Source: an optimization exercise on an open RTL-to-GDS flow (aim: small area, a short achievable clock period and few clock cycles per item). Production flows keep margins and buffers that such runs may drop. RTL that was checked went through simulation tests only; none was proved equivalent to the original. Not every run is shown, and edits may drop behaviour that the tests do not exercise. Function not checked in runs 3, 5, 6 and 8: the RTL went through the layout flow alone.

--- flow/sin_q15_full.hex ---
0000
0065
00C9
012E
0192
01F7
025B
02C0
0324
0389
03ED
0452
04B6
051B
057F
05E3
0648
06AC
0711
0775
07D9
083E
08A2
0906
096A
09CF
0A33
0A97
0AFB
0B5F
0BC4
0C28
0C8C
0CF0
0D54
0DB8
0E1C
0E80
0EE3
0F47
0FAB
100F
1072
10D6
113A
119D
1201
1264
12C8
132B
138F
13F2
1455
14B9
151C
157F
15E2
1645
16A8
170B
176E
17D0
1833
1896
18F9
195B
19BE
1A20
1A82
1AE5
1B47
1BA9
1C0B
1C6D
1CCF
1D31
1D93
1DF5
1E57
1EB8
1F1A
1F7B
1FDD
203E
209F
2100
2161
21C2
2223
2284
22E5
2346
23A6
2407
2467
24C8
2528
2588
25E8
2648
26A8
2708
2767
27C7
2826
2886
28E5
2944
29A3
2A02
2A61
2AC0
2B1F
2B7D
2BDC
2C3A
2C99
2CF7
2D55
2DB3
2E11
2E6E
2ECC
2F2A
2F87
2FE4
3041
309E
30FB
3158
31B5
3211
326E
32CA
3326
3383
33DF
343A
3496
34F2
354D
35A8
3604
365F
36BA
3715
376F
37CA
3824
387E
38D9
3933
398C
39E6
3A40
3A99
3AF2
3B4C
3BA5
3BFE
3C56
3CAF
3D07
3D60
3DB8
3E10
3E68
3EBF
3F17
3F6E
3FC5
401D
4073
40CA
4121
4177
41CE
4224
427A
42D0
4325
437B
43D0
4425
447A
44CF
4524
4578
45CD
4621
4675
46C9
471C
4770
47C3
4816
4869
48BC
490F
4961
49B4
4A06
4A58
4AA9
4AFB
4B4C
4B9D
4BEE
4C3F
4C90
4CE0
4D31
4D81
4DD1
4E20
4E70
4EBF
4F0E
4F5D
4FAC
4FFB
5049
5097
50E5
5133
5181
51CE
521B
5268
52B5
5302
534E
539B
53E7
5432
547E
54C9
5515
5560
55AA
55F5
563F
568A
56D3
571D
5767
57B0
57F9
5842
588B
58D3
591C
5964
59AC
59F3
5A3B
5A82
5AC9
5B0F
5B56
5B9C
5BE2
5C28
5C6E
5CB3
5CF9
5D3E
5D82
5DC7
5E0B
5E4F
5E93
5ED7
5F1A
5F5D
5FA0
5FE3
6025
6068
60AA
60EB
612D
616E
61AF
61F0
6231
6271
62B1
62F1
6331
6370
63AF
63EE
642D
646C
64AA
64E8
6525
6563
65A0
65DD
661A
6656
6693
66CF
670A
6746
6781
67BC
67F7
6832
686C
68A6
68E0
6919
6952
698B
69C4
69FD
6A35
6A6D
6AA4
6ADC
6B13
6B4A
6B81
6BB7
6BED
6C23
6C59
6C8E
6CC3
6CF8
6D2D
6D61
6D95
6DC9
6DFD
6E30
6E63
6E96
6EC8
6EFB
6F2C
6F5E
6F90
6FC1
6FF2
7022
7053
7083
70B2
70E2
7111
7140
716F
719D
71CB
71F9
7227
7254
7281
72AE
72DB
7307
7333
735E
738A
73B5
73E0
740A
7435
745F
7488
74B2
74DB
7504
752D
7555
757D
75A5
75CC
75F3
761A
7641
7667
768D
76B3
76D8
76FE
7722
7747
776B
778F
77B3
77D7
77FA
781D
783F
7862
7884
78A5
78C7
78E8
7909
7929
794A
796A
7989
79A9
79C8
79E6
7A05
7A23
7A41
7A5F
7A7C
7A99
7AB6
7AD2
7AEE
7B0A
7B26
7B41
7B5C
7B77
7B91
7BAB
7BC5
7BDE
7BF8
7C10
7C29
7C41
7C59
7C71
7C88
7C9F
7CB6
7CCD
7CE3
7CF9
7D0E
7D24
7D39
7D4D
7D62
7D76
7D89
7D9D
7DB0
7DC3
7DD5
7DE8
7DFA
7E0B
7E1D
7E2E
7E3E
7E4F
7E5F
7E6F
7E7E
7E8D
7E9C
7EAB
7EB9
7EC7
7ED5
7EE2
7EEF
7EFC
7F09
7F15
7F21
7F2C
7F37
7F42
7F4D
7F57
7F61
7F6B
7F74
7F7D
7F86
7F8F
7F97
7F9F
7FA6
7FAD
7FB4
7FBB
7FC1
7FC7
7FCD
7FD2
7FD8
7FDC
7FE1
7FE5
7FE9
7FEC
7FF0
7FF3
7FF5
7FF7
7FF9
7FFB
7FFD
7FFE
7FFE
7FFF
7FFF
7FFF
7FFE
7FFE
7FFD
7FFB
7FF9
7FF7
7FF5
7FF3
7FF0
7FEC
7FE9
7FE5
7FE1
7FDC
7FD8
7FD2
7FCD
7FC7
7FC1
7FBB
7FB4
7FAD
7FA6
7F9F
7F97
7F8F
7F86
7F7D
7F74
7F6B
7F61
7F57
7F4D
7F42
7F37
7F2C
7F21
7F15
7F09
7EFC
7EEF
7EE2
7ED5
7EC7
7EB9
7EAB
7E9C
7E8D
7E7E
7E6F
7E5F
7E4F
7E3E
7E2E
7E1D
7E0B
7DFA
7DE8
7DD5
7DC3
7DB0
7D9D
7D89
7D76
7D62
7D4D
7D39
7D24
7D0E
7CF9
7CE3
7CCD
7CB6
7C9F
7C88
7C71
7C59
7C41
7C29
7C10
7BF8
7BDE
7BC5
7BAB
7B91
7B77
7B5C
7B41
7B26
7B0A
7AEE
7AD2
7AB6
7A99
7A7C
7A5F
7A41
7A23
7A05
79E6
79C8
79A9
7989
796A
794A
7929
7909
78E8
78C7
78A5
7884
7862
783F
781D
77FA
77D7
77B3
778F
776B
7747
7722
76FE
76D8
76B3
768D
7667
7641
761A
75F3
75CC
75A5
757D
7555
752D
7504
74DB
74B2
7488
745F
7435
740A
73E0
73B5
738A
735E
7333
7307
72DB
72AE
7281
7254
7227
71F9
71CB
719D
716F
7140
7111
70E2
70B2
7083
7053
7022
6FF2
6FC1
6F90
6F5E
6F2C
6EFB
6EC8
6E96
6E63
6E30
6DFD
6DC9
6D95
6D61
6D2D
6CF8
6CC3
6C8E
6C59
6C23
6BED
6BB7
6B81
6B4A
6B13
6ADC
6AA4
6A6D
6A35
69FD
69C4
698B
6952
6919
68E0
68A6
686C
6832
67F7
67BC
6781
6746
670A
66CF
6693
6656
661A
65DD
65A0
6563
6525
64E8
64AA
646C
642D
63EE
63AF
6370
6331
62F1
62B1
6271
6231
61F0
61AF
616E
612D
60EB
60AA
6068
6025
5FE3
5FA0
5F5D
5F1A
5ED7
5E93
5E4F
5E0B
5DC7
5D82
5D3E
5CF9
5CB3
5C6E
5C28
5BE2
5B9C
5B56
5B0F
5AC9
5A82
5A3B
59F3
59AC
5964
591C
58D3
588B
5842
57F9
57B0
5767
571D
56D3
568A
563F
55F5
55AA
5560
5515
54C9
547E
5432
53E7
539B
534E
5302
52B5
5268
521B
51CE
5181
5133
50E5
5097
5049
4FFB
4FAC
4F5D
4F0E
4EBF
4E70
4E20
4DD1
4D81
4D31
4CE0
4C90
4C3F
4BEE
4B9D
4B4C
4AFB
4AA9
4A58
4A06
49B4
4961
490F
48BC
4869
4816
47C3
4770
471C
46C9
4675
4621
45CD
4578
4524
44CF
447A
4425
43D0
437B
4325
42D0
427A
4224
41CE
4177
4121
40CA
4073
401D
3FC5
3F6E
3F17
3EBF
3E68
3E10
3DB8
3D60
3D07
3CAF
3C56
3BFE
3BA5
3B4C
3AF2
3A99
3A40
39E6
398C
3933
38D9
387E
3824
37CA
376F
3715
36BA
365F
3604
35A8
354D
34F2
3496
343A
33DF
3383
3326
32CA
326E
3211
31B5
3158
30FB
309E
3041
2FE4
2F87
2F2A
2ECC
2E6E
2E11
2DB3
2D55
2CF7
2C99
2C3A
2BDC
2B7D
2B1F
2AC0
2A61
2A02
29A3
2944
28E5
2886
2826
27C7
2767
2708
26A8
2648
25E8
2588
2528
24C8
2467
2407
23A6
2346
22E5
2284
2223
21C2
2161
2100
209F
203E
1FDD
1F7B
1F1A
1EB8
1E57
1DF5
1D93
1D31
1CCF
1C6D
1C0B
1BA9
1B47
1AE5
1A82
1A20
19BE
195B
18F9
1896
1833
17D0
176E
170B
16A8
1645
15E2
157F
151C
14B9
1455
13F2
138F
132B
12C8
1264
1201
119D
113A
10D6
1072
100F
0FAB
0F47
0EE3
0E80
0E1C
0DB8
0D54
0CF0
0C8C
0C28
0BC4
0B5F
0AFB
0A97
0A33
09CF
096A
0906
08A2
083E
07D9
0775
0711
06AC
0648
05E3
057F
051B
04B6
0452
03ED
0389
0324
02C0
025B
01F7
0192
012E
00C9
0065
0000
FF9B
FF37
FED2
FE6E
FE09
FDA5
FD40
FCDC
FC77
FC13
FBAE
FB4A
FAE5
FA81
FA1D
F9B8
F954
F8EF
F88B
F827
F7C2
F75E
F6FA
F696
F631
F5CD
F569
F505
F4A1
F43C
F3D8
F374
F310
F2AC
F248
F1E4
F180
F11D
F0B9
F055
EFF1
EF8E
EF2A
EEC6
EE63
EDFF
ED9C
ED38
ECD5
EC71
EC0E
EBAB
EB47
EAE4
EA81
EA1E
E9BB
E958
E8F5
E892
E830
E7CD
E76A
E707
E6A5
E642
E5E0
E57E
E51B
E4B9
E457
E3F5
E393
E331
E2CF
E26D
E20B
E1A9
E148
E0E6
E085
E023
DFC2
DF61
DF00
DE9F
DE3E
DDDD
DD7C
DD1B
DCBA
DC5A
DBF9
DB99
DB38
DAD8
DA78
DA18
D9B8
D958
D8F8
D899
D839
D7DA
D77A
D71B
D6BC
D65D
D5FE
D59F
D540
D4E1
D483
D424
D3C6
D367
D309
D2AB
D24D
D1EF
D192
D134
D0D6
D079
D01C
CFBF
CF62
CF05
CEA8
CE4B
CDEF
CD92
CD36
CCDA
CC7D
CC21
CBC6
CB6A
CB0E
CAB3
CA58
C9FC
C9A1
C946
C8EB
C891
C836
C7DC
C782
C727
C6CD
C674
C61A
C5C0
C567
C50E
C4B4
C45B
C402
C3AA
C351
C2F9
C2A0
C248
C1F0
C198
C141
C0E9
C092
C03B
BFE3
BF8D
BF36
BEDF
BE89
BE32
BDDC
BD86
BD30
BCDB
BC85
BC30
BBDB
BB86
BB31
BADC
BA88
BA33
B9DF
B98B
B937
B8E4
B890
B83D
B7EA
B797
B744
B6F1
B69F
B64C
B5FA
B5A8
B557
B505
B4B4
B463
B412
B3C1
B370
B320
B2CF
B27F
B22F
B1E0
B190
B141
B0F2
B0A3
B054
B005
AFB7
AF69
AF1B
AECD
AE7F
AE32
ADE5
AD98
AD4B
ACFE
ACB2
AC65
AC19
ABCE
AB82
AB37
AAEB
AAA0
AA56
AA0B
A9C1
A976
A92D
A8E3
A899
A850
A807
A7BE
A775
A72D
A6E4
A69C
A654
A60D
A5C5
A57E
A537
A4F1
A4AA
A464
A41E
A3D8
A392
A34D
A307
A2C2
A27E
A239
A1F5
A1B1
A16D
A129
A0E6
A0A3
A060
A01D
9FDB
9F98
9F56
9F15
9ED3
9E92
9E51
9E10
9DCF
9D8F
9D4F
9D0F
9CCF
9C90
9C51
9C12
9BD3
9B94
9B56
9B18
9ADB
9A9D
9A60
9A23
99E6
99AA
996D
9931
98F6
98BA
987F
9844
9809
97CE
9794
975A
9720
96E7
96AE
9675
963C
9603
95CB
9593
955C
9524
94ED
94B6
947F
9449
9413
93DD
93A7
9372
933D
9308
92D3
929F
926B
9237
9203
91D0
919D
916A
9138
9105
90D4
90A2
9070
903F
900E
8FDE
8FAD
8F7D
8F4E
8F1E
8EEF
8EC0
8E91
8E63
8E35
8E07
8DD9
8DAC
8D7F
8D52
8D25
8CF9
8CCD
8CA2
8C76
8C4B
8C20
8BF6
8BCB
8BA1
8B78
8B4E
8B25
8AFC
8AD3
8AAB
8A83
8A5B
8A34
8A0D
89E6
89BF
8999
8973
894D
8928
8902
88DE
88B9
8895
8871
884D
8829
8806
87E3
87C1
879E
877C
875B
8739
8718
86F7
86D7
86B6
8696
8677
8657
8638
861A
85FB
85DD
85BF
85A1
8584
8567
854A
852E
8512
84F6
84DA
84BF
84A4
8489
846F
8455
843B
8422
8408
83F0
83D7
83BF
83A7
838F
8378
8361
834A
8333
831D
8307
82F2
82DC
82C7
82B3
829E
828A
8277
8263
8250
823D
822B
8218
8206
81F5
81E3
81D2
81C2
81B1
81A1
8191
8182
8173
8164
8155
8147
8139
812B
811E
8111
8104
80F7
80EB
80DF
80D4
80C9
80BE
80B3
80A9
809F
8095
808C
8083
807A
8071
8069
8061
805A
8053
804C
8045
803F
8039
8033
802E
8028
8024
801F
801B
8017
8014
8010
800D
800B
8009
8007
8005
8003
8002
8002
8001
8001
8001
8002
8002
8003
8005
8007
8009
800B
800D
8010
8014
8017
801B
801F
8024
8028
802E
8033
8039
803F
8045
804C
8053
805A
8061
8069
8071
807A
8083
808C
8095
809F
80A9
80B3
80BE
80C9
80D4
80DF
80EB
80F7
8104
8111
811E
812B
8139
8147
8155
8164
8173
8182
8191
81A1
81B1
81C2
81D2
81E3
81F5
8206
8218
822B
823D
8250
8263
8277
828A
829E
82B3
82C7
82DC
82F2
8307
831D
8333
834A
8361
8378
838F
83A7
83BF
83D7
83F0
8408
8422
843B
8455
846F
8489
84A4
84BF
84DA
84F6
8512
852E
854A
8567
8584
85A1
85BF
85DD
85FB
861A
8638
8657
8677
8696
86B6
86D7
86F7
8718
8739
875B
877C
879E
87C1
87E3
8806
8829
884D
8871
8895
88B9
88DE
8902
8928
894D
8973
8999
89BF
89E6
8A0D
8A34
8A5B
8A83
8AAB
8AD3
8AFC
8B25
8B4E
8B78
8BA1
8BCB
8BF6
8C20
8C4B
8C76
8CA2
8CCD
8CF9
8D25
8D52
8D7F
8DAC
8DD9
8E07
8E35
8E63
8E91
8EC0
8EEF
8F1E
8F4E
8F7D
8FAD
8FDE
900E
903F
9070
90A2
90D4
9105
9138
916A
919D
91D0
9203
9237
926B
929F
92D3
9308
933D
9372
93A7
93DD
9413
9449
947F
94B6
94ED
9524
955C
9593
95CB
9603
963C
9675
96AE
96E7
9720
975A
9794
97CE
9809
9844
987F
98BA
98F6
9931
996D
99AA
99E6
9A23
9A60
9A9D
9ADB
9B18
9B56
9B94
9BD3
9C12
9C51
9C90
9CCF
9D0F
9D4F
9D8F
9DCF
9E10
9E51
9E92
9ED3
9F15
9F56
9F98
9FDB
A01D
A060
A0A3
A0E6
A129
A16D
A1B1
A1F5
A239
A27E
A2C2
A307
A34D
A392
A3D8
A41E
A464
A4AA
A4F1
A537
A57E
A5C5
A60D
A654
A69C
A6E4
A72D
A775
A7BE
A807
A850
A899
A8E3
A92D
A976
A9C1
AA0B
AA56
AAA0
AAEB
AB37
AB82
ABCE
AC19
AC65
ACB2
ACFE
AD4B
AD98
ADE5
AE32
AE7F
AECD
AF1B
AF69
AFB7
B005
B054
B0A3
B0F2
B141
B190
B1E0
B22F
B27F
B2CF
B320
B370
B3C1
B412
B463
B4B4
B505
B557
B5A8
B5FA
B64C
B69F
B6F1
B744
B797
B7EA
B83D
B890
B8E4
B937
B98B
B9DF
BA33
BA88
BADC
BB31
BB86
BBDB
BC30
BC85
BCDB
BD30
BD86
BDDC
BE32
BE89
BEDF
BF36
BF8D
BFE3
C03B
C092
C0E9
C141
C198
C1F0
C248
C2A0
C2F9
C351
C3AA
C402
C45B
C4B4
C50E
C567
C5C0
C61A
C674
C6CD
C727
C782
C7DC
C836
C891
C8EB
C946
C9A1
C9FC
CA58
CAB3
CB0E
CB6A
CBC6
CC21
CC7D
CCDA
CD36
CD92
CDEF
CE4B
CEA8
CF05
CF62
CFBF
D01C
D079
D0D6
D134
D192
D1EF
D24D
D2AB
D309
D367
D3C6
D424
D483
D4E1
D540
D59F
D5FE
D65D
D6BC
D71B
D77A
D7DA
D839
D899
D8F8
D958
D9B8
DA18
DA78
DAD8
DB38
DB99
DBF9
DC5A
DCBA
DD1B
DD7C
DDDD
DE3E
DE9F
DF00
DF61
DFC2
E023
E085
E0E6
E148
E1A9
E20B
E26D
E2CF
E331
E393
E3F5
E457
E4B9
E51B
E57E
E5E0
E642
E6A5
E707
E76A
E7CD
E830
E892
E8F5
E958
E9BB
EA1E
EA81
EAE4
EB47
EBAB
EC0E
EC71
ECD5
ED38
ED9C
EDFF
EE63
EEC6
EF2A
EF8E
EFF1
F055
F0B9
F11D
F180
F1E4
F248
F2AC
F310
F374
F3D8
F43C
F4A1
F505
F569
F5CD
F631
F696
F6FA
F75E
F7C2
F827
F88B
F8EF
F954
F9B8
FA1D
FA81
FAE5
FB4A
FBAE
FC13
FC77
FCDC
FD40
FDA5
FE09
FE6E
FED2
FF37
FF9B
--- flow/tanh_q15.hex ---
8017
8017
8017
8017
8018
8018
8018
8018
8018
8019
8019
8019
8019
8019
801A
801A
801A
801A
801A
801A
801B
801B
801B
801B
801C
801C
801C
801C
801C
801D
801D
801D
801D
801D
801E
801E
801E
801E
801F
801F
801F
801F
8020
8020
8020
8020
8020
8021
8021
8021
8021
8022
8022
8022
8023
8023
8023
8023
8024
8024
8024
8024
8025
8025
8025
8026
8026
8026
8026
8027
8027
8027
8028
8028
8028
8028
8029
8029
8029
802A
802A
802A
802B
802B
802B
802C
802C
802C
802D
802D
802D
802E
802E
802E
802F
802F
8030
8030
8030
8031
8031
8031
8032
8032
8033
8033
8033
8034
8034
8034
8035
8035
8036
8036
8037
8037
8037
8038
8038
8039
8039
803A
803A
803A
803B
803B
803C
803C
803D
803D
803E
803E
803F
803F
8040
8040
8041
8041
8042
8042
8043
8043
8044
8044
8045
8045
8046
8046
8047
8047
8048
8048
8049
804A
804A
804B
804B
804C
804C
804D
804E
804E
804F
804F
8050
8051
8051
8052
8053
8053
8054
8055
8055
8056
8056
8057
8058
8059
8059
805A
805B
805B
805C
805D
805D
805E
805F
8060
8060
8061
8062
8063
8063
8064
8065
8066
8066
8067
8068
8069
806A
806B
806B
806C
806D
806E
806F
8070
8070
8071
8072
8073
8074
8075
8076
8077
8078
8079
8079
807A
807B
807C
807D
807E
807F
8080
8081
8082
8083
8084
8085
8086
8087
8088
808A
808B
808C
808D
808E
808F
8090
8091
8092
8093
8095
8096
8097
8098
8099
809A
809C
809D
809E
809F
80A1
80A2
80A3
80A4
80A6
80A7
80A8
80A9
80AB
80AC
80AD
80AF
80B0
80B2
80B3
80B4
80B6
80B7
80B9
80BA
80BB
80BD
80BE
80C0
80C1
80C3
80C4
80C6
80C7
80C9
80CB
80CC
80CE
80CF
80D1
80D3
80D4
80D6
80D7
80D9
80DB
80DD
80DE
80E0
80E2
80E4
80E5
80E7
80E9
80EB
80ED
80EE
80F0
80F2
80F4
80F6
80F8
80FA
80FC
80FE
8100
8102
8104
8106
8108
810A
810C
810E
8110
8112
8114
8116
8118
811B
811D
811F
8121
8124
8126
8128
812A
812D
812F
8131
8134
8136
8139
813B
813E
8140
8142
8145
8148
814A
814D
814F
8152
8154
8157
815A
815C
815F
8162
8165
8167
816A
816D
8170
8173
8176
8179
817B
817E
8181
8184
8187
818A
818E
8191
8194
8197
819A
819D
81A0
81A4
81A7
81AA
81AE
81B1
81B4
81B8
81BB
81BE
81C2
81C5
81C9
81CD
81D0
81D4
81D7
81DB
81DF
81E2
81E6
81EA
81EE
81F2
81F5
81F9
81FD
8201
8205
8209
820D
8211
8215
821A
821E
8222
8226
822A
822F
8233
8237
823C
8240
8245
8249
824E
8252
8257
825C
8260
8265
826A
826F
8273
8278
827D
8282
8287
828C
8291
8296
829B
82A1
82A6
82AB
82B0
82B6
82BB
82C1
82C6
82CB
82D1
82D7
82DC
82E2
82E8
82ED
82F3
82F9
82FF
8305
830B
8311
8317
831D
8323
8329
8330
8336
833C
8343
8349
8350
8356
835D
8364
836A
8371
8378
837F
8386
838D
8394
839B
83A2
83A9
83B0
83B7
83BF
83C6
83CE
83D5
83DD
83E4
83EC
83F4
83FC
8404
840B
8413
841B
8424
842C
8434
843C
8445
844D
8456
845E
8467
846F
8478
8481
848A
8493
849C
84A5
84AE
84B7
84C0
84CA
84D3
84DD
84E6
84F0
84FA
8503
850D
8517
8521
852B
8535
8540
854A
8554
855F
8569
8574
857F
858A
8594
859F
85AA
85B6
85C1
85CC
85D7
85E3
85EE
85FA
8606
8611
861D
8629
8635
8642
864E
865A
8667
8673
8680
868C
8699
86A6
86B3
86C0
86CD
86DB
86E8
86F6
8703
8711
871F
872C
873A
8749
8757
8765
8773
8782
8791
879F
87AE
87BD
87CC
87DB
87EB
87FA
8809
8819
8829
8839
8849
8859
8869
8879
888A
889A
88AB
88BC
88CD
88DE
88EF
8900
8912
8923
8935
8947
8959
896B
897D
898F
89A2
89B4
89C7
89DA
89ED
8A00
8A13
8A27
8A3A
8A4E
8A62
8A76
8A8A
8A9E
8AB3
8AC7
8ADC
8AF1
8B06
8B1B
8B30
8B46
8B5B
8B71
8B87
8B9D
8BB3
8BCA
8BE0
8BF7
8C0E
8C25
8C3C
8C54
8C6B
8C83
8C9B
8CB3
8CCB
8CE3
8CFC
8D15
8D2E
8D47
8D60
8D79
8D93
8DAD
8DC7
8DE1
8DFB
8E16
8E30
8E4B
8E66
8E82
8E9D
8EB9
8ED5
8EF1
8F0D
8F29
8F46
8F63
8F80
8F9D
8FBA
8FD8
8FF6
9014
9032
9050
906F
908E
90AD
90CC
90EC
910C
912B
914C
916C
918D
91AD
91CE
91F0
9211
9233
9255
9277
9299
92BC
92DF
9302
9325
9349
936C
9390
93B5
93D9
93FE
9423
9448
946D
9493
94B9
94DF
9506
952C
9553
957B
95A2
95CA
95F2
961A
9643
966B
9694
96BE
96E7
9711
973B
9766
9790
97BB
97E6
9812
983E
986A
9896
98C3
98EF
991D
994A
9978
99A6
99D4
9A03
9A31
9A61
9A90
9AC0
9AF0
9B20
9B51
9B82
9BB3
9BE5
9C16
9C49
9C7B
9CAE
9CE1
9D14
9D48
9D7C
9DB0
9DE5
9E1A
9E4F
9E85
9EBB
9EF1
9F28
9F5E
9F96
9FCD
A005
A03D
A076
A0AF
A0E8
A121
A15B
A195
A1D0
A20B
A246
A281
A2BD
A2F9
A336
A373
A3B0
A3EE
A42C
A46A
A4A9
A4E8
A527
A567
A5A7
A5E7
A628
A669
A6AA
A6EC
A72E
A771
A7B4
A7F7
A83B
A87F
A8C3
A908
A94D
A992
A9D8
AA1E
AA65
AAAC
AAF3
AB3B
AB83
ABCB
AC14
AC5D
ACA7
ACF1
AD3B
AD86
ADD1
AE1C
AE68
AEB4
AF01
AF4E
AF9B
AFE9
B037
B085
B0D4
B123
B173
B1C3
B213
B264
B2B5
B306
B358
B3AB
B3FD
B450
B4A4
B4F8
B54C
B5A0
B5F5
B64B
B6A0
B6F7
B74D
B7A4
B7FB
B853
B8AB
B903
B95C
B9B5
BA0F
BA69
BAC3
BB1E
BB79
BBD5
BC31
BC8D
BCE9
BD47
BDA4
BE02
BE60
BEBE
BF1D
BF7D
BFDC
C03C
C09D
C0FE
C15F
C1C0
C222
C284
C2E7
C34A
C3AD
C411
C475
C4DA
C53F
C5A4
C609
C66F
C6D6
C73C
C7A3
C80B
C872
C8DA
C943
C9AC
CA15
CA7E
CAE8
CB52
CBBD
CC27
CC93
CCFE
CD6A
CDD6
CE43
CEAF
CF1D
CF8A
CFF8
D066
D0D4
D143
D1B2
D222
D291
D301
D372
D3E2
D453
D4C5
D536
D5A8
D61A
D68D
D6FF
D772
D7E6
D859
D8CD
D941
D9B6
DA2A
DA9F
DB14
DB8A
DC00
DC76
DCEC
DD62
DDD9
DE50
DEC7
DF3F
DFB7
E02F
E0A7
E11F
E198
E211
E28A
E303
E37D
E3F6
E470
E4EB
E565
E5DF
E65A
E6D5
E750
E7CC
E847
E8C3
E93F
E9BB
EA37
EAB3
EB30
EBAD
EC29
ECA6
ED24
EDA1
EE1E
EE9C
EF1A
EF97
F015
F093
F112
F190
F20E
F28D
F30B
F38A
F409
F488
F507
F586
F605
F685
F704
F783
F803
F882
F902
F981
FA01
FA81
FB01
FB81
FC00
FC80
FD00
FD80
FE00
FE80
FF00
FF80
0000
0080
0100
0180
0200
0280
0300
0380
0400
047F
04FF
057F
05FF
067F
06FE
077E
07FD
087D
08FC
097B
09FB
0A7A
0AF9
0B78
0BF7
0C76
0CF5
0D73
0DF2
0E70
0EEE
0F6D
0FEB
1069
10E6
1164
11E2
125F
12DC
135A
13D7
1453
14D0
154D
15C9
1645
16C1
173D
17B9
1834
18B0
192B
19A6
1A21
1A9B
1B15
1B90
1C0A
1C83
1CFD
1D76
1DEF
1E68
1EE1
1F59
1FD1
2049
20C1
2139
21B0
2227
229E
2314
238A
2400
2476
24EC
2561
25D6
264A
26BF
2733
27A7
281A
288E
2901
2973
29E6
2A58
2ACA
2B3B
2BAD
2C1E
2C8E
2CFF
2D6F
2DDE
2E4E
2EBD
2F2C
2F9A
3008
3076
30E3
3151
31BD
322A
3296
3302
336D
33D9
3443
34AE
3518
3582
35EB
3654
36BD
3726
378E
37F5
385D
38C4
392A
3991
39F7
3A5C
3AC1
3B26
3B8B
3BEF
3C53
3CB6
3D19
3D7C
3DDE
3E40
3EA1
3F02
3F63
3FC4
4024
4083
40E3
4142
41A0
41FE
425C
42B9
4317
4373
43CF
442B
4487
44E2
453D
4597
45F1
464B
46A4
46FD
4755
47AD
4805
485C
48B3
4909
4960
49B5
4A0B
4A60
4AB4
4B08
4B5C
4BB0
4C03
4C55
4CA8
4CFA
4D4B
4D9C
4DED
4E3D
4E8D
4EDD
4F2C
4F7B
4FC9
5017
5065
50B2
50FF
514C
5198
51E4
522F
527A
52C5
530F
5359
53A3
53EC
5435
547D
54C5
550D
5554
559B
55E2
5628
566E
56B3
56F8
573D
5781
57C5
5809
584C
588F
58D2
5914
5956
5997
59D8
5A19
5A59
5A99
5AD9
5B18
5B57
5B96
5BD4
5C12
5C50
5C8D
5CCA
5D07
5D43
5D7F
5DBA
5DF5
5E30
5E6B
5EA5
5EDF
5F18
5F51
5F8A
5FC3
5FFB
6033
606A
60A2
60D8
610F
6145
617B
61B1
61E6
621B
6250
6284
62B8
62EC
631F
6352
6385
63B7
63EA
641B
644D
647E
64AF
64E0
6510
6540
6570
659F
65CF
65FD
662C
665A
6688
66B6
66E3
6711
673D
676A
6796
67C2
67EE
681A
6845
6870
689A
68C5
68EF
6919
6942
696C
6995
69BD
69E6
6A0E
6A36
6A5E
6A85
6AAD
6AD4
6AFA
6B21
6B47
6B6D
6B93
6BB8
6BDD
6C02
6C27
6C4B
6C70
6C94
6CB7
6CDB
6CFE
6D21
6D44
6D67
6D89
6DAB
6DCD
6DEF
6E10
6E32
6E53
6E73
6E94
6EB4
6ED5
6EF4
6F14
6F34
6F53
6F72
6F91
6FB0
6FCE
6FEC
700A
7028
7046
7063
7080
709D
70BA
70D7
70F3
710F
712B
7147
7163
717E
719A
71B5
71D0
71EA
7205
721F
7239
7253
726D
7287
72A0
72B9
72D2
72EB
7304
731D
7335
734D
7365
737D
7395
73AC
73C4
73DB
73F2
7409
7420
7436
744D
7463
7479
748F
74A5
74BA
74D0
74E5
74FA
750F
7524
7539
754D
7562
7576
758A
759E
75B2
75C6
75D9
75ED
7600
7613
7626
7639
764C
765E
7671
7683
7695
76A7
76B9
76CB
76DD
76EE
7700
7711
7722
7733
7744
7755
7766
7776
7787
7797
77A7
77B7
77C7
77D7
77E7
77F7
7806
7815
7825
7834
7843
7852
7861
786F
787E
788D
789B
78A9
78B7
78C6
78D4
78E1
78EF
78FD
790A
7918
7925
7933
7940
794D
795A
7967
7974
7980
798D
7999
79A6
79B2
79BE
79CB
79D7
79E3
79EF
79FA
7A06
7A12
7A1D
7A29
7A34
7A3F
7A4A
7A56
7A61
7A6C
7A76
7A81
7A8C
7A97
7AA1
7AAC
7AB6
7AC0
7ACB
7AD5
7ADF
7AE9
7AF3
7AFD
7B06
7B10
7B1A
7B23
7B2D
7B36
7B40
7B49
7B52
7B5B
7B64
7B6D
7B76
7B7F
7B88
7B91
7B99
7BA2
7BAA
7BB3
7BBB
7BC4
7BCC
7BD4
7BDC
7BE5
7BED
7BF5
7BFC
7C04
7C0C
7C14
7C1C
7C23
7C2B
7C32
7C3A
7C41
7C49
7C50
7C57
7C5E
7C65
7C6C
7C73
7C7A
7C81
7C88
7C8F
7C96
7C9C
7CA3
7CAA
7CB0
7CB7
7CBD
7CC4
7CCA
7CD0
7CD7
7CDD
7CE3
7CE9
7CEF
7CF5
7CFB
7D01
7D07
7D0D
7D13
7D18
7D1E
7D24
7D29
7D2F
7D35
7D3A
7D3F
7D45
7D4A
7D50
7D55
7D5A
7D5F
7D65
7D6A
7D6F
7D74
7D79
7D7E
7D83
7D88
7D8D
7D91
7D96
7D9B
7DA0
7DA4
7DA9
7DAE
7DB2
7DB7
7DBB
7DC0
7DC4
7DC9
7DCD
7DD1
7DD6
7DDA
7DDE
7DE2
7DE6
7DEB
7DEF
7DF3
7DF7
7DFB
7DFF
7E03
7E07
7E0B
7E0E
7E12
7E16
7E1A
7E1E
7E21
7E25
7E29
7E2C
7E30
7E33
7E37
7E3B
7E3E
7E42
7E45
7E48
7E4C
7E4F
7E52
7E56
7E59
7E5C
7E60
7E63
7E66
7E69
7E6C
7E6F
7E72
7E76
7E79
7E7C
7E7F
7E82
7E85
7E87
7E8A
7E8D
7E90
7E93
7E96
7E99
7E9B
7E9E
7EA1
7EA4
7EA6
7EA9
7EAC
7EAE
7EB1
7EB3
7EB6
7EB8
7EBB
7EBE
7EC0
7EC2
7EC5
7EC7
7ECA
7ECC
7ECF
7ED1
7ED3
7ED6
7ED8
7EDA
7EDC
7EDF
7EE1
7EE3
7EE5
7EE8
7EEA
7EEC
7EEE
7EF0
7EF2
7EF4
7EF6
7EF8
7EFA
7EFC
7EFE
7F00
7F02
7F04
7F06
7F08
7F0A
7F0C
7F0E
7F10
7F12
7F13
7F15
7F17
7F19
7F1B
7F1C
7F1E
7F20
7F22
7F23
7F25
7F27
7F29
7F2A
7F2C
7F2D
7F2F
7F31
7F32
7F34
7F35
7F37
7F39
7F3A
7F3C
7F3D
7F3F
7F40
7F42
7F43
7F45
7F46
7F47
7F49
7F4A
7F4C
7F4D
7F4E
7F50
7F51
7F53
7F54
7F55
7F57
7F58
7F59
7F5A
7F5C
7F5D
7F5E
7F5F
7F61
7F62
7F63
7F64
7F66
7F67
7F68
7F69
7F6A
7F6B
7F6D
7F6E
7F6F
7F70
7F71
7F72
7F73
7F74
7F75
7F76
7F78
7F79
7F7A
7F7B
7F7C
7F7D
7F7E
7F7F
7F80
7F81
7F82
7F83
7F84
7F85
7F86
7F87
7F87
7F88
7F89
7F8A
7F8B
7F8C
7F8D
7F8E
7F8F
7F90
7F90
7F91
7F92
7F93
7F94
7F95
7F95
7F96
7F97
7F98
7F99
7F9A
7F9A
7F9B
7F9C
7F9D
7F9D
7F9E
7F9F
7FA0
7FA0
7FA1
7FA2
7FA3
7FA3
7FA4
7FA5
7FA5
7FA6
7FA7
7FA7
7FA8
7FA9
7FAA
7FAA
7FAB
7FAB
7FAC
7FAD
7FAD
7FAE
7FAF
7FAF
7FB0
7FB1
7FB1
7FB2
7FB2
7FB3
7FB4
7FB4
7FB5
7FB5
7FB6
7FB6
7FB7
7FB8
7FB8
7FB9
7FB9
7FBA
7FBA
7FBB
7FBB
7FBC
7FBC
7FBD
7FBD
7FBE
7FBE
7FBF
7FBF
7FC0
7FC0
7FC1
7FC1
7FC2
7FC2
7FC3
7FC3
7FC4
7FC4
7FC5
7FC5
7FC6
7FC6
7FC6
7FC7
7FC7
7FC8
7FC8
7FC9
7FC9
7FC9
7FCA
7FCA
7FCB
7FCB
7FCC
7FCC
7FCC
7FCD
7FCD
7FCD
7FCE
7FCE
7FCF
7FCF
7FCF
7FD0
7FD0
7FD0
7FD1
7FD1
7FD2
7FD2
7FD2
7FD3
7FD3
7FD3
7FD4
7FD4
7FD4
7FD5
7FD5
7FD5
7FD6
7FD6
7FD6
7FD7
7FD7
7FD7
7FD8
7FD8
7FD8
7FD8
7FD9
7FD9
7FD9
7FDA
7FDA
7FDA
7FDA
7FDB
7FDB
7FDB
7FDC
7FDC
7FDC
7FDC
7FDD
7FDD
7FDD
7FDD
7FDE
7FDE
7FDE
7FDF
7FDF
7FDF
7FDF
7FE0
7FE0
7FE0
7FE0
7FE0
7FE1
7FE1
7FE1
7FE1
7FE2
7FE2
7FE2
7FE2
7FE3
7FE3
7FE3
7FE3
7FE3
7FE4
7FE4
7FE4
7FE4
7FE4
7FE5
7FE5
7FE5
7FE5
7FE6
7FE6
7FE6
7FE6
7FE6
7FE6
7FE7
7FE7
7FE7
7FE7
7FE7
7FE8
7FE8
7FE8
7FE8
7FE8
7FE9
7FE9
7FE9
--- flow/run.sh ---
#!/bin/bash
# synth_recipe.tcl (not shown) runs the flow's synth.tcl, then flattens the netlist and writes it again
# the make line also repeats each setting of config.mk as NAME=value (left out here)
make -C /OpenROAD-flow-scripts/flow DESIGN_CONFIG=/design/flow/config.mk WORK_HOME=/design/flow/orfs CLKGATE_MAP_FILE= SYNTH_SCRIPT=/design/flow/synth_recipe.tcl finish
--- flow/config.mk ---
export PLATFORM = sky130hd
export DESIGN_NAME = lut_master
export DESIGN_NICKNAME = lut_master
export VERILOG_FILES = /design/flow/design.v
export SDC_FILE = /design/flow/constraint.sdc
export NUM_CORES = 4
export LEC_CHECK = 0
export CAP_MARGIN = 40
export CORE_MARGIN = 2
export CORE_UTILIZATION = 16
export PLACE_DENSITY = 0.26
export SLEW_MARGIN = 40
export SYNTH_MEMORY_MAX_BITS = 70000
--- flow/constraint.sdc ---
create_clock -name core_clock -period 8.0 [get_ports {clk}]
set_input_delay 1.6000 -clock core_clock [delete_from_list [all_inputs] [get_ports {clk}]]
set_output_delay 1.6000 -clock core_clock [all_outputs]
set_load 0.01 [all_outputs]
--- flow/design.v ---
`default_nettype none
module combinatorial_interp
	#(
		parameter data_width = 16,
		parameter interp_bits = 4
	)
	(
		input  wire signed [data_width  - 1 : 0] base,
		input  wire signed [data_width  - 1 : 0] target,
		input  wire 	   [interp_bits - 1 : 0] frac,
		output wire signed [data_width  - 1 : 0] interpolated
	);
	wire signed [data_width-1:0] diff = target - base;
	wire diff_sign = diff[data_width-1];
	wire [data_width-1:0] diff_mag =
		diff_sign ? -diff : diff;
	wire signed [data_width-1:0] interp_terms [0:interp_bits-1];
	wire signed [data_width-1:0] interp_sums  [0:interp_bits-1];
	genvar i;
	generate
		for (i = 0; i < interp_bits; i = i + 1) begin : gen_interp
			wire [data_width-1:0] mag_term = diff_mag >> (i+1);
			wire signed [data_width-1:0] signed_term =
				diff_sign ? -$signed(mag_term)
						  :  $signed(mag_term);
			assign interp_terms[i] =
				frac[interp_bits-1-i] ? signed_term : 0;
			if (i == 0) begin
				assign interp_sums[i] = base + interp_terms[i];
			end else begin
				assign interp_sums[i] =
					interp_sums[i-1] + interp_terms[i];
			end
		end
	endgenerate
	assign interpolated = interp_sums[interp_bits-1];
endmodule
module sequential_interp #(parameter data_width = 16, parameter interp_bits = 3)
	(
		input wire clk,
		input wire reset,
		input  wire start,
		output reg out_valid,
		input wire signed [data_width - 1 : 0] base,
		input wire signed [data_width - 1 : 0] target,
		input wire signed [interp_bits - 1 : 0] frac,
		output reg signed [data_width - 1 : 0] interpolated
	);
	wire signed [data_width - 1 : 0] diff = target - base;
	reg signed [data_width - 1 : 0] interp_sum;
	localparam index_width = $clog2(interp_bits);
	reg [index_width - 1 : 0] index;
	reg signed  [data_width  - 1 : 0] diff_latched;
	reg 		[interp_bits - 1 : 0] frac_latched;
	reg busy;
	integer i;
	always @(posedge clk) begin
		out_valid <= 0;
		if (reset) begin
			index <= (interp_bits - 1);
			interpolated <= 0;
			interp_sum <= 0;
			busy <= 0;
		end
		else begin
			if (start & !busy) begin
				busy <= 1;
				interp_sum  <= base + (frac[interp_bits - 1] ? (diff >>> 1) : 0);
				if (diff[data_width-1])begin
					diff_latched <= -(((-diff) >> 2));
				end else begin
					diff_latched <= diff >> 2;
				end
				frac_latched <= frac;
				index <= (interp_bits - 2);
			end
			else if (busy) begin
				if (index == 0) begin
					interpolated <= interp_sum + (frac_latched[0] ? diff_latched : 0);
					busy <= 0;
					out_valid <= 1;
				end
				else begin
					interp_sum <= interp_sum + (frac_latched[index] ? diff_latched : 0);
					if (diff_latched[data_width-1]) begin
						diff_latched <= -(((-diff_latched) >> 1));
					end else begin
						diff_latched <= diff_latched >> 1;
					end
					index <= index - 1;
				end
			end
		end
	end
endmodule
`default_nettype wire
`default_nettype none
module sin_2pi_lut_16 (
		input wire clk,
		input wire reset,
		input wire read,
		output reg valid,
		input wire signed [15:0] x,
		output reg signed [15:0] base_sample,
		output reg signed [15:0] next_sample,
		output wire [4 - 1 : 0] frac
	);
	reg signed [15:0] sin_lut[0:2047];
	initial begin
		$readmemh("sin_q15_full.hex", sin_lut);
	end
	wire [10:0] base_index = x[14:4];
	wire [10:0] next_index = (base_index == 2047) ? 0 : base_index + 1;
	assign frac = x[3:0];
	reg [10:0] read_addr;
	reg [15:0] read_result;
	reg wait_one;
	reg [3:0] state;
	always @(posedge clk) begin
		read_result <= sin_lut[read_addr];
		wait_one <= 0;
		valid <= 0;
		if (reset) begin
			state <= 0;
		end
		else begin
			case (state)
				0: begin
					if (read) begin
						valid <= 0;
						read_addr <= base_index;
						state <= 1;
						wait_one <= 1;
					end
				end
				1: begin
					if (!wait_one) begin
						base_sample <= read_result;
						read_addr <= next_index;
						state <= 2;
						wait_one <= 1;
					end
				end
				2: begin
					if (!wait_one) begin
						next_sample <= read_result;
						state <= 0;
						valid <= 1;
					end
				end
			endcase
		end
	end
endmodule
module tanh_4_lut_16 (
		input wire clk,
		input wire reset,
		input wire read,
		output reg valid,
		input wire signed [15:0] x,
		output reg [15:0] base_sample,
		output reg [15:0] next_sample,
		output wire [4 - 1 : 0] frac
	);
	reg signed [15:0] tanh_lut[0:2047];
	initial begin
		$readmemh("tanh_q15.hex", tanh_lut);
	end
	wire signed [15:0] x_index = x + 16'sh8000;
	wire [10:0] base_index = x_index[15:5];
	wire [10:0] next_index = (base_index == 2047) ? 2047 : base_index + 1;
	assign frac = x[4:1];
	reg [10:0] read_addr;
	reg [15:0] read_result;
	reg wait_one;
	reg [3:0] state;
	always @(posedge clk) begin
		read_result <= tanh_lut[read_addr];
		wait_one <= 0;
		if (reset) begin
			state <= 0;
			valid <= 0;
		end
		else begin
			valid <= 0;
			case (state)
				0: begin
					if (read) begin
						read_addr <= base_index;
						state <= 1;
						wait_one <= 1;
					end
				end
				1: begin
					if (!wait_one) begin
						base_sample <= read_result;
						read_addr <= next_index;
						state <= 2;
						wait_one <= 1;
					end
				end
				2: begin
					if (!wait_one) begin
						next_sample <= read_result;
						state <= 0;
						valid <= 1;
					end
				end
			endcase
		end
	end
endmodule
`default_nettype wire
`default_nettype none
module lut_master #(parameter data_width = 16) (
		input wire clk,
		input wire reset,
		input wire req,
		input wire [8 - 1 : 0] lut_handle,
		input wire [data_width - 1 : 0] req_arg,
		output reg [data_width - 1 : 0] data_out,
		output reg valid,
		output reg invalid_request
	);
	reg [7:0] state;
	reg [8 - 1 : 0] lut_handle_latched;
	reg [data_width - 1 : 0] req_arg_latched;
	reg [data_width - 1 : 0] base_sample;
	reg [data_width - 1 : 0] next_sample;
	reg [4 - 1 : 0] frac;
	wire signed [data_width - 1 : 0] interpolated;
	reg  interp_start;
	wire interp_valid;
	wire [data_width - 1 : 0] tanh_base_sample;
	wire [data_width - 1 : 0] tanh_next_sample;
	wire [4 - 1 : 0] tanh_frac;
	reg tanh_read;
	wire tanh_valid;
	wire [data_width - 1 : 0] sin_base_sample;
	wire [data_width - 1 : 0] sin_next_sample;
	wire [4 - 1 : 0] sin_frac;
	reg sin_read;
	wire sin_valid;
	sequential_interp #(.data_width(data_width), .interp_bits(4)) interp (
		.clk(clk),
		.reset(reset),
		.base(base_sample),
		.target(next_sample),
		.frac(frac),
		.interpolated(interpolated),
		.start(interp_start),
		.out_valid(interp_valid)
	);
	reg wait_one;
	always @(posedge clk) begin
		wait_one <= 0;
		tanh_read <= 0;
		sin_read  <= 0;
		valid <= 0;
		if (reset) begin
			invalid_request <= 0;
			valid <= 0;
			interp_start <= 0;
			state <= 0;
		end
		else begin
			case (state)
				0: begin
					if (!wait_one && req) begin
						lut_handle_latched 	<= lut_handle;
						req_arg_latched 	<= req_arg;
						state <= 1;
					end
				end
				1: begin
					case (lut_handle_latched)
						0: begin
							sin_read <= 1;
							state <= 2;
							wait_one <= 1;
						end
						1: begin
							tanh_read <= 1;
							state <= 3;
							wait_one <= 1;
						end
						default: begin
							invalid_request <= 1;
						end
					endcase
				end
				2: begin
					sin_read <= 0;
					if (!wait_one && sin_valid) begin
						base_sample <= sin_base_sample;
						next_sample <= sin_next_sample;
						frac <= sin_frac;
						interp_start <= 1;
						state <= 5;
					end
				end
				3: begin
					tanh_read <= 0;
					if (!wait_one && tanh_valid) begin
						base_sample <= tanh_base_sample;
						next_sample <= tanh_next_sample;
						frac <= tanh_frac;
						interp_start <= 1;
						state <= 5;
					end
				end
				5: begin
					interp_start <= 0;
					state <= 6;
				end
				6: begin
					if (interp_valid) begin
						data_out <= interpolated;
						valid <= 1;
						state <= 0;
						wait_one <= 1;
					end
				end
				7: begin
					data_out <= interpolated;
					valid <= 1;
					state <= 0;
					wait_one <= 1;
				end
				8: begin
				end
			endcase
		end	
	end
	sin_2pi_lut_16 sin_lut (
		.clk(clk),
		.reset(reset),
		.x(req_arg_latched),
		.base_sample(sin_base_sample),
		.next_sample(sin_next_sample),
		.frac(sin_frac),
		.read(sin_read),
		.valid(sin_valid)
	);
	tanh_4_lut_16 tanh_lut (
		.clk(clk),
		.reset(reset),
		.x(req_arg_latched),
		.base_sample(tanh_base_sample),
		.next_sample(tanh_next_sample),
		.frac(tanh_frac),
		.read(tanh_read),
		.valid(tanh_valid)
	);
endmodule
`default_nettype wire
**Run 1: placement by cell class**

Bar = 200 um. Fill, decap, tap and diode cells in gray.
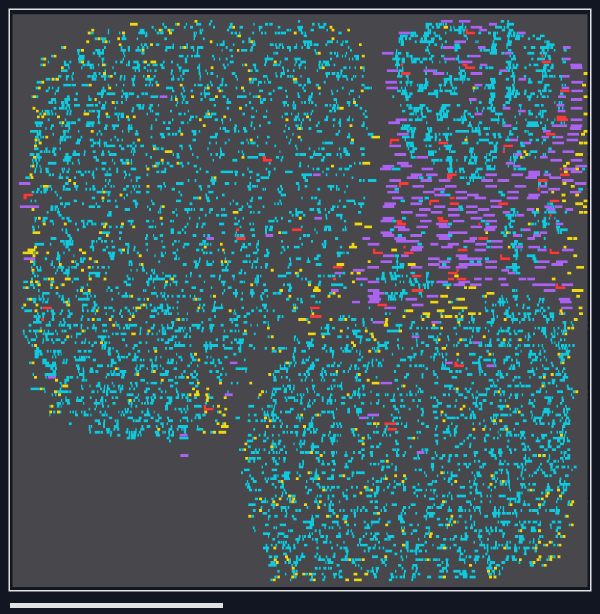
flops: shown in purple, cells 267. other buffers and delay cells: shown in yellow, cells 560. combinational and other logic: shown in cyan, cells 6,100. clock drivers and dummy loads: shown in red, cells 75.
# rows: 198
Finished Core Util: 19.1%
sequential cell area share: 12.9%
Core Footprint: 0.291 mm^2
post-route cell area: 0.0555 mm^2

**Run 1: nets reached from selected ports**

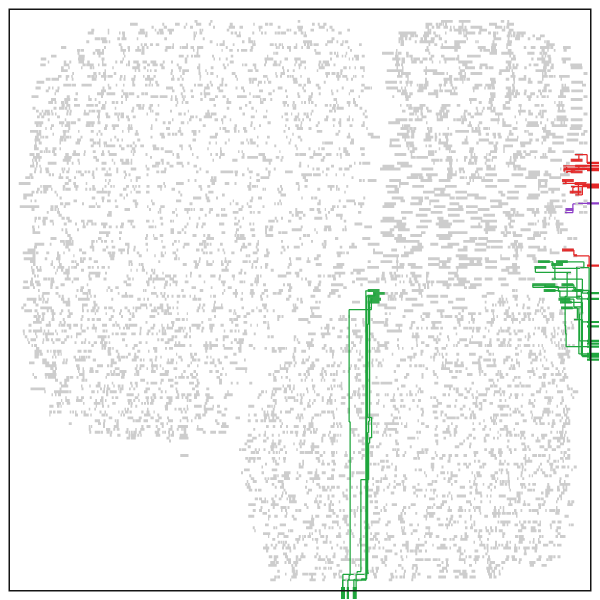
`invalid_request`: shown in purple, bits 1, direction output, edge east, end cells 1, wire 27.9 um. `req_arg`: shown in green, bits 16, direction input, edge 11 east, 5 south, end cells 16, wire 2,470 um. `lut_handle`: shown in red, bits 8, direction input, edge east, end cells 8, wire 242 um.
# IOs: 45
Port Buffers: 44

==> metrics.md, run 1 <==
| Metric | Value |
|---|---|
| Min Clock Period, post-route | 6.12 ns |
| # clock sinks | ~270 |
| Via Count | 71,900 |
| Top cell type's share of synthesized area | 11.7% |
| Multi-input logic area | 0.0369 mm^2 |
| Hold path depth | 0 |
| # DRC | 0 |
| Worst Clk Skew | 0.0799 ns |
| Postcts setup bufs | 0 |
| Critical path's largest stage delay | 1.05 ns |
| R2R cell count | 13 |
| ANT cells | between 70 and 80 |
| Clock tree root buffer cell | clkbuf_16 |
| Post-synth EDFFs | ~180 |
| Highest Signal Layer | met5 |
| Finished Layout Cells | 11,000 |
| Routed Antenna Nets | 0 |
| Buffering overhead | 8.50% |
| Leading area contributor after synthesis | edfxtp_1 |
| CP Data Arrival Time | 6.69 ns |
| Final Max Slew Viols | 0 |
| Worst Tran Pin Value | about 1.1 ns |
| Layout Nets | 7,130 |
| Grt total ovfl | 0 |
| Fraction of area in multi-input gates | around two thirds |
| Post-synthesis cell count | 7,162 |
| Status | no timing/DRC/antenna violations |
| Final setup viols | 0 |
| Kind of critical path | reg -> reg |
| WHS | a little under 0.4 ns |
| CP bufs+invs | 2 |
| Clock-cell share of area | 2.45% |
| CTS Hold Bufs | 0 |
| Layout area overhead | 18.5% |
| Fillcell total | 33,500 |
| RSZ-0062 raised after global routing | no |
| Post-synth top cells | a21oi_1, nor2_1, nand2_1 |
Testbench counts for the RTL of run 1, summed over its fixed seeds: cycles 168,000, items 12,000.
**Run 1: local utilization**

27 x 27 tiles, from white (low) to dark blue (high), 0 to 100% covered.
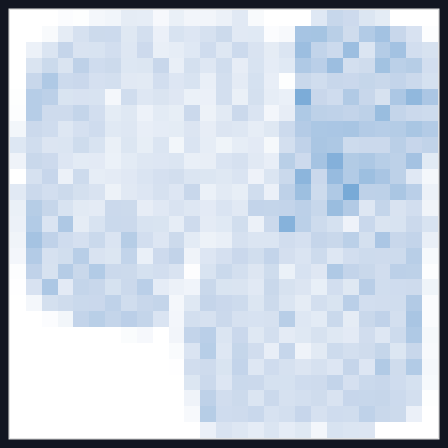
The emptiest ninth of the die: south-west. The mean over all tiles is 17%. The densest ninth of the die: north-east. 15% of the tiles are nearly empty.
starting density of the core: 16.1%

[run 1: kinds of logic (layout without fill, tap and decap cells)]
| group | after synthesis | after routing | share of synthesized area, % |
|---|---|---|---|
| buf+inv | 884 | 724 | 8.00 |
| fa+ha+maj | 134 | 134 | 3.64 |
| xor+xnor | 87 | 87 | 1.64 |
| compound gates | 3101 | 3101 | 43.2 |
| simple gates | 2593 | 2593 | 25.2 |
| mux | 96 | 96 | 2.99 |
| other cells | 0 | 79 | 0 |
| flops | 267 | 267 | 15.3 |
[run 1: cells in the final DEF (no fill, tap or decap), drive strengths merged, types with 55 or more instances in the layout]
master	synthesis	final
nor2b	95	95
o211ai	134	134
a211oi	171	171
and2	88	88
a221oi	86	86
nand3	261	261
nand2	784	784
a31oi	180	180
nand2b	103	103
o311ai	111	111
nor2	791	791
edfxtp	182	182
inv	84	87
buf	363	515
a311oi	97	97
ha	129	129
o21ai	764	764
o22ai	87	87
o31ai	64	64
diode	0	79
nor3	256	256
o221ai	86	86
clkbuf	432	55
dfxtp	85	85
a21oi	805	805
**Run 1: track usage over the die**

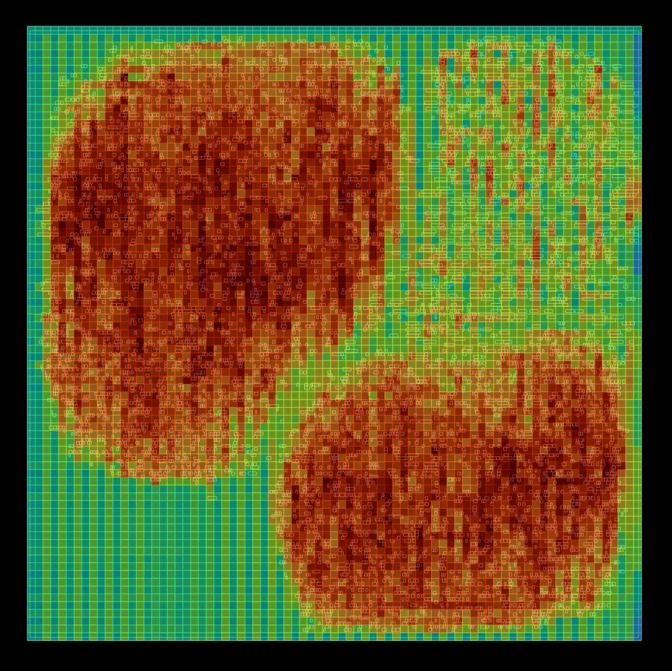

==> run 2: a larger rewrite; changed files in full <==
removed: flow/sin_q15_full.hex
removed: flow/tanh_q15.hex
==> flow/design.v <==
`default_nettype none
module lut_eval (
		input  wire [22:0] k,
		input  wire [13:0] c1,
		input  wire [5:0]  c2,
		input  wire [3:0]  t,
		input  wire        mirror,
		output wire [14:0] y,
		output wire [6:0]  lo,
		output wire [14:0] delta
	);
	wire [4:0] tp = {1'b0, t} + {4'd0, mirror};
	reg  [5:0] qp;
	always @(*) begin
		case (tp)
			5'd0: qp = 6'd8;
			5'd1: qp = 6'd15;
			5'd2: qp = 6'd21;
			5'd3: qp = 6'd26;
			5'd4: qp = 6'd30;
			5'd5: qp = 6'd33;
			5'd6: qp = 6'd35;
			5'd7: qp = 6'd36;
			5'd8: qp = 6'd36;
			5'd9: qp = 6'd35;
			5'd10: qp = 6'd33;
			5'd11: qp = 6'd30;
			5'd12: qp = 6'd26;
			5'd13: qp = 6'd21;
			5'd14: qp = 6'd15;
			5'd15: qp = 6'd8;
			5'd16: qp = 6'd0;
			default: qp = 6'd0;
		endcase
	end
	wire [3:0] u = 4'd7 - t;
	wire [22:0] nt_r0 = k;
	wire [22:0] nt_r1 = tp[0] ? {9'b0, c1} : 23'd0;
	wire [22:0] nt_r2 = tp[1] ? {8'b0, c1, 1'b0} : 23'd0;
	wire [22:0] nt_r3 = tp[2] ? {7'b0, c1, 2'b0} : 23'd0;
	wire [22:0] nt_r4 = tp[4] ? {5'b0, c1, 4'b0} : tp[3] ? {6'b0, c1, 3'b0} : 23'd0;
	wire [22:0] nt_r5 = qp[0] ? {17'b0, c2} : 23'd0;
	wire [22:0] nt_r6 = qp[1] ? {16'b0, c2, 1'b0} : 23'd0;
	wire [22:0] nt_r7 = qp[2] ? {15'b0, c2, 2'b0} : 23'd0;
	wire [22:0] nt_r8 = qp[3] ? {14'b0, c2, 3'b0} : 23'd0;
	wire [22:0] nt_r9 = qp[4] ? {13'b0, c2, 4'b0} : 23'd0;
	wire [22:0] nt_r10 = qp[5] ? {12'b0, c2, 5'b0} : 23'd0;
	wire [22:0] nt_c11_s = nt_r1 ^ nt_r10 ^ nt_r2;
	wire [22:0] nt_c11_y = {(nt_r1[21:0] & nt_r10[21:0]) | (nt_r1[21:0] & nt_r2[21:0]) | (nt_r10[21:0] & nt_r2[21:0]), 1'b0};
	wire [22:0] nt_c12_s = nt_r3 ^ nt_r4 ^ nt_r5;
	wire [22:0] nt_c12_y = {(nt_r3[21:0] & nt_r4[21:0]) | (nt_r3[21:0] & nt_r5[21:0]) | (nt_r4[21:0] & nt_r5[21:0]), 1'b0};
	wire [22:0] nt_c13_s = nt_r6 ^ nt_r7 ^ nt_r8;
	wire [22:0] nt_c13_y = {(nt_r6[21:0] & nt_r7[21:0]) | (nt_r6[21:0] & nt_r8[21:0]) | (nt_r7[21:0] & nt_r8[21:0]), 1'b0};
	wire [22:0] nt_c14_s = nt_r9 ^ nt_c11_s ^ nt_c11_y;
	wire [22:0] nt_c14_y = {(nt_r9[21:0] & nt_c11_s[21:0]) | (nt_r9[21:0] & nt_c11_y[21:0]) | (nt_c11_s[21:0] & nt_c11_y[21:0]), 1'b0};
	wire [22:0] nt_c15_s = nt_c12_s ^ nt_c12_y ^ nt_c13_s;
	wire [22:0] nt_c15_y = {(nt_c12_s[21:0] & nt_c12_y[21:0]) | (nt_c12_s[21:0] & nt_c13_s[21:0]) | (nt_c12_y[21:0] & nt_c13_s[21:0]), 1'b0};
	wire [22:0] nt_c16_s = nt_c13_y ^ nt_r0 ^ nt_c14_s;
	wire [22:0] nt_c16_y = {(nt_c13_y[21:0] & nt_r0[21:0]) | (nt_c13_y[21:0] & nt_c14_s[21:0]) | (nt_r0[21:0] & nt_c14_s[21:0]), 1'b0};
	wire [22:0] nt_c17_s = nt_c14_y ^ nt_c15_s ^ nt_c15_y;
	wire [22:0] nt_c17_y = {(nt_c14_y[21:0] & nt_c15_s[21:0]) | (nt_c14_y[21:0] & nt_c15_y[21:0]) | (nt_c15_s[21:0] & nt_c15_y[21:0]), 1'b0};
	wire [22:0] nt_c18_s = nt_c16_s ^ nt_c16_y ^ nt_c17_s;
	wire [22:0] nt_c18_y = {(nt_c16_s[21:0] & nt_c16_y[21:0]) | (nt_c16_s[21:0] & nt_c17_s[21:0]) | (nt_c16_y[21:0] & nt_c17_s[21:0]), 1'b0};
	wire [22:0] nt_c19_s = nt_c17_y ^ nt_c18_s ^ nt_c18_y;
	wire [22:0] nt_c19_y = {(nt_c17_y[21:0] & nt_c18_s[21:0]) | (nt_c17_y[21:0] & nt_c18_y[21:0]) | (nt_c18_s[21:0] & nt_c18_y[21:0]), 1'b0};
	wire [22:0] n = nt_c19_s + nt_c19_y;
	assign y  = n[21:7];
	assign lo = n[6:0];
	wire [14:0] dt_r0 = {1'b0, c1};
	wire [14:0] dt_r1 = u[0] ? {9'b0, c2} : 15'd0;
	wire [14:0] dt_r2 = (u[1] ? {8'b0, c2, 1'b0} : 15'd0) | {14'd0, u[3]};
	wire [14:0] dt_r3 = u[2] ? {7'b0, c2, 2'b0} : 15'd0;
	wire [14:0] dt_r4 = u[3] ? ~{6'b0, c2, 3'b0} : 15'd0;
	wire [14:0] dt_c5_s = dt_r0 ^ dt_r1 ^ dt_r2;
	wire [14:0] dt_c5_y = {(dt_r0[13:0] & dt_r1[13:0]) | (dt_r0[13:0] & dt_r2[13:0]) | (dt_r1[13:0] & dt_r2[13:0]), 1'b0};
	wire [14:0] dt_c6_s = dt_r3 ^ dt_r4 ^ dt_c5_s;
	wire [14:0] dt_c6_y = {(dt_r3[13:0] & dt_r4[13:0]) | (dt_r3[13:0] & dt_c5_s[13:0]) | (dt_r4[13:0] & dt_c5_s[13:0]), 1'b0};
	wire [14:0] dt_c7_s = dt_c5_y ^ dt_c6_s ^ dt_c6_y;
	wire [14:0] dt_c7_y = {(dt_c5_y[13:0] & dt_c6_s[13:0]) | (dt_c5_y[13:0] & dt_c6_y[13:0]) | (dt_c6_s[13:0] & dt_c6_y[13:0]), 1'b0};
	assign delta = dt_c7_s + dt_c7_y;
endmodule
module lut_interp (
		input  wire [14:0] y,
		input  wire [6:0]  lo,
		input  wire [14:0] delta,
		input  wire [3:0]  frac,
		input  wire        mirror,
		input  wire        neg,
		output wire [15:0] interpolated
	);
	wire dneg = mirror ^ neg;
	wire [14:0] dsum = delta + {8'd0, lo ^ {7{mirror}}};
	wire [7:0] d = dsum[14:7];
	wire ee = dneg & frac[3] & d[0];
	reg [15:0] cst;
	always @(*) begin
		case ({mirror, ee, neg})
			3'b000: cst = 16'd0;
			3'b001: cst = -16'sd1;
			3'b010: cst = 16'd1;
			3'b011: cst = 16'd0;
			3'b100: cst = 16'd4;
			3'b101: cst = 16'd3;
			3'b110: cst = 16'd3;
			default: cst = 16'd2;
		endcase
	end
	wire [15:0] gt_r0 = {1'b0, y};
	wire [15:0] gt_r1 = (frac[3] ? {9'b0, d[7:1]} : 16'd0) ^ {16{mirror}};
	wire [15:0] gt_r2 = (frac[2] ? {10'b0, d[7:2]} : 16'd0) ^ {16{mirror}};
	wire [15:0] gt_r3 = (frac[1] ? {11'b0, d[7:3]} : 16'd0) ^ {16{mirror}};
	wire [15:0] gt_r4 = (frac[0] ? {12'b0, d[7:4]} : 16'd0) ^ {16{mirror}};
	wire [15:0] gt_r5 = cst;
	wire [15:0] gt_c6_s = gt_r0 ^ gt_r1 ^ gt_r2;
	wire [15:0] gt_c6_y = {(gt_r0[14:0] & gt_r1[14:0]) | (gt_r0[14:0] & gt_r2[14:0]) | (gt_r1[14:0] & gt_r2[14:0]), 1'b0};
	wire [15:0] gt_c7_s = gt_r3 ^ gt_r4 ^ gt_r5;
	wire [15:0] gt_c7_y = {(gt_r3[14:0] & gt_r4[14:0]) | (gt_r3[14:0] & gt_r5[14:0]) | (gt_r4[14:0] & gt_r5[14:0]), 1'b0};
	wire [15:0] gt_c8_s = gt_c6_s ^ gt_c6_y ^ gt_c7_s;
	wire [15:0] gt_c8_y = {(gt_c6_s[14:0] & gt_c6_y[14:0]) | (gt_c6_s[14:0] & gt_c7_s[14:0]) | (gt_c6_y[14:0] & gt_c7_s[14:0]), 1'b0};
	wire [15:0] gt_c9_s = gt_c7_y ^ gt_c8_s ^ gt_c8_y;
	wire [15:0] gt_c9_y = {(gt_c7_y[14:0] & gt_c8_s[14:0]) | (gt_c7_y[14:0] & gt_c8_y[14:0]) | (gt_c8_s[14:0] & gt_c8_y[14:0]), 1'b0};
	wire [15:0] s = gt_c9_s + gt_c9_y;
	assign interpolated = s ^ {16{neg}};
endmodule
`default_nettype wire
`default_nettype none
module lut_coef_rom (
		input  wire [6:0]  addr,
		output reg  [22:0] k,
		output reg  [13:0] c1,
		output reg  [5:0]  c2
	);
	always @(*) begin
		case (addr)
			7'd0: begin k = 23'h00003a; c1 = 14'd12862; c2 = 6'd2; end
			7'd1: begin k = 23'h03242b; c1 = 14'd12832; c2 = 6'd2; end
			7'd2: begin k = 23'h064627; c1 = 14'd12768; c2 = 6'd4; end
			7'd3: begin k = 23'h0963f3; c1 = 14'd12681; c2 = 6'd7; end
			7'd4: begin k = 23'h0c7c64; c1 = 14'd12558; c2 = 6'd7; end
			7'd5: begin k = 23'h0f8cf0; c1 = 14'd12406; c2 = 6'd9; end
			7'd6: begin k = 23'h129403; c1 = 14'd12219; c2 = 6'd11; end
			7'd7: begin k = 23'h158f20; c1 = 14'd12012; c2 = 6'd15; end
			7'd8: begin k = 23'h187d30; c1 = 14'd11774; c2 = 6'd17; end
			7'd9: begin k = 23'h1b5ca5; c1 = 14'd11501; c2 = 6'd17; end
			7'd10: begin k = 23'h1e2aaa; c1 = 14'd11206; c2 = 6'd20; end
			7'd11: begin k = 23'h20e67b; c1 = 14'd10879; c2 = 6'd21; end
			7'd12: begin k = 23'h238d77; c1 = 14'd10531; c2 = 6'd25; end
			7'd13: begin k = 23'h261f03; c1 = 14'd10155; c2 = 6'd25; end
			7'd14: begin k = 23'h2898d2; c1 = 14'd9758; c2 = 6'd27; end
			7'd15: begin k = 23'h2af9f5; c1 = 14'd9334; c2 = 6'd26; end
			7'd16: begin k = 23'h2d4034; c1 = 14'd8889; c2 = 6'd28; end
			7'd17: begin k = 23'h2f6aa8; c1 = 14'd8418; c2 = 6'd30; end
			7'd18: begin k = 23'h3177ae; c1 = 14'd7934; c2 = 6'd32; end
			7'd19: begin k = 23'h336681; c1 = 14'd7426; c2 = 6'd33; end
			7'd20: begin k = 23'h35357f; c1 = 14'd6899; c2 = 6'd34; end
			7'd21: begin k = 23'h36e3a2; c1 = 14'd6361; c2 = 6'd35; end
			7'd22: begin k = 23'h386ff9; c1 = 14'd5803; c2 = 6'd36; end
			7'd23: begin k = 23'h39d970; c1 = 14'd5235; c2 = 6'd37; end
			7'd24: begin k = 23'h3b1f96; c1 = 14'd4649; c2 = 6'd36; end
			7'd25: begin k = 23'h3c40dc; c1 = 14'd4053; c2 = 6'd38; end
			7'd26: begin k = 23'h3d3cea; c1 = 14'd3453; c2 = 6'd39; end
			7'd27: begin k = 23'h3e1366; c1 = 14'd2841; c2 = 6'd39; end
			7'd28: begin k = 23'h3ec375; c1 = 14'd2220; c2 = 6'd41; end
			7'd29: begin k = 23'h3f4cf5; c1 = 14'd1595; c2 = 6'd41; end
			7'd30: begin k = 23'h3fafa6; c1 = 14'd966; c2 = 6'd39; end
			7'd31: begin k = 23'h3feac0; c1 = 14'd335; c2 = 6'd40; end
			7'd32: begin k = 23'h00003a; c1 = 14'd12862; c2 = 6'd2; end
			7'd33: begin k = 23'h03242b; c1 = 14'd12832; c2 = 6'd2; end
			7'd34: begin k = 23'h064627; c1 = 14'd12768; c2 = 6'd4; end
			7'd35: begin k = 23'h0963f3; c1 = 14'd12681; c2 = 6'd7; end
			7'd36: begin k = 23'h0c7c64; c1 = 14'd12558; c2 = 6'd7; end
			7'd37: begin k = 23'h0f8cf0; c1 = 14'd12406; c2 = 6'd9; end
			7'd38: begin k = 23'h129403; c1 = 14'd12219; c2 = 6'd11; end
			7'd39: begin k = 23'h158f20; c1 = 14'd12012; c2 = 6'd15; end
			7'd40: begin k = 23'h187d30; c1 = 14'd11774; c2 = 6'd17; end
			7'd41: begin k = 23'h1b5ca5; c1 = 14'd11501; c2 = 6'd17; end
			7'd42: begin k = 23'h1e2aaa; c1 = 14'd11206; c2 = 6'd20; end
			7'd43: begin k = 23'h20e67b; c1 = 14'd10879; c2 = 6'd21; end
			7'd44: begin k = 23'h238d77; c1 = 14'd10531; c2 = 6'd25; end
			7'd45: begin k = 23'h261f03; c1 = 14'd10155; c2 = 6'd25; end
			7'd46: begin k = 23'h2898d2; c1 = 14'd9758; c2 = 6'd27; end
			7'd47: begin k = 23'h2af9f5; c1 = 14'd9334; c2 = 6'd26; end
			7'd48: begin k = 23'h2d4034; c1 = 14'd8889; c2 = 6'd28; end
			7'd49: begin k = 23'h2f6aa8; c1 = 14'd8418; c2 = 6'd30; end
			7'd50: begin k = 23'h3177ae; c1 = 14'd7934; c2 = 6'd32; end
			7'd51: begin k = 23'h336681; c1 = 14'd7426; c2 = 6'd33; end
			7'd52: begin k = 23'h35357f; c1 = 14'd6899; c2 = 6'd34; end
			7'd53: begin k = 23'h36e3a2; c1 = 14'd6361; c2 = 6'd35; end
			7'd54: begin k = 23'h386ff9; c1 = 14'd5803; c2 = 6'd36; end
			7'd55: begin k = 23'h39d970; c1 = 14'd5235; c2 = 6'd37; end
			7'd56: begin k = 23'h3b1f96; c1 = 14'd4649; c2 = 6'd36; end
			7'd57: begin k = 23'h3c40dc; c1 = 14'd4053; c2 = 6'd38; end
			7'd58: begin k = 23'h3d3cea; c1 = 14'd3453; c2 = 6'd39; end
			7'd59: begin k = 23'h3e1366; c1 = 14'd2841; c2 = 6'd39; end
			7'd60: begin k = 23'h3ec375; c1 = 14'd2220; c2 = 6'd41; end
			7'd61: begin k = 23'h3f4cf5; c1 = 14'd1595; c2 = 6'd41; end
			7'd62: begin k = 23'h3fafa6; c1 = 14'd966; c2 = 6'd39; end
			7'd63: begin k = 23'h3feac0; c1 = 14'd335; c2 = 6'd40; end
			7'd64: begin k = 23'h7ffffd; c1 = 14'd16368; c2 = 6'd4; end
			7'd65: begin k = 23'h03fe4b; c1 = 14'd16245; c2 = 6'd13; end
			7'd66: begin k = 23'h07f4ed; c1 = 14'd15998; c2 = 6'd19; end
			7'd67: begin k = 23'h0bdbb9; c1 = 14'd15633; c2 = 6'd27; end
			7'd68: begin k = 23'h0fabbb; c1 = 14'd15167; c2 = 6'd33; end
			7'd69: begin k = 23'h135e5f; c1 = 14'd14609; c2 = 6'd38; end
			7'd70: begin k = 23'h16ee0a; c1 = 14'd13971; c2 = 6'd42; end
			7'd71: begin k = 23'h1a55c7; c1 = 14'd13274; c2 = 6'd45; end
			7'd72: begin k = 23'h1d91f1; c1 = 14'd12530; c2 = 6'd47; end
			7'd73: begin k = 23'h209f8d; c1 = 14'd11764; c2 = 6'd48; end
			7'd74: begin k = 23'h237d11; c1 = 14'd10974; c2 = 6'd49; end
			7'd75: begin k = 23'h26296e; c1 = 14'd10187; c2 = 6'd49; end
			7'd76: begin k = 23'h28a49f; c1 = 14'd9416; c2 = 6'd48; end
			7'd77: begin k = 23'h2aefc0; c1 = 14'd8656; c2 = 6'd46; end
			7'd78: begin k = 23'h2d0b3a; c1 = 14'd7931; c2 = 6'd45; end
			7'd79: begin k = 23'h2ef985; c1 = 14'd7235; c2 = 6'd43; end
			7'd80: begin k = 23'h30bc95; c1 = 14'd6579; c2 = 6'd40; end
			7'd81: begin k = 23'h3256bd; c1 = 14'd5962; c2 = 6'd37; end
			7'd82: begin k = 23'h33ca50; c1 = 14'd5391; c2 = 6'd35; end
			7'd83: begin k = 23'h351a5c; c1 = 14'd4859; c2 = 6'd32; end
			7'd84: begin k = 23'h364917; c1 = 14'd4372; c2 = 6'd30; end
			7'd85: begin k = 23'h375989; c1 = 14'd3924; c2 = 6'd28; end
			7'd86: begin k = 23'h384e0c; c1 = 14'd3516; c2 = 6'd25; end
			7'd87: begin k = 23'h392913; c1 = 14'd3145; c2 = 6'd23; end
			7'd88: begin k = 23'h39ed27; c1 = 14'd2808; c2 = 6'd20; end
			7'd89: begin k = 23'h3a9c10; c1 = 14'd2505; c2 = 6'd18; end
			7'd90: begin k = 23'h3b381b; c1 = 14'd2232; c2 = 6'd16; end
			7'd91: begin k = 23'h3bc323; c1 = 14'd1985; c2 = 6'd15; end
			7'd92: begin k = 23'h3c3f05; c1 = 14'd1764; c2 = 6'd12; end
			7'd93: begin k = 23'h3cacea; c1 = 14'd1568; c2 = 6'd11; end
			7'd94: begin k = 23'h3d0e88; c1 = 14'd1393; c2 = 6'd10; end
			7'd95: begin k = 23'h3d6554; c1 = 14'd1233; c2 = 6'd9; end
			7'd96: begin k = 23'h3db21e; c1 = 14'd1095; c2 = 6'd8; end
			7'd97: begin k = 23'h3df641; c1 = 14'd970; c2 = 6'd8; end
			7'd98: begin k = 23'h3e3283; c1 = 14'd862; c2 = 6'd7; end
			7'd99: begin k = 23'h3e6832; c1 = 14'd758; c2 = 6'd7; end
			7'd100: begin k = 23'h3e97a8; c1 = 14'd675; c2 = 6'd4; end
			7'd101: begin k = 23'h3ec18f; c1 = 14'd596; c2 = 6'd4; end
			7'd102: begin k = 23'h3ee697; c1 = 14'd526; c2 = 6'd4; end
			7'd103: begin k = 23'h3f073c; c1 = 14'd467; c2 = 6'd4; end
			7'd104: begin k = 23'h3f2431; c1 = 14'd413; c2 = 6'd4; end
			7'd105: begin k = 23'h3f3e0d; c1 = 14'd364; c2 = 6'd2; end
			7'd106: begin k = 23'h3f54b1; c1 = 14'd321; c2 = 6'd2; end
			7'd107: begin k = 23'h3f688c; c1 = 14'd284; c2 = 6'd3; end
			7'd108: begin k = 23'h3f7a26; c1 = 14'd253; c2 = 6'd2; end
			7'd109: begin k = 23'h3f89a9; c1 = 14'd225; c2 = 6'd3; end
			7'd110: begin k = 23'h3f97a6; c1 = 14'd197; c2 = 6'd2; end
			7'd111: begin k = 23'h3fa3d0; c1 = 14'd174; c2 = 6'd2; end
			7'd112: begin k = 23'h3fae8b; c1 = 14'd154; c2 = 6'd2; end
			7'd113: begin k = 23'h3fb81b; c1 = 14'd138; c2 = 6'd1; end
			7'd114: begin k = 23'h3fc089; c1 = 14'd121; c2 = 6'd1; end
			7'd115: begin k = 23'h3fc7fb; c1 = 14'd105; c2 = 6'd1; end
			7'd116: begin k = 23'h3fce73; c1 = 14'd91; c2 = 6'd2; end
			7'd117: begin k = 23'h3fd45d; c1 = 14'd82; c2 = 6'd0; end
			7'd118: begin k = 23'h3fd964; c1 = 14'd71; c2 = 6'd1; end
			7'd119: begin k = 23'h3fddc1; c1 = 14'd65; c2 = 6'd1; end
			7'd120: begin k = 23'h3fe1cd; c1 = 14'd56; c2 = 6'd1; end
			7'd121: begin k = 23'h3fe558; c1 = 14'd48; c2 = 6'd1; end
			7'd122: begin k = 23'h3fe868; c1 = 14'd45; c2 = 6'd1; end
			7'd123: begin k = 23'h3feb20; c1 = 14'd39; c2 = 6'd1; end
			7'd124: begin k = 23'h3fed9c; c1 = 14'd35; c2 = 6'd0; end
			7'd125: begin k = 23'h3fefc7; c1 = 14'd30; c2 = 6'd0; end
			7'd126: begin k = 23'h3ff191; c1 = 14'd29; c2 = 6'd0; end
			7'd127: begin k = 23'h3ff31f; c1 = 14'd26; c2 = 6'd1; end
			default: begin k = 23'h0; c1 = 14'd0; c2 = 6'd0; end
		endcase
	end
endmodule
`default_nettype wire
`default_nettype none
module lut_master #(parameter data_width = 16) (
		input wire clk,
		input wire reset,
		input wire req,
		input wire [8 - 1 : 0] lut_handle,
		input wire [data_width - 1 : 0] req_arg,
		output wire [data_width - 1 : 0] data_out,
		output reg valid,
		output reg invalid_request
	);
	wire handle_ok = (lut_handle[8 - 1 : 1] == 0);
	wire is_tanh   = lut_handle[0];
	always @(posedge clk) begin
		if (reset) begin
			invalid_request <= 0;
			valid <= 0;
		end
		else begin
			if (req && !handle_ok)
				invalid_request <= 1;
			valid <= req && handle_ok && !invalid_request;
		end
	end
	wire       mirror = is_tanh ? req_arg[15] : req_arg[13];
	wire       neg    = is_tanh ? req_arg[15] : req_arg[14];
	wire [9:0] pair_a = (is_tanh ? req_arg[14:5] : {1'b0, req_arg[12:4]}) ^ {10{mirror}};
	wire [3:0] frac   = is_tanh ? req_arg[4:1] : req_arg[3:0];
	wire [22:0] k;
	wire [13:0] c1;
	wire [5:0]  c2;
	wire [14:0] y;
	wire [6:0]  lo;
	wire [14:0] delta;
	lut_coef_rom coef (.addr({is_tanh, pair_a[9:4]}), .k(k), .c1(c1), .c2(c2));
	lut_eval eval (
		.k(k), .c1(c1), .c2(c2),
		.t(pair_a[3:0]),
		.mirror(mirror),
		.y(y), .lo(lo), .delta(delta)
	);
	reg [14:0] y_r;
	reg [6:0]  lo_r;
	reg [14:0] delta_r;
	reg [3:0]  frac_r;
	reg        mirror_r;
	reg        neg_r;
	always @(posedge clk) begin
		y_r      <= y;
		lo_r     <= lo;
		delta_r  <= delta;
		frac_r   <= frac;
		mirror_r <= mirror;
		neg_r    <= neg;
	end
	lut_interp interp (
		.y(y_r), .lo(lo_r), .delta(delta_r),
		.frac(frac_r),
		.mirror(mirror_r),
		.neg(neg_r),
		.interpolated(data_out)
	);
endmodule
`default_nettype wire
**Run 2: track usage over the die**

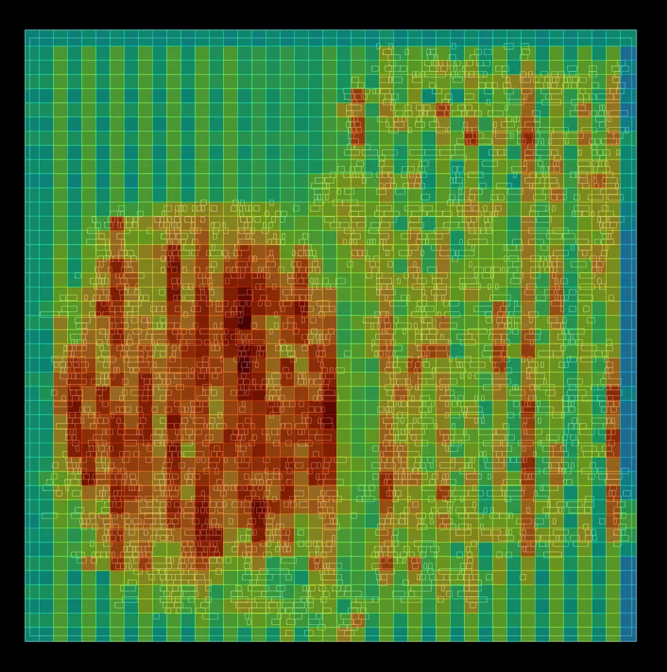
busiest metal layer after global routing: met2
Total Routing Usage GR: 17.8%
M1 GR Usage: 23.2%
met3 usage: 1.91%

**Run 2: placement by cell class**

Bar = 100 um. Fill, decap, tap and diode cells in gray.
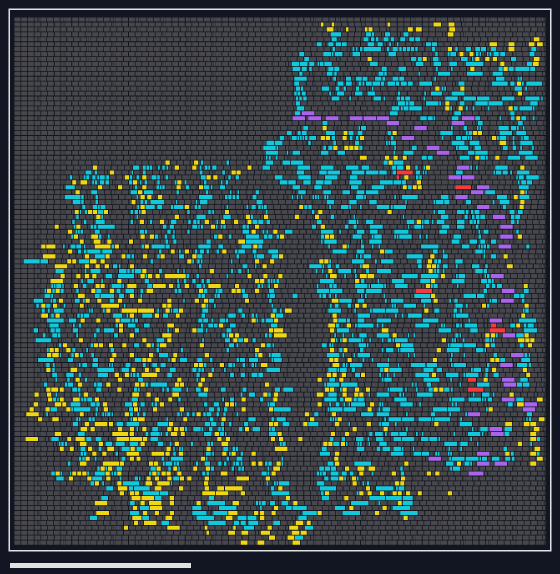
other buffers and delay cells: shown in yellow, cells 684. clock drivers and dummy loads: shown in red, cells 8. combinational and other logic: shown in cyan, cells 1,665. flops: shown in purple, cells 45.

==> run 2 against run 1 <==
Cell count is 68% lower. Critical path type is now in -> reg. Die area is 70% lower. Count of clock-buffer cells in the layout is 47 lower. Non-clock buffer count rose by 124. Via count shrank 78%. First-iteration DRC count down 91%.
==> metrics.md, run 2 <==
| Metric | Value |
|---|---|
| Finished Layout Cells | 3,546 (was 11,000) |
| CP Data Arrival Time | 8.09 ns (was 6.69 ns) |
| Critical path's largest stage delay | 0.52 ns (was 1.05 ns) |
| Port Buffers | 44 (unchanged) |
| Most frequent cells in the layout | buf_4, nand2_1, nor2_1, inv_1, ha_1 (was a21oi_1, nand2_1, nor2_1, o21ai_0, buf_4) |
| Final Max Slew Viols | 0 (unchanged) |
| Min Clock Period, post-route | 7.91 ns (was 6.12 ns) |
| # DRC | 0 (unchanged) |
| Via Count | 16,100 (was 71,900) |
| WHS | 0.454 ns (was 0.388 ns) |
| Worst Clk Skew | 0.0000247 ns (was 0.0799 ns) |
| # rows | 107 (was 198) |
| Post-synthesis cell count | 1,816 (was 7,162) |
| Starting density of the core | 16.2% (was 16.1%) |
| Kind of critical path | in -> reg (was reg -> reg) |
| RSZ-0062 raised after global routing | yes (was no) |
| Num tapcells | 1,144 (was 3,900) |
| Multi-input logic area | 0.0137 mm^2 (was 0.0369 mm^2) |
| Clock-cell share of area | 0.666% (was 2.45%) |
| Postcts setup bufs | 41 (was 0) |
| Routed Antenna Nets | 0 (unchanged) |
| # IOs | 45 (unchanged) |
| Layout area overhead | 66.1% (was 18.5%) |
| ANT cells | 0 (was 79) |
| Leading area contributor after synthesis | fa_1 (was edfxtp_1) |
| Mapped cell area | 0.0138 mm^2 (was 0.0469 mm^2) |
| Buffering overhead | 26.1% (was 8.50%) |
| Sequential cell area share | 3.95% (was 12.9%) |
| Seq/Total Area, Yosys | 6.53% (was 15.3%) |
| Post-synth EDFFs | 0 (was 182) |
| Critical path launch point type | input port (was flop) |
| # clock sinks | 45 (was 267) |
| Grt total ovfl | 0 (unchanged) |
| Inverter count | 177 (was 89) |
| Top cell type's share of synthesized area | 17.7% (was 11.7%) |
| Commonest non-fill, non-tap cell in the layout | buf_4 (was a21oi_1) |
| Worst Tran Pin Value | 0.843 ns (was 1.06 ns) |
| Yosys reg bits | 45 (was 267) |
| Fraction of area in multi-input gates | 60.0% (was 66.4%) |
| Layout Nets | 2,715 (was 7,130) |
| Fillcell total | 9,423 (was 33,500) |
| Post-route cell area | 0.0229 mm^2 (was 0.0555 mm^2) |
| Status | no timing/DRC/antenna violations (unchanged) |
| CTS Hold Bufs | 0 (unchanged) |
Testbench counts for the RTL of run 2, summed over its fixed seeds: cycles 12,008, items 12,000.
**Run 2: register map, names as in the netlist**

Other sequential cells in the stronger gray, the rest of the logic in the fainter gray.
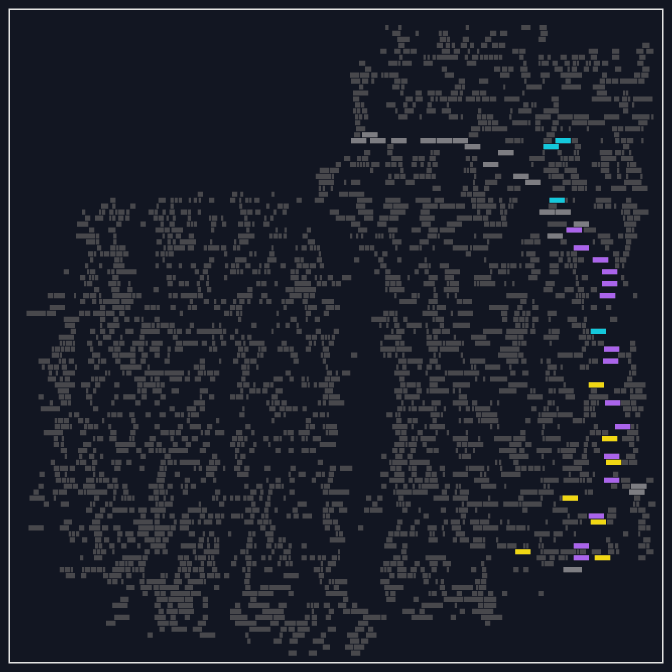
`lo_r`: shown in yellow, sequential cells 7, where south-east. `delta_r`: shown in purple, sequential cells 15. `frac_r`: shown in cyan, sequential cells 4, where north-east.
Finished Core Util: 26.9%

==> run 2: final timing paths <==
kind,startpoint,end,slack (ns),cells after the start
worst max-delay path,req_arg[15],y_r[14],0.09,29
worst min-delay path,invalid_request,valid,0.45,1
worst max register to register,invalid_request,valid,7.31,1
worst min register to register,invalid_request,valid,0.45,1
==> run 2: critical path: cells and delay by family <==
| family | cells | cell delay, ns |
|---|---|---|
| buffers and inverters | 6 | 0.64 |
| and+or+nand+nor | 4 | 0.81 |
| adders and majority gates | 7 | 2.88 |
| muxes | 1 | 0.32 |
| AOI/OAI and AO/OA | 9 | 1.60 |
| xor gates and xnor gates | 2 | 0.20 |
==> run 2: layer usage <==
metal  vias to the layer above  wire length, um  global-route usage (%)
li1                       7499                -                       -
met1                      8012            35500                    23.2
met2                       469            37600                    29.7
met3                       144             3900                    1.91
met4                         0             4100                    7.71
met5                         -                0                       0
==> run 2: logic make-up after synthesis <==
| family | synth area share [%] |
|---|---|
| flip-flops | 6.53 |
| multiplexers | 2.03 |
| adder cells (fa/ha/maj) | 32.7 |
| buffers and inverters | 8.46 |
| AO/OA/AOI/OAI | 23.0 |
| XOR/XNOR | 8.69 |
| AND/OR/NAND/NOR | 18.6 |
**Run 2: local utilization**

30 x 30 tiles, from white (low) to dark blue (high), 0 to 100% covered.
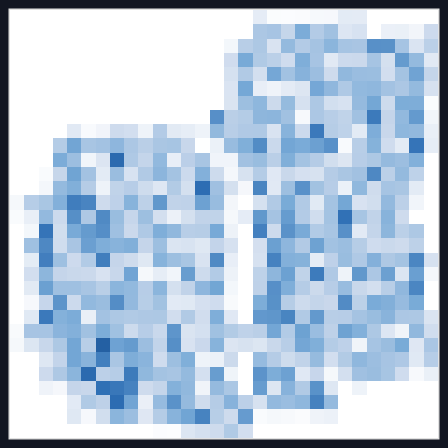

==> run 3: a larger rewrite; changed files in full <==
==> flow/design.v <==
`default_nettype none
module lut_eval (
		input  wire [22:0] k,
		input  wire [13:0] c1,
		input  wire [5:0]  c2,
		input  wire        is_tanh,
		input  wire [4:0]  xs,
		input  wire [4:0]  xt,
		output wire [14:0] y,
		output wire [6:0]  lo,
		output wire [14:0] delta
	);
	reg [4:0] tp_s, tp_t;
	reg [5:0] qp_s, qp_t;
	reg [3:0] tn_s, tn_t;
	always @(*) begin
		case (xs)
			5'd0: begin tp_s = 5'd0; qp_s = 6'd8; tn_s = 4'd15; end
			5'd1: begin tp_s = 5'd1; qp_s = 6'd15; tn_s = 4'd14; end
			5'd2: begin tp_s = 5'd2; qp_s = 6'd21; tn_s = 4'd13; end
			5'd3: begin tp_s = 5'd3; qp_s = 6'd26; tn_s = 4'd12; end
			5'd4: begin tp_s = 5'd4; qp_s = 6'd30; tn_s = 4'd11; end
			5'd5: begin tp_s = 5'd5; qp_s = 6'd33; tn_s = 4'd10; end
			5'd6: begin tp_s = 5'd6; qp_s = 6'd35; tn_s = 4'd9; end
			5'd7: begin tp_s = 5'd7; qp_s = 6'd36; tn_s = 4'd8; end
			5'd8: begin tp_s = 5'd8; qp_s = 6'd36; tn_s = 4'd7; end
			5'd9: begin tp_s = 5'd9; qp_s = 6'd35; tn_s = 4'd6; end
			5'd10: begin tp_s = 5'd10; qp_s = 6'd33; tn_s = 4'd5; end
			5'd11: begin tp_s = 5'd11; qp_s = 6'd30; tn_s = 4'd4; end
			5'd12: begin tp_s = 5'd12; qp_s = 6'd26; tn_s = 4'd3; end
			5'd13: begin tp_s = 5'd13; qp_s = 6'd21; tn_s = 4'd2; end
			5'd14: begin tp_s = 5'd14; qp_s = 6'd15; tn_s = 4'd1; end
			5'd15: begin tp_s = 5'd15; qp_s = 6'd8; tn_s = 4'd0; end
			5'd16: begin tp_s = 5'd16; qp_s = 6'd0; tn_s = 4'd0; end
			5'd17: begin tp_s = 5'd15; qp_s = 6'd8; tn_s = 4'd1; end
			5'd18: begin tp_s = 5'd14; qp_s = 6'd15; tn_s = 4'd2; end
			5'd19: begin tp_s = 5'd13; qp_s = 6'd21; tn_s = 4'd3; end
			5'd20: begin tp_s = 5'd12; qp_s = 6'd26; tn_s = 4'd4; end
			5'd21: begin tp_s = 5'd11; qp_s = 6'd30; tn_s = 4'd5; end
			5'd22: begin tp_s = 5'd10; qp_s = 6'd33; tn_s = 4'd6; end
			5'd23: begin tp_s = 5'd9; qp_s = 6'd35; tn_s = 4'd7; end
			5'd24: begin tp_s = 5'd8; qp_s = 6'd36; tn_s = 4'd8; end
			5'd25: begin tp_s = 5'd7; qp_s = 6'd36; tn_s = 4'd9; end
			5'd26: begin tp_s = 5'd6; qp_s = 6'd35; tn_s = 4'd10; end
			5'd27: begin tp_s = 5'd5; qp_s = 6'd33; tn_s = 4'd11; end
			5'd28: begin tp_s = 5'd4; qp_s = 6'd30; tn_s = 4'd12; end
			5'd29: begin tp_s = 5'd3; qp_s = 6'd26; tn_s = 4'd13; end
			5'd30: begin tp_s = 5'd2; qp_s = 6'd21; tn_s = 4'd14; end
			5'd31: begin tp_s = 5'd1; qp_s = 6'd15; tn_s = 4'd15; end
			default: begin tp_s = 5'd0; qp_s = 6'd0; tn_s = 4'd0; end
		endcase
		case (xt)
			5'd0: begin tp_t = 5'd0; qp_t = 6'd8; tn_t = 4'd15; end
			5'd1: begin tp_t = 5'd1; qp_t = 6'd15; tn_t = 4'd14; end
			5'd2: begin tp_t = 5'd2; qp_t = 6'd21; tn_t = 4'd13; end
			5'd3: begin tp_t = 5'd3; qp_t = 6'd26; tn_t = 4'd12; end
			5'd4: begin tp_t = 5'd4; qp_t = 6'd30; tn_t = 4'd11; end
			5'd5: begin tp_t = 5'd5; qp_t = 6'd33; tn_t = 4'd10; end
			5'd6: begin tp_t = 5'd6; qp_t = 6'd35; tn_t = 4'd9; end
			5'd7: begin tp_t = 5'd7; qp_t = 6'd36; tn_t = 4'd8; end
			5'd8: begin tp_t = 5'd8; qp_t = 6'd36; tn_t = 4'd7; end
			5'd9: begin tp_t = 5'd9; qp_t = 6'd35; tn_t = 4'd6; end
			5'd10: begin tp_t = 5'd10; qp_t = 6'd33; tn_t = 4'd5; end
			5'd11: begin tp_t = 5'd11; qp_t = 6'd30; tn_t = 4'd4; end
			5'd12: begin tp_t = 5'd12; qp_t = 6'd26; tn_t = 4'd3; end
			5'd13: begin tp_t = 5'd13; qp_t = 6'd21; tn_t = 4'd2; end
			5'd14: begin tp_t = 5'd14; qp_t = 6'd15; tn_t = 4'd1; end
			5'd15: begin tp_t = 5'd15; qp_t = 6'd8; tn_t = 4'd0; end
			5'd16: begin tp_t = 5'd16; qp_t = 6'd0; tn_t = 4'd0; end
			5'd17: begin tp_t = 5'd15; qp_t = 6'd8; tn_t = 4'd1; end
			5'd18: begin tp_t = 5'd14; qp_t = 6'd15; tn_t = 4'd2; end
			5'd19: begin tp_t = 5'd13; qp_t = 6'd21; tn_t = 4'd3; end
			5'd20: begin tp_t = 5'd12; qp_t = 6'd26; tn_t = 4'd4; end
			5'd21: begin tp_t = 5'd11; qp_t = 6'd30; tn_t = 4'd5; end
			5'd22: begin tp_t = 5'd10; qp_t = 6'd33; tn_t = 4'd6; end
			5'd23: begin tp_t = 5'd9; qp_t = 6'd35; tn_t = 4'd7; end
			5'd24: begin tp_t = 5'd8; qp_t = 6'd36; tn_t = 4'd8; end
			5'd25: begin tp_t = 5'd7; qp_t = 6'd36; tn_t = 4'd9; end
			5'd26: begin tp_t = 5'd6; qp_t = 6'd35; tn_t = 4'd10; end
			5'd27: begin tp_t = 5'd5; qp_t = 6'd33; tn_t = 4'd11; end
			5'd28: begin tp_t = 5'd4; qp_t = 6'd30; tn_t = 4'd12; end
			5'd29: begin tp_t = 5'd3; qp_t = 6'd26; tn_t = 4'd13; end
			5'd30: begin tp_t = 5'd2; qp_t = 6'd21; tn_t = 4'd14; end
			5'd31: begin tp_t = 5'd1; qp_t = 6'd15; tn_t = 4'd15; end
			default: begin tp_t = 5'd0; qp_t = 6'd0; tn_t = 4'd0; end
		endcase
	end
	wire [4:0] tp = is_tanh ? tp_t : tp_s;
	wire [5:0] qp = is_tanh ? qp_t : qp_s;
	wire [3:0] tn = is_tanh ? tn_t : tn_s;
	wire nt_0_s = k[4] ^ (c1[4] & tp[0]);
	wire nt_0_c = k[4] & (c1[4] & tp[0]);
	wire nt_1_s = k[5] ^ (c1[5] & tp[0]) ^ (c1[4] & tp[1]);
	wire nt_1_c = (k[5] & (c1[5] & tp[0])) | (k[5] & (c1[4] & tp[1])) | ((c1[5] & tp[0]) & (c1[4] & tp[1]));
	wire nt_2_s = (c1[3] & tp[2]) ^ ((c1[2] & tp[3]) | (c1[1] & tp[4]));
	wire nt_2_c = (c1[3] & tp[2]) & ((c1[2] & tp[3]) | (c1[1] & tp[4]));
	wire nt_3_s = k[6] ^ (c1[6] & tp[0]) ^ (c1[5] & tp[1]);
	wire nt_3_c = (k[6] & (c1[6] & tp[0])) | (k[6] & (c1[5] & tp[1])) | ((c1[6] & tp[0]) & (c1[5] & tp[1]));
	wire nt_4_s = (c1[4] & tp[2]) ^ ((c1[3] & tp[3]) | (c1[2] & tp[4]));
	wire nt_4_c = (c1[4] & tp[2]) & ((c1[3] & tp[3]) | (c1[2] & tp[4]));
	wire nt_5_s = k[7] ^ (c1[7] & tp[0]) ^ (c1[6] & tp[1]);
	wire nt_5_c = (k[7] & (c1[7] & tp[0])) | (k[7] & (c1[6] & tp[1])) | ((c1[7] & tp[0]) & (c1[6] & tp[1]));
	wire nt_6_s = k[2] ^ (c1[2] & tp[0]);
	wire nt_6_c = k[2] & (c1[2] & tp[0]);
	wire nt_7_s = k[3] ^ (c1[3] & tp[0]) ^ (c1[2] & tp[1]);
	wire nt_7_c = (k[3] & (c1[3] & tp[0])) | (k[3] & (c1[2] & tp[1])) | ((c1[3] & tp[0]) & (c1[2] & tp[1]));
	wire nt_8_s = (c1[1] & tp[2]) ^ ((c1[0] & tp[3])) ^ (c2[3] & qp[0]);
	wire nt_8_c = ((c1[1] & tp[2]) & ((c1[0] & tp[3]))) | ((c1[1] & tp[2]) & (c2[3] & qp[0])) | (((c1[0] & tp[3])) & (c2[3] & qp[0]));
	wire nt_9_s = (c1[3] & tp[1]) ^ (c1[2] & tp[2]) ^ ((c1[1] & tp[3]) | (c1[0] & tp[4]));
	wire nt_9_c = ((c1[3] & tp[1]) & (c1[2] & tp[2])) | ((c1[3] & tp[1]) & ((c1[1] & tp[3]) | (c1[0] & tp[4]))) | ((c1[2] & tp[2]) & ((c1[1] & tp[3]) | (c1[0] & tp[4])));
	wire nt_10_s = (c2[4] & qp[0]) ^ (c2[3] & qp[1]) ^ (c2[2] & qp[2]);
	wire nt_10_c = ((c2[4] & qp[0]) & (c2[3] & qp[1])) | ((c2[4] & qp[0]) & (c2[2] & qp[2])) | ((c2[3] & qp[1]) & (c2[2] & qp[2]));
	wire nt_11_s = (c2[1] & qp[3]) ^ (c2[0] & qp[4]);
	wire nt_11_c = (c2[1] & qp[3]) & (c2[0] & qp[4]);
	wire nt_12_s = (c2[5] & qp[0]) ^ (c2[4] & qp[1]) ^ (c2[3] & qp[2]);
	wire nt_12_c = ((c2[5] & qp[0]) & (c2[4] & qp[1])) | ((c2[5] & qp[0]) & (c2[3] & qp[2])) | ((c2[4] & qp[1]) & (c2[3] & qp[2]));
	wire nt_13_s = (c2[2] & qp[3]) ^ (c2[1] & qp[4]) ^ (c2[0] & qp[5]);
	wire nt_13_c = ((c2[2] & qp[3]) & (c2[1] & qp[4])) | ((c2[2] & qp[3]) & (c2[0] & qp[5])) | ((c2[1] & qp[4]) & (c2[0] & qp[5]));
	wire nt_14_s = nt_0_c ^ nt_2_s ^ nt_1_s;
	wire nt_14_c = (nt_0_c & nt_2_s) | (nt_0_c & nt_1_s) | (nt_2_s & nt_1_s);
	wire nt_15_s = (c2[5] & qp[1]) ^ (c2[4] & qp[2]) ^ (c2[3] & qp[3]);
	wire nt_15_c = ((c2[5] & qp[1]) & (c2[4] & qp[2])) | ((c2[5] & qp[1]) & (c2[3] & qp[3])) | ((c2[4] & qp[2]) & (c2[3] & qp[3]));
	wire nt_16_s = (c2[2] & qp[4]) ^ (c2[1] & qp[5]) ^ nt_2_c;
	wire nt_16_c = ((c2[2] & qp[4]) & (c2[1] & qp[5])) | ((c2[2] & qp[4]) & nt_2_c) | ((c2[1] & qp[5]) & nt_2_c);
	wire nt_17_s = nt_4_s ^ nt_1_c ^ nt_3_s;
	wire nt_17_c = (nt_4_s & nt_1_c) | (nt_4_s & nt_3_s) | (nt_1_c & nt_3_s);
	wire nt_18_s = (c1[5] & tp[2]) ^ ((c1[4] & tp[3]) | (c1[3] & tp[4])) ^ (c2[5] & qp[2]);
	wire nt_18_c = ((c1[5] & tp[2]) & ((c1[4] & tp[3]) | (c1[3] & tp[4]))) | ((c1[5] & tp[2]) & (c2[5] & qp[2])) | (((c1[4] & tp[3]) | (c1[3] & tp[4])) & (c2[5] & qp[2]));
	wire nt_19_s = (c2[4] & qp[3]) ^ (c2[3] & qp[4]) ^ (c2[2] & qp[5]);
	wire nt_19_c = ((c2[4] & qp[3]) & (c2[3] & qp[4])) | ((c2[4] & qp[3]) & (c2[2] & qp[5])) | ((c2[3] & qp[4]) & (c2[2] & qp[5]));
	wire nt_20_s = nt_4_c ^ nt_3_c ^ nt_5_s;
	wire nt_20_c = (nt_4_c & nt_3_c) | (nt_4_c & nt_5_s) | (nt_3_c & nt_5_s);
	wire nt_21_s = k[8] ^ (c1[8] & tp[0]) ^ (c1[7] & tp[1]);
	wire nt_21_c = (k[8] & (c1[8] & tp[0])) | (k[8] & (c1[7] & tp[1])) | ((c1[8] & tp[0]) & (c1[7] & tp[1]));
	wire nt_22_s = (c1[6] & tp[2]) ^ ((c1[5] & tp[3]) | (c1[4] & tp[4])) ^ (c2[5] & qp[3]);
	wire nt_22_c = ((c1[6] & tp[2]) & ((c1[5] & tp[3]) | (c1[4] & tp[4]))) | ((c1[6] & tp[2]) & (c2[5] & qp[3])) | (((c1[5] & tp[3]) | (c1[4] & tp[4])) & (c2[5] & qp[3]));
	wire nt_23_s = (c2[4] & qp[4]) ^ (c2[3] & qp[5]) ^ nt_5_c;
	wire nt_23_c = ((c2[4] & qp[4]) & (c2[3] & qp[5])) | ((c2[4] & qp[4]) & nt_5_c) | ((c2[3] & qp[5]) & nt_5_c);
	wire nt_24_s = k[9] ^ (c1[9] & tp[0]) ^ (c1[8] & tp[1]);
	wire nt_24_c = (k[9] & (c1[9] & tp[0])) | (k[9] & (c1[8] & tp[1])) | ((c1[9] & tp[0]) & (c1[8] & tp[1]));
	wire nt_25_s = (c1[7] & tp[2]) ^ ((c1[6] & tp[3]) | (c1[5] & tp[4])) ^ (c2[5] & qp[4]);
	wire nt_25_c = ((c1[7] & tp[2]) & ((c1[6] & tp[3]) | (c1[5] & tp[4]))) | ((c1[7] & tp[2]) & (c2[5] & qp[4])) | (((c1[6] & tp[3]) | (c1[5] & tp[4])) & (c2[5] & qp[4]));
	wire nt_26_s = k[10] ^ (c1[10] & tp[0]) ^ (c1[9] & tp[1]);
	wire nt_26_c = (k[10] & (c1[10] & tp[0])) | (k[10] & (c1[9] & tp[1])) | ((c1[10] & tp[0]) & (c1[9] & tp[1]));
	wire nt_27_s = k[1] ^ (c1[1] & tp[0]);
	wire nt_27_c = k[1] & (c1[1] & tp[0]);
	wire nt_28_s = (c1[1] & tp[1]) ^ (c1[0] & tp[2]) ^ (c2[2] & qp[0]);
	wire nt_28_c = ((c1[1] & tp[1]) & (c1[0] & tp[2])) | ((c1[1] & tp[1]) & (c2[2] & qp[0])) | ((c1[0] & tp[2]) & (c2[2] & qp[0]));
	wire nt_29_s = (c2[1] & qp[1]) ^ (c2[0] & qp[2]);
	wire nt_29_c = (c2[1] & qp[1]) & (c2[0] & qp[2]);
	wire nt_30_s = (c2[2] & qp[1]) ^ (c2[1] & qp[2]) ^ (c2[0] & qp[3]);
	wire nt_30_c = ((c2[2] & qp[1]) & (c2[1] & qp[2])) | ((c2[2] & qp[1]) & (c2[0] & qp[3])) | ((c2[1] & qp[2]) & (c2[0] & qp[3]));
	wire nt_31_s = nt_6_c ^ nt_7_s ^ nt_8_s;
	wire nt_31_c = (nt_6_c & nt_7_s) | (nt_6_c & nt_8_s) | (nt_7_s & nt_8_s);
	wire nt_32_s = nt_11_s ^ nt_0_s ^ nt_7_c;
	wire nt_32_c = (nt_11_s & nt_0_s) | (nt_11_s & nt_7_c) | (nt_0_s & nt_7_c);
	wire nt_33_s = nt_8_c ^ nt_9_s ^ nt_10_s;
	wire nt_33_c = (nt_8_c & nt_9_s) | (nt_8_c & nt_10_s) | (nt_9_s & nt_10_s);
	wire nt_34_s = nt_11_c ^ nt_9_c ^ nt_10_c;
	wire nt_34_c = (nt_11_c & nt_9_c) | (nt_11_c & nt_10_c) | (nt_9_c & nt_10_c);
	wire nt_35_s = nt_12_s ^ nt_13_s ^ nt_14_s;
	wire nt_35_c = (nt_12_s & nt_13_s) | (nt_12_s & nt_14_s) | (nt_13_s & nt_14_s);
	wire nt_36_s = nt_12_c ^ nt_13_c ^ nt_15_s;
	wire nt_36_c = (nt_12_c & nt_13_c) | (nt_12_c & nt_15_s) | (nt_13_c & nt_15_s);
	wire nt_37_s = nt_16_s ^ nt_14_c ^ nt_17_s;
	wire nt_37_c = (nt_16_s & nt_14_c) | (nt_16_s & nt_17_s) | (nt_14_c & nt_17_s);
	wire nt_38_s = nt_15_c ^ nt_18_s ^ nt_19_s;
	wire nt_38_c = (nt_15_c & nt_18_s) | (nt_15_c & nt_19_s) | (nt_18_s & nt_19_s);
	wire nt_39_s = nt_16_c ^ nt_17_c ^ nt_20_s;
	wire nt_39_c = (nt_16_c & nt_17_c) | (nt_16_c & nt_20_s) | (nt_17_c & nt_20_s);
	wire nt_40_s = nt_18_c ^ nt_19_c ^ nt_21_s;
	wire nt_40_c = (nt_18_c & nt_19_c) | (nt_18_c & nt_21_s) | (nt_19_c & nt_21_s);
	wire nt_41_s = nt_22_s ^ nt_20_c ^ nt_23_s;
	wire nt_41_c = (nt_22_s & nt_20_c) | (nt_22_s & nt_23_s) | (nt_20_c & nt_23_s);
	wire nt_42_s = (c2[4] & qp[5]) ^ nt_21_c ^ nt_22_c;
	wire nt_42_c = ((c2[4] & qp[5]) & nt_21_c) | ((c2[4] & qp[5]) & nt_22_c) | (nt_21_c & nt_22_c);
	wire nt_43_s = nt_24_s ^ nt_25_s ^ nt_23_c;
	wire nt_43_c = (nt_24_s & nt_25_s) | (nt_24_s & nt_23_c) | (nt_25_s & nt_23_c);
	wire nt_44_s = (c1[8] & tp[2]) ^ ((c1[7] & tp[3]) | (c1[6] & tp[4])) ^ (c2[5] & qp[5]);
	wire nt_44_c = ((c1[8] & tp[2]) & ((c1[7] & tp[3]) | (c1[6] & tp[4]))) | ((c1[8] & tp[2]) & (c2[5] & qp[5])) | (((c1[7] & tp[3]) | (c1[6] & tp[4])) & (c2[5] & qp[5]));
	wire nt_45_s = nt_24_c ^ nt_25_c ^ nt_26_s;
	wire nt_45_c = (nt_24_c & nt_25_c) | (nt_24_c & nt_26_s) | (nt_25_c & nt_26_s);
	wire nt_46_s = k[11] ^ (c1[11] & tp[0]) ^ (c1[10] & tp[1]);
	wire nt_46_c = (k[11] & (c1[11] & tp[0])) | (k[11] & (c1[10] & tp[1])) | ((c1[11] & tp[0]) & (c1[10] & tp[1]));
	wire nt_47_s = (c1[9] & tp[2]) ^ ((c1[8] & tp[3]) | (c1[7] & tp[4])) ^ nt_26_c;
	wire nt_47_c = ((c1[9] & tp[2]) & ((c1[8] & tp[3]) | (c1[7] & tp[4]))) | ((c1[9] & tp[2]) & nt_26_c) | (((c1[8] & tp[3]) | (c1[7] & tp[4])) & nt_26_c);
	wire nt_48_s = k[12] ^ (c1[12] & tp[0]) ^ (c1[11] & tp[1]);
	wire nt_48_c = (k[12] & (c1[12] & tp[0])) | (k[12] & (c1[11] & tp[1])) | ((c1[12] & tp[0]) & (c1[11] & tp[1]));
	wire nt_49_s = (c1[10] & tp[2]) ^ ((c1[9] & tp[3]) | (c1[8] & tp[4]));
	wire nt_49_c = (c1[10] & tp[2]) & ((c1[9] & tp[3]) | (c1[8] & tp[4]));
	wire nt_50_s = k[13] ^ (c1[13] & tp[0]) ^ (c1[12] & tp[1]);
	wire nt_50_c = (k[13] & (c1[13] & tp[0])) | (k[13] & (c1[12] & tp[1])) | ((c1[13] & tp[0]) & (c1[12] & tp[1]));
	wire nt_51_s = (c1[11] & tp[2]) ^ ((c1[10] & tp[3]) | (c1[9] & tp[4]));
	wire nt_51_c = (c1[11] & tp[2]) & ((c1[10] & tp[3]) | (c1[9] & tp[4]));
	wire nt_52_s = k[14] ^ (c1[13] & tp[1]) ^ (c1[12] & tp[2]);
	wire nt_52_c = (k[14] & (c1[13] & tp[1])) | (k[14] & (c1[12] & tp[2])) | ((c1[13] & tp[1]) & (c1[12] & tp[2]));
	wire nt_53_s = (c1[0] & tp[1]) ^ (c2[1] & qp[0]);
	wire nt_53_c = (c1[0] & tp[1]) & (c2[1] & qp[0]);
	wire nt_54_s = nt_27_c ^ nt_29_s ^ nt_6_s;
	wire nt_54_c = (nt_27_c & nt_29_s) | (nt_27_c & nt_6_s) | (nt_29_s & nt_6_s);
	wire nt_55_s = nt_29_c ^ nt_28_c ^ nt_30_s;
	wire nt_55_c = (nt_29_c & nt_28_c) | (nt_29_c & nt_30_s) | (nt_28_c & nt_30_s);
	wire nt_56_s = nt_30_c ^ nt_31_c ^ nt_32_s;
	wire nt_56_c = (nt_30_c & nt_31_c) | (nt_30_c & nt_32_s) | (nt_31_c & nt_32_s);
	wire nt_57_s = nt_32_c ^ nt_33_c ^ nt_34_s;
	wire nt_57_c = (nt_32_c & nt_33_c) | (nt_32_c & nt_34_s) | (nt_33_c & nt_34_s);
	wire nt_58_s = nt_34_c ^ nt_36_s ^ nt_35_c;
	wire nt_58_c = (nt_34_c & nt_36_s) | (nt_34_c & nt_35_c) | (nt_36_s & nt_35_c);
	wire nt_59_s = nt_36_c ^ nt_38_s ^ nt_37_c;
	wire nt_59_c = (nt_36_c & nt_38_s) | (nt_36_c & nt_37_c) | (nt_38_s & nt_37_c);
	wire nt_60_s = nt_38_c ^ nt_40_s ^ nt_39_c;
	wire nt_60_c = (nt_38_c & nt_40_s) | (nt_38_c & nt_39_c) | (nt_40_s & nt_39_c);
	wire nt_61_s = nt_40_c ^ nt_42_s ^ nt_41_c;
	wire nt_61_c = (nt_40_c & nt_42_s) | (nt_40_c & nt_41_c) | (nt_42_s & nt_41_c);
	wire nt_62_s = nt_44_s ^ nt_42_c ^ nt_45_s;
	wire nt_62_c = (nt_44_s & nt_42_c) | (nt_44_s & nt_45_s) | (nt_42_c & nt_45_s);
	wire nt_63_s = nt_44_c ^ nt_46_s ^ nt_45_c;
	wire nt_63_c = (nt_44_c & nt_46_s) | (nt_44_c & nt_45_c) | (nt_46_s & nt_45_c);
	wire nt_64_s = nt_49_s ^ nt_46_c ^ nt_48_s;
	wire nt_64_c = (nt_49_s & nt_46_c) | (nt_49_s & nt_48_s) | (nt_46_c & nt_48_s);
	wire nt_65_s = nt_49_c ^ nt_51_s ^ nt_48_c;
	wire nt_65_c = (nt_49_c & nt_51_s) | (nt_49_c & nt_48_c) | (nt_51_s & nt_48_c);
	wire nt_66_s = ((c1[11] & tp[3]) | (c1[10] & tp[4])) ^ nt_51_c ^ nt_50_c;
	wire nt_66_c = (((c1[11] & tp[3]) | (c1[10] & tp[4])) & nt_51_c) | (((c1[11] & tp[3]) | (c1[10] & tp[4])) & nt_50_c) | (nt_51_c & nt_50_c);
	wire nt_67_s = k[15] ^ (c1[13] & tp[2]) ^ ((c1[12] & tp[3]) | (c1[11] & tp[4]));
	wire nt_67_c = (k[15] & (c1[13] & tp[2])) | (k[15] & ((c1[12] & tp[3]) | (c1[11] & tp[4]))) | ((c1[13] & tp[2]) & ((c1[12] & tp[3]) | (c1[11] & tp[4])));
	wire nt_68_s = k[0] ^ (c1[0] & tp[0]);
	wire nt_68_c = k[0] & (c1[0] & tp[0]);
	wire nt_69_s = (c2[0] & qp[1]) ^ nt_53_s ^ nt_27_s;
	wire nt_69_c = ((c2[0] & qp[1]) & nt_53_s) | ((c2[0] & qp[1]) & nt_27_s) | (nt_53_s & nt_27_s);
	wire nt_70_s = nt_53_c ^ nt_28_s ^ nt_54_s;
	wire nt_70_c = (nt_53_c & nt_28_s) | (nt_53_c & nt_54_s) | (nt_28_s & nt_54_s);
	wire nt_71_s = nt_54_c ^ nt_55_s ^ nt_31_s;
	wire nt_71_c = (nt_54_c & nt_55_s) | (nt_54_c & nt_31_s) | (nt_55_s & nt_31_s);
	wire nt_72_s = nt_55_c ^ nt_33_s ^ nt_56_s;
	wire nt_72_c = (nt_55_c & nt_33_s) | (nt_55_c & nt_56_s) | (nt_33_s & nt_56_s);
	wire nt_73_s = nt_56_c ^ nt_57_s ^ nt_35_s;
	wire nt_73_c = (nt_56_c & nt_57_s) | (nt_56_c & nt_35_s) | (nt_57_s & nt_35_s);
	wire nt_74_s = nt_57_c ^ nt_37_s ^ nt_58_s;
	wire nt_74_c = (nt_57_c & nt_37_s) | (nt_57_c & nt_58_s) | (nt_37_s & nt_58_s);
	wire nt_75_s = nt_39_s ^ nt_58_c ^ nt_59_s;
	wire nt_75_c = (nt_39_s & nt_58_c) | (nt_39_s & nt_59_s) | (nt_58_c & nt_59_s);
	wire nt_76_s = nt_41_s ^ nt_59_c ^ nt_60_s;
	wire nt_76_c = (nt_41_s & nt_59_c) | (nt_41_s & nt_60_s) | (nt_59_c & nt_60_s);
	wire nt_77_s = nt_43_s ^ nt_60_c ^ nt_61_s;
	wire nt_77_c = (nt_43_s & nt_60_c) | (nt_43_s & nt_61_s) | (nt_60_c & nt_61_s);
	wire nt_78_s = nt_62_s ^ nt_43_c ^ nt_61_c;
	wire nt_78_c = (nt_62_s & nt_43_c) | (nt_62_s & nt_61_c) | (nt_43_c & nt_61_c);
	wire nt_79_s = nt_47_s ^ nt_62_c ^ nt_63_s;
	wire nt_79_c = (nt_47_s & nt_62_c) | (nt_47_s & nt_63_s) | (nt_62_c & nt_63_s);
	wire nt_80_s = nt_64_s ^ nt_47_c ^ nt_63_c;
	wire nt_80_c = (nt_64_s & nt_47_c) | (nt_64_s & nt_63_c) | (nt_47_c & nt_63_c);
	wire nt_81_s = nt_50_s ^ nt_64_c ^ nt_65_s;
	wire nt_81_c = (nt_50_s & nt_64_c) | (nt_50_s & nt_65_s) | (nt_64_c & nt_65_s);
	wire nt_82_s = nt_52_s ^ nt_65_c ^ nt_66_s;
	wire nt_82_c = (nt_52_s & nt_65_c) | (nt_52_s & nt_66_s) | (nt_65_c & nt_66_s);
	wire nt_83_s = nt_67_s ^ nt_52_c ^ nt_66_c;
	wire nt_83_c = (nt_67_s & nt_52_c) | (nt_67_s & nt_66_c) | (nt_52_c & nt_66_c);
	wire nt_84_s = k[16] ^ ((c1[13] & tp[3]) | (c1[12] & tp[4])) ^ nt_67_c;
	wire nt_84_c = (k[16] & ((c1[13] & tp[3]) | (c1[12] & tp[4]))) | (k[16] & nt_67_c) | (((c1[13] & tp[3]) | (c1[12] & tp[4])) & nt_67_c);
	wire nt_85_s = k[17] ^ ((c1[13] & tp[4]));
	wire nt_85_c = k[17] & ((c1[13] & tp[4]));
	wire [22:0] nt_a = {k[22], k[21], k[20], k[19], nt_85_c, nt_84_c, nt_83_c, nt_82_c, nt_81_c, nt_80_c, nt_79_c, nt_78_c, nt_77_c, nt_76_c, nt_75_c, nt_74_c, nt_73_c, nt_72_c, nt_71_c, nt_70_c, nt_69_c, nt_68_c, nt_68_s};
	wire [22:0] nt_b = {1'b0, 1'b0, 1'b0, 1'b0, k[18], nt_85_s, nt_84_s, nt_83_s, nt_82_s, nt_81_s, nt_80_s, nt_79_s, nt_78_s, nt_77_s, nt_76_s, nt_75_s, nt_74_s, nt_73_s, nt_72_s, nt_71_s, nt_70_s, nt_69_s, (c2[0] & qp[0])};
	wire [22:0] n = nt_a + nt_b;
	assign y  = n[21:7];
	assign lo = n[6:0];
	wire dt_0_s = ~tn[3] ^ c1[3] ^ (c2[3] & tn[0]);
	wire dt_0_c = (~tn[3] & c1[3]) | (~tn[3] & (c2[3] & tn[0])) | (c1[3] & (c2[3] & tn[0]));
	wire dt_1_s = c1[4] ^ (c2[4] & tn[0]) ^ (c2[3] & tn[1]);
	wire dt_1_c = (c1[4] & (c2[4] & tn[0])) | (c1[4] & (c2[3] & tn[1])) | ((c2[4] & tn[0]) & (c2[3] & tn[1]));
	wire dt_2_s = c1[5] ^ (c2[5] & tn[0]) ^ (c2[4] & tn[1]);
	wire dt_2_c = (c1[5] & (c2[5] & tn[0])) | (c1[5] & (c2[4] & tn[1])) | ((c2[5] & tn[0]) & (c2[4] & tn[1]));
	wire dt_3_s = c1[6] ^ (c2[5] & tn[1]);
	wire dt_3_c = c1[6] & (c2[5] & tn[1]);
	wire dt_4_s = c1[2] ^ (c2[2] & tn[0]);
	wire dt_4_c = c1[2] & (c2[2] & tn[0]);
	wire dt_5_s = (c2[2] & tn[1]) ^ (c2[1] & tn[2]) ^ (~c2[0] & ~tn[3]);
	wire dt_5_c = ((c2[2] & tn[1]) & (c2[1] & tn[2])) | ((c2[2] & tn[1]) & (~c2[0] & ~tn[3])) | ((c2[1] & tn[2]) & (~c2[0] & ~tn[3]));
	wire dt_6_s = (c2[2] & tn[2]) ^ (~c2[1] & ~tn[3]) ^ dt_0_c;
	wire dt_6_c = ((c2[2] & tn[2]) & (~c2[1] & ~tn[3])) | ((c2[2] & tn[2]) & dt_0_c) | ((~c2[1] & ~tn[3]) & dt_0_c);
	wire dt_7_s = (c2[3] & tn[2]) ^ (~c2[2] & ~tn[3]) ^ dt_1_c;
	wire dt_7_c = ((c2[3] & tn[2]) & (~c2[2] & ~tn[3])) | ((c2[3] & tn[2]) & dt_1_c) | ((~c2[2] & ~tn[3]) & dt_1_c);
	wire dt_8_s = (c2[4] & tn[2]) ^ (~c2[3] & ~tn[3]) ^ dt_3_s;
	wire dt_8_c = ((c2[4] & tn[2]) & (~c2[3] & ~tn[3])) | ((c2[4] & tn[2]) & dt_3_s) | ((~c2[3] & ~tn[3]) & dt_3_s);
	wire dt_9_s = c1[7] ^ (c2[5] & tn[2]) ^ (~c2[4] & ~tn[3]);
	wire dt_9_c = (c1[7] & (c2[5] & tn[2])) | (c1[7] & (~c2[4] & ~tn[3])) | ((c2[5] & tn[2]) & (~c2[4] & ~tn[3]));
	wire dt_10_s = c1[1] ^ (c2[1] & tn[0]);
	wire dt_10_c = c1[1] & (c2[1] & tn[0]);
	wire dt_11_s = (c2[1] & tn[1]) ^ (c2[0] & tn[2]) ^ dt_4_s;
	wire dt_11_c = ((c2[1] & tn[1]) & (c2[0] & tn[2])) | ((c2[1] & tn[1]) & dt_4_s) | ((c2[0] & tn[2]) & dt_4_s);
	wire dt_12_s = dt_4_c ^ dt_5_s ^ dt_0_s;
	wire dt_12_c = (dt_4_c & dt_5_s) | (dt_4_c & dt_0_s) | (dt_5_s & dt_0_s);
	wire dt_13_s = dt_5_c ^ dt_1_s ^ dt_6_s;
	wire dt_13_c = (dt_5_c & dt_1_s) | (dt_5_c & dt_6_s) | (dt_1_s & dt_6_s);
	wire dt_14_s = dt_2_s ^ dt_6_c ^ dt_7_s;
	wire dt_14_c = (dt_2_s & dt_6_c) | (dt_2_s & dt_7_s) | (dt_6_c & dt_7_s);
	wire dt_15_s = dt_2_c ^ dt_8_s ^ dt_7_c;
	wire dt_15_c = (dt_2_c & dt_8_s) | (dt_2_c & dt_7_c) | (dt_8_s & dt_7_c);
	wire dt_16_s = dt_3_c ^ dt_9_s ^ dt_8_c;
	wire dt_16_c = (dt_3_c & dt_9_s) | (dt_3_c & dt_8_c) | (dt_9_s & dt_8_c);
	wire dt_17_s = c1[8] ^ (~c2[5] & ~tn[3]) ^ dt_9_c;
	wire dt_17_c = (c1[8] & (~c2[5] & ~tn[3])) | (c1[8] & dt_9_c) | ((~c2[5] & ~tn[3]) & dt_9_c);
	wire dt_18_s = ~tn[3] ^ c1[9];
	wire dt_18_c = ~tn[3] & c1[9];
	wire dt_19_s = ~tn[3] ^ c1[10];
	wire dt_19_c = ~tn[3] & c1[10];
	wire dt_20_s = ~tn[3] ^ c1[11];
	wire dt_20_c = ~tn[3] & c1[11];
	wire dt_21_s = ~tn[3] ^ c1[12];
	wire dt_21_c = ~tn[3] & c1[12];
	wire dt_22_s = ~tn[3] ^ c1[13];
	wire dt_22_c = ~tn[3] & c1[13];
	wire [14:0] dt_a = {dt_22_c, dt_21_c, dt_20_c, dt_19_c, dt_18_c, dt_17_c, dt_16_c, dt_15_c, dt_14_c, dt_13_c, dt_12_c, dt_11_c, dt_10_c, dt_10_s, c1[0]};
	wire [14:0] dt_b = {~tn[3], dt_22_s, dt_21_s, dt_20_s, dt_19_s, dt_18_s, dt_17_s, dt_16_s, dt_15_s, dt_14_s, dt_13_s, dt_12_s, dt_11_s, (c2[0] & tn[1]), (c2[0] & tn[0])};
	assign delta = dt_a + dt_b;
endmodule
module lut_interp (
		input  wire [14:0] y,
		input  wire [6:0]  lo,
		input  wire [14:0] delta,
		input  wire [3:0]  frac,
		input  wire        mirror,
		input  wire        neg,
		output wire [15:0] interpolated
	);
	wire dneg = mirror ^ neg;
	wire [14:0] dsum = delta + {8'd0, lo ^ {7{mirror}}};
	wire [7:0] d = dsum[14:7];
	wire ee = dneg & frac[3] & d[0];
	wire [15:0] cc = mirror ? (neg ? 16'hff12 : 16'hff13) : (neg ? 16'hffff : 16'h0000);
	wire gt_0_s = y[0] ^ cc[0];
	wire gt_0_c = y[0] & cc[0];
	wire gt_1_s = y[1] ^ cc[1];
	wire gt_1_c = y[1] & cc[1];
	wire gt_2_s = y[2] ^ cc[2];
	wire gt_2_c = y[2] & cc[2];
	wire gt_3_s = y[3] ^ cc[3];
	wire gt_3_c = y[3] & cc[3];
	wire gt_4_s = gt_0_s ^ ((frac[3] & d[1]) ^ mirror) ^ ((frac[2] & d[2]) ^ mirror);
	wire gt_4_c = (gt_0_s & ((frac[3] & d[1]) ^ mirror)) | (gt_0_s & ((frac[2] & d[2]) ^ mirror)) | (((frac[3] & d[1]) ^ mirror) & ((frac[2] & d[2]) ^ mirror));
	wire gt_5_s = gt_0_c ^ gt_1_s ^ ((frac[3] & d[2]) ^ mirror);
	wire gt_5_c = (gt_0_c & gt_1_s) | (gt_0_c & ((frac[3] & d[2]) ^ mirror)) | (gt_1_s & ((frac[3] & d[2]) ^ mirror));
	wire gt_6_s = ((frac[2] & d[3]) ^ mirror) ^ ((frac[1] & d[4]) ^ mirror);
	wire gt_6_c = ((frac[2] & d[3]) ^ mirror) & ((frac[1] & d[4]) ^ mirror);
	wire gt_7_s = gt_1_c ^ gt_2_s ^ ((frac[3] & d[3]) ^ mirror);
	wire gt_7_c = (gt_1_c & gt_2_s) | (gt_1_c & ((frac[3] & d[3]) ^ mirror)) | (gt_2_s & ((frac[3] & d[3]) ^ mirror));
	wire gt_8_s = ((frac[2] & d[4]) ^ mirror) ^ ((frac[1] & d[5]) ^ mirror) ^ ((frac[0] & d[6]) ^ mirror);
	wire gt_8_c = (((frac[2] & d[4]) ^ mirror) & ((frac[1] & d[5]) ^ mirror)) | (((frac[2] & d[4]) ^ mirror) & ((frac[0] & d[6]) ^ mirror)) | (((frac[1] & d[5]) ^ mirror) & ((frac[0] & d[6]) ^ mirror));
	wire gt_9_s = gt_2_c ^ gt_3_s ^ ((frac[3] & d[4]) ^ mirror);
	wire gt_9_c = (gt_2_c & gt_3_s) | (gt_2_c & ((frac[3] & d[4]) ^ mirror)) | (gt_3_s & ((frac[3] & d[4]) ^ mirror));
	wire gt_10_s = ((frac[2] & d[5]) ^ mirror) ^ ((frac[1] & d[6]) ^ mirror) ^ ((frac[0] & d[7]) ^ mirror);
	wire gt_10_c = (((frac[2] & d[5]) ^ mirror) & ((frac[1] & d[6]) ^ mirror)) | (((frac[2] & d[5]) ^ mirror) & ((frac[0] & d[7]) ^ mirror)) | (((frac[1] & d[6]) ^ mirror) & ((frac[0] & d[7]) ^ mirror));
	wire gt_11_s = y[4] ^ cc[4] ^ gt_3_c;
	wire gt_11_c = (y[4] & cc[4]) | (y[4] & gt_3_c) | (cc[4] & gt_3_c);
	wire gt_12_s = ((frac[3] & d[5]) ^ mirror) ^ ((frac[2] & d[6]) ^ mirror) ^ ((frac[1] & d[7]) ^ mirror);
	wire gt_12_c = (((frac[3] & d[5]) ^ mirror) & ((frac[2] & d[6]) ^ mirror)) | (((frac[3] & d[5]) ^ mirror) & ((frac[1] & d[7]) ^ mirror)) | (((frac[2] & d[6]) ^ mirror) & ((frac[1] & d[7]) ^ mirror));
	wire gt_13_s = y[5] ^ cc[5] ^ ((frac[3] & d[6]) ^ mirror);
	wire gt_13_c = (y[5] & cc[5]) | (y[5] & ((frac[3] & d[6]) ^ mirror)) | (cc[5] & ((frac[3] & d[6]) ^ mirror));
	wire gt_14_s = ((frac[1] & d[3]) ^ mirror) ^ ((frac[0] & d[4]) ^ mirror);
	wire gt_14_c = ((frac[1] & d[3]) ^ mirror) & ((frac[0] & d[4]) ^ mirror);
	wire gt_15_s = ((frac[0] & d[5]) ^ mirror) ^ gt_6_s ^ gt_4_c;
	wire gt_15_c = (((frac[0] & d[5]) ^ mirror) & gt_6_s) | (((frac[0] & d[5]) ^ mirror) & gt_4_c) | (gt_6_s & gt_4_c);
	wire gt_16_s = gt_6_c ^ gt_5_c ^ gt_7_s;
	wire gt_16_c = (gt_6_c & gt_5_c) | (gt_6_c & gt_7_s) | (gt_5_c & gt_7_s);
	wire gt_17_s = gt_7_c ^ gt_8_c ^ gt_9_s;
	wire gt_17_c = (gt_7_c & gt_8_c) | (gt_7_c & gt_9_s) | (gt_8_c & gt_9_s);
	wire gt_18_s = gt_11_s ^ gt_9_c ^ gt_10_c;
	wire gt_18_c = (gt_11_s & gt_9_c) | (gt_11_s & gt_10_c) | (gt_9_c & gt_10_c);
	wire gt_19_s = gt_11_c ^ ((frac[2] & d[7]) ^ mirror) ^ gt_12_c;
	wire gt_19_c = (gt_11_c & ((frac[2] & d[7]) ^ mirror)) | (gt_11_c & gt_12_c) | (((frac[2] & d[7]) ^ mirror) & gt_12_c);
	wire gt_20_s = y[6] ^ cc[6] ^ ((frac[3] & d[7]) ^ mirror);
	wire gt_20_c = (y[6] & cc[6]) | (y[6] & ((frac[3] & d[7]) ^ mirror)) | (cc[6] & ((frac[3] & d[7]) ^ mirror));
	wire gt_21_s = (ee ^ mirror) ^ gt_14_s;
	wire gt_21_c = (ee ^ mirror) & gt_14_s;
	wire gt_22_s = gt_14_c ^ gt_5_s ^ gt_15_s;
	wire gt_22_c = (gt_14_c & gt_5_s) | (gt_14_c & gt_15_s) | (gt_5_s & gt_15_s);
	wire gt_23_s = gt_8_s ^ gt_15_c ^ gt_16_s;
	wire gt_23_c = (gt_8_s & gt_15_c) | (gt_8_s & gt_16_s) | (gt_15_c & gt_16_s);
	wire gt_24_s = gt_10_s ^ gt_16_c ^ gt_17_s;
	wire gt_24_c = (gt_10_s & gt_16_c) | (gt_10_s & gt_17_s) | (gt_16_c & gt_17_s);
	wire gt_25_s = gt_12_s ^ gt_17_c ^ gt_18_s;
	wire gt_25_c = (gt_12_s & gt_17_c) | (gt_12_s & gt_18_s) | (gt_17_c & gt_18_s);
	wire gt_26_s = gt_13_s ^ gt_18_c ^ gt_19_s;
	wire gt_26_c = (gt_13_s & gt_18_c) | (gt_13_s & gt_19_s) | (gt_18_c & gt_19_s);
	wire gt_27_s = gt_20_s ^ gt_13_c ^ gt_19_c;
	wire gt_27_c = (gt_20_s & gt_13_c) | (gt_20_s & gt_19_c) | (gt_13_c & gt_19_c);
	wire gt_28_s = y[7] ^ cc[7] ^ gt_20_c;
	wire gt_28_c = (y[7] & cc[7]) | (y[7] & gt_20_c) | (cc[7] & gt_20_c);
	wire gt_29_s = y[8] ^ cc[8];
	wire gt_29_c = y[8] & cc[8];
	wire gt_30_s = y[9] ^ cc[9];
	wire gt_30_c = y[9] & cc[9];
	wire gt_31_s = y[10] ^ cc[10];
	wire gt_31_c = y[10] & cc[10];
	wire gt_32_s = y[11] ^ cc[11];
	wire gt_32_c = y[11] & cc[11];
	wire gt_33_s = y[12] ^ cc[12];
	wire gt_33_c = y[12] & cc[12];
	wire gt_34_s = y[13] ^ cc[13];
	wire gt_34_c = y[13] & cc[13];
	wire gt_35_s = y[14] ^ cc[14];
	wire gt_35_c = y[14] & cc[14];
	wire [15:0] gt_a = {gt_35_c, gt_34_c, gt_33_c, gt_32_c, gt_31_c, gt_30_c, gt_29_c, gt_28_c, gt_27_c, gt_26_c, gt_25_c, gt_24_c, gt_23_c, gt_22_c, gt_21_c, gt_21_s};
	wire [15:0] gt_b = {cc[15], gt_35_s, gt_34_s, gt_33_s, gt_32_s, gt_31_s, gt_30_s, gt_29_s, gt_28_s, gt_27_s, gt_26_s, gt_25_s, gt_24_s, gt_23_s, gt_22_s, gt_4_s};
	wire [15:0] s = gt_a + gt_b;
	assign interpolated = s ^ {16{neg}};
endmodule
`default_nettype wire
`default_nettype none
module lut_coef_rom (
		input  wire [6:0]  addr,
		output reg  [22:0] k,
		output reg  [13:0] c1,
		output reg  [5:0]  c2
	);
	always @(*) begin
		case (addr)
			7'd0: begin k = 23'h00003a; c1 = 14'd12862; c2 = 6'd2; end
			7'd1: begin k = 23'h03242b; c1 = 14'd12832; c2 = 6'd2; end
			7'd2: begin k = 23'h064627; c1 = 14'd12768; c2 = 6'd4; end
			7'd3: begin k = 23'h0963f3; c1 = 14'd12681; c2 = 6'd7; end
			7'd4: begin k = 23'h0c7c64; c1 = 14'd12558; c2 = 6'd7; end
			7'd5: begin k = 23'h0f8cf0; c1 = 14'd12406; c2 = 6'd9; end
			7'd6: begin k = 23'h129403; c1 = 14'd12219; c2 = 6'd11; end
			7'd7: begin k = 23'h158f20; c1 = 14'd12012; c2 = 6'd15; end
			7'd8: begin k = 23'h187d30; c1 = 14'd11774; c2 = 6'd17; end
			7'd9: begin k = 23'h1b5ca5; c1 = 14'd11501; c2 = 6'd17; end
			7'd10: begin k = 23'h1e2aaa; c1 = 14'd11206; c2 = 6'd20; end
			7'd11: begin k = 23'h20e67b; c1 = 14'd10879; c2 = 6'd21; end
			7'd12: begin k = 23'h238d77; c1 = 14'd10531; c2 = 6'd25; end
			7'd13: begin k = 23'h261f03; c1 = 14'd10155; c2 = 6'd25; end
			7'd14: begin k = 23'h2898d2; c1 = 14'd9758; c2 = 6'd27; end
			7'd15: begin k = 23'h2af9f5; c1 = 14'd9334; c2 = 6'd26; end
			7'd16: begin k = 23'h2d4034; c1 = 14'd8889; c2 = 6'd28; end
			7'd17: begin k = 23'h2f6aa8; c1 = 14'd8418; c2 = 6'd30; end
			7'd18: begin k = 23'h3177ae; c1 = 14'd7934; c2 = 6'd32; end
			7'd19: begin k = 23'h336681; c1 = 14'd7426; c2 = 6'd33; end
			7'd20: begin k = 23'h35357f; c1 = 14'd6899; c2 = 6'd34; end
			7'd21: begin k = 23'h36e3a2; c1 = 14'd6361; c2 = 6'd35; end
			7'd22: begin k = 23'h386ff9; c1 = 14'd5803; c2 = 6'd36; end
			7'd23: begin k = 23'h39d970; c1 = 14'd5235; c2 = 6'd37; end
			7'd24: begin k = 23'h3b1f96; c1 = 14'd4649; c2 = 6'd36; end
			7'd25: begin k = 23'h3c40dc; c1 = 14'd4053; c2 = 6'd38; end
			7'd26: begin k = 23'h3d3cea; c1 = 14'd3453; c2 = 6'd39; end
			7'd27: begin k = 23'h3e1366; c1 = 14'd2841; c2 = 6'd39; end
			7'd28: begin k = 23'h3ec375; c1 = 14'd2220; c2 = 6'd41; end
			7'd29: begin k = 23'h3f4cf5; c1 = 14'd1595; c2 = 6'd41; end
			7'd30: begin k = 23'h3fafa6; c1 = 14'd966; c2 = 6'd39; end
			7'd31: begin k = 23'h3feac0; c1 = 14'd335; c2 = 6'd40; end
			7'd32: begin k = 23'h00003a; c1 = 14'd12862; c2 = 6'd2; end
			7'd33: begin k = 23'h03242b; c1 = 14'd12832; c2 = 6'd2; end
			7'd34: begin k = 23'h064627; c1 = 14'd12768; c2 = 6'd4; end
			7'd35: begin k = 23'h0963f3; c1 = 14'd12681; c2 = 6'd7; end
			7'd36: begin k = 23'h0c7c64; c1 = 14'd12558; c2 = 6'd7; end
			7'd37: begin k = 23'h0f8cf0; c1 = 14'd12406; c2 = 6'd9; end
			7'd38: begin k = 23'h129403; c1 = 14'd12219; c2 = 6'd11; end
			7'd39: begin k = 23'h158f20; c1 = 14'd12012; c2 = 6'd15; end
			7'd40: begin k = 23'h187d30; c1 = 14'd11774; c2 = 6'd17; end
			7'd41: begin k = 23'h1b5ca5; c1 = 14'd11501; c2 = 6'd17; end
			7'd42: begin k = 23'h1e2aaa; c1 = 14'd11206; c2 = 6'd20; end
			7'd43: begin k = 23'h20e67b; c1 = 14'd10879; c2 = 6'd21; end
			7'd44: begin k = 23'h238d77; c1 = 14'd10531; c2 = 6'd25; end
			7'd45: begin k = 23'h261f03; c1 = 14'd10155; c2 = 6'd25; end
			7'd46: begin k = 23'h2898d2; c1 = 14'd9758; c2 = 6'd27; end
			7'd47: begin k = 23'h2af9f5; c1 = 14'd9334; c2 = 6'd26; end
			7'd48: begin k = 23'h2d4034; c1 = 14'd8889; c2 = 6'd28; end
			7'd49: begin k = 23'h2f6aa8; c1 = 14'd8418; c2 = 6'd30; end
			7'd50: begin k = 23'h3177ae; c1 = 14'd7934; c2 = 6'd32; end
			7'd51: begin k = 23'h336681; c1 = 14'd7426; c2 = 6'd33; end
			7'd52: begin k = 23'h35357f; c1 = 14'd6899; c2 = 6'd34; end
			7'd53: begin k = 23'h36e3a2; c1 = 14'd6361; c2 = 6'd35; end
			7'd54: begin k = 23'h386ff9; c1 = 14'd5803; c2 = 6'd36; end
			7'd55: begin k = 23'h39d970; c1 = 14'd5235; c2 = 6'd37; end
			7'd56: begin k = 23'h3b1f96; c1 = 14'd4649; c2 = 6'd36; end
			7'd57: begin k = 23'h3c40dc; c1 = 14'd4053; c2 = 6'd38; end
			7'd58: begin k = 23'h3d3cea; c1 = 14'd3453; c2 = 6'd39; end
			7'd59: begin k = 23'h3e1366; c1 = 14'd2841; c2 = 6'd39; end
			7'd60: begin k = 23'h3ec375; c1 = 14'd2220; c2 = 6'd41; end
			7'd61: begin k = 23'h3f4cf5; c1 = 14'd1595; c2 = 6'd41; end
			7'd62: begin k = 23'h3fafa6; c1 = 14'd966; c2 = 6'd39; end
			7'd63: begin k = 23'h3feac0; c1 = 14'd335; c2 = 6'd40; end
			7'd64: begin k = 23'h7ffffd; c1 = 14'd16368; c2 = 6'd4; end
			7'd65: begin k = 23'h03fe4b; c1 = 14'd16245; c2 = 6'd13; end
			7'd66: begin k = 23'h07f4ed; c1 = 14'd15998; c2 = 6'd19; end
			7'd67: begin k = 23'h0bdbb9; c1 = 14'd15633; c2 = 6'd27; end
			7'd68: begin k = 23'h0fabbb; c1 = 14'd15167; c2 = 6'd33; end
			7'd69: begin k = 23'h135e5f; c1 = 14'd14609; c2 = 6'd38; end
			7'd70: begin k = 23'h16ee0a; c1 = 14'd13971; c2 = 6'd42; end
			7'd71: begin k = 23'h1a55c7; c1 = 14'd13274; c2 = 6'd45; end
			7'd72: begin k = 23'h1d91f1; c1 = 14'd12530; c2 = 6'd47; end
			7'd73: begin k = 23'h209f8d; c1 = 14'd11764; c2 = 6'd48; end
			7'd74: begin k = 23'h237d11; c1 = 14'd10974; c2 = 6'd49; end
			7'd75: begin k = 23'h26296e; c1 = 14'd10187; c2 = 6'd49; end
			7'd76: begin k = 23'h28a49f; c1 = 14'd9416; c2 = 6'd48; end
			7'd77: begin k = 23'h2aefc0; c1 = 14'd8656; c2 = 6'd46; end
			7'd78: begin k = 23'h2d0b3a; c1 = 14'd7931; c2 = 6'd45; end
			7'd79: begin k = 23'h2ef985; c1 = 14'd7235; c2 = 6'd43; end
			7'd80: begin k = 23'h30bc95; c1 = 14'd6579; c2 = 6'd40; end
			7'd81: begin k = 23'h3256bd; c1 = 14'd5962; c2 = 6'd37; end
			7'd82: begin k = 23'h33ca50; c1 = 14'd5391; c2 = 6'd35; end
			7'd83: begin k = 23'h351a5c; c1 = 14'd4859; c2 = 6'd32; end
			7'd84: begin k = 23'h364917; c1 = 14'd4372; c2 = 6'd30; end
			7'd85: begin k = 23'h375989; c1 = 14'd3924; c2 = 6'd28; end
			7'd86: begin k = 23'h384e0c; c1 = 14'd3516; c2 = 6'd25; end
			7'd87: begin k = 23'h392913; c1 = 14'd3145; c2 = 6'd23; end
			7'd88: begin k = 23'h39ed27; c1 = 14'd2808; c2 = 6'd20; end
			7'd89: begin k = 23'h3a9c10; c1 = 14'd2505; c2 = 6'd18; end
			7'd90: begin k = 23'h3b381b; c1 = 14'd2232; c2 = 6'd16; end
			7'd91: begin k = 23'h3bc323; c1 = 14'd1985; c2 = 6'd15; end
			7'd92: begin k = 23'h3c3f05; c1 = 14'd1764; c2 = 6'd12; end
			7'd93: begin k = 23'h3cacea; c1 = 14'd1568; c2 = 6'd11; end
			7'd94: begin k = 23'h3d0e88; c1 = 14'd1393; c2 = 6'd10; end
			7'd95: begin k = 23'h3d6554; c1 = 14'd1233; c2 = 6'd9; end
			7'd96: begin k = 23'h3db21e; c1 = 14'd1095; c2 = 6'd8; end
			7'd97: begin k = 23'h3df641; c1 = 14'd970; c2 = 6'd8; end
			7'd98: begin k = 23'h3e3283; c1 = 14'd862; c2 = 6'd7; end
			7'd99: begin k = 23'h3e6832; c1 = 14'd758; c2 = 6'd7; end
			7'd100: begin k = 23'h3e97a8; c1 = 14'd675; c2 = 6'd4; end
			7'd101: begin k = 23'h3ec18f; c1 = 14'd596; c2 = 6'd4; end
			7'd102: begin k = 23'h3ee697; c1 = 14'd526; c2 = 6'd4; end
			7'd103: begin k = 23'h3f073c; c1 = 14'd467; c2 = 6'd4; end
			7'd104: begin k = 23'h3f2431; c1 = 14'd413; c2 = 6'd4; end
			7'd105: begin k = 23'h3f3e0d; c1 = 14'd364; c2 = 6'd2; end
			7'd106: begin k = 23'h3f54b1; c1 = 14'd321; c2 = 6'd2; end
			7'd107: begin k = 23'h3f688c; c1 = 14'd284; c2 = 6'd3; end
			7'd108: begin k = 23'h3f7a26; c1 = 14'd253; c2 = 6'd2; end
			7'd109: begin k = 23'h3f89a9; c1 = 14'd225; c2 = 6'd3; end
			7'd110: begin k = 23'h3f97a6; c1 = 14'd197; c2 = 6'd2; end
			7'd111: begin k = 23'h3fa3d0; c1 = 14'd174; c2 = 6'd2; end
			7'd112: begin k = 23'h3fae8b; c1 = 14'd154; c2 = 6'd2; end
			7'd113: begin k = 23'h3fb81b; c1 = 14'd138; c2 = 6'd1; end
			7'd114: begin k = 23'h3fc089; c1 = 14'd121; c2 = 6'd1; end
			7'd115: begin k = 23'h3fc7fb; c1 = 14'd105; c2 = 6'd1; end
			7'd116: begin k = 23'h3fce73; c1 = 14'd91; c2 = 6'd2; end
			7'd117: begin k = 23'h3fd45d; c1 = 14'd82; c2 = 6'd0; end
			7'd118: begin k = 23'h3fd964; c1 = 14'd71; c2 = 6'd1; end
			7'd119: begin k = 23'h3fddc1; c1 = 14'd65; c2 = 6'd1; end
			7'd120: begin k = 23'h3fe1cd; c1 = 14'd56; c2 = 6'd1; end
			7'd121: begin k = 23'h3fe558; c1 = 14'd48; c2 = 6'd1; end
			7'd122: begin k = 23'h3fe868; c1 = 14'd45; c2 = 6'd1; end
			7'd123: begin k = 23'h3feb20; c1 = 14'd39; c2 = 6'd1; end
			7'd124: begin k = 23'h3fed9c; c1 = 14'd35; c2 = 6'd0; end
			7'd125: begin k = 23'h3fefc7; c1 = 14'd30; c2 = 6'd0; end
			7'd126: begin k = 23'h3ff191; c1 = 14'd29; c2 = 6'd0; end
			7'd127: begin k = 23'h3ff31f; c1 = 14'd26; c2 = 6'd1; end
			default: begin k = 23'h0; c1 = 14'd0; c2 = 6'd0; end
		endcase
	end
endmodule
`default_nettype wire
`default_nettype none
module lut_master #(parameter data_width = 16) (
		input wire clk,
		input wire reset,
		input wire req,
		input wire [8 - 1 : 0] lut_handle,
		input wire [data_width - 1 : 0] req_arg,
		output wire [data_width - 1 : 0] data_out,
		output reg valid,
		output reg invalid_request
	);
	wire handle_ok = (lut_handle[8 - 1 : 1] == 0);
	wire is_tanh   = lut_handle[0];
	always @(posedge clk) begin
		if (reset) begin
			invalid_request <= 0;
			valid <= 0;
		end
		else begin
			if (req && !handle_ok)
				invalid_request <= 1;
			valid <= req && handle_ok && !invalid_request;
		end
	end
	wire       mirror = is_tanh ? req_arg[15] : req_arg[13];
	wire       neg    = is_tanh ? req_arg[15] : req_arg[14];
	wire [9:0] pair_a = (is_tanh ? req_arg[14:5] : {1'b0, req_arg[12:4]}) ^ {10{mirror}};
	wire [3:0] frac   = is_tanh ? req_arg[4:1] : req_arg[3:0];
	wire [22:0] k;
	wire [13:0] c1;
	wire [5:0]  c2;
	wire [14:0] y;
	wire [6:0]  lo;
	wire [14:0] delta;
	lut_coef_rom coef (.addr({is_tanh, pair_a[9:4]}), .k(k), .c1(c1), .c2(c2));
	lut_eval eval (
		.k(k), .c1(c1), .c2(c2),
		.is_tanh(is_tanh),
		.xs({req_arg[13], req_arg[7:4]}),
		.xt({req_arg[15], req_arg[8:5]}),
		.y(y), .lo(lo), .delta(delta)
	);
	reg [14:0] y_r;
	reg [6:0]  lo_r;
	reg [14:0] delta_r;
	reg [3:0]  frac_r;
	reg        mirror_r;
	reg        neg_r;
	always @(posedge clk) begin
		y_r      <= y;
		lo_r     <= lo;
		delta_r  <= delta;
		frac_r   <= frac;
		mirror_r <= mirror;
		neg_r    <= neg;
	end
	lut_interp interp (
		.y(y_r), .lo(lo_r), .delta(delta_r),
		.frac(frac_r),
		.mirror(mirror_r),
		.neg(neg_r),
		.interpolated(data_out)
	);
endmodule
`default_nettype wire
==> flow/config.mk <==
export PLATFORM = sky130hd
export DESIGN_NAME = lut_master
export DESIGN_NICKNAME = lut_master
export VERILOG_FILES = /design/flow/design.v
export SDC_FILE = /design/flow/constraint.sdc
export NUM_CORES = 4
export LEC_CHECK = 0
export ABC_AREA = 1
export CAP_MARGIN = 20
export CORE_MARGIN = 2
export CORE_UTILIZATION = 45
export PLACE_DENSITY = 0.6
export SLEW_MARGIN = 20
export SYNTH_MEMORY_MAX_BITS = 70000
**Run 3: local utilization**

17 x 17 tiles, from white (low) to dark blue (high), 0 to 100% covered.
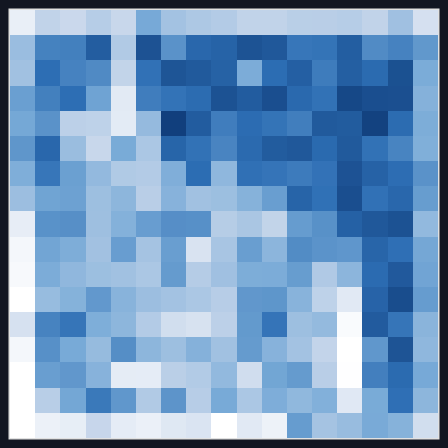
19% of the tiles are over 75% full. The mean over all tiles is 51%. The fullest tile reaches 94%.
Finished Core Util: 56.0%
starting density of the core: 46.1%
Core Footprint: 0.0280 mm^2

**Run 3: nets reached from selected ports**

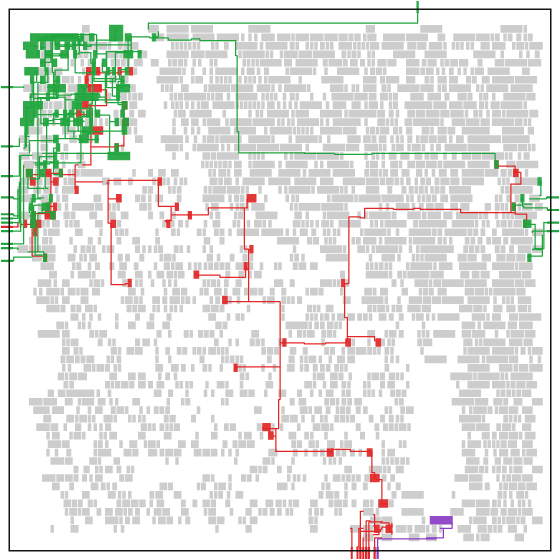
`lut_handle`: shown in red, bits 8, direction input, edge 7 south, 1 west, end cells 59, wire 752 um. `invalid_request`: shown in purple, bits 1, direction output, edge south, end cells 1, wire 36.3 um. `req_arg`: shown in green, bits 16, direction input, edge 11 west, 4 east, 1 north, end cells 103, wire 1,400 um.

==> run 3 against run 2 <==
Still clean. Cell area down 32%. Synthesized cell count up 12%. Critical path depth up 2. Cell count down 26%. Count of clock-buffer cells in the layout down 1. Wire length down 25%. Critical endpoint is now y_r[4]. Highest routed layer unchanged.
==> metrics.md, run 3 <==
| Metric | Value |
|---|---|
| Final Max Slew Viols | 0 (unchanged) |
| Grt met2 use | 60.9% (was 29.7%) |
| Worst Tran Pin Value | 0.903 ns (was 0.843 ns) |
| Worst R2R End | valid (unchanged) |
| Yosys reg bits | 45 (unchanged) |
| Crit-path leading delay family | adder cells (unchanged) |
| Layout Nets | 2,522 (was 2,715) |
| Kind of critical path | in -> reg (unchanged) |
| Post-synth top cells | nand2_1, inv_1, nand3_1 (was nor2_1, nand2_1, inv_1) |
| Worst Hold End | invalid_request (was valid) |
| Commonest non-fill, non-tap cell in the layout | nand2_1 (was buf_4) |
| Seq/Total Area, Yosys | 6.98% (was 6.53%) |
| Post-synthesis cell count | 2,033 (was 1,816) |
| WHS | 0.482 ns (was 0.454 ns) |
| Postcts setup bufs | 0 (was 41) |
| Metal3 WL | 7800 um (was 3900 um) |
| Mapped cell area | 0.0129 mm^2 (was 0.0138 mm^2) |
| Fillcell total | 2,798 (was 9,423) |
| Final setup viols | 0 (unchanged) |
| Top cell type's share of synthesized area | 17.7% (about the same) |
| Status | no timing/DRC/antenna violations (unchanged) |
| Layout area overhead | 21.5% (was 66.1%) |
| M1 GR Usage | 49.6% (was 23.2%) |
| Met3 usage | 11.3% (was 1.91%) |
| Grt total ovfl | 0 (unchanged) |
| Clock tree root buffer cell | clkbuf_16 (unchanged) |
| Finished Layout Cells | 2,638 (was 3,546) |
**Run 3: placement by cell class**

Bar = 50 um. Fill, decap, tap and diode cells in gray.
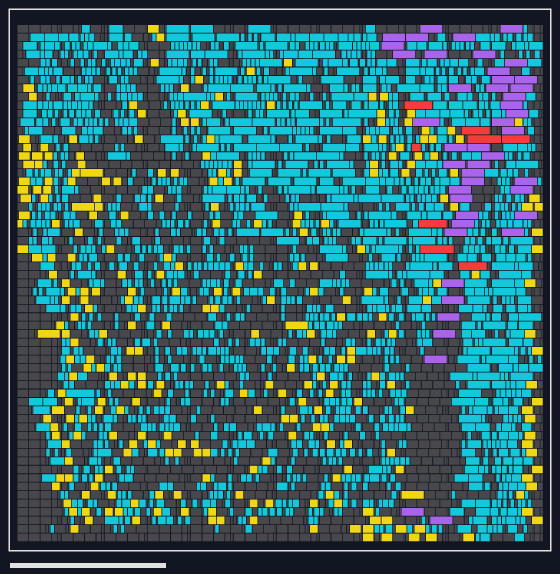
combinational and other logic: shown in cyan, cells 1,921. other buffers and delay cells: shown in yellow, cells 285. clock drivers and dummy loads: shown in red, cells 8. flops: shown in purple, cells 45.
sequential cell area share: 5.77%
post-route cell area: 0.0157 mm^2
# rows: 61

## run 3: kinds of logic after synthesis
kind of cell | Yosys count | synth area share (%)
AO/OA/AOI/OAI | 353 | 15.5
XOR/XNOR | 90 | 6.11
adder cells (fa/ha/maj) | 237 | 29.6
buffers and inverters | 365 | 11.3
flip-flops | 45 | 6.98
AND/OR/NAND/NOR | 943 | 30.5
## run 3: worst max path at each step
stage / end / from / slack [ns] / cells past startpoint
4_1_cts: data_out[12] / mirror_r / 0.06 / 28
3_5_place_dp: y_r[13] / req_arg[8] / -0.42 / 30
5_1_grt: data_out[12] / mirror_r / -0.06 / 27
3_3_place_gp: y_r[13] / req_arg[8] / -0.43 / 30
6_report: y_r[4] / req_arg[13] / 0.23 / 31
2_1_floorplan: y_r[13] / req_arg[8] / 0.83 / 30
## run 3: final cells by class
cell class	count	area, um^2	area share [%]
multi-input combinational	1623	10700	68.0
timing repair buffer	285	2310	14.7
inverter	298	1120	7.17
sequential	45	905	5.77
tap	378	473	3.02
clock buffer	5	125	0.798
clock inverter	3	68.8	0.439
antenna	1	2.50	0.0160
**Run 3: register map, names as in the netlist**

Other sequential cells in the stronger gray, the rest of the logic in the fainter gray.
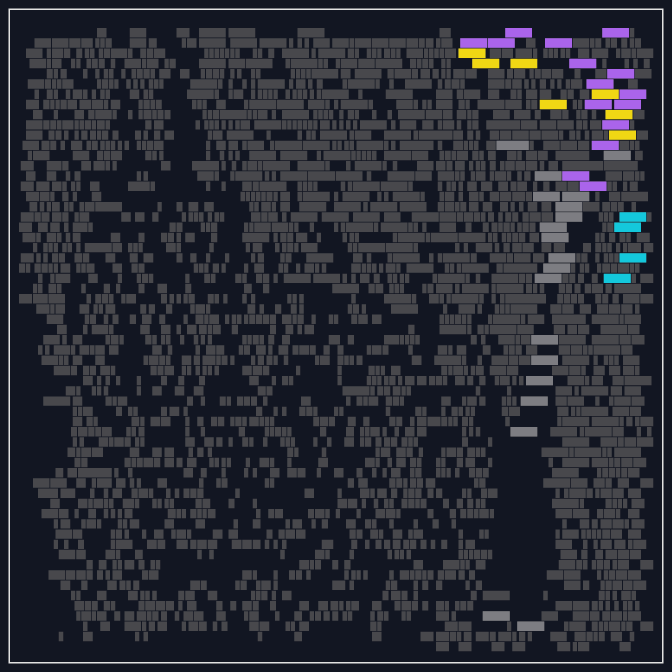

--- run 4 (diff from run 3) ---
--- a/flow/design.v
+++ b/flow/design.v
@@ -3,91 +3,51 @@
 		input  wire [22:0] k,
 		input  wire [13:0] c1,
 		input  wire [5:0]  c2,
-		input  wire        is_tanh,
-		input  wire [4:0]  xs,
-		input  wire [4:0]  xt,
+		input  wire [3:0]  t,
+		input  wire        mirror,
 		output wire [14:0] y,
 		output wire [6:0]  lo,
 		output wire [14:0] delta
 	);
-	reg [4:0] tp_s, tp_t;
-	reg [5:0] qp_s, qp_t;
-	reg [3:0] tn_s, tn_t;
+	reg [4:0] tp;
+	reg [5:0] qp;
 	always @(*) begin
-		case (xs)
-			5'd0: begin tp_s = 5'd0; qp_s = 6'd8; tn_s = 4'd15; end
-			5'd1: begin tp_s = 5'd1; qp_s = 6'd15; tn_s = 4'd14; end
-			5'd2: begin tp_s = 5'd2; qp_s = 6'd21; tn_s = 4'd13; end
-			5'd3: begin tp_s = 5'd3; qp_s = 6'd26; tn_s = 4'd12; end
-			5'd4: begin tp_s = 5'd4; qp_s = 6'd30; tn_s = 4'd11; end
-			5'd5: begin tp_s = 5'd5; qp_s = 6'd33; tn_s = 4'd10; end
-			5'd6: begin tp_s = 5'd6; qp_s = 6'd35; tn_s = 4'd9; end
-			5'd7: begin tp_s = 5'd7; qp_s = 6'd36; tn_s = 4'd8; end
-			5'd8: begin tp_s = 5'd8; qp_s = 6'd36; tn_s = 4'd7; end
-			5'd9: begin tp_s = 5'd9; qp_s = 6'd35; tn_s = 4'd6; end
-			5'd10: begin tp_s = 5'd10; qp_s = 6'd33; tn_s = 4'd5; end
-			5'd11: begin tp_s = 5'd11; qp_s = 6'd30; tn_s = 4'd4; end
-			5'd12: begin tp_s = 5'd12; qp_s = 6'd26; tn_s = 4'd3; end
-			5'd13: begin tp_s = 5'd13; qp_s = 6'd21; tn_s = 4'd2; end
-			5'd14: begin tp_s = 5'd14; qp_s = 6'd15; tn_s = 4'd1; end
-			5'd15: begin tp_s = 5'd15; qp_s = 6'd8; tn_s = 4'd0; end
-			5'd16: begin tp_s = 5'd16; qp_s = 6'd0; tn_s = 4'd0; end
-			5'd17: begin tp_s = 5'd15; qp_s = 6'd8; tn_s = 4'd1; end
-			5'd18: begin tp_s = 5'd14; qp_s = 6'd15; tn_s = 4'd2; end
-			5'd19: begin tp_s = 5'd13; qp_s = 6'd21; tn_s = 4'd3; end
-			5'd20: begin tp_s = 5'd12; qp_s = 6'd26; tn_s = 4'd4; end
-			5'd21: begin tp_s = 5'd11; qp_s = 6'd30; tn_s = 4'd5; end
-			5'd22: begin tp_s = 5'd10; qp_s = 6'd33; tn_s = 4'd6; end
-			5'd23: begin tp_s = 5'd9; qp_s = 6'd35; tn_s = 4'd7; end
-			5'd24: begin tp_s = 5'd8; qp_s = 6'd36; tn_s = 4'd8; end
-			5'd25: begin tp_s = 5'd7; qp_s = 6'd36; tn_s = 4'd9; end
-			5'd26: begin tp_s = 5'd6; qp_s = 6'd35; tn_s = 4'd10; end
-			5'd27: begin tp_s = 5'd5; qp_s = 6'd33; tn_s = 4'd11; end
-			5'd28: begin tp_s = 5'd4; qp_s = 6'd30; tn_s = 4'd12; end
-			5'd29: begin tp_s = 5'd3; qp_s = 6'd26; tn_s = 4'd13; end
-			5'd30: begin tp_s = 5'd2; qp_s = 6'd21; tn_s = 4'd14; end
-			5'd31: begin tp_s = 5'd1; qp_s = 6'd15; tn_s = 4'd15; end
-			default: begin tp_s = 5'd0; qp_s = 6'd0; tn_s = 4'd0; end
-		endcase
-		case (xt)
-			5'd0: begin tp_t = 5'd0; qp_t = 6'd8; tn_t = 4'd15; end
-			5'd1: begin tp_t = 5'd1; qp_t = 6'd15; tn_t = 4'd14; end
-			5'd2: begin tp_t = 5'd2; qp_t = 6'd21; tn_t = 4'd13; end
-			5'd3: begin tp_t = 5'd3; qp_t = 6'd26; tn_t = 4'd12; end
-			5'd4: begin tp_t = 5'd4; qp_t = 6'd30; tn_t = 4'd11; end
-			5'd5: begin tp_t = 5'd5; qp_t = 6'd33; tn_t = 4'd10; end
-			5'd6: begin tp_t = 5'd6; qp_t = 6'd35; tn_t = 4'd9; end
-			5'd7: begin tp_t = 5'd7; qp_t = 6'd36; tn_t = 4'd8; end
-			5'd8: begin tp_t = 5'd8; qp_t = 6'd36; tn_t = 4'd7; end
-			5'd9: begin tp_t = 5'd9; qp_t = 6'd35; tn_t = 4'd6; end
-			5'd10: begin tp_t = 5'd10; qp_t = 6'd33; tn_t = 4'd5; end
-			5'd11: begin tp_t = 5'd11; qp_t = 6'd30; tn_t = 4'd4; end
-			5'd12: begin tp_t = 5'd12; qp_t = 6'd26; tn_t = 4'd3; end
-			5'd13: begin tp_t = 5'd13; qp_t = 6'd21; tn_t = 4'd2; end
-			5'd14: begin tp_t = 5'd14; qp_t = 6'd15; tn_t = 4'd1; end
-			5'd15: begin tp_t = 5'd15; qp_t = 6'd8; tn_t = 4'd0; end
-			5'd16: begin tp_t = 5'd16; qp_t = 6'd0; tn_t = 4'd0; end
-			5'd17: begin tp_t = 5'd15; qp_t = 6'd8; tn_t = 4'd1; end
-			5'd18: begin tp_t = 5'd14; qp_t = 6'd15; tn_t = 4'd2; end
-			5'd19: begin tp_t = 5'd13; qp_t = 6'd21; tn_t = 4'd3; end
-			5'd20: begin tp_t = 5'd12; qp_t = 6'd26; tn_t = 4'd4; end
-			5'd21: begin tp_t = 5'd11; qp_t = 6'd30; tn_t = 4'd5; end
-			5'd22: begin tp_t = 5'd10; qp_t = 6'd33; tn_t = 4'd6; end
-			5'd23: begin tp_t = 5'd9; qp_t = 6'd35; tn_t = 4'd7; end
-			5'd24: begin tp_t = 5'd8; qp_t = 6'd36; tn_t = 4'd8; end
-			5'd25: begin tp_t = 5'd7; qp_t = 6'd36; tn_t = 4'd9; end
-			5'd26: begin tp_t = 5'd6; qp_t = 6'd35; tn_t = 4'd10; end
-			5'd27: begin tp_t = 5'd5; qp_t = 6'd33; tn_t = 4'd11; end
-			5'd28: begin tp_t = 5'd4; qp_t = 6'd30; tn_t = 4'd12; end
-			5'd29: begin tp_t = 5'd3; qp_t = 6'd26; tn_t = 4'd13; end
-			5'd30: begin tp_t = 5'd2; qp_t = 6'd21; tn_t = 4'd14; end
-			5'd31: begin tp_t = 5'd1; qp_t = 6'd15; tn_t = 4'd15; end
-			default: begin tp_t = 5'd0; qp_t = 6'd0; tn_t = 4'd0; end
+		case ({mirror, t})
+			5'd0: begin tp = 5'd0; qp = 6'd8; end
+			5'd1: begin tp = 5'd1; qp = 6'd15; end
+			5'd2: begin tp = 5'd2; qp = 6'd21; end
+			5'd3: begin tp = 5'd3; qp = 6'd26; end
+			5'd4: begin tp = 5'd4; qp = 6'd30; end
+			5'd5: begin tp = 5'd5; qp = 6'd33; end
+			5'd6: begin tp = 5'd6; qp = 6'd35; end
+			5'd7: begin tp = 5'd7; qp = 6'd36; end
+			5'd8: begin tp = 5'd8; qp = 6'd36; end
+			5'd9: begin tp = 5'd9; qp = 6'd35; end
+			5'd10: begin tp = 5'd10; qp = 6'd33; end
+			5'd11: begin tp = 5'd11; qp = 6'd30; end
+			5'd12: begin tp = 5'd12; qp = 6'd26; end
+			5'd13: begin tp = 5'd13; qp = 6'd21; end
+			5'd14: begin tp = 5'd14; qp = 6'd15; end
+			5'd15: begin tp = 5'd15; qp = 6'd8; end
+			5'd16: begin tp = 5'd1; qp = 6'd15; end
+			5'd17: begin tp = 5'd2; qp = 6'd21; end
+			5'd18: begin tp = 5'd3; qp = 6'd26; end
+			5'd19: begin tp = 5'd4; qp = 6'd30; end
+			5'd20: begin tp = 5'd5; qp = 6'd33; end
+			5'd21: begin tp = 5'd6; qp = 6'd35; end
+			5'd22: begin tp = 5'd7; qp = 6'd36; end
+			5'd23: begin tp = 5'd8; qp = 6'd36; end
+			5'd24: begin tp = 5'd9; qp = 6'd35; end
+			5'd25: begin tp = 5'd10; qp = 6'd33; end
+			5'd26: begin tp = 5'd11; qp = 6'd30; end
+			5'd27: begin tp = 5'd12; qp = 6'd26; end
+			5'd28: begin tp = 5'd13; qp = 6'd21; end
+			5'd29: begin tp = 5'd14; qp = 6'd15; end
+			5'd30: begin tp = 5'd15; qp = 6'd8; end
+			5'd31: begin tp = 5'd16; qp = 6'd0; end
+			default: begin tp = 5'd0; qp = 6'd0; end
 		endcase
 	end
-	wire [4:0] tp = is_tanh ? tp_t : tp_s;
-	wire [5:0] qp = is_tanh ? qp_t : qp_s;
-	wire [3:0] tn = is_tanh ? tn_t : tn_s;
 	wire nt_0_s = k[4] ^ (c1[4] & tp[0]);
 	wire nt_0_c = k[4] & (c1[4] & tp[0]);
 	wire nt_1_s = k[5] ^ (c1[5] & tp[0]) ^ (c1[4] & tp[1]);
@@ -265,30 +225,30 @@
 	wire [22:0] n = nt_a + nt_b;
 	assign y  = n[21:7];
 	assign lo = n[6:0];
-	wire dt_0_s = ~tn[3] ^ c1[3] ^ (c2[3] & tn[0]);
-	wire dt_0_c = (~tn[3] & c1[3]) | (~tn[3] & (c2[3] & tn[0])) | (c1[3] & (c2[3] & tn[0]));
-	wire dt_1_s = c1[4] ^ (c2[4] & tn[0]) ^ (c2[3] & tn[1]);
-	wire dt_1_c = (c1[4] & (c2[4] & tn[0])) | (c1[4] & (c2[3] & tn[1])) | ((c2[4] & tn[0]) & (c2[3] & tn[1]));
-	wire dt_2_s = c1[5] ^ (c2[5] & tn[0]) ^ (c2[4] & tn[1]);
-	wire dt_2_c = (c1[5] & (c2[5] & tn[0])) | (c1[5] & (c2[4] & tn[1])) | ((c2[5] & tn[0]) & (c2[4] & tn[1]));
-	wire dt_3_s = c1[6] ^ (c2[5] & tn[1]);
-	wire dt_3_c = c1[6] & (c2[5] & tn[1]);
-	wire dt_4_s = c1[2] ^ (c2[2] & tn[0]);
-	wire dt_4_c = c1[2] & (c2[2] & tn[0]);
-	wire dt_5_s = (c2[2] & tn[1]) ^ (c2[1] & tn[2]) ^ (~c2[0] & ~tn[3]);
-	wire dt_5_c = ((c2[2] & tn[1]) & (c2[1] & tn[2])) | ((c2[2] & tn[1]) & (~c2[0] & ~tn[3])) | ((c2[1] & tn[2]) & (~c2[0] & ~tn[3]));
-	wire dt_6_s = (c2[2] & tn[2]) ^ (~c2[1] & ~tn[3]) ^ dt_0_c;
-	wire dt_6_c = ((c2[2] & tn[2]) & (~c2[1] & ~tn[3])) | ((c2[2] & tn[2]) & dt_0_c) | ((~c2[1] & ~tn[3]) & dt_0_c);
-	wire dt_7_s = (c2[3] & tn[2]) ^ (~c2[2] & ~tn[3]) ^ dt_1_c;
-	wire dt_7_c = ((c2[3] & tn[2]) & (~c2[2] & ~tn[3])) | ((c2[3] & tn[2]) & dt_1_c) | ((~c2[2] & ~tn[3]) & dt_1_c);
-	wire dt_8_s = (c2[4] & tn[2]) ^ (~c2[3] & ~tn[3]) ^ dt_3_s;
-	wire dt_8_c = ((c2[4] & tn[2]) & (~c2[3] & ~tn[3])) | ((c2[4] & tn[2]) & dt_3_s) | ((~c2[3] & ~tn[3]) & dt_3_s);
-	wire dt_9_s = c1[7] ^ (c2[5] & tn[2]) ^ (~c2[4] & ~tn[3]);
-	wire dt_9_c = (c1[7] & (c2[5] & tn[2])) | (c1[7] & (~c2[4] & ~tn[3])) | ((c2[5] & tn[2]) & (~c2[4] & ~tn[3]));
-	wire dt_10_s = c1[1] ^ (c2[1] & tn[0]);
-	wire dt_10_c = c1[1] & (c2[1] & tn[0]);
-	wire dt_11_s = (c2[1] & tn[1]) ^ (c2[0] & tn[2]) ^ dt_4_s;
-	wire dt_11_c = ((c2[1] & tn[1]) & (c2[0] & tn[2])) | ((c2[1] & tn[1]) & dt_4_s) | ((c2[0] & tn[2]) & dt_4_s);
+	wire dt_0_s = t[3] ^ c1[3] ^ (c2[3] & ~t[0]);
+	wire dt_0_c = (t[3] & c1[3]) | (t[3] & (c2[3] & ~t[0])) | (c1[3] & (c2[3] & ~t[0]));
+	wire dt_1_s = c1[4] ^ (c2[4] & ~t[0]) ^ (c2[3] & ~t[1]);
+	wire dt_1_c = (c1[4] & (c2[4] & ~t[0])) | (c1[4] & (c2[3] & ~t[1])) | ((c2[4] & ~t[0]) & (c2[3] & ~t[1]));
+	wire dt_2_s = c1[5] ^ (c2[5] & ~t[0]) ^ (c2[4] & ~t[1]);
+	wire dt_2_c = (c1[5] & (c2[5] & ~t[0])) | (c1[5] & (c2[4] & ~t[1])) | ((c2[5] & ~t[0]) & (c2[4] & ~t[1]));
+	wire dt_3_s = c1[6] ^ (c2[5] & ~t[1]);
+	wire dt_3_c = c1[6] & (c2[5] & ~t[1]);
+	wire dt_4_s = c1[2] ^ (c2[2] & ~t[0]);
+	wire dt_4_c = c1[2] & (c2[2] & ~t[0]);
+	wire dt_5_s = (c2[2] & ~t[1]) ^ (c2[1] & ~t[2]) ^ (~c2[0] & t[3]);
+	wire dt_5_c = ((c2[2] & ~t[1]) & (c2[1] & ~t[2])) | ((c2[2] & ~t[1]) & (~c2[0] & t[3])) | ((c2[1] & ~t[2]) & (~c2[0] & t[3]));
+	wire dt_6_s = (c2[2] & ~t[2]) ^ (~c2[1] & t[3]) ^ dt_0_c;
+	wire dt_6_c = ((c2[2] & ~t[2]) & (~c2[1] & t[3])) | ((c2[2] & ~t[2]) & dt_0_c) | ((~c2[1] & t[3]) & dt_0_c);
+	wire dt_7_s = (c2[3] & ~t[2]) ^ (~c2[2] & t[3]) ^ dt_1_c;
+	wire dt_7_c = ((c2[3] & ~t[2]) & (~c2[2] & t[3])) | ((c2[3] & ~t[2]) & dt_1_c) | ((~c2[2] & t[3]) & dt_1_c);
+	wire dt_8_s = (c2[4] & ~t[2]) ^ (~c2[3] & t[3]) ^ dt_3_s;
+	wire dt_8_c = ((c2[4] & ~t[2]) & (~c2[3] & t[3])) | ((c2[4] & ~t[2]) & dt_3_s) | ((~c2[3] & t[3]) & dt_3_s);
+	wire dt_9_s = c1[7] ^ (c2[5] & ~t[2]) ^ (~c2[4] & t[3]);
+	wire dt_9_c = (c1[7] & (c2[5] & ~t[2])) | (c1[7] & (~c2[4] & t[3])) | ((c2[5] & ~t[2]) & (~c2[4] & t[3]));
+	wire dt_10_s = c1[1] ^ (c2[1] & ~t[0]);
+	wire dt_10_c = c1[1] & (c2[1] & ~t[0]);
+	wire dt_11_s = (c2[1] & ~t[1]) ^ (c2[0] & ~t[2]) ^ dt_4_s;
+	wire dt_11_c = ((c2[1] & ~t[1]) & (c2[0] & ~t[2])) | ((c2[1] & ~t[1]) & dt_4_s) | ((c2[0] & ~t[2]) & dt_4_s);
 	wire dt_12_s = dt_4_c ^ dt_5_s ^ dt_0_s;
 	wire dt_12_c = (dt_4_c & dt_5_s) | (dt_4_c & dt_0_s) | (dt_5_s & dt_0_s);
 	wire dt_13_s = dt_5_c ^ dt_1_s ^ dt_6_s;
@@ -299,20 +259,20 @@
 	wire dt_15_c = (dt_2_c & dt_8_s) | (dt_2_c & dt_7_c) | (dt_8_s & dt_7_c);
 	wire dt_16_s = dt_3_c ^ dt_9_s ^ dt_8_c;
 	wire dt_16_c = (dt_3_c & dt_9_s) | (dt_3_c & dt_8_c) | (dt_9_s & dt_8_c);
-	wire dt_17_s = c1[8] ^ (~c2[5] & ~tn[3]) ^ dt_9_c;
-	wire dt_17_c = (c1[8] & (~c2[5] & ~tn[3])) | (c1[8] & dt_9_c) | ((~c2[5] & ~tn[3]) & dt_9_c);
-	wire dt_18_s = ~tn[3] ^ c1[9];
-	wire dt_18_c = ~tn[3] & c1[9];
-	wire dt_19_s = ~tn[3] ^ c1[10];
-	wire dt_19_c = ~tn[3] & c1[10];
-	wire dt_20_s = ~tn[3] ^ c1[11];
-	wire dt_20_c = ~tn[3] & c1[11];
-	wire dt_21_s = ~tn[3] ^ c1[12];
-	wire dt_21_c = ~tn[3] & c1[12];
-	wire dt_22_s = ~tn[3] ^ c1[13];
-	wire dt_22_c = ~tn[3] & c1[13];
+	wire dt_17_s = c1[8] ^ (~c2[5] & t[3]) ^ dt_9_c;
+	wire dt_17_c = (c1[8] & (~c2[5] & t[3])) | (c1[8] & dt_9_c) | ((~c2[5] & t[3]) & dt_9_c);
+	wire dt_18_s = t[3] ^ c1[9];
+	wire dt_18_c = t[3] & c1[9];
+	wire dt_19_s = t[3] ^ c1[10];
+	wire dt_19_c = t[3] & c1[10];
+	wire dt_20_s = t[3] ^ c1[11];
+	wire dt_20_c = t[3] & c1[11];
+	wire dt_21_s = t[3] ^ c1[12];
+	wire dt_21_c = t[3] & c1[12];
+	wire dt_22_s = t[3] ^ c1[13];
+	wire dt_22_c = t[3] & c1[13];
 	wire [14:0] dt_a = {dt_22_c, dt_21_c, dt_20_c, dt_19_c, dt_18_c, dt_17_c, dt_16_c, dt_15_c, dt_14_c, dt_13_c, dt_12_c, dt_11_c, dt_10_c, dt_10_s, c1[0]};
-	wire [14:0] dt_b = {~tn[3], dt_22_s, dt_21_s, dt_20_s, dt_19_s, dt_18_s, dt_17_s, dt_16_s, dt_15_s, dt_14_s, dt_13_s, dt_12_s, dt_11_s, (c2[0] & tn[1]), (c2[0] & tn[0])};
+	wire [14:0] dt_b = {t[3], dt_22_s, dt_21_s, dt_20_s, dt_19_s, dt_18_s, dt_17_s, dt_16_s, dt_15_s, dt_14_s, dt_13_s, dt_12_s, dt_11_s, (c2[0] & ~t[1]), (c2[0] & ~t[0])};
 	assign delta = dt_a + dt_b;
 endmodule
 module lut_interp (
@@ -586,9 +546,8 @@
 	lut_coef_rom coef (.addr({is_tanh, pair_a[9:4]}), .k(k), .c1(c1), .c2(c2));
 	lut_eval eval (
 		.k(k), .c1(c1), .c2(c2),
-		.is_tanh(is_tanh),
-		.xs({req_arg[13], req_arg[7:4]}),
-		.xt({req_arg[15], req_arg[8:5]}),
+		.t(pair_a[3:0]),
+		.mirror(mirror),
 		.y(y), .lo(lo), .delta(delta)
 	);
 	reg [14:0] y_r;
**Run 4: register map, names as in the netlist**

Other sequential cells in the stronger gray, the rest of the logic in the fainter gray.
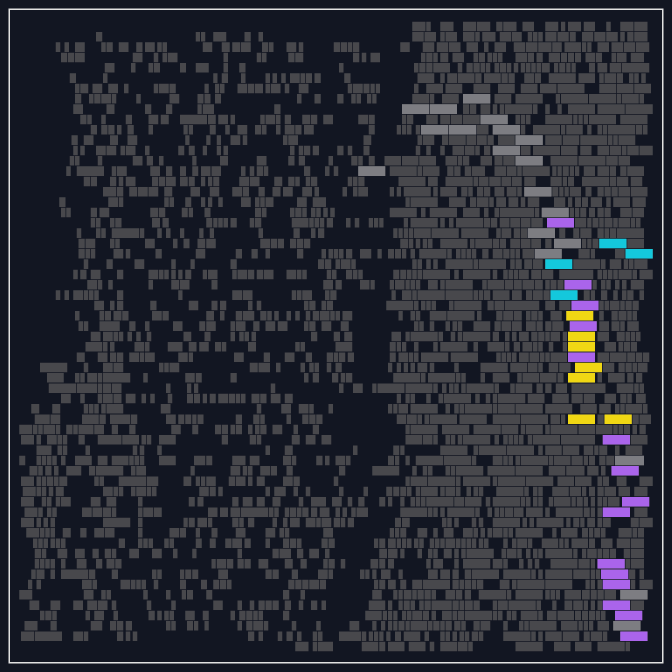
`lo_r`: shown in yellow, sequential cells 7, where east. `delta_r`: shown in purple, sequential cells 15. `frac_r`: shown in cyan, sequential cells 4.
Another 19 sequential cells are not colored.
Reg area: 902 um^2
sequential cell area share: 5.90%
Finished Core Util: 55.2%

**Run 4: local utilization**

17 x 17 tiles, from white (low) to dark blue (high), 0 to 100% covered.
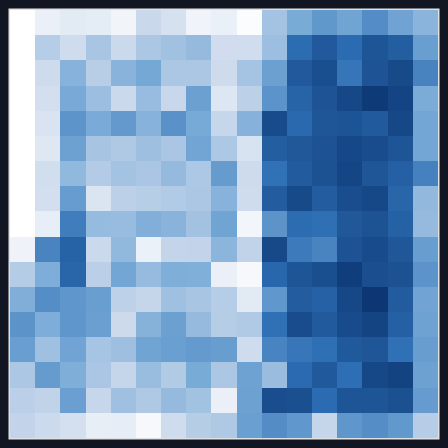
3.5% of the tiles are nearly empty. The fullest tile reaches 97%. The mean over all tiles is 50%.
Core Footprint: 0.0277 mm^2
starting density of the core: 45.6%

==> run 4 against run 3 <==
Critical endpoint is now y_r[10]. Critical path depth increased by 2. Cell area decreased by 2.5%. Largest cell class unchanged. Synthesized cell count shrank 3.0%. First-iteration DRC count shrank 37%. Non-clock buffer count down 11. Still clean on timing, DRC and antenna. Via count is 4.5% lower. Area after synthesis down 2.0%. Global-route usage increased by 3.6 points.
==> metrics.md, run 4 <==
| Metric | Value |
|---|---|
| Min Clock Period, post-route | 7.74 ns (was 7.77 ns) |
| Seq/Total Area, Yosys | 7.13% (was 6.98%) |
| Clock tree root buffer cell | clkbuf_16 (unchanged) |
| Routed wl met2 | 28,700 um (was 25,700 um) |
| Grt total ovfl | 0 (unchanged) |
| DRT met1 WL | 22,100 um (was 23,100 um) |
| Status | no timing/DRC/antenna violations (unchanged) |
| Worst Clk Skew | 0.000141 ns (was 0.0000262 ns) |
| Kind of critical path | in -> reg (unchanged) |
| Met3 usage | 7.02% (was 11.3%) |
| Top cell type's share of synthesized area | 18.1% (was 17.7%) |
| Final Max Slew Viols | 0 (unchanged) |
| CTS Hold Bufs | 0 (unchanged) |
| Finished Layout Cells | 2,564 (was 2,638) |
| Total Routing Usage GR | 42.9% (was 39.3%) |
| M1 GR Usage | 46.6% (was 49.6%) |
| Most frequent cells in the layout | nand2_1, inv_1, nand3_1, buf_4, nor2_1 (was nand2_1, inv_1, buf_4, nand3_1, nor2_1) |
| Post-synthesis simple-gate area fraction | 32.7% (was 30.5%) |
| Commonest non-fill, non-tap cell in the layout | nand2_1 (unchanged) |
| Layout Nets | 2,437 (was 2,522) |
| Busiest metal layer after global routing | met2 (unchanged) |
| CP Data Arrival Time | 7.92 ns (was 7.93 ns) |
| Post-synth EDFFs | 0 (unchanged) |
| Leading area contributor after synthesis | fa_1 (unchanged) |
| Via Count | 14,900 (was 15,600) |
| Critical path's largest stage delay | 0.50 ns (was 0.56 ns) |
| Adder-cell share of the synthesized area | 29.0% (was 29.6%) |
| Compound-gate portion of the synthesized area | 13.8% (was 15.5%) |
| Highest Signal Layer | met4 (unchanged) |
| Port Buffers | 44 (unchanged) |
| # clock sinks | 45 (unchanged) |
| Post-route cell area | 0.0153 mm^2 (was 0.0157 mm^2) |
| # DRC | 0 (unchanged) |
| Metal3 WL | 4990 um (was 7800 um) |
| Multiplexer share of the synthesized area | 0% (unchanged) |
| Routed Antenna Nets | 0 (unchanged) |
| Largest family of logic cells by synthesized area | simple AND/OR/NAND/NOR gates (unchanged) |
Testbench counts for the RTL of run 4, summed over its fixed seeds: cycles 12,008, items 12,000.
**Run 4: placement by cell class**

Bar = 50 um. Fill, decap, tap and diode cells in gray.
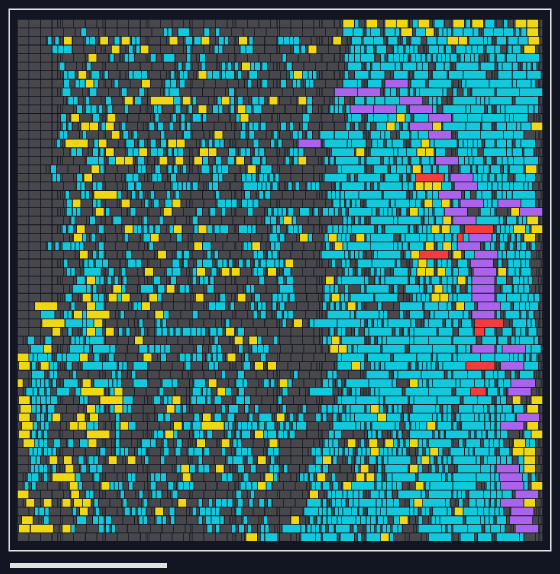
clock drivers and dummy loads: shown in red, cells 8. combinational and other logic: shown in cyan, cells 1,859. flops: shown in purple, cells 45. other buffers and delay cells: shown in yellow, cells 274.

-- run 4: path summary, 6_finish.rpt --
| kind | slack (ns) | startpoint | to | depth (start not counted) |
|---|---|---|---|---|
| setup / recovery | 0.26 | req_arg[13] | y_r[10] | 33 |
| hold / removal | 0.48 | invalid_request | invalid_request | 2 |
| setup reg to reg | 7.32 | invalid_request | valid | 3 |
| hold reg to reg | 0.48 | invalid_request | invalid_request | 2 |
-- run 4: worst min-delay path, cell delays in order (launching register included) --
cell     delay (ns)
dfxtp_1        0.31
inv_1          0.06
a21oi_1        0.06
-- run 4: final cells by class --
cell class,instances,area (um^2)
well taps,378,473
flip-flops and latches,45,902
repair buffers,274,2310
clock inverters,2,13.8
fillers,2714,12400
multi-input cells,1587,10400
inverters,272,1020
clock buffers,6,139
**Run 4: track usage over the die**

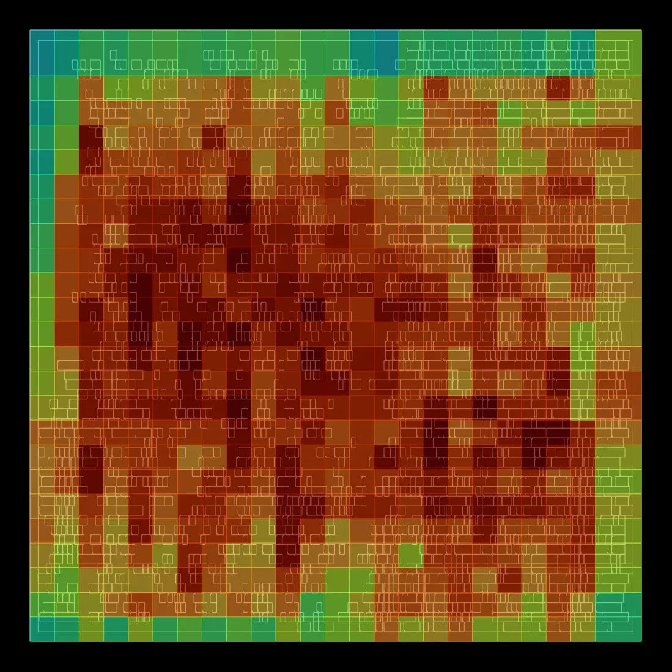

==> run 5: too many edits to list; what changed since run 4 <==
flow/design.v: 575 -> 610 lines; modules unchanged: 0
  lut_eval: edited, 276 -> 302 lines
  lut_interp: edited, 91 -> 99 lines
  lut_coef_rom: edited, 140 -> 140 lines
  lut_master: edited, 62 -> 63 lines
==> module lut_coef_rom as of run 5 <==
module lut_coef_rom (
		input  wire [6:0]  addr,
		output reg  [22:0] k,
		output reg  [13:0] c1,
		output reg  [5:0]  c2
	);
	always @(*) begin
		case (addr)
			7'd0: begin k = 23'h00004a; c1 = 14'd12862; c2 = 6'd2; end
			7'd1: begin k = 23'h03243b; c1 = 14'd12832; c2 = 6'd2; end
			7'd2: begin k = 23'h064647; c1 = 14'd12768; c2 = 6'd4; end
			7'd3: begin k = 23'h09642b; c1 = 14'd12681; c2 = 6'd7; end
			7'd4: begin k = 23'h0c7c9c; c1 = 14'd12558; c2 = 6'd7; end
			7'd5: begin k = 23'h0f8d38; c1 = 14'd12406; c2 = 6'd9; end
			7'd6: begin k = 23'h12945b; c1 = 14'd12219; c2 = 6'd11; end
			7'd7: begin k = 23'h158f98; c1 = 14'd12012; c2 = 6'd15; end
			7'd8: begin k = 23'h187db8; c1 = 14'd11774; c2 = 6'd17; end
			7'd9: begin k = 23'h1b5d2d; c1 = 14'd11501; c2 = 6'd17; end
			7'd10: begin k = 23'h1e2b4a; c1 = 14'd11206; c2 = 6'd20; end
			7'd11: begin k = 23'h20e723; c1 = 14'd10879; c2 = 6'd21; end
			7'd12: begin k = 23'h238e3f; c1 = 14'd10531; c2 = 6'd25; end
			7'd13: begin k = 23'h261fcb; c1 = 14'd10155; c2 = 6'd25; end
			7'd14: begin k = 23'h2899aa; c1 = 14'd9758; c2 = 6'd27; end
			7'd15: begin k = 23'h2afac5; c1 = 14'd9334; c2 = 6'd26; end
			7'd16: begin k = 23'h2d4114; c1 = 14'd8889; c2 = 6'd28; end
			7'd17: begin k = 23'h2f6b98; c1 = 14'd8418; c2 = 6'd30; end
			7'd18: begin k = 23'h3178ae; c1 = 14'd7934; c2 = 6'd32; end
			7'd19: begin k = 23'h336789; c1 = 14'd7426; c2 = 6'd33; end
			7'd20: begin k = 23'h35368f; c1 = 14'd6899; c2 = 6'd34; end
			7'd21: begin k = 23'h36e4ba; c1 = 14'd6361; c2 = 6'd35; end
			7'd22: begin k = 23'h387119; c1 = 14'd5803; c2 = 6'd36; end
			7'd23: begin k = 23'h39da98; c1 = 14'd5235; c2 = 6'd37; end
			7'd24: begin k = 23'h3b20b6; c1 = 14'd4649; c2 = 6'd36; end
			7'd25: begin k = 23'h3c420c; c1 = 14'd4053; c2 = 6'd38; end
			7'd26: begin k = 23'h3d3e22; c1 = 14'd3453; c2 = 6'd39; end
			7'd27: begin k = 23'h3e149e; c1 = 14'd2841; c2 = 6'd39; end
			7'd28: begin k = 23'h3ec4bd; c1 = 14'd2220; c2 = 6'd41; end
			7'd29: begin k = 23'h3f4e3d; c1 = 14'd1595; c2 = 6'd41; end
			7'd30: begin k = 23'h3fb0de; c1 = 14'd966; c2 = 6'd39; end
			7'd31: begin k = 23'h3fec00; c1 = 14'd335; c2 = 6'd40; end
			7'd32: begin k = 23'h00004a; c1 = 14'd12862; c2 = 6'd2; end
			7'd33: begin k = 23'h03243b; c1 = 14'd12832; c2 = 6'd2; end
			7'd34: begin k = 23'h064647; c1 = 14'd12768; c2 = 6'd4; end
			7'd35: begin k = 23'h09642b; c1 = 14'd12681; c2 = 6'd7; end
			7'd36: begin k = 23'h0c7c9c; c1 = 14'd12558; c2 = 6'd7; end
			7'd37: begin k = 23'h0f8d38; c1 = 14'd12406; c2 = 6'd9; end
			7'd38: begin k = 23'h12945b; c1 = 14'd12219; c2 = 6'd11; end
			7'd39: begin k = 23'h158f98; c1 = 14'd12012; c2 = 6'd15; end
			7'd40: begin k = 23'h187db8; c1 = 14'd11774; c2 = 6'd17; end
			7'd41: begin k = 23'h1b5d2d; c1 = 14'd11501; c2 = 6'd17; end
			7'd42: begin k = 23'h1e2b4a; c1 = 14'd11206; c2 = 6'd20; end
			7'd43: begin k = 23'h20e723; c1 = 14'd10879; c2 = 6'd21; end
			7'd44: begin k = 23'h238e3f; c1 = 14'd10531; c2 = 6'd25; end
			7'd45: begin k = 23'h261fcb; c1 = 14'd10155; c2 = 6'd25; end
			7'd46: begin k = 23'h2899aa; c1 = 14'd9758; c2 = 6'd27; end
			7'd47: begin k = 23'h2afac5; c1 = 14'd9334; c2 = 6'd26; end
			7'd48: begin k = 23'h2d4114; c1 = 14'd8889; c2 = 6'd28; end
			7'd49: begin k = 23'h2f6b98; c1 = 14'd8418; c2 = 6'd30; end
			7'd50: begin k = 23'h3178ae; c1 = 14'd7934; c2 = 6'd32; end
			7'd51: begin k = 23'h336789; c1 = 14'd7426; c2 = 6'd33; end
			7'd52: begin k = 23'h35368f; c1 = 14'd6899; c2 = 6'd34; end
			7'd53: begin k = 23'h36e4ba; c1 = 14'd6361; c2 = 6'd35; end
			7'd54: begin k = 23'h387119; c1 = 14'd5803; c2 = 6'd36; end
			7'd55: begin k = 23'h39da98; c1 = 14'd5235; c2 = 6'd37; end
			7'd56: begin k = 23'h3b20b6; c1 = 14'd4649; c2 = 6'd36; end
			7'd57: begin k = 23'h3c420c; c1 = 14'd4053; c2 = 6'd38; end
			7'd58: begin k = 23'h3d3e22; c1 = 14'd3453; c2 = 6'd39; end
			7'd59: begin k = 23'h3e149e; c1 = 14'd2841; c2 = 6'd39; end
			7'd60: begin k = 23'h3ec4bd; c1 = 14'd2220; c2 = 6'd41; end
			7'd61: begin k = 23'h3f4e3d; c1 = 14'd1595; c2 = 6'd41; end
			7'd62: begin k = 23'h3fb0de; c1 = 14'd966; c2 = 6'd39; end
			7'd63: begin k = 23'h3fec00; c1 = 14'd335; c2 = 6'd40; end
			7'd64: begin k = 23'h00001d; c1 = 14'd16368; c2 = 6'd4; end
			7'd65: begin k = 23'h03feb3; c1 = 14'd16245; c2 = 6'd13; end
			7'd66: begin k = 23'h07f585; c1 = 14'd15998; c2 = 6'd19; end
			7'd67: begin k = 23'h0bdc91; c1 = 14'd15633; c2 = 6'd27; end
			7'd68: begin k = 23'h0facc3; c1 = 14'd15167; c2 = 6'd33; end
			7'd69: begin k = 23'h135f8f; c1 = 14'd14609; c2 = 6'd38; end
			7'd70: begin k = 23'h16ef5a; c1 = 14'd13971; c2 = 6'd42; end
			7'd71: begin k = 23'h1a572f; c1 = 14'd13274; c2 = 6'd45; end
			7'd72: begin k = 23'h1d9369; c1 = 14'd12530; c2 = 6'd47; end
			7'd73: begin k = 23'h20a10d; c1 = 14'd11764; c2 = 6'd48; end
			7'd74: begin k = 23'h237e99; c1 = 14'd10974; c2 = 6'd49; end
			7'd75: begin k = 23'h262af6; c1 = 14'd10187; c2 = 6'd49; end
			7'd76: begin k = 23'h28a61f; c1 = 14'd9416; c2 = 6'd48; end
			7'd77: begin k = 23'h2af130; c1 = 14'd8656; c2 = 6'd46; end
			7'd78: begin k = 23'h2d0ca2; c1 = 14'd7931; c2 = 6'd45; end
			7'd79: begin k = 23'h2efadd; c1 = 14'd7235; c2 = 6'd43; end
			7'd80: begin k = 23'h30bdd5; c1 = 14'd6579; c2 = 6'd40; end
			7'd81: begin k = 23'h3257e5; c1 = 14'd5962; c2 = 6'd37; end
			7'd82: begin k = 23'h33cb68; c1 = 14'd5391; c2 = 6'd35; end
			7'd83: begin k = 23'h351b5c; c1 = 14'd4859; c2 = 6'd32; end
			7'd84: begin k = 23'h364a07; c1 = 14'd4372; c2 = 6'd30; end
			7'd85: begin k = 23'h375a69; c1 = 14'd3924; c2 = 6'd28; end
			7'd86: begin k = 23'h384ed4; c1 = 14'd3516; c2 = 6'd25; end
			7'd87: begin k = 23'h3929cb; c1 = 14'd3145; c2 = 6'd23; end
			7'd88: begin k = 23'h39edc7; c1 = 14'd2808; c2 = 6'd20; end
			7'd89: begin k = 23'h3a9ca0; c1 = 14'd2505; c2 = 6'd18; end
			7'd90: begin k = 23'h3b389b; c1 = 14'd2232; c2 = 6'd16; end
			7'd91: begin k = 23'h3bc39b; c1 = 14'd1985; c2 = 6'd15; end
			7'd92: begin k = 23'h3c3f65; c1 = 14'd1764; c2 = 6'd12; end
			7'd93: begin k = 23'h3cad42; c1 = 14'd1568; c2 = 6'd11; end
			7'd94: begin k = 23'h3d0ed8; c1 = 14'd1393; c2 = 6'd10; end
			7'd95: begin k = 23'h3d659c; c1 = 14'd1233; c2 = 6'd9; end
			7'd96: begin k = 23'h3db25e; c1 = 14'd1095; c2 = 6'd8; end
			7'd97: begin k = 23'h3df681; c1 = 14'd970; c2 = 6'd8; end
			7'd98: begin k = 23'h3e32bb; c1 = 14'd862; c2 = 6'd7; end
			7'd99: begin k = 23'h3e686a; c1 = 14'd758; c2 = 6'd7; end
			7'd100: begin k = 23'h3e97c8; c1 = 14'd675; c2 = 6'd4; end
			7'd101: begin k = 23'h3ec1af; c1 = 14'd596; c2 = 6'd4; end
			7'd102: begin k = 23'h3ee6b7; c1 = 14'd526; c2 = 6'd4; end
			7'd103: begin k = 23'h3f075c; c1 = 14'd467; c2 = 6'd4; end
			7'd104: begin k = 23'h3f2451; c1 = 14'd413; c2 = 6'd4; end
			7'd105: begin k = 23'h3f3e1d; c1 = 14'd364; c2 = 6'd2; end
			7'd106: begin k = 23'h3f54c1; c1 = 14'd321; c2 = 6'd2; end
			7'd107: begin k = 23'h3f68a4; c1 = 14'd284; c2 = 6'd3; end
			7'd108: begin k = 23'h3f7a36; c1 = 14'd253; c2 = 6'd2; end
			7'd109: begin k = 23'h3f89c1; c1 = 14'd225; c2 = 6'd3; end
			7'd110: begin k = 23'h3f97b6; c1 = 14'd197; c2 = 6'd2; end
			7'd111: begin k = 23'h3fa3e0; c1 = 14'd174; c2 = 6'd2; end
			7'd112: begin k = 23'h3fae9b; c1 = 14'd154; c2 = 6'd2; end
			7'd113: begin k = 23'h3fb823; c1 = 14'd138; c2 = 6'd1; end
			7'd114: begin k = 23'h3fc091; c1 = 14'd121; c2 = 6'd1; end
			7'd115: begin k = 23'h3fc803; c1 = 14'd105; c2 = 6'd1; end
			7'd116: begin k = 23'h3fce83; c1 = 14'd91; c2 = 6'd2; end
			7'd117: begin k = 23'h3fd45d; c1 = 14'd82; c2 = 6'd0; end
			7'd118: begin k = 23'h3fd96c; c1 = 14'd71; c2 = 6'd1; end
			7'd119: begin k = 23'h3fddc9; c1 = 14'd65; c2 = 6'd1; end
			7'd120: begin k = 23'h3fe1d5; c1 = 14'd56; c2 = 6'd1; end
			7'd121: begin k = 23'h3fe560; c1 = 14'd48; c2 = 6'd1; end
			7'd122: begin k = 23'h3fe870; c1 = 14'd45; c2 = 6'd1; end
			7'd123: begin k = 23'h3feb28; c1 = 14'd39; c2 = 6'd1; end
			7'd124: begin k = 23'h3fed9c; c1 = 14'd35; c2 = 6'd0; end
			7'd125: begin k = 23'h3fefc7; c1 = 14'd30; c2 = 6'd0; end
			7'd126: begin k = 23'h3ff191; c1 = 14'd29; c2 = 6'd0; end
			7'd127: begin k = 23'h3ff327; c1 = 14'd26; c2 = 6'd1; end
			default: begin k = 23'h0; c1 = 14'd0; c2 = 6'd0; end
		endcase
	end
endmodule
==> module lut_master as of run 5 <==
module lut_master #(parameter data_width = 16) (
		input wire clk,
		input wire reset,
		input wire req,
		input wire [8 - 1 : 0] lut_handle,
		input wire [data_width - 1 : 0] req_arg,
		output wire [data_width - 1 : 0] data_out,
		output reg valid,
		output reg invalid_request
	);
	wire handle_ok = (lut_handle[8 - 1 : 1] == 0);
	wire is_tanh   = lut_handle[0];
	always @(posedge clk) begin
		if (reset) begin
			invalid_request <= 0;
			valid <= 0;
		end
		else begin
			if (req && !handle_ok)
				invalid_request <= 1;
			valid <= req && handle_ok && !invalid_request;
		end
	end
	wire       mirror = is_tanh ? req_arg[15] : req_arg[13];
	wire       neg    = is_tanh ? req_arg[15] : req_arg[14];
	wire [9:0] pair_a = (is_tanh ? req_arg[14:5] : {1'b0, req_arg[12:4]}) ^ {10{mirror}};
	wire [3:0] frac   = is_tanh ? req_arg[4:1] : req_arg[3:0];
	wire [22:0] k;
	wire [13:0] c1;
	wire [5:0]  c2;
	wire [14:0] y;
	wire [6:0]  lo;
	wire [14:0] delta;
	lut_coef_rom coef (.addr({is_tanh, pair_a[9:4]}), .k(k), .c1(c1), .c2(c2));
	lut_eval eval (
		.k(k), .c1(c1), .c2(c2),
		.is_tanh(is_tanh),
		.xs({req_arg[13], req_arg[7:4]}),
		.xt({req_arg[15], req_arg[8:5]}),
		.y(y), .lo(lo), .delta(delta)
	);
	reg [14:0] y_r;
	reg [6:0]  lo_r;
	reg [14:0] delta_r;
	reg [3:0]  frac_r;
	reg        mirror_r;
	reg        neg_r;
	always @(posedge clk) begin
		y_r      <= y;
		lo_r     <= lo;
		delta_r  <= delta;
		frac_r   <= frac;
		mirror_r <= mirror;
		neg_r    <= neg;
	end
	lut_interp interp (
		.y(y_r), .lo(lo_r), .delta(delta_r),
		.frac(frac_r),
		.mirror(mirror_r),
		.neg(neg_r),
		.interpolated(data_out)
	);
endmodule
**Run 5: track usage over the die**

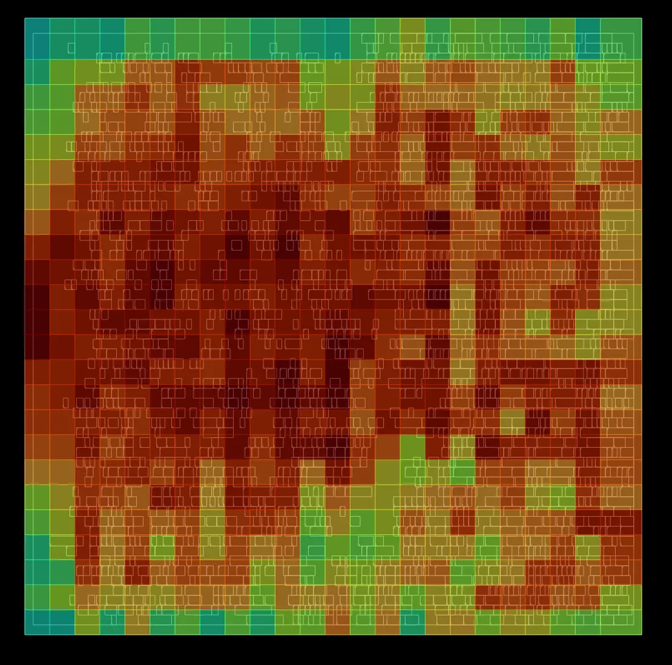
Total Routing Usage GR: 44.1%
grt met2 use: 72.5%
met3 usage: 9.05%
Finished Core Util: 58.3%
M1 GR Usage: 49.0%

**Run 5: register map, names as in the netlist**

Other sequential cells in the stronger gray, the rest of the logic in the fainter gray.
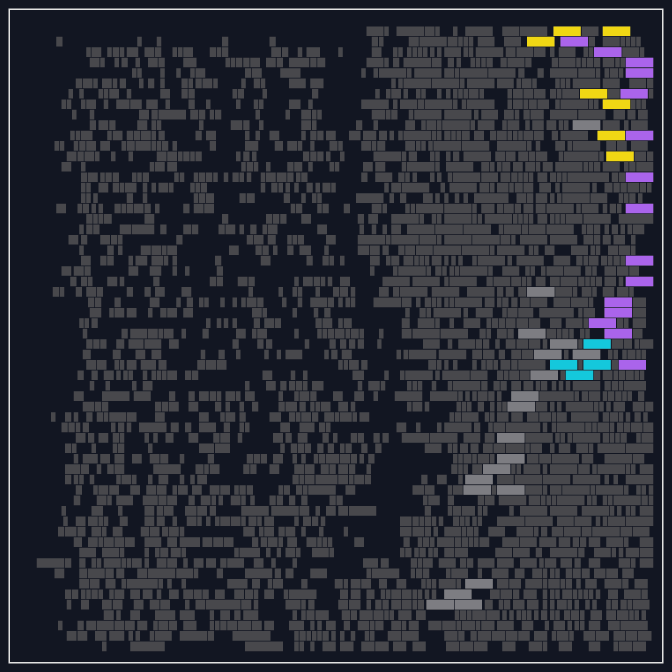
`lo_r`: shown in yellow, sequential cells 7, where north-east. `delta_r`: shown in purple, sequential cells 15. `frac_r`: shown in cyan, sequential cells 4, where east.

**Run 5: nets reached from selected ports**

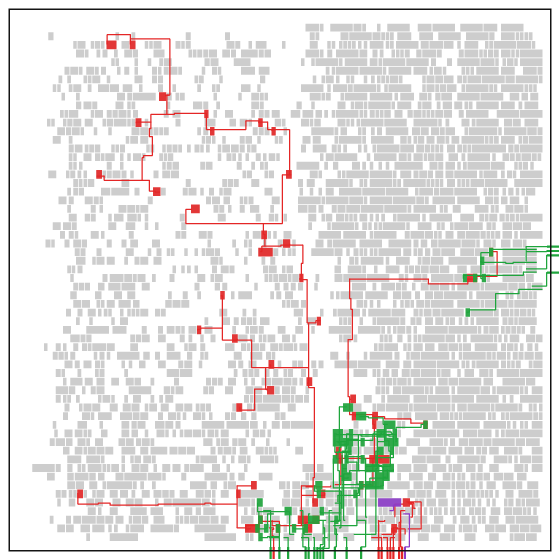
`req_arg`: shown in green, bits 16, direction input, edge 12 south, 4 east, end cells 53, wire 785 um. `lut_handle`: shown in red, bits 8, direction input, edge south, end cells 53, wire 876 um. `invalid_request`: shown in purple, bits 1, direction output, edge south, end cells 1, wire 19.4 um.

==> run 5 against run 4 <==
Synthesized cell count decreased by 6.3%. Highest routed layer unchanged. Flip-flop and latch count unchanged. Critical path depth grew 3. Still clean.
==> metrics.md, run 5 <==
| Metric | Value |
|---|---|
| Critical Path Stages | 36 (was 33) |
| CTS Hold Bufs | 0 (unchanged) |
| Post-synthesis cell count | 1,847 (was 1,972) |
| WHS | 0.481 ns (was 0.476 ns) |
| # clock sinks | 45 (unchanged) |
| Seq/Total Area, Yosys | 7.26% (was 7.13%) |
| ANT cells | 0 (unchanged) |
| Worst hold start | invalid_request (unchanged) |
| Core Footprint | 0.0270 mm^2 (was 0.0277 mm^2) |
| Clock tree root buffer cell | clkbuf_16 (unchanged) |
| Via Count | 14,900 (about the same) |
| Status | no timing/DRC/antenna violations (unchanged) |
| Commonest non-fill, non-tap cell in the layout | nand2_1 (unchanged) |
| Finished Layout Cells | 2,488 (was 2,564) |
| # IOs | 45 (unchanged) |
| Reg area | 901 um^2 (was 902 um^2) |
| Post-synth top cells | nand2_1, inv_1, nor2_1 (was nand2_1, inv_1, nand3_1) |
| Starting density of the core | 45.9% (was 45.6%) |
| Kind of critical path | in -> reg (unchanged) |
| Hold path depth | 2 (unchanged) |
| # rows | 60 (was 61) |
| CP bufs+invs | 11 (was 9) |
| Layout area overhead | 26.9% (was 20.9%) |
| DRT met1 WL | 22,100 um (about the same) |
| Mapped cell area | 0.0124 mm^2 (was 0.0126 mm^2) |
| Routed Antenna Nets | 0 (unchanged) |
| Fillcell total | 2,505 (was 2,714) |
| Busiest metal layer after global routing | met2 (unchanged) |
| Routed wl met2 | 28,600 um (was 28,700 um) |
| Critical Path Start | req_arg[8] (was req_arg[13]) |
| Grt total ovfl | 0 (unchanged) |
run 5: cell types whose count changed after synthesis, sizes merged, moves of 7 or more:
cell    change
nand2      -93
nand3      -82
o21ai      +23
a21oi      +17
buf        -12
inv         -9
nor3        +9
clkbuf      +8
o211ai      -7
run 5: worst min path at each step:
stage | endpoint
after floorplan | invalid_request
after global placement | invalid_request
after detailed placement | invalid_request
after CTS | invalid_request
after global routing | invalid_request
final | invalid_request
run 5: cell type report:
type                       instances  area share [%]
clock inverter                     2           0.238
tap                              341            2.71
clock buffer                       6           0.882
sequential                        45            5.72
timing repair buffer             356            18.7
multi-input combinational       1471            65.4
inverter                         267            6.36
run 5: tightest hold or removal path: cells and delay by family, from the launching register on:
kind | cells | cell delay (ns)
AO/OA/AOI/OAI | 1 | 0.06
buffers and inverters | 1 | 0.06
flip-flops | 1 | 0.31
run 5: cells by family (layout without fill, tap and decap cells):
family	Yosys count	after routing	synth area share, %
compound gates	356	356	16.9
fa+ha+maj	227	227	30.0
flops	45	45	7.26
buf+inv	331	631	11.5
simple gates	798	798	27.8
xor+xnor	90	90	6.56
**Run 5: local utilization**

17 x 17 tiles, from white (low) to dark blue (high), 0 to 100% covered.
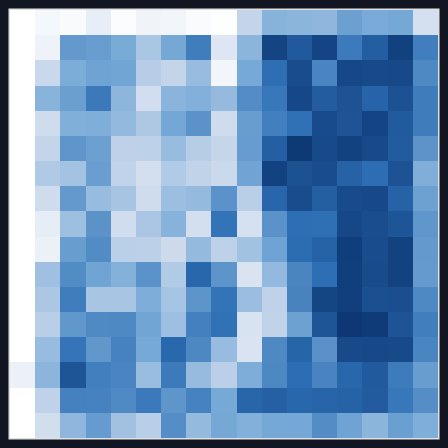

--- run 6 (diff from run 5) ---
==> flow/flow/run.sh (new file) <==
#!/bin/bash
# Standard layout, with the input and output ports buffered by buf_4 cells
# instead of the delay buffers buffer_ports picks by default.
set -euo pipefail
bash standard.sh "BUFFER_PORTS_ARGS=-buffer_cell sky130_fd_sc_hd__buf_4" finish > make_finish.log 2>&1
==> flow/standard.sh (new file) <==
#!/bin/bash
# synth_recipe.tcl (not shown) runs the flow's synth.tcl, then flattens the netlist and writes it again
# the make line also repeats each setting of config.mk as NAME=value (left out here)
make -C /OpenROAD-flow-scripts/flow DESIGN_CONFIG=/design/flow/config.mk WORK_HOME=/design/flow/orfs CLKGATE_MAP_FILE= SYNTH_SCRIPT=/design/flow/synth_recipe.tcl "${@:-finish}"
removed: flow/run.sh
**Run 6: local utilization**

17 x 17 tiles, from white (low) to dark blue (high), 0 to 100% covered.
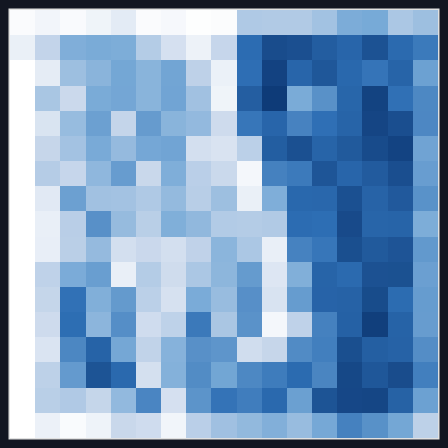
24% of the tiles are over 75% full. The fullest tile reaches 96%. 5.9% of the tiles are nearly empty. The mean over all tiles is 48%.
starting density of the core: 45.9%
Finished Core Util: 52.9%

**Run 6: nets reached from selected ports**

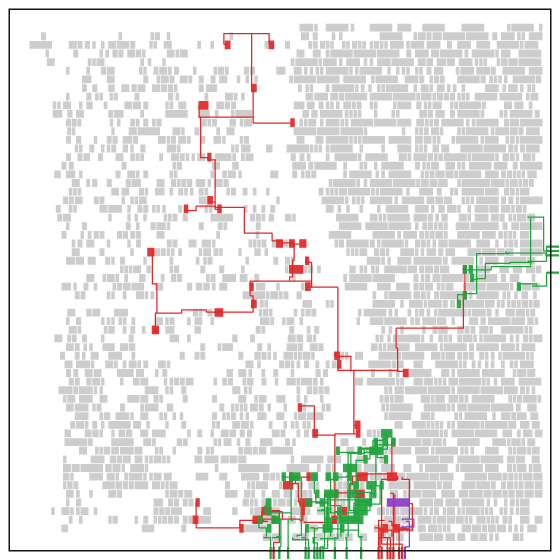
`invalid_request`: shown in purple, bits 1, direction output, edge south, end cells 1, wire 26.9 um. `req_arg`: shown in green, bits 16, direction input, edge 12 south, 4 east, end cells 53, wire 679 um. `lut_handle`: shown in red, bits 8, direction input, edge south, end cells 53, wire 778 um.

**Run 6: placement by cell class**

Bar = 50 um. Fill, decap, tap and diode cells in gray.
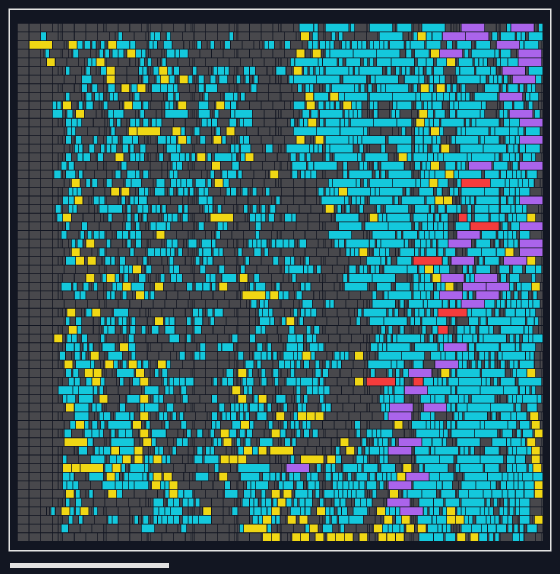
flops: shown in purple, cells 45. clock drivers and dummy loads: shown in red, cells 8. combinational and other logic: shown in cyan, cells 1,738. other buffers and delay cells: shown in yellow, cells 209.

==> run 6 against run 5 <==
Critical path depth decreased by 9. Fmax increased by 0.18%. Cell area decreased by 9.3%. Synthesized cell count unchanged. Via count decreased by 4.7%. Wire length decreased by 4.1%. Clock skew about the same. Hold slack about the same. Sequential share of layout area increased by 0.59 points. Flip-flop and latch count unchanged. Core utilization decreased by 5.4 points. Critical path type unchanged.
==> metrics.md, run 6 <==
| Metric | Value |
|---|---|
| Status | no timing/DRC/antenna violations (unchanged) |
| Commonest non-fill, non-tap cell in the layout | nand2_1 (unchanged) |
| Most frequent cells in the layout | nand2_1, inv_1, buf_4, nor2_1, nand3_1 (was nand2_1, buf_4, inv_1, nor2_1, nand3_1) |
| CTS Hold Bufs | 0 (unchanged) |
| Critical path launch point type | input port (unchanged) |
| Top cell type's share of synthesized area | 19.0% (unchanged) |
| CP Data Arrival Time | 7.98 ns (was 8.00 ns) |
| Core Footprint | 0.0270 mm^2 (unchanged) |
| Final Max Slew Viols | 0 (unchanged) |
| Post-synth top cells | nand2_1, inv_1, nor2_1 (unchanged) |
| Metal3 WL | 5710 um (was 6080 um) |
| Mapped cell area | 0.0124 mm^2 (unchanged) |
| Seq/Total Area, Yosys | 7.26% (unchanged) |
| Clock tree root buffer cell | clkbuf_16 (unchanged) |
| # DRC | 0 (unchanged) |
| Yosys reg bits | 45 (unchanged) |
| Crit-path leading delay family | adder cells (unchanged) |
| Post-synth EDFFs | 0 (unchanged) |
| Layout area overhead | 15.1% (was 26.9%) |
| Final setup viols | 0 (unchanged) |
| # IOs | 45 (unchanged) |
| Kind of critical path | in -> reg (unchanged) |
| Grt met2 use | 69.5% (was 72.5%) |
| Total Routing Usage GR | 42.6% (was 44.1%) |
## run 6: cell counts after synthesis
Identical to the previous run, type by type.
## run 6: final timing paths
kind	start	endpoint	slack [ns]	depth (start not counted)
max	lut_handle[0]	y_r[5]	0.20	27
min	invalid_request	invalid_request	0.48	2
max reg2reg	invalid_request	valid	7.36	3
min reg2reg	invalid_request	invalid_request	0.48	2
## run 6: logic make-up (layout without fill, tap and decap cells)
kind of cell	count (synthesis)	in the layout	share of synthesized area (%)
compound gates	356	356	16.9
flops	45	45	7.26
xor+xnor	90	90	6.56
fa+ha+maj	227	227	30.0
other cells	0	1	0
simple gates	798	798	27.8
buf+inv	331	484	11.5
## run 6: stage by stage
step,std cells,util (%)
after detailed placement,2334,52.2
after CTS,2342,52.8
after floorplan,1847,-
final,2342,52.9
after global placement,2334,52.2
after global routing,2342,52.9
## run 6: layout make-up
type | instances | area, um^2
diodes | 1 | 2.50
clock buffers | 5 | 125
clock inverters | 3 | 25.0
fillers | 2651 | 12700
inverters | 267 | 1000
multi-input cells | 1471 | 10100
flip-flops and latches | 45 | 901
well taps | 341 | 427
repair buffers | 209 | 1680
**Run 6: track usage over the die**

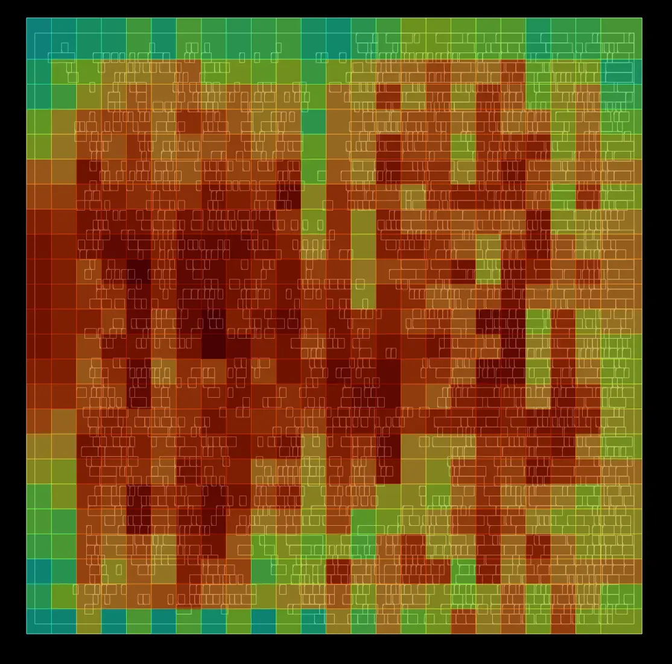

## Run 7: large edit since run 6, in outline
flow/design.v: 610 -> 653 lines; modules unchanged: 1
  lut_eval: edited, 302 -> 337 lines
  lut_interp: edited, 99 -> 101 lines
  lut_master: edited, 63 -> 69 lines
==> module lut_master as of run 7 <==
module lut_master #(parameter data_width = 16) (
		input wire clk,
		input wire reset,
		input wire req,
		input wire [8 - 1 : 0] lut_handle,
		input wire [data_width - 1 : 0] req_arg,
		output wire [data_width - 1 : 0] data_out,
		output reg valid,
		output reg invalid_request
	);
	wire handle_ok = (lut_handle[8 - 1 : 1] == 0);
	wire is_tanh   = lut_handle[0];
	always @(posedge clk) begin
		if (reset) begin
			invalid_request <= 0;
			valid <= 0;
		end
		else begin
			if (req && !handle_ok)
				invalid_request <= 1;
			valid <= req && handle_ok && !invalid_request;
		end
	end
	wire       mirror = is_tanh ? req_arg[15] : req_arg[13];
	wire       neg    = is_tanh ? req_arg[15] : req_arg[14];
	wire [9:0] pair_a = (is_tanh ? req_arg[14:5] : {1'b0, req_arg[12:4]}) ^ {10{mirror}};
	wire [3:0] frac   = is_tanh ? req_arg[4:1] : req_arg[3:0];
	wire [22:0] k;
	wire [13:0] c1;
	wire [5:0]  c2;
	wire [15:0] ya, yb;
	wire        c7;
	wire [7:0]  dh;
	wire        e;
	lut_coef_rom coef (.addr({is_tanh, pair_a[9:4]}), .k(k), .c1(c1), .c2(c2));
	lut_eval eval (
		.k(k), .c1(c1), .c2(c2),
		.is_tanh(is_tanh),
		.xs({req_arg[13], req_arg[7:4]}),
		.xt({req_arg[15], req_arg[8:5]}),
		.mirror(mirror),
		.neg(neg),
		.ya(ya), .yb(yb), .c7(c7), .dh(dh), .e(e)
	);
	reg [15:0] ya_r, yb_r;
	reg        c7_r;
	reg [7:0]  dh_r;
	reg        e_r;
	reg [3:0]  frac_r;
	reg        mirror_r;
	reg        neg_r;
	always @(posedge clk) begin
		ya_r     <= ya;
		yb_r     <= yb;
		c7_r     <= c7;
		dh_r     <= dh;
		e_r      <= e;
		frac_r   <= frac;
		mirror_r <= mirror;
		neg_r    <= neg;
	end
	lut_interp interp (
		.ya(ya_r), .yb(yb_r), .c7(c7_r), .dh(dh_r), .e(e_r),
		.frac(frac_r),
		.mirror(mirror_r),
		.neg(neg_r),
		.interpolated(data_out)
	);
endmodule
==> module lut_interp as of run 7 <==
module lut_interp (
		input  wire [15:0] ya,
		input  wire [15:0] yb,
		input  wire        c7,
		input  wire [7:0]  dh,
		input  wire        e,
		input  wire [3:0]  frac,
		input  wire        mirror,
		input  wire        neg,
		output wire [15:0] interpolated
	);
	wire dneg = mirror ^ neg;
	wire [7:0] d = dh + {7'd0, e};
	wire ee = dneg & frac[3] & d[0];
	wire gt_0_s = ya[0] ^ yb[0] ^ c7;
	wire gt_0_c = (ya[0] & yb[0]) | (ya[0] & c7) | (yb[0] & c7);
	wire gt_1_s = ((frac[3] & d[1]) ^ mirror) ^ ((frac[2] & d[2]) ^ mirror) ^ ((frac[1] & d[3]) ^ mirror);
	wire gt_1_c = (((frac[3] & d[1]) ^ mirror) & ((frac[2] & d[2]) ^ mirror)) | (((frac[3] & d[1]) ^ mirror) & ((frac[1] & d[3]) ^ mirror)) | (((frac[2] & d[2]) ^ mirror) & ((frac[1] & d[3]) ^ mirror));
	wire gt_2_s = ((frac[0] & d[4]) ^ mirror) ^ (mirror & d[0]) ^ (ee ^ mirror);
	wire gt_2_c = (((frac[0] & d[4]) ^ mirror) & (mirror & d[0])) | (((frac[0] & d[4]) ^ mirror) & (ee ^ mirror)) | ((mirror & d[0]) & (ee ^ mirror));
	wire gt_3_s = ya[1] ^ yb[1] ^ ((frac[3] & d[2]) ^ mirror);
	wire gt_3_c = (ya[1] & yb[1]) | (ya[1] & ((frac[3] & d[2]) ^ mirror)) | (yb[1] & ((frac[3] & d[2]) ^ mirror));
	wire gt_4_s = ((frac[2] & d[3]) ^ mirror) ^ ((frac[1] & d[4]) ^ mirror) ^ ((frac[0] & d[5]) ^ mirror);
	wire gt_4_c = (((frac[2] & d[3]) ^ mirror) & ((frac[1] & d[4]) ^ mirror)) | (((frac[2] & d[3]) ^ mirror) & ((frac[0] & d[5]) ^ mirror)) | (((frac[1] & d[4]) ^ mirror) & ((frac[0] & d[5]) ^ mirror));
	wire gt_5_s = ya[2] ^ yb[2] ^ ((frac[3] & d[3]) ^ mirror);
	wire gt_5_c = (ya[2] & yb[2]) | (ya[2] & ((frac[3] & d[3]) ^ mirror)) | (yb[2] & ((frac[3] & d[3]) ^ mirror));
	wire gt_6_s = ((frac[2] & d[4]) ^ mirror) ^ ((frac[1] & d[5]) ^ mirror) ^ ((frac[0] & d[6]) ^ mirror);
	wire gt_6_c = (((frac[2] & d[4]) ^ mirror) & ((frac[1] & d[5]) ^ mirror)) | (((frac[2] & d[4]) ^ mirror) & ((frac[0] & d[6]) ^ mirror)) | (((frac[1] & d[5]) ^ mirror) & ((frac[0] & d[6]) ^ mirror));
	wire gt_7_s = ya[3] ^ yb[3] ^ ((frac[3] & d[4]) ^ mirror);
	wire gt_7_c = (ya[3] & yb[3]) | (ya[3] & ((frac[3] & d[4]) ^ mirror)) | (yb[3] & ((frac[3] & d[4]) ^ mirror));
	wire gt_8_s = ((frac[2] & d[5]) ^ mirror) ^ ((frac[1] & d[6]) ^ mirror) ^ ((frac[0] & d[7]) ^ mirror);
	wire gt_8_c = (((frac[2] & d[5]) ^ mirror) & ((frac[1] & d[6]) ^ mirror)) | (((frac[2] & d[5]) ^ mirror) & ((frac[0] & d[7]) ^ mirror)) | (((frac[1] & d[6]) ^ mirror) & ((frac[0] & d[7]) ^ mirror));
	wire gt_9_s = ya[4] ^ yb[4] ^ ((frac[3] & d[5]) ^ mirror);
	wire gt_9_c = (ya[4] & yb[4]) | (ya[4] & ((frac[3] & d[5]) ^ mirror)) | (yb[4] & ((frac[3] & d[5]) ^ mirror));
	wire gt_10_s = ((frac[2] & d[6]) ^ mirror) ^ ((frac[1] & d[7]) ^ mirror) ^ (mirror & d[4]);
	wire gt_10_c = (((frac[2] & d[6]) ^ mirror) & ((frac[1] & d[7]) ^ mirror)) | (((frac[2] & d[6]) ^ mirror) & (mirror & d[4])) | (((frac[1] & d[7]) ^ mirror) & (mirror & d[4]));
	wire gt_11_s = ya[5] ^ yb[5] ^ ((frac[3] & d[6]) ^ mirror);
	wire gt_11_c = (ya[5] & yb[5]) | (ya[5] & ((frac[3] & d[6]) ^ mirror)) | (yb[5] & ((frac[3] & d[6]) ^ mirror));
	wire gt_12_s = ya[6] ^ yb[6] ^ ((frac[3] & d[7]) ^ mirror);
	wire gt_12_c = (ya[6] & yb[6]) | (ya[6] & ((frac[3] & d[7]) ^ mirror)) | (yb[6] & ((frac[3] & d[7]) ^ mirror));
	wire gt_13_s = ya[7] ^ yb[7] ^ (mirror & d[7]);
	wire gt_13_c = (ya[7] & yb[7]) | (ya[7] & (mirror & d[7])) | (yb[7] & (mirror & d[7]));
	wire gt_14_s = gt_0_s ^ gt_1_s ^ gt_2_s;
	wire gt_14_c = (gt_0_s & gt_1_s) | (gt_0_s & gt_2_s) | (gt_1_s & gt_2_s);
	wire gt_15_s = gt_0_c ^ (mirror & d[1]) ^ gt_1_c;
	wire gt_15_c = (gt_0_c & (mirror & d[1])) | (gt_0_c & gt_1_c) | ((mirror & d[1]) & gt_1_c);
	wire gt_16_s = gt_3_s ^ gt_4_s ^ gt_2_c;
	wire gt_16_c = (gt_3_s & gt_4_s) | (gt_3_s & gt_2_c) | (gt_4_s & gt_2_c);
	wire gt_17_s = (mirror & d[2]) ^ gt_3_c ^ gt_4_c;
	wire gt_17_c = ((mirror & d[2]) & gt_3_c) | ((mirror & d[2]) & gt_4_c) | (gt_3_c & gt_4_c);
	wire gt_18_s = (mirror & d[3]) ^ gt_5_c ^ gt_6_c;
	wire gt_18_c = ((mirror & d[3]) & gt_5_c) | ((mirror & d[3]) & gt_6_c) | (gt_5_c & gt_6_c);
	wire gt_19_s = gt_7_c ^ gt_8_c ^ gt_9_s;
	wire gt_19_c = (gt_7_c & gt_8_c) | (gt_7_c & gt_9_s) | (gt_8_c & gt_9_s);
	wire gt_20_s = ((frac[2] & d[7]) ^ mirror) ^ (mirror & d[5]) ^ gt_9_c;
	wire gt_20_c = (((frac[2] & d[7]) ^ mirror) & (mirror & d[5])) | (((frac[2] & d[7]) ^ mirror) & gt_9_c) | ((mirror & d[5]) & gt_9_c);
	wire gt_21_s = (mirror & d[6]) ^ gt_11_c ^ gt_12_s;
	wire gt_21_c = ((mirror & d[6]) & gt_11_c) | ((mirror & d[6]) & gt_12_s) | (gt_11_c & gt_12_s);
	wire gt_22_s = ya[8] ^ yb[8] ^ gt_13_c;
	wire gt_22_c = (ya[8] & yb[8]) | (ya[8] & gt_13_c) | (yb[8] & gt_13_c);
	wire gt_23_s = gt_15_s ^ gt_14_c ^ gt_16_s;
	wire gt_23_c = (gt_15_s & gt_14_c) | (gt_15_s & gt_16_s) | (gt_14_c & gt_16_s);
	wire gt_24_s = gt_5_s ^ gt_6_s ^ gt_15_c;
	wire gt_24_c = (gt_5_s & gt_6_s) | (gt_5_s & gt_15_c) | (gt_6_s & gt_15_c);
	wire gt_25_s = gt_7_s ^ gt_8_s ^ gt_17_c;
	wire gt_25_c = (gt_7_s & gt_8_s) | (gt_7_s & gt_17_c) | (gt_8_s & gt_17_c);
	wire gt_26_s = gt_10_s ^ gt_18_c ^ gt_19_s;
	wire gt_26_c = (gt_10_s & gt_18_c) | (gt_10_s & gt_19_s) | (gt_18_c & gt_19_s);
	wire gt_27_s = gt_10_c ^ gt_11_s ^ gt_19_c;
	wire gt_27_c = (gt_10_c & gt_11_s) | (gt_10_c & gt_19_c) | (gt_11_s & gt_19_c);
	wire gt_28_s = gt_12_c ^ gt_13_s ^ gt_21_c;
	wire gt_28_c = (gt_12_c & gt_13_s) | (gt_12_c & gt_21_c) | (gt_13_s & gt_21_c);
	wire gt_29_s = ya[9] ^ yb[9] ^ gt_22_c;
	wire gt_29_c = (ya[9] & yb[9]) | (ya[9] & gt_22_c) | (yb[9] & gt_22_c);
	wire gt_30_s = gt_17_s ^ gt_16_c ^ gt_24_s;
	wire gt_30_c = (gt_17_s & gt_16_c) | (gt_17_s & gt_24_s) | (gt_16_c & gt_24_s);
	wire gt_31_s = gt_18_s ^ gt_24_c ^ gt_25_s;
	wire gt_31_c = (gt_18_s & gt_24_c) | (gt_18_s & gt_25_s) | (gt_24_c & gt_25_s);
	wire gt_32_s = gt_20_s ^ gt_26_c ^ gt_27_s;
	wire gt_32_c = (gt_20_s & gt_26_c) | (gt_20_s & gt_27_s) | (gt_26_c & gt_27_s);
	wire gt_33_s = gt_20_c ^ gt_21_s ^ gt_27_c;
	wire gt_33_c = (gt_20_c & gt_21_s) | (gt_20_c & gt_27_c) | (gt_21_s & gt_27_c);
	wire gt_34_s = ya[10] ^ yb[10] ^ gt_29_c;
	wire gt_34_c = (ya[10] & yb[10]) | (ya[10] & gt_29_c) | (yb[10] & gt_29_c);
	wire gt_35_s = gt_25_c ^ gt_26_s ^ gt_31_c;
	wire gt_35_c = (gt_25_c & gt_26_s) | (gt_25_c & gt_31_c) | (gt_26_s & gt_31_c);
	wire gt_36_s = ya[11] ^ yb[11] ^ gt_34_c;
	wire gt_36_c = (ya[11] & yb[11]) | (ya[11] & gt_34_c) | (yb[11] & gt_34_c);
	wire gt_37_s = ya[12] ^ yb[12] ^ gt_36_c;
	wire gt_37_c = (ya[12] & yb[12]) | (ya[12] & gt_36_c) | (yb[12] & gt_36_c);
	wire gt_38_s = ya[13] ^ yb[13] ^ gt_37_c;
	wire gt_38_c = (ya[13] & yb[13]) | (ya[13] & gt_37_c) | (yb[13] & gt_37_c);
	wire gt_39_s = ya[14] ^ yb[14] ^ gt_38_c;
	wire gt_39_c = (ya[14] & yb[14]) | (ya[14] & gt_38_c) | (yb[14] & gt_38_c);
	wire gt_40_s = ya[15] ^ yb[15] ^ gt_39_c;
	wire gt_40_c = (ya[15] & yb[15]) | (ya[15] & gt_39_c) | (yb[15] & gt_39_c);
	wire [15:0] gt_a = {gt_40_s, gt_39_s, gt_38_s, gt_37_s, gt_36_s, gt_34_s, gt_29_s, gt_22_s, gt_28_s, gt_32_c, gt_32_s, gt_35_s, gt_30_c, gt_23_c, gt_23_s, gt_14_s};
	wire [15:0] gt_b = {1'b0, 1'b0, 1'b0, 1'b0, 1'b0, 1'b0, 1'b0, gt_28_c, gt_33_c, gt_33_s, gt_35_c, 1'b0, gt_31_s, gt_30_s, 1'b0, 1'b0};
	wire [15:0] s = gt_a + gt_b;
	assign interpolated = s ^ {16{neg}};
endmodule
**Run 7: track usage over the die**

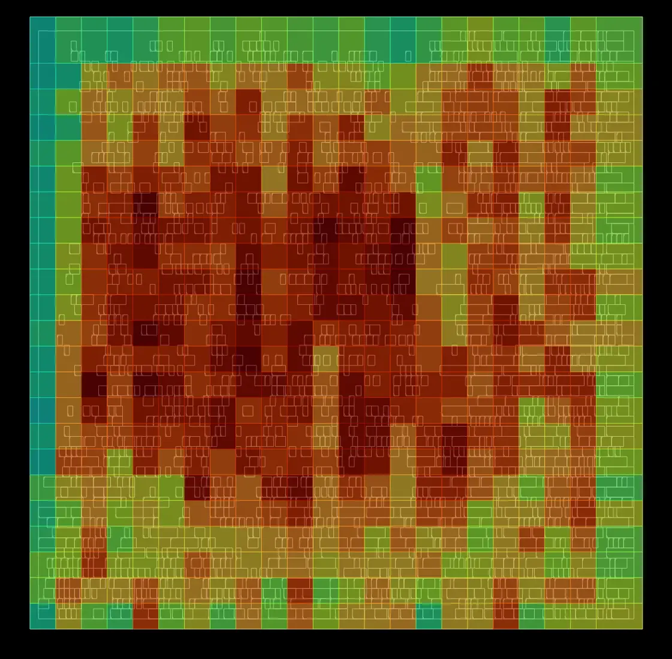
post-DR wirelength/cell: 24.8 um
Total Routing Usage GR: 41.0%
grt met2 use: 66.3%
Finished Core Util: 52.7%
M1 GR Usage: 51.0%

**Run 7: register map, names as in the netlist**

Other sequential cells in the stronger gray, the rest of the logic in the fainter gray.
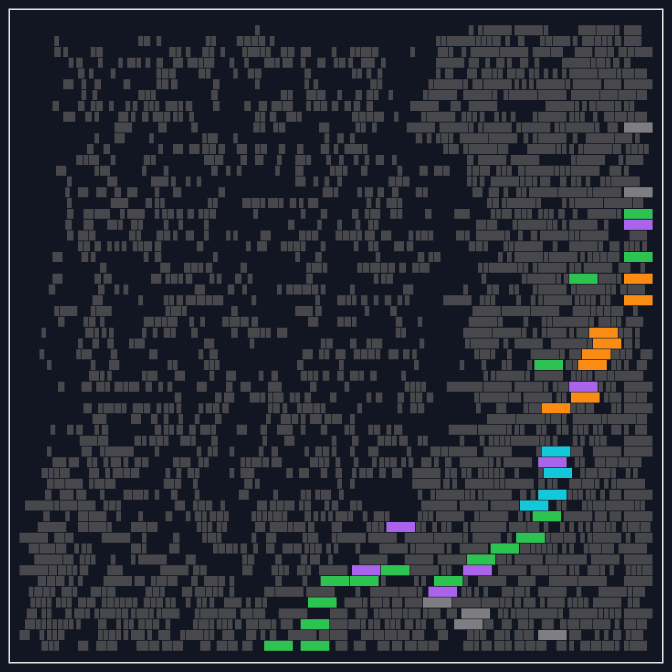
`frac_r`: shown in cyan, sequential cells 4, where south-east. `dh_r`: shown in orange, sequential cells 8, where east. `ya_r`: shown in green, sequential cells 16. `interp.yb`: shown in purple, sequential cells 7.

==> run 7 against run 6 <==
Worst setup slack better by 0.086 ns. Wire length fell by 9.7%. Non-clock buffer count is 22 lower. Cell area shrank 7.2%. Via count down 8.1%. Hold slack got worse by 0.00095 ns. Critical path type unchanged. Critical endpoint is now e_r. Largest cell class unchanged.
==> metrics.md, run 7 <==
| Metric | Value |
|---|---|
| CP bufs+invs | 6 (was 5) |
| Crit-path leading delay family | adder cells (unchanged) |
| Starting density of the core | 45.9% (about the same) |
| # DRC | 0 (unchanged) |
| Clock tree root buffer cell | clkbuf_16 (unchanged) |
| Seq/Total Area, Yosys | 7.10% (was 7.26%) |
| Mapped cell area | 0.0116 mm^2 (was 0.0124 mm^2) |
| Hold path depth | 2 (unchanged) |
| CTS Hold Bufs | 0 (unchanged) |
| Worst hold start | invalid_request (unchanged) |
| Leading area contributor after synthesis | fa_1 (unchanged) |
| # clock sinks | 41 (was 45) |
| Routed Antenna Nets | 0 (unchanged) |
| Critical path launch point type | input port (unchanged) |
| Placed cells | 2,203 (was 2,334) |
| # IOs | 45 (unchanged) |
| Worst reg-to-reg setup slack | 7.29 ns (was 7.36 ns) |
| Finished Layout Cells | 2,211 (was 2,342) |
| CP Data Arrival Time | 7.89 ns (was 7.98 ns) |
| Layout Nets | 2,108 (was 2,253) |
| Top cell type's share of synthesized area | 25.8% (was 19.0%) |
| Status | no timing/DRC/antenna violations (unchanged) |
| Post-synth EDFFs | 0 (unchanged) |
| Kind of critical path | in -> reg (unchanged) |
| Grt total ovfl | 0 (unchanged) |
| FF-to-FF Start | invalid_request (unchanged) |
| Via Count | 13,100 (was 14,200) |
| Final Max Slew Viols | 0 (unchanged) |
| Final setup viols | 0 (unchanged) |
| Worst Clk Skew | 0.000214 ns (was 0.0000447 ns) |
| Worst R2R End | valid (unchanged) |
| Worst Hold End | invalid_request (unchanged) |
| Critical Path Start | lut_handle[0] (unchanged) |
| Postcts setup bufs | 0 (unchanged) |
| Core Footprint | 0.0252 mm^2 (was 0.0270 mm^2) |
| Fillcell total | 2,535 (was 2,651) |
| Port Buffers | 44 (unchanged) |
| Post-synthesis cell count | 1,755 (was 1,847) |
| Commonest non-fill, non-tap cell in the layout | nand2_1 (unchanged) |
Testbench counts for the RTL of run 7, summed over its fixed seeds: cycles 12,008, items 12,000.
**Run 7: nets reached from selected ports**

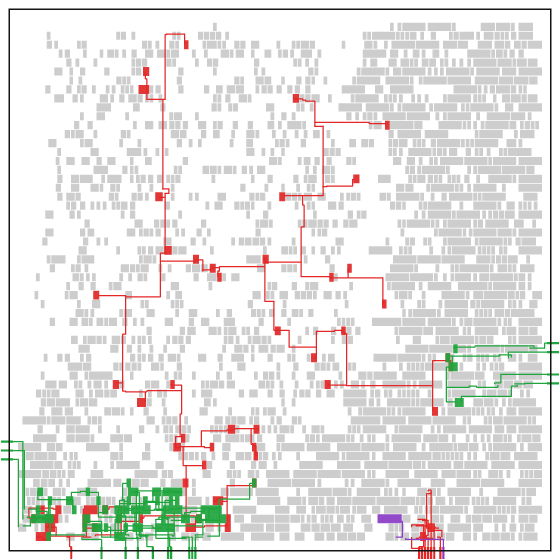
`invalid_request`: shown in purple, bits 1, direction output, edge south, end cells 1, wire 21.9 um. `req_arg`: shown in green, bits 16, direction input, edge 9 south, 4 east, 3 west, end cells 58, wire 770 um. `lut_handle`: shown in red, bits 8, direction input, edge south, end cells 63, wire 868 um.

[run 7: area by class of cell]
| cell class | instances | area (um^2) | area share (%) |
|---|---|---|---|
| inverters | 290 | 1090 | 8.21 |
| clock inverters | 1 | 7.51 | 0.0566 |
| multi-input cells | 1355 | 9270 | 69.9 |
| well taps | 330 | 413 | 3.11 |
| clock buffers | 6 | 139 | 1.05 |
| flip-flops and latches | 41 | 821 | 6.19 |
| diodes | 1 | 2.50 | 0.0189 |
| repair buffers | 187 | 1520 | 11.4 |
[run 7: cell families after synthesis]
group / after synthesis / synth area share, %
AND/OR/NAND/NOR: 893 / 33.4
flip-flops: 41 / 7.10
adder cells (fa/ha/maj): 201 / 31.4
AO/OA/AOI/OAI: 187 / 9.57
XOR/XNOR: 74 / 5.61
buffers and inverters: 359 / 12.9
[run 7: metal layers]
layer / part of all wire (%) / GRT usage (%)
met1: 37 / 51.0
met5: 0 / 0
met4: 8.5 / 28.5
met3: 8.9 / 4.95
met2: 45 / 66.3
**Run 7: local utilization**

16 x 16 tiles, from white (low) to dark blue (high), 0 to 100% covered.
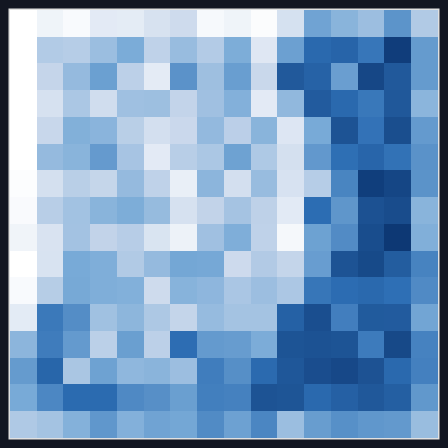

==> run 8: too many edits to list; what changed since run 7 <==
flow/design.v: 653 -> 652 lines; modules unchanged: 0
  lut_eval: edited, 337 -> 335 lines
  lut_interp: edited, 101 -> 102 lines
  lut_coef_rom: edited, 140 -> 140 lines
  lut_master: edited, 69 -> 69 lines
==> module lut_master as of run 8 <==
module lut_master #(parameter data_width = 16) (
		input wire clk,
		input wire reset,
		input wire req,
		input wire [8 - 1 : 0] lut_handle,
		input wire [data_width - 1 : 0] req_arg,
		output wire [data_width - 1 : 0] data_out,
		output reg valid,
		output reg invalid_request
	);
	wire handle_ok = (lut_handle[8 - 1 : 1] == 0);
	wire is_tanh   = lut_handle[0];
	always @(posedge clk) begin
		if (reset) begin
			invalid_request <= 0;
			valid <= 0;
		end
		else begin
			if (req && !handle_ok)
				invalid_request <= 1;
			valid <= req && handle_ok && !invalid_request;
		end
	end
	wire       mirror = is_tanh ? req_arg[15] : req_arg[13];
	wire       neg    = is_tanh ? req_arg[15] : req_arg[14];
	wire [9:0] pair_a = (is_tanh ? req_arg[14:5] : {1'b0, req_arg[12:4]}) ^ {10{mirror}};
	wire [3:0] frac   = is_tanh ? req_arg[4:1] : req_arg[3:0];
	wire [22:0] k;
	wire [13:0] c1;
	wire [5:0]  c2;
	wire [15:0] ya, yb;
	wire        c7;
	wire [6:0]  lo;
	wire [14:0] delta;
	lut_coef_rom coef (.addr({is_tanh, pair_a[9:4]}), .k(k), .c1(c1), .c2(c2));
	lut_eval eval (
		.k(k), .c1(c1), .c2(c2),
		.is_tanh(is_tanh),
		.xs({req_arg[13], req_arg[7:4]}),
		.xt({req_arg[15], req_arg[8:5]}),
		.mirror(mirror),
		.neg(neg),
		.ya(ya), .yb(yb), .c7(c7), .lo(lo), .delta(delta)
	);
	reg [15:0] ya_r, yb_r;
	reg        c7_r;
	reg [6:0]  lo_r;
	reg [14:0] delta_r;
	reg [3:0]  frac_r;
	reg        mirror_r;
	reg        neg_r;
	always @(posedge clk) begin
		ya_r     <= ya;
		yb_r     <= yb;
		c7_r     <= c7;
		lo_r     <= lo;
		delta_r  <= delta;
		frac_r   <= frac;
		mirror_r <= mirror;
		neg_r    <= neg;
	end
	lut_interp interp (
		.ya(ya_r), .yb(yb_r), .c7(c7_r), .lo(lo_r), .delta(delta_r),
		.frac(frac_r),
		.mirror(mirror_r),
		.neg(neg_r),
		.interpolated(data_out)
	);
endmodule
**Run 8: local utilization**

17 x 17 tiles, from white (low) to dark blue (high), 0 to 100% covered.
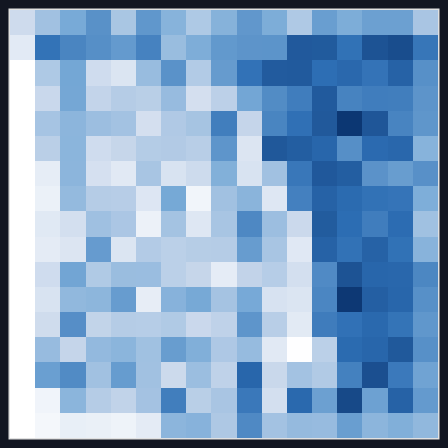
The fullest tile reaches 97%. 14% of the tiles are over 75% full. The emptiest ninth of the die: west.

**Run 8: register map, names as in the netlist**

Other sequential cells in the stronger gray, the rest of the logic in the fainter gray.
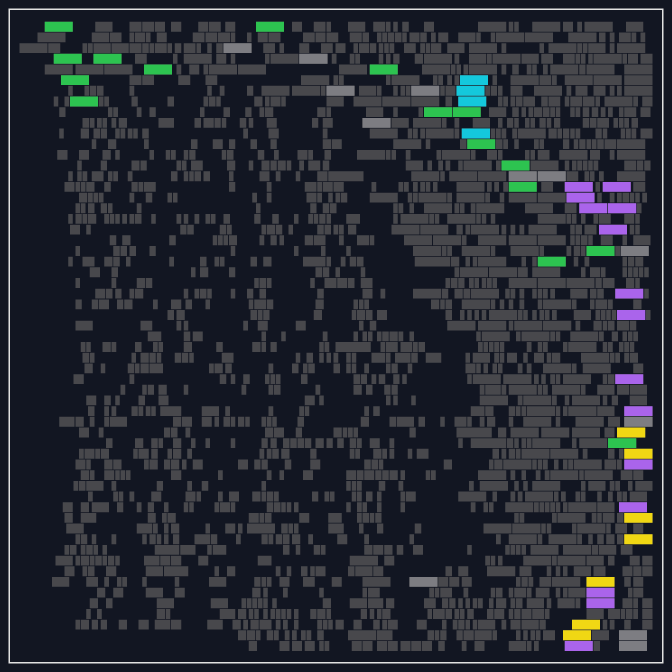
`frac_r`: shown in cyan, sequential cells 4. `delta_r`: shown in purple, sequential cells 15. `ya_r`: shown in green, sequential cells 16. `lo_r`: shown in yellow, sequential cells 7, where south-east.

==> run 8 against run 7 <==
Flip-flop and latch count up 13. Cell area down 3.8%. Register-to-register slack better by 0.07 ns. Cell count down 5.7%. Area after synthesis up 2.4%. Hold slack worse by 0.0055 ns. Die area up 2.3%. Largest cell class unchanged.
==> metrics.md, run 8 <==
| Metric | Value |
|---|---|
| # clock sinks | 54 (was 41) |
| Status | no timing/DRC/antenna violations (unchanged) |
| Worst Hold End | invalid_request (unchanged) |
| Min Clock Period, post-route | 7.53 ns (was 7.71 ns) |
| Mapped cell area | 0.0118 mm^2 (was 0.0116 mm^2) |
| Critical path's largest stage delay | 0.48 ns (was 0.56 ns) |
| Post-synthesis cell count | 1,698 (was 1,755) |
| Post-DR wirelength/cell | 25.0 um (was 24.8 um) |
| Worst hold start | invalid_request (unchanged) |
| Post-synth top cells | nand2_1, inv_1, fa_1 (was nand2_1, inv_1, nand3_1) |
| CTS Hold Bufs | 0 (unchanged) |
| Postcts setup bufs | 0 (unchanged) |
| Critical Path Start | delta_r[1] (was lut_handle[0]) |
| Worst Clk Skew | 0.000810 ns (was 0.000214 ns) |
| Port Buffers | 44 (unchanged) |
| Worst R2R End | valid (unchanged) |
| WHS | 0.475 ns (was 0.480 ns) |
| Grt total ovfl | 0 (unchanged) |
| Seq/Total Area, Yosys | 9.14% (was 7.10%) |
| Via Count | 12,400 (was 13,100) |
| Grt met2 use | 60.5% (was 66.3%) |
| Clock tree root buffer cell | clkbuf_16 (unchanged) |
| Most frequent cells in the layout | nand2_1, inv_1, fa_1, nor2_1, nand3_1 (was nand2_1, inv_1, nand3_1, buf_4, fa_1) |
| Busiest metal layer after global routing | met2 (unchanged) |
| DRT met1 WL | 19,700 um (was 20,500 um) |
| Met3 usage | 6.60% (was 4.95%) |
| RSZ-0062 raised after global routing | no (unchanged) |
| Layout Nets | 1,978 (was 2,108) |
| Layout area overhead | 7.86% (was 14.8%) |
| Finished Layout Cells | 2,086 (was 2,211) |
| Final setup viols | 0 (unchanged) |
**Run 8: nets reached from selected ports**

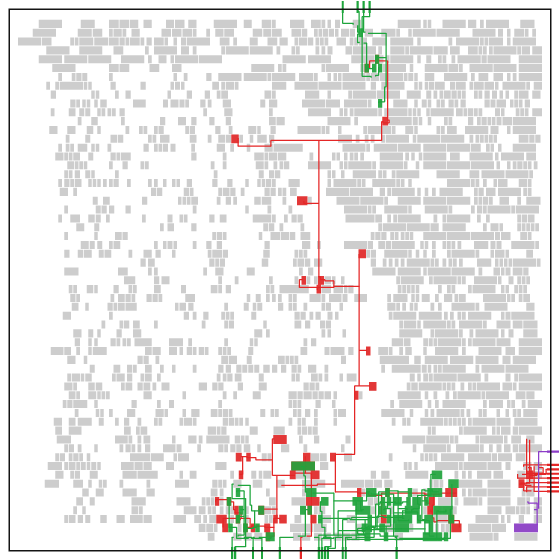
`invalid_request`: shown in purple, bits 1, direction output, edge east, end cells 1, wire 31.6 um. `lut_handle`: shown in red, bits 8, direction input, edge 7 east, 1 south, end cells 47, wire 581 um. `req_arg`: shown in green, bits 16, direction input, edge 12 south, 4 north, end cells 62, wire 728 um.

-- run 8: cell count changes after synthesis, sizes merged, moves of 6 or more --
| cell | previous run | this run |
|---|---|---|
| o21ai | 75 | 90 |
| o22ai | 7 | 14 |
| inv | 288 | 301 |
| nand2 | 515 | 448 |
| dfxtp | 41 | 54 |
| xnor2 | 22 | 16 |
| nand4 | 28 | 20 |
| buf | 57 | 46 |
| nand3 | 208 | 148 |
| a21oi | 53 | 59 |
| nor2 | 125 | 156 |
-- run 8: final cells by class --
| class | count | area, um^2 |
|---|---|---|
| fillers | 2620 | 13200 |
| repair buffers | 105 | 813 |
| clock inverters | 3 | 28.8 |
| flip-flops and latches | 54 | 1080 |
| well taps | 335 | 419 |
| clock buffers | 5 | 125 |
| inverters | 303 | 1140 |
| multi-input cells | 1280 | 9140 |
| diodes | 1 | 2.50 |
-- run 8: kinds of logic after synthesis --
group           synth area share, %
xor+xnor                       4.96
simple gates                   30.5
mux                          0.0847
fa+ha+maj                      30.6
compound gates                 11.1
flops                          9.14
buf+inv                        13.6
**Run 8: placement by cell class**

Bar = 50 um. Fill, decap, tap and diode cells in gray.
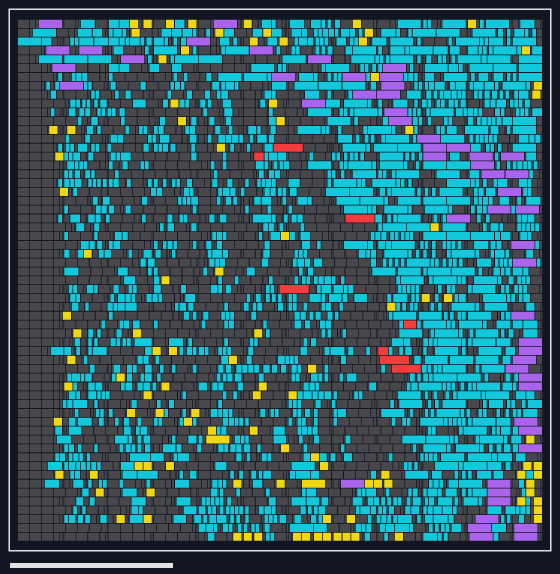

--- run 9 (diff from run 8) ---
--- a/flow/design.v
+++ b/flow/design.v
@@ -11,8 +11,8 @@
 		output wire [15:0] ya,
 		output wire [15:0] yb,
 		output wire        c7,
-		output wire [6:0]  lo,
-		output wire [14:0] delta
+		output wire [7:0]  dh,
+		output wire        e
 	);
 	reg [3:0] tp_s, tp_t;
 	reg [4:0] qp_s, qp_t;
@@ -281,7 +281,6 @@
 	wire [22:0] nt_b = {1'b0, 1'b0, 1'b0, 1'b0, 1'b0, nt_68_c, nt_78_c, nt_78_s, nt_77_s, 1'b0, 1'b0, 1'b0, nt_83_s, nt_82_s, nt_88_c, 1'b0, 1'b0, 1'b0, nt_71_s, 1'b0, 1'b0, nt_34_s, 1'b0};
 	wire [7:0] s2 = {1'b0, nt_a[6:0]} + {1'b0, nt_b[6:0]};
 	assign c7 = s2[7];
-	assign lo = s2[6:0];
 	assign ya = nt_a[22:7];
 	assign yb = nt_b[22:7];
 	wire dt_0_s = c1[1] ^ (c2[1] & tn[0]) ^ (c2[0] & tn[1]);
@@ -332,22 +331,24 @@
 	wire dt_22_c = (~tn[3] & c1[13]) | (~tn[3] & dt_21_c) | (c1[13] & dt_21_c);
 	wire [14:0] dt_a = {dt_22_c, dt_22_s, dt_21_s, dt_20_s, dt_19_s, dt_17_s, dt_13_s, dt_16_s, dt_18_s, dt_14_c, dt_10_s, dt_8_c, dt_8_s, dt_0_s, c1[0]};
 	wire [14:0] dt_b = {~tn[3], 1'b0, 1'b0, 1'b0, 1'b0, 1'b0, dt_16_c, dt_18_c, 1'b0, dt_15_s, dt_14_s, dt_9_s, 1'b0, 1'b0, (c2[0] & tn[0])};
-	assign delta = dt_a + dt_b;
+	wire [14:0] delta = dt_a + dt_b;
+	wire [8:0] s3 = {2'b0, delta[6:0]} + {2'b0, nt_a[6:0]} + {2'b0, nt_b[6:0]};
+	assign dh = delta[14:7];
+	assign e  = s3[7] ^ s2[7];
 endmodule
 module lut_interp (
 		input  wire [15:0] ya,
 		input  wire [15:0] yb,
 		input  wire        c7,
-		input  wire [6:0]  lo,
-		input  wire [14:0] delta,
+		input  wire [7:0]  dh,
+		input  wire        e,
 		input  wire [3:0]  frac,
 		input  wire        mirror,
 		input  wire        neg,
 		output wire [15:0] interpolated
 	);
 	wire dneg = mirror ^ neg;
-	wire [14:0] dsum = delta + {8'd0, lo};
-	wire [7:0] d = dsum[14:7];
+	wire [7:0] d = dh + {7'd0, e};
 	wire ee = dneg & frac[3] & d[0];
 	wire gt_0_s = ya[0] ^ yb[0] ^ c7;
 	wire gt_0_c = (ya[0] & yb[0]) | (ya[0] & c7) | (yb[0] & c7);
@@ -612,8 +613,8 @@
 	wire [5:0]  c2;
 	wire [15:0] ya, yb;
 	wire        c7;
-	wire [6:0]  lo;
-	wire [14:0] delta;
+	wire [7:0]  dh;
+	wire        e;
 	lut_coef_rom coef (.addr({is_tanh, pair_a[9:4]}), .k(k), .c1(c1), .c2(c2));
 	lut_eval eval (
 		.k(k), .c1(c1), .c2(c2),
@@ -622,12 +623,12 @@
 		.xt({req_arg[15], req_arg[8:5]}),
 		.mirror(mirror),
 		.neg(neg),
-		.ya(ya), .yb(yb), .c7(c7), .lo(lo), .delta(delta)
+		.ya(ya), .yb(yb), .c7(c7), .dh(dh), .e(e)
 	);
 	reg [15:0] ya_r, yb_r;
 	reg        c7_r;
-	reg [6:0]  lo_r;
-	reg [14:0] delta_r;
+	reg [7:0]  dh_r;
+	reg        e_r;
 	reg [3:0]  frac_r;
 	reg        mirror_r;
 	reg        neg_r;
@@ -635,14 +636,14 @@
 		ya_r     <= ya;
 		yb_r     <= yb;
 		c7_r     <= c7;
-		lo_r     <= lo;
-		delta_r  <= delta;
+		dh_r     <= dh;
+		e_r      <= e;
 		frac_r   <= frac;
 		mirror_r <= mirror;
 		neg_r    <= neg;
 	end
 	lut_interp interp (
-		.ya(ya_r), .yb(yb_r), .c7(c7_r), .lo(lo_r), .delta(delta_r),
+		.ya(ya_r), .yb(yb_r), .c7(c7_r), .dh(dh_r), .e(e_r),
 		.frac(frac_r),
 		.mirror(mirror_r),
 		.neg(neg_r),
**Run 9: placement by cell class**

Bar = 50 um. Fill, decap, tap and diode cells in gray.
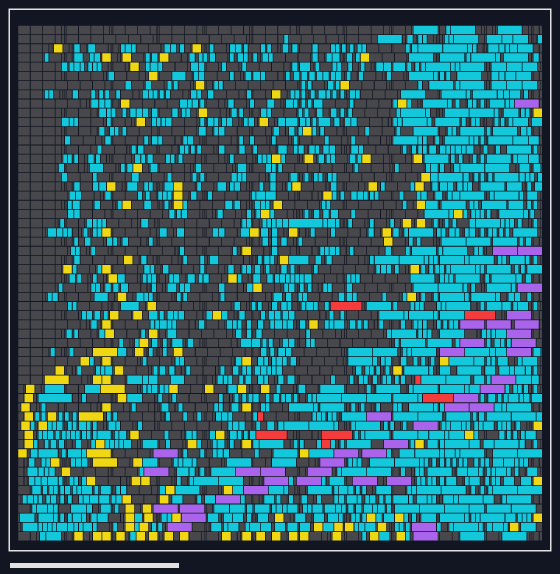
clock drivers and dummy loads: shown in red, cells 8. flops: shown in purple, cells 41. combinational and other logic: shown in cyan, cells 1,529. other buffers and delay cells: shown in yellow, cells 151.

**Run 9: track usage over the die**

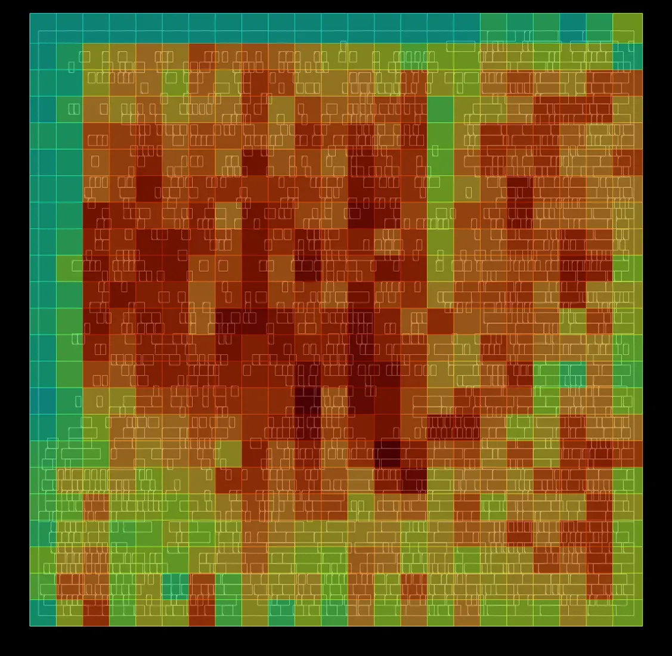
Total Routing Usage GR: 38.4%
Finished Core Util: 52.3%
met3 usage: 7.87%
grt met2 use: 61.7%

==> run 9 against run 8 <==
Core utilization up 3.1 points. Hold slack worse by 0.0034 ns. Global-route usage up 0.83 points. Worst setup slack worse by 0.23 ns. Die area down 7.7%. Register-to-register slack worse by 0.05 ns. Largest cell class unchanged.
==> metrics.md, run 9 <==
| Metric | Value |
|---|---|
| Post-synthesis simple-gate area fraction | 29.1% (was 30.5%) |
| # clock sinks | 41 (was 54) |
| Via Count | 12,000 (was 12,400) |
| Min Clock Period, post-route | 7.76 ns (was 7.53 ns) |
| Post-synth EDFFs | 0 (unchanged) |
| Post-route cell area | 0.0123 mm^2 (was 0.0128 mm^2) |
| Worst hold start | invalid_request (unchanged) |
| DRT met1 WL | 18,500 um (was 19,700 um) |
| Critical path launch point type | input port (was flop) |
| Compound-gate portion of the synthesized area | 12.0% (was 11.1%) |
| # IOs | 45 (unchanged) |
| # DRC | 0 (unchanged) |
| M1 GR Usage | 47.9% (was 46.1%) |
| Finished Layout Cells | 2,048 (was 2,086) |
| Status | no timing/DRC/antenna violations (unchanged) |
| Final setup viols | 0 (unchanged) |
| Postcts setup bufs | 0 (unchanged) |
| Post-DR wirelength/cell | 23.9 um (was 25.0 um) |
| Kind of critical path | in -> reg (was reg -> out) |
| Critical Path Start | lut_handle[0] (was delta_r[1]) |
| RSZ-0062 raised after global routing | no (unchanged) |
| Top cell type's share of synthesized area | 27.2% (was 24.7%) |
| Capture point of the critical path | e_r (was data_out[15]) |
| Grt total ovfl | 0 (unchanged) |
| Worst Hold End | invalid_request (unchanged) |
| Placed cells | 2,040 (was 2,077) |
| Worst reg-to-reg setup slack | 7.31 ns (was 7.36 ns) |
| Post-synth top cells | nand2_1, inv_1, nor2_1 (was nand2_1, inv_1, fa_1) |
| Worst Tran Pin Value | 1.12 ns (was 0.806 ns) |
| WHS | 0.471 ns (was 0.475 ns) |
| R2R cell count | 3 (unchanged) |
| Busiest metal layer after global routing | met2 (unchanged) |
| Largest family of logic cells by synthesized area | adder cells (unchanged) |
| Worst Clk Skew | 0.00000899 ns (was 0.000810 ns) |
| Fillcell total | 2,391 (was 2,620) |
| FF-to-FF Start | invalid_request (unchanged) |
| Routed wl met2 | 22,000 um (was 23,000 um) |
Testbench counts for the RTL of run 9, summed over its fixed seeds: cycles 12,008, items 12,000.
**Run 9: nets reached from selected ports**

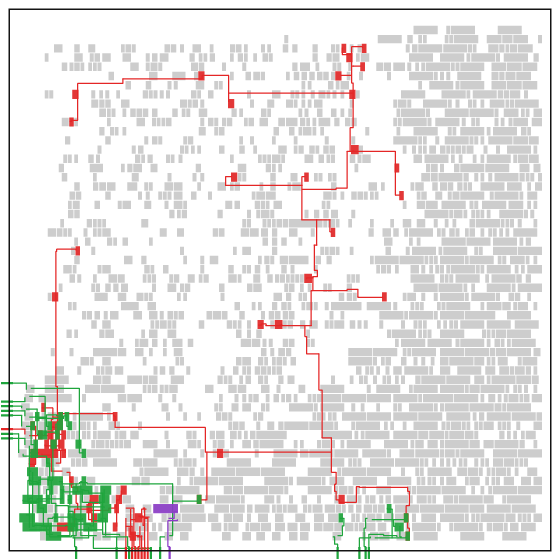
`req_arg`: shown in green, bits 16, direction input, edge 9 south, 7 west, end cells 60, wire 680 um. `lut_handle`: shown in red, bits 8, direction input, edge 7 south, 1 west, end cells 56, wire 847 um. `invalid_request`: shown in purple, bits 1, direction output, edge south, end cells 1, wire 16.4 um.

## run 9: cell count changes in the layout (fill, tap and decap cells not counted), sizes merged, moves of 3 or more
cell,delta
nor2,+6
o21ai,+23
buf,+46
o2111ai,-3
xnor2,+5
nand3,-33
dfxtp,-13
xor2,+4
inv,-19
o22ai,-5
a21o,-3
ha,-11
nand2,-17
o211ai,-9
## run 9: layout make-up
type,count,area share [%]
clock inverters,3,0.142
flip-flops and latches,41,6.65
repair buffers,151,9.79
well taps,319,3.23
clock buffers,5,1.01
inverters,286,8.69
multi-input cells,1243,70.5
## run 9: critical path, cell delays in order
cell and delay, ns:
buf_4 0.18, nand2_2 0.14, inv_1 0.10, nor2_4 0.21, nand2_1 0.10, nand2_2 0.08, buf_4 0.16, ha_2 0.31
nand2_2 0.13, inv_1 0.25, nor2_1 0.09, o21ai_0 0.21, nand2_1 0.19, inv_1 0.15, nand4_1 0.13, fa_1 0.53
inv_1 0.05, fa_1 0.38, fa_1 0.41, fa_1 0.45, fa_1 0.43, fa_1 0.50, ha_1 0.33, ha_1 0.32
nand4_1 0.11, o221ai_1 0.22, xnor2_1 0.14, inv_1 0.05
**Run 9: local utilization**

16 x 16 tiles, from white (low) to dark blue (high), 0 to 100% covered.
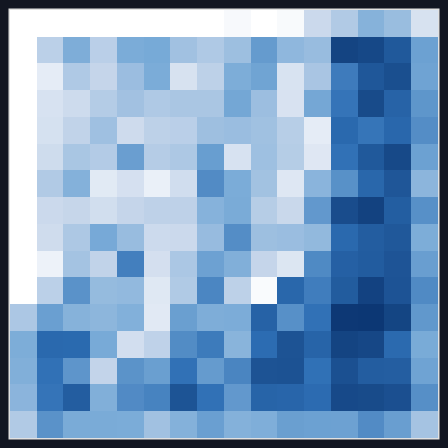

--- run 10 (diff from run 9) ---
==> flow/flow/run.sh (replaced) <==
#!/bin/bash
# Standard layout, with two changes: the input and output ports are buffered
# by buf_4 cells instead of the delay buffers buffer_ports picks by default,
# and synthesis leaves the adders to abc instead of mapping them to the
# platform's full/half adder cells (the registers are the standard ones).
set -euo pipefail
bash standard.sh "BUFFER_PORTS_ARGS=-buffer_cell sky130_fd_sc_hd__buf_4" "ADDER_MAP_FILE=" finish > make_finish.log 2>&1
**Run 10: local utilization**

17 x 17 tiles, from white (low) to dark blue (high), 0 to 100% covered.
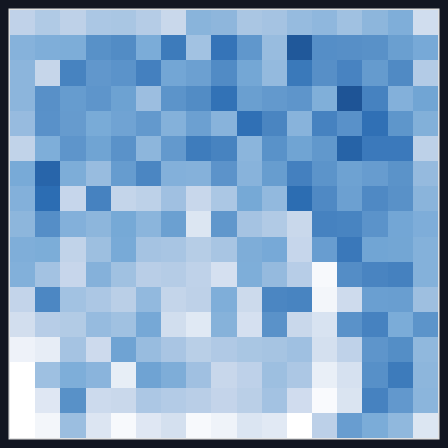
The fullest tile reaches 85%. 1.4% of the tiles are nearly empty. The mean over all tiles is 44%. 2.1% of the tiles are over 75% full.
Finished Core Util: 48.3%
starting density of the core: 45.6%
Core Footprint: 0.0287 mm^2

**Run 10: nets reached from selected ports**

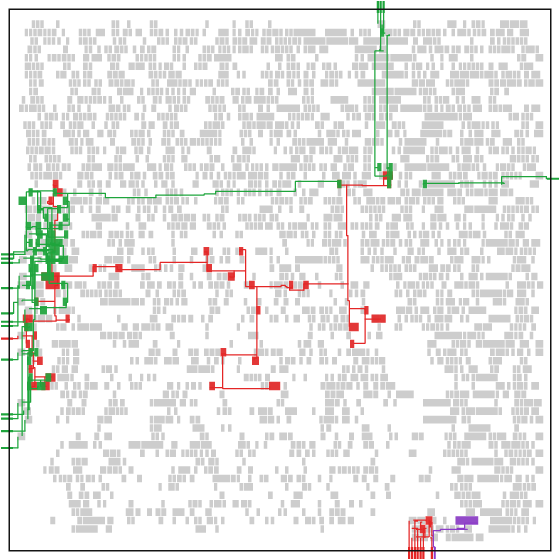
`lut_handle`: shown in red, bits 8, direction input, edge 7 south, 1 west, end cells 47, wire 496 um. `invalid_request`: shown in purple, bits 1, direction output, edge south, end cells 1, wire 26.1 um. `req_arg`: shown in green, bits 16, direction input, edge 12 west, 3 north, 1 east, end cells 55, wire 774 um.

==> run 10 against run 9 <==
Via count is 38% higher. Fmax is 22% higher. Cell area is 12% higher. Hold slack better by 0.0015 ns. Register-to-register slack better by 0.06 ns. Non-clock buffer count is 78 lower. Area after synthesis is 20% higher.
==> metrics.md, run 10 <==
| Metric | Value |
|---|---|
| Top cell type's share of synthesized area | 29.5% (was 27.2%) |
| CP Data Arrival Time | 6.53 ns (was 7.95 ns) |
| Highest Signal Layer | met4 (unchanged) |
| XOR/XNOR share of the synthesized area | 10.6% (was 6.28%) |
| Postcts setup bufs | 0 (unchanged) |
| # clock sinks | 41 (unchanged) |
| Status | no timing/DRC/antenna violations (unchanged) |
| Critical Path Start | lut_handle[0] (unchanged) |
| Post-synth top cells | nand2_1, nand3_1, inv_1 (was nand2_1, inv_1, nor2_1) |
| Post-route cell area | 0.0139 mm^2 (was 0.0123 mm^2) |
| WHS | 0.473 ns (was 0.471 ns) |
| Reg area | 821 um^2 (unchanged) |
| Busiest metal layer after global routing | met2 (unchanged) |
| Adder-cell share of the synthesized area | 0.0765% (was 32.4%) |
| Critical path launch point type | input port (unchanged) |
| Hold path depth | 2 (unchanged) |
| Mapped cell area | 0.0131 mm^2 (was 0.0109 mm^2) |
| Layout area overhead | 5.91% (was 13.4%) |
| Post-synthesis simple-gate area fraction | 59.0% (was 29.1%) |
| Min Clock Period, post-route | 6.34 ns (was 7.76 ns) |
| Worst hold start | invalid_request (unchanged) |
| Worst Tran Pin Value | 1.16 ns (was 1.12 ns) |
| Critical path's largest stage delay | 0.70 ns (was 0.53 ns) |
| Finished Layout Cells | 2,965 (was 2,048) |
| RSZ-0062 raised after global routing | no (unchanged) |
| Placed cells | 2,956 (was 2,040) |
| Largest family of logic cells by synthesized area | simple AND/OR/NAND/NOR gates (was adder cells) |
| Routed Antenna Nets | 0 (unchanged) |
| Worst Hold End | invalid_request (unchanged) |
| Post-synthesis cell count | 2,563 (was 1,627) |
| Critical path's slowest cell | o32ai_1 (was fa_1) |
| Commonest non-fill, non-tap cell in the layout | nand2_1 (unchanged) |
| Multi-input logic area | 0.0107 mm^2 (was 0.00870 mm^2) |
| Grt total ovfl | 0 (unchanged) |
| Final setup viols | 0 (unchanged) |
| # DRC | 0 (unchanged) |
| Compound-gate portion of the synthesized area | 11.6% (was 12.0%) |
| Seq/Total Area, Yosys | 6.27% (was 7.54%) |
| Post-synth EDFFs | 0 (unchanged) |
| Capture point of the critical path | ya_r[6] (was e_r) |
| Clock tree root buffer cell | clkbuf_16 (unchanged) |
| DRT met1 WL | 22,200 um (was 18,500 um) |
| Yosys reg bits | 41 (unchanged) |
| Multiplexer share of the synthesized area | 0% (unchanged) |
| # IOs | 45 (unchanged) |
| Leading area contributor after synthesis | nand2_1 (was fa_1) |
**Run 10: track usage over the die**

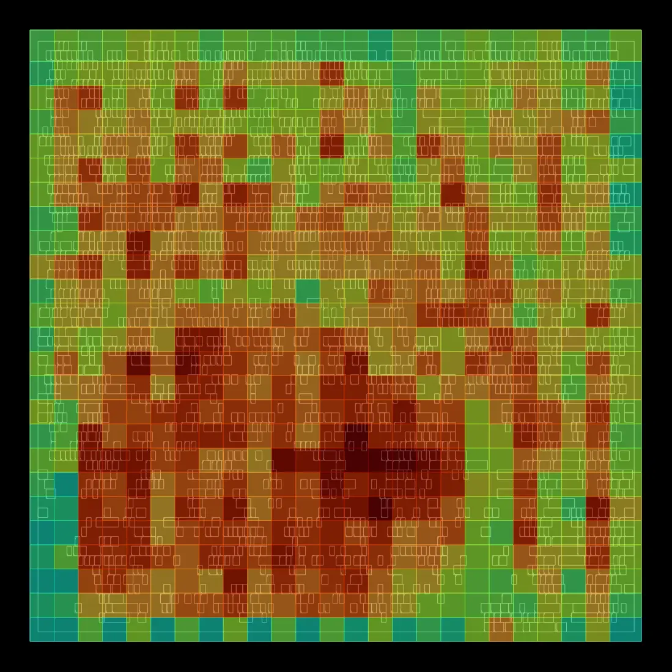
post-DR wirelength/cell: 18.2 um
M1 GR Usage: 43.5%
grt met2 use: 55.2%
met3 usage: 8.49%
Total Routing Usage GR: 34.6%

-- run 10: cell count changes in the layout (fill, tap and decap cells not counted), sizes merged, moves of 48 or more --
cell / before / now
nand2: 431 / 1111
fa: 148 / 0
xor2: 55 / 103
buf: 151 / 73
nand3: 115 / 320
nor2: 162 / 222
-- run 10: cell type report --
| class | instances | area share, % |
|---|---|---|
| multi-input cells | 2155 | 76.9 |
| flip-flops and latches | 41 | 5.92 |
| diodes | 1 | 0.0180 |
| repair buffers | 73 | 4.13 |
| well taps | 384 | 3.47 |
| inverters | 303 | 8.20 |
| clock buffers | 5 | 0.902 |
| clock inverters | 3 | 0.496 |
-- run 10: worst max-delay path, delay by kind of cell --
kind            cells  cell delay (ns)
compound gates      3             0.99
buf+inv             3             0.92
xor+xnor            1             0.24
simple gates       21             2.77
--- run 11 (diff from run 10) ---
--- a/flow/config.mk
+++ b/flow/config.mk
@@ -10,5 +10,6 @@
 export CORE_MARGIN = 2
 export CORE_UTILIZATION = 45
 export PLACE_DENSITY = 0.6
+export SETUP_SLACK_MARGIN = 1.0
 export SLEW_MARGIN = 20
 export SYNTH_MEMORY_MAX_BITS = 70000
**Run 11: placement by cell class**

Bar = 50 um. Fill, decap, tap and diode cells in gray.
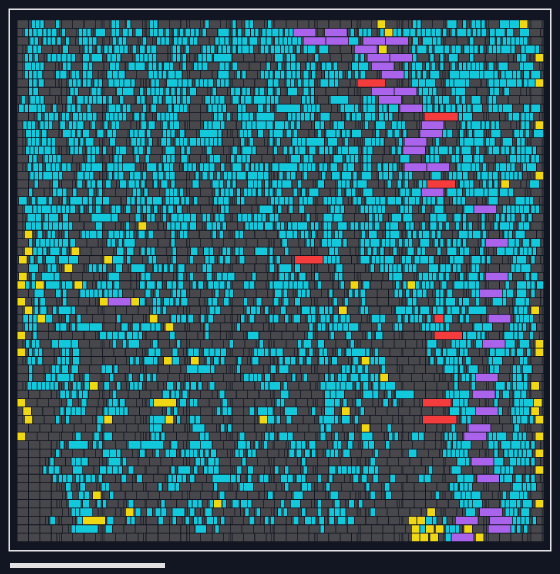
combinational and other logic: shown in cyan, cells 2,458. other buffers and delay cells: shown in yellow, cells 73. flops: shown in purple, cells 41. clock drivers and dummy loads: shown in red, cells 8.

==> run 11 against run 10 <==
Still clean on timing, DRC and antenna. Global-route usage did not move. Synthesized cell count unchanged. Die area unchanged. Non-clock buffer count stayed put. Fmax is the same. Hold slack unchanged. Area after synthesis stayed put. Worst setup slack unchanged. Sequential share of layout area did not move. Register-to-register slack barely moved. Wire length did not move.
==> metrics.md, run 11 <==
| Metric | Value |
|---|---|
| Core Footprint | 0.0287 mm^2 (unchanged) |
| FF+latch count | 41 (unchanged) |
| Largest family of logic cells by synthesized area | simple AND/OR/NAND/NOR gates (unchanged) |
| Compound-gate portion of the synthesized area | 11.6% (unchanged) |
| CTS Hold Bufs | 0 (unchanged) |
| Starting density of the core | 45.6% (unchanged) |
| Status | no timing/DRC/antenna violations (unchanged) |
| Leading area contributor after synthesis | nand2_1 (unchanged) |
| Commonest non-fill, non-tap cell in the layout | nand2_1 (unchanged) |
| Adder-cell share of the synthesized area | 0.0765% (unchanged) |
| Buffering overhead | 4.13% (unchanged) |
| ANT cells | 1 (unchanged) |
| WHS | 0.473 ns (unchanged) |
| Worst Tran Pin Value | 1.16 ns (unchanged) |
| Critical path launch point type | input port (unchanged) |
| Port Buffers | 44 (unchanged) |
| Seq/Total Area, Yosys | 6.27% (unchanged) |
| Post-route cell area | 0.0139 mm^2 (unchanged) |
| DRT met1 WL | 22,200 um (unchanged) |
| Via Count | 16,500 (unchanged) |
| Worst Hold End | invalid_request (unchanged) |
| Post-synthesis cell count | 2,563 (unchanged) |
| Multiplexer share of the synthesized area | 0% (unchanged) |
| #MultiIn Comb | 2,155 (unchanged) |
| Postcts setup bufs | 0 (unchanged) |
| XOR/XNOR share of the synthesized area | 10.6% (unchanged) |
| Routed wl met2 | 23,100 um (unchanged) |
| Busiest metal layer after global routing | met2 (unchanged) |
| Worst reg-to-reg setup slack | 7.37 ns (about the same) |
| Reg area | 821 um^2 (unchanged) |
| Final setup viols | 0 (unchanged) |
| Grt total ovfl | 0 (unchanged) |
| FF-to-FF Start | invalid_request (unchanged) |
| Clock tree root buffer cell | clkbuf_16 (unchanged) |
| Worst hold start | invalid_request (unchanged) |
| Layout Nets | 2,606 (unchanged) |
| Worst R2R End | valid (unchanged) |
| Layout area overhead | 5.91% (unchanged) |
| Post-synth top cells | nand2_1, nand3_1, inv_1 (unchanged) |
| R2R cell count | 3 (unchanged) |
| Post-DR wirelength/cell | 18.2 um (unchanged) |
| Hold path depth | 2 (unchanged) |
| CP Data Arrival Time | 6.53 ns (about the same) |
| Grt met2 use | 55.2% (unchanged) |
| Clock buffer count | 5 (unchanged) |
| # DRC | 0 (unchanged) |
| Mapped cell area | 0.0131 mm^2 (unchanged) |
| Finished Layout Cells | 2,965 (unchanged) |
| Placed cells | 2,956 (unchanged) |
| Worst Clk Skew | 0.0000279 ns (unchanged) |
**Run 11: register map, names as in the netlist**

Other sequential cells in the stronger gray, the rest of the logic in the fainter gray.
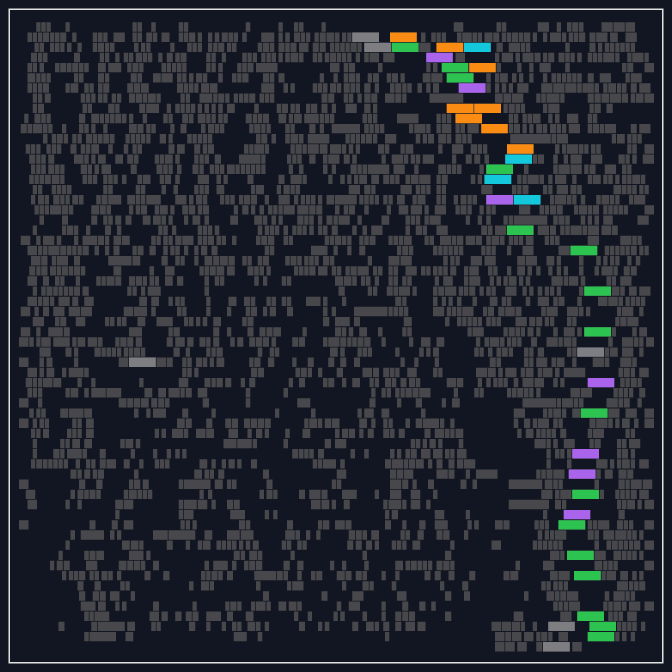
`interp.yb`: shown in purple, sequential cells 7. `ya_r`: shown in green, sequential cells 16. `dh_r`: shown in orange, sequential cells 8. `frac_r`: shown in cyan, sequential cells 4, where north-east.
Another 6 sequential cells are not colored.

-- run 11: cell counts in the layout (fill, tap and decap cells not counted) --
Identical to the previous run, type by type.
-- run 11: how the worst max path moves through the flow --
stage	slack, ns	startpoint	endpoint	cells past startpoint
2_1_floorplan	3.05	e_r	data_out[12]	25
3_3_place_gp	1.49	lut_handle[0]	ya_r[7]	28
3_5_place_dp	1.53	lut_handle[0]	ya_r[6]	28
4_1_cts	1.84	lut_handle[0]	ya_r[6]	28
5_1_grt	1.24	lut_handle[0]	e_r	35
6_report	1.66	lut_handle[0]	ya_r[6]	28
-- run 11: worst max-delay path, cell delays in order --
cell	delay [ns]
buf_4	0.43
inv_2	0.15
nand2_2	0.11
nand2_2	0.14
nand2_1	0.12
nand2_2	0.37
buf_12	0.34
nand2_1	0.26
nand2_1	0.28
o32ai_1	0.70
nand2_1	0.17
nand3_1	0.21
nor2_1	0.09
a21oi_1	0.21
or2_1	0.18
nand2_1	0.08
xor2_1	0.24
nand2_1	0.11
nand2_1	0.10
o21ai_2	0.08
nand2_1	0.08
nand2_1	0.08
nand2_1	0.08
nand2_2	0.07
nand2_1	0.07
nand2_1	0.07
nand2_1	0.06
nand2_1	0.04

[afterwards: timing with drivers on the ports]
In the flow no input, the clock included, has a driving cell. The finished layouts below were timed again as built, in two steps.
Step 1 assumes that a clkbuf_16 drives the clock port and a buf_2 every other input.
Step 2 times the ports against the registers' clock, not the clock port: input delays grow and output delays shrink by t, the midpoint of the rising clock arrivals with the driver on.
a / b / c = ideal ports / drivers / drivers and shift; a / b = the first two.
| run | t (ns) | slack for setup (ns) | latest minus earliest clock arrival (ns) |
|---|---|---|---|
| run 1 | 0.727 | 1.884 / 1.884 / 1.884 | 0.086 / 0.085 |
| run 2 | 0.348 | 0.087 / 0.051 / -0.252 | 0.013 / 0.013 |
| run 3 | 0.328 | 0.233 / 0.237 / -0.090 | 0.007 / 0.007 |
| run 4 | 0.331 | 0.262 / 0.280 / -0.050 | 0.011 / 0.011 |
| run 5 | 0.331 | 0.189 / 0.206 / -0.125 | 0.008 / 0.008 |
| run 6 | 0.339 | 0.203 / 0.223 / -0.116 | 0.010 / 0.010 |
| run 7 | 0.322 | 0.289 / 0.308 / -0.014 | 0.009 / 0.009 |
| run 8 | 0.356 | 0.472 / 0.425 / 0.279 | 0.008 / 0.008 |
| run 9 | 0.331 | 0.244 / 0.263 / -0.068 | 0.005 / 0.006 |
| run 10 | 0.356 | 1.662 / 1.692 / 1.336 | 0.020 / 0.021 |
| run 11 | 0.356 | 1.662 / 1.692 / 1.336 | 0.020 / 0.021 |
Met with ideal ports but missed after step 2: setup timing in 7 of these runs. The setup slack of run 2, which loses most, moves by -0.036 ns with the drivers and by -0.339 ns with both steps.
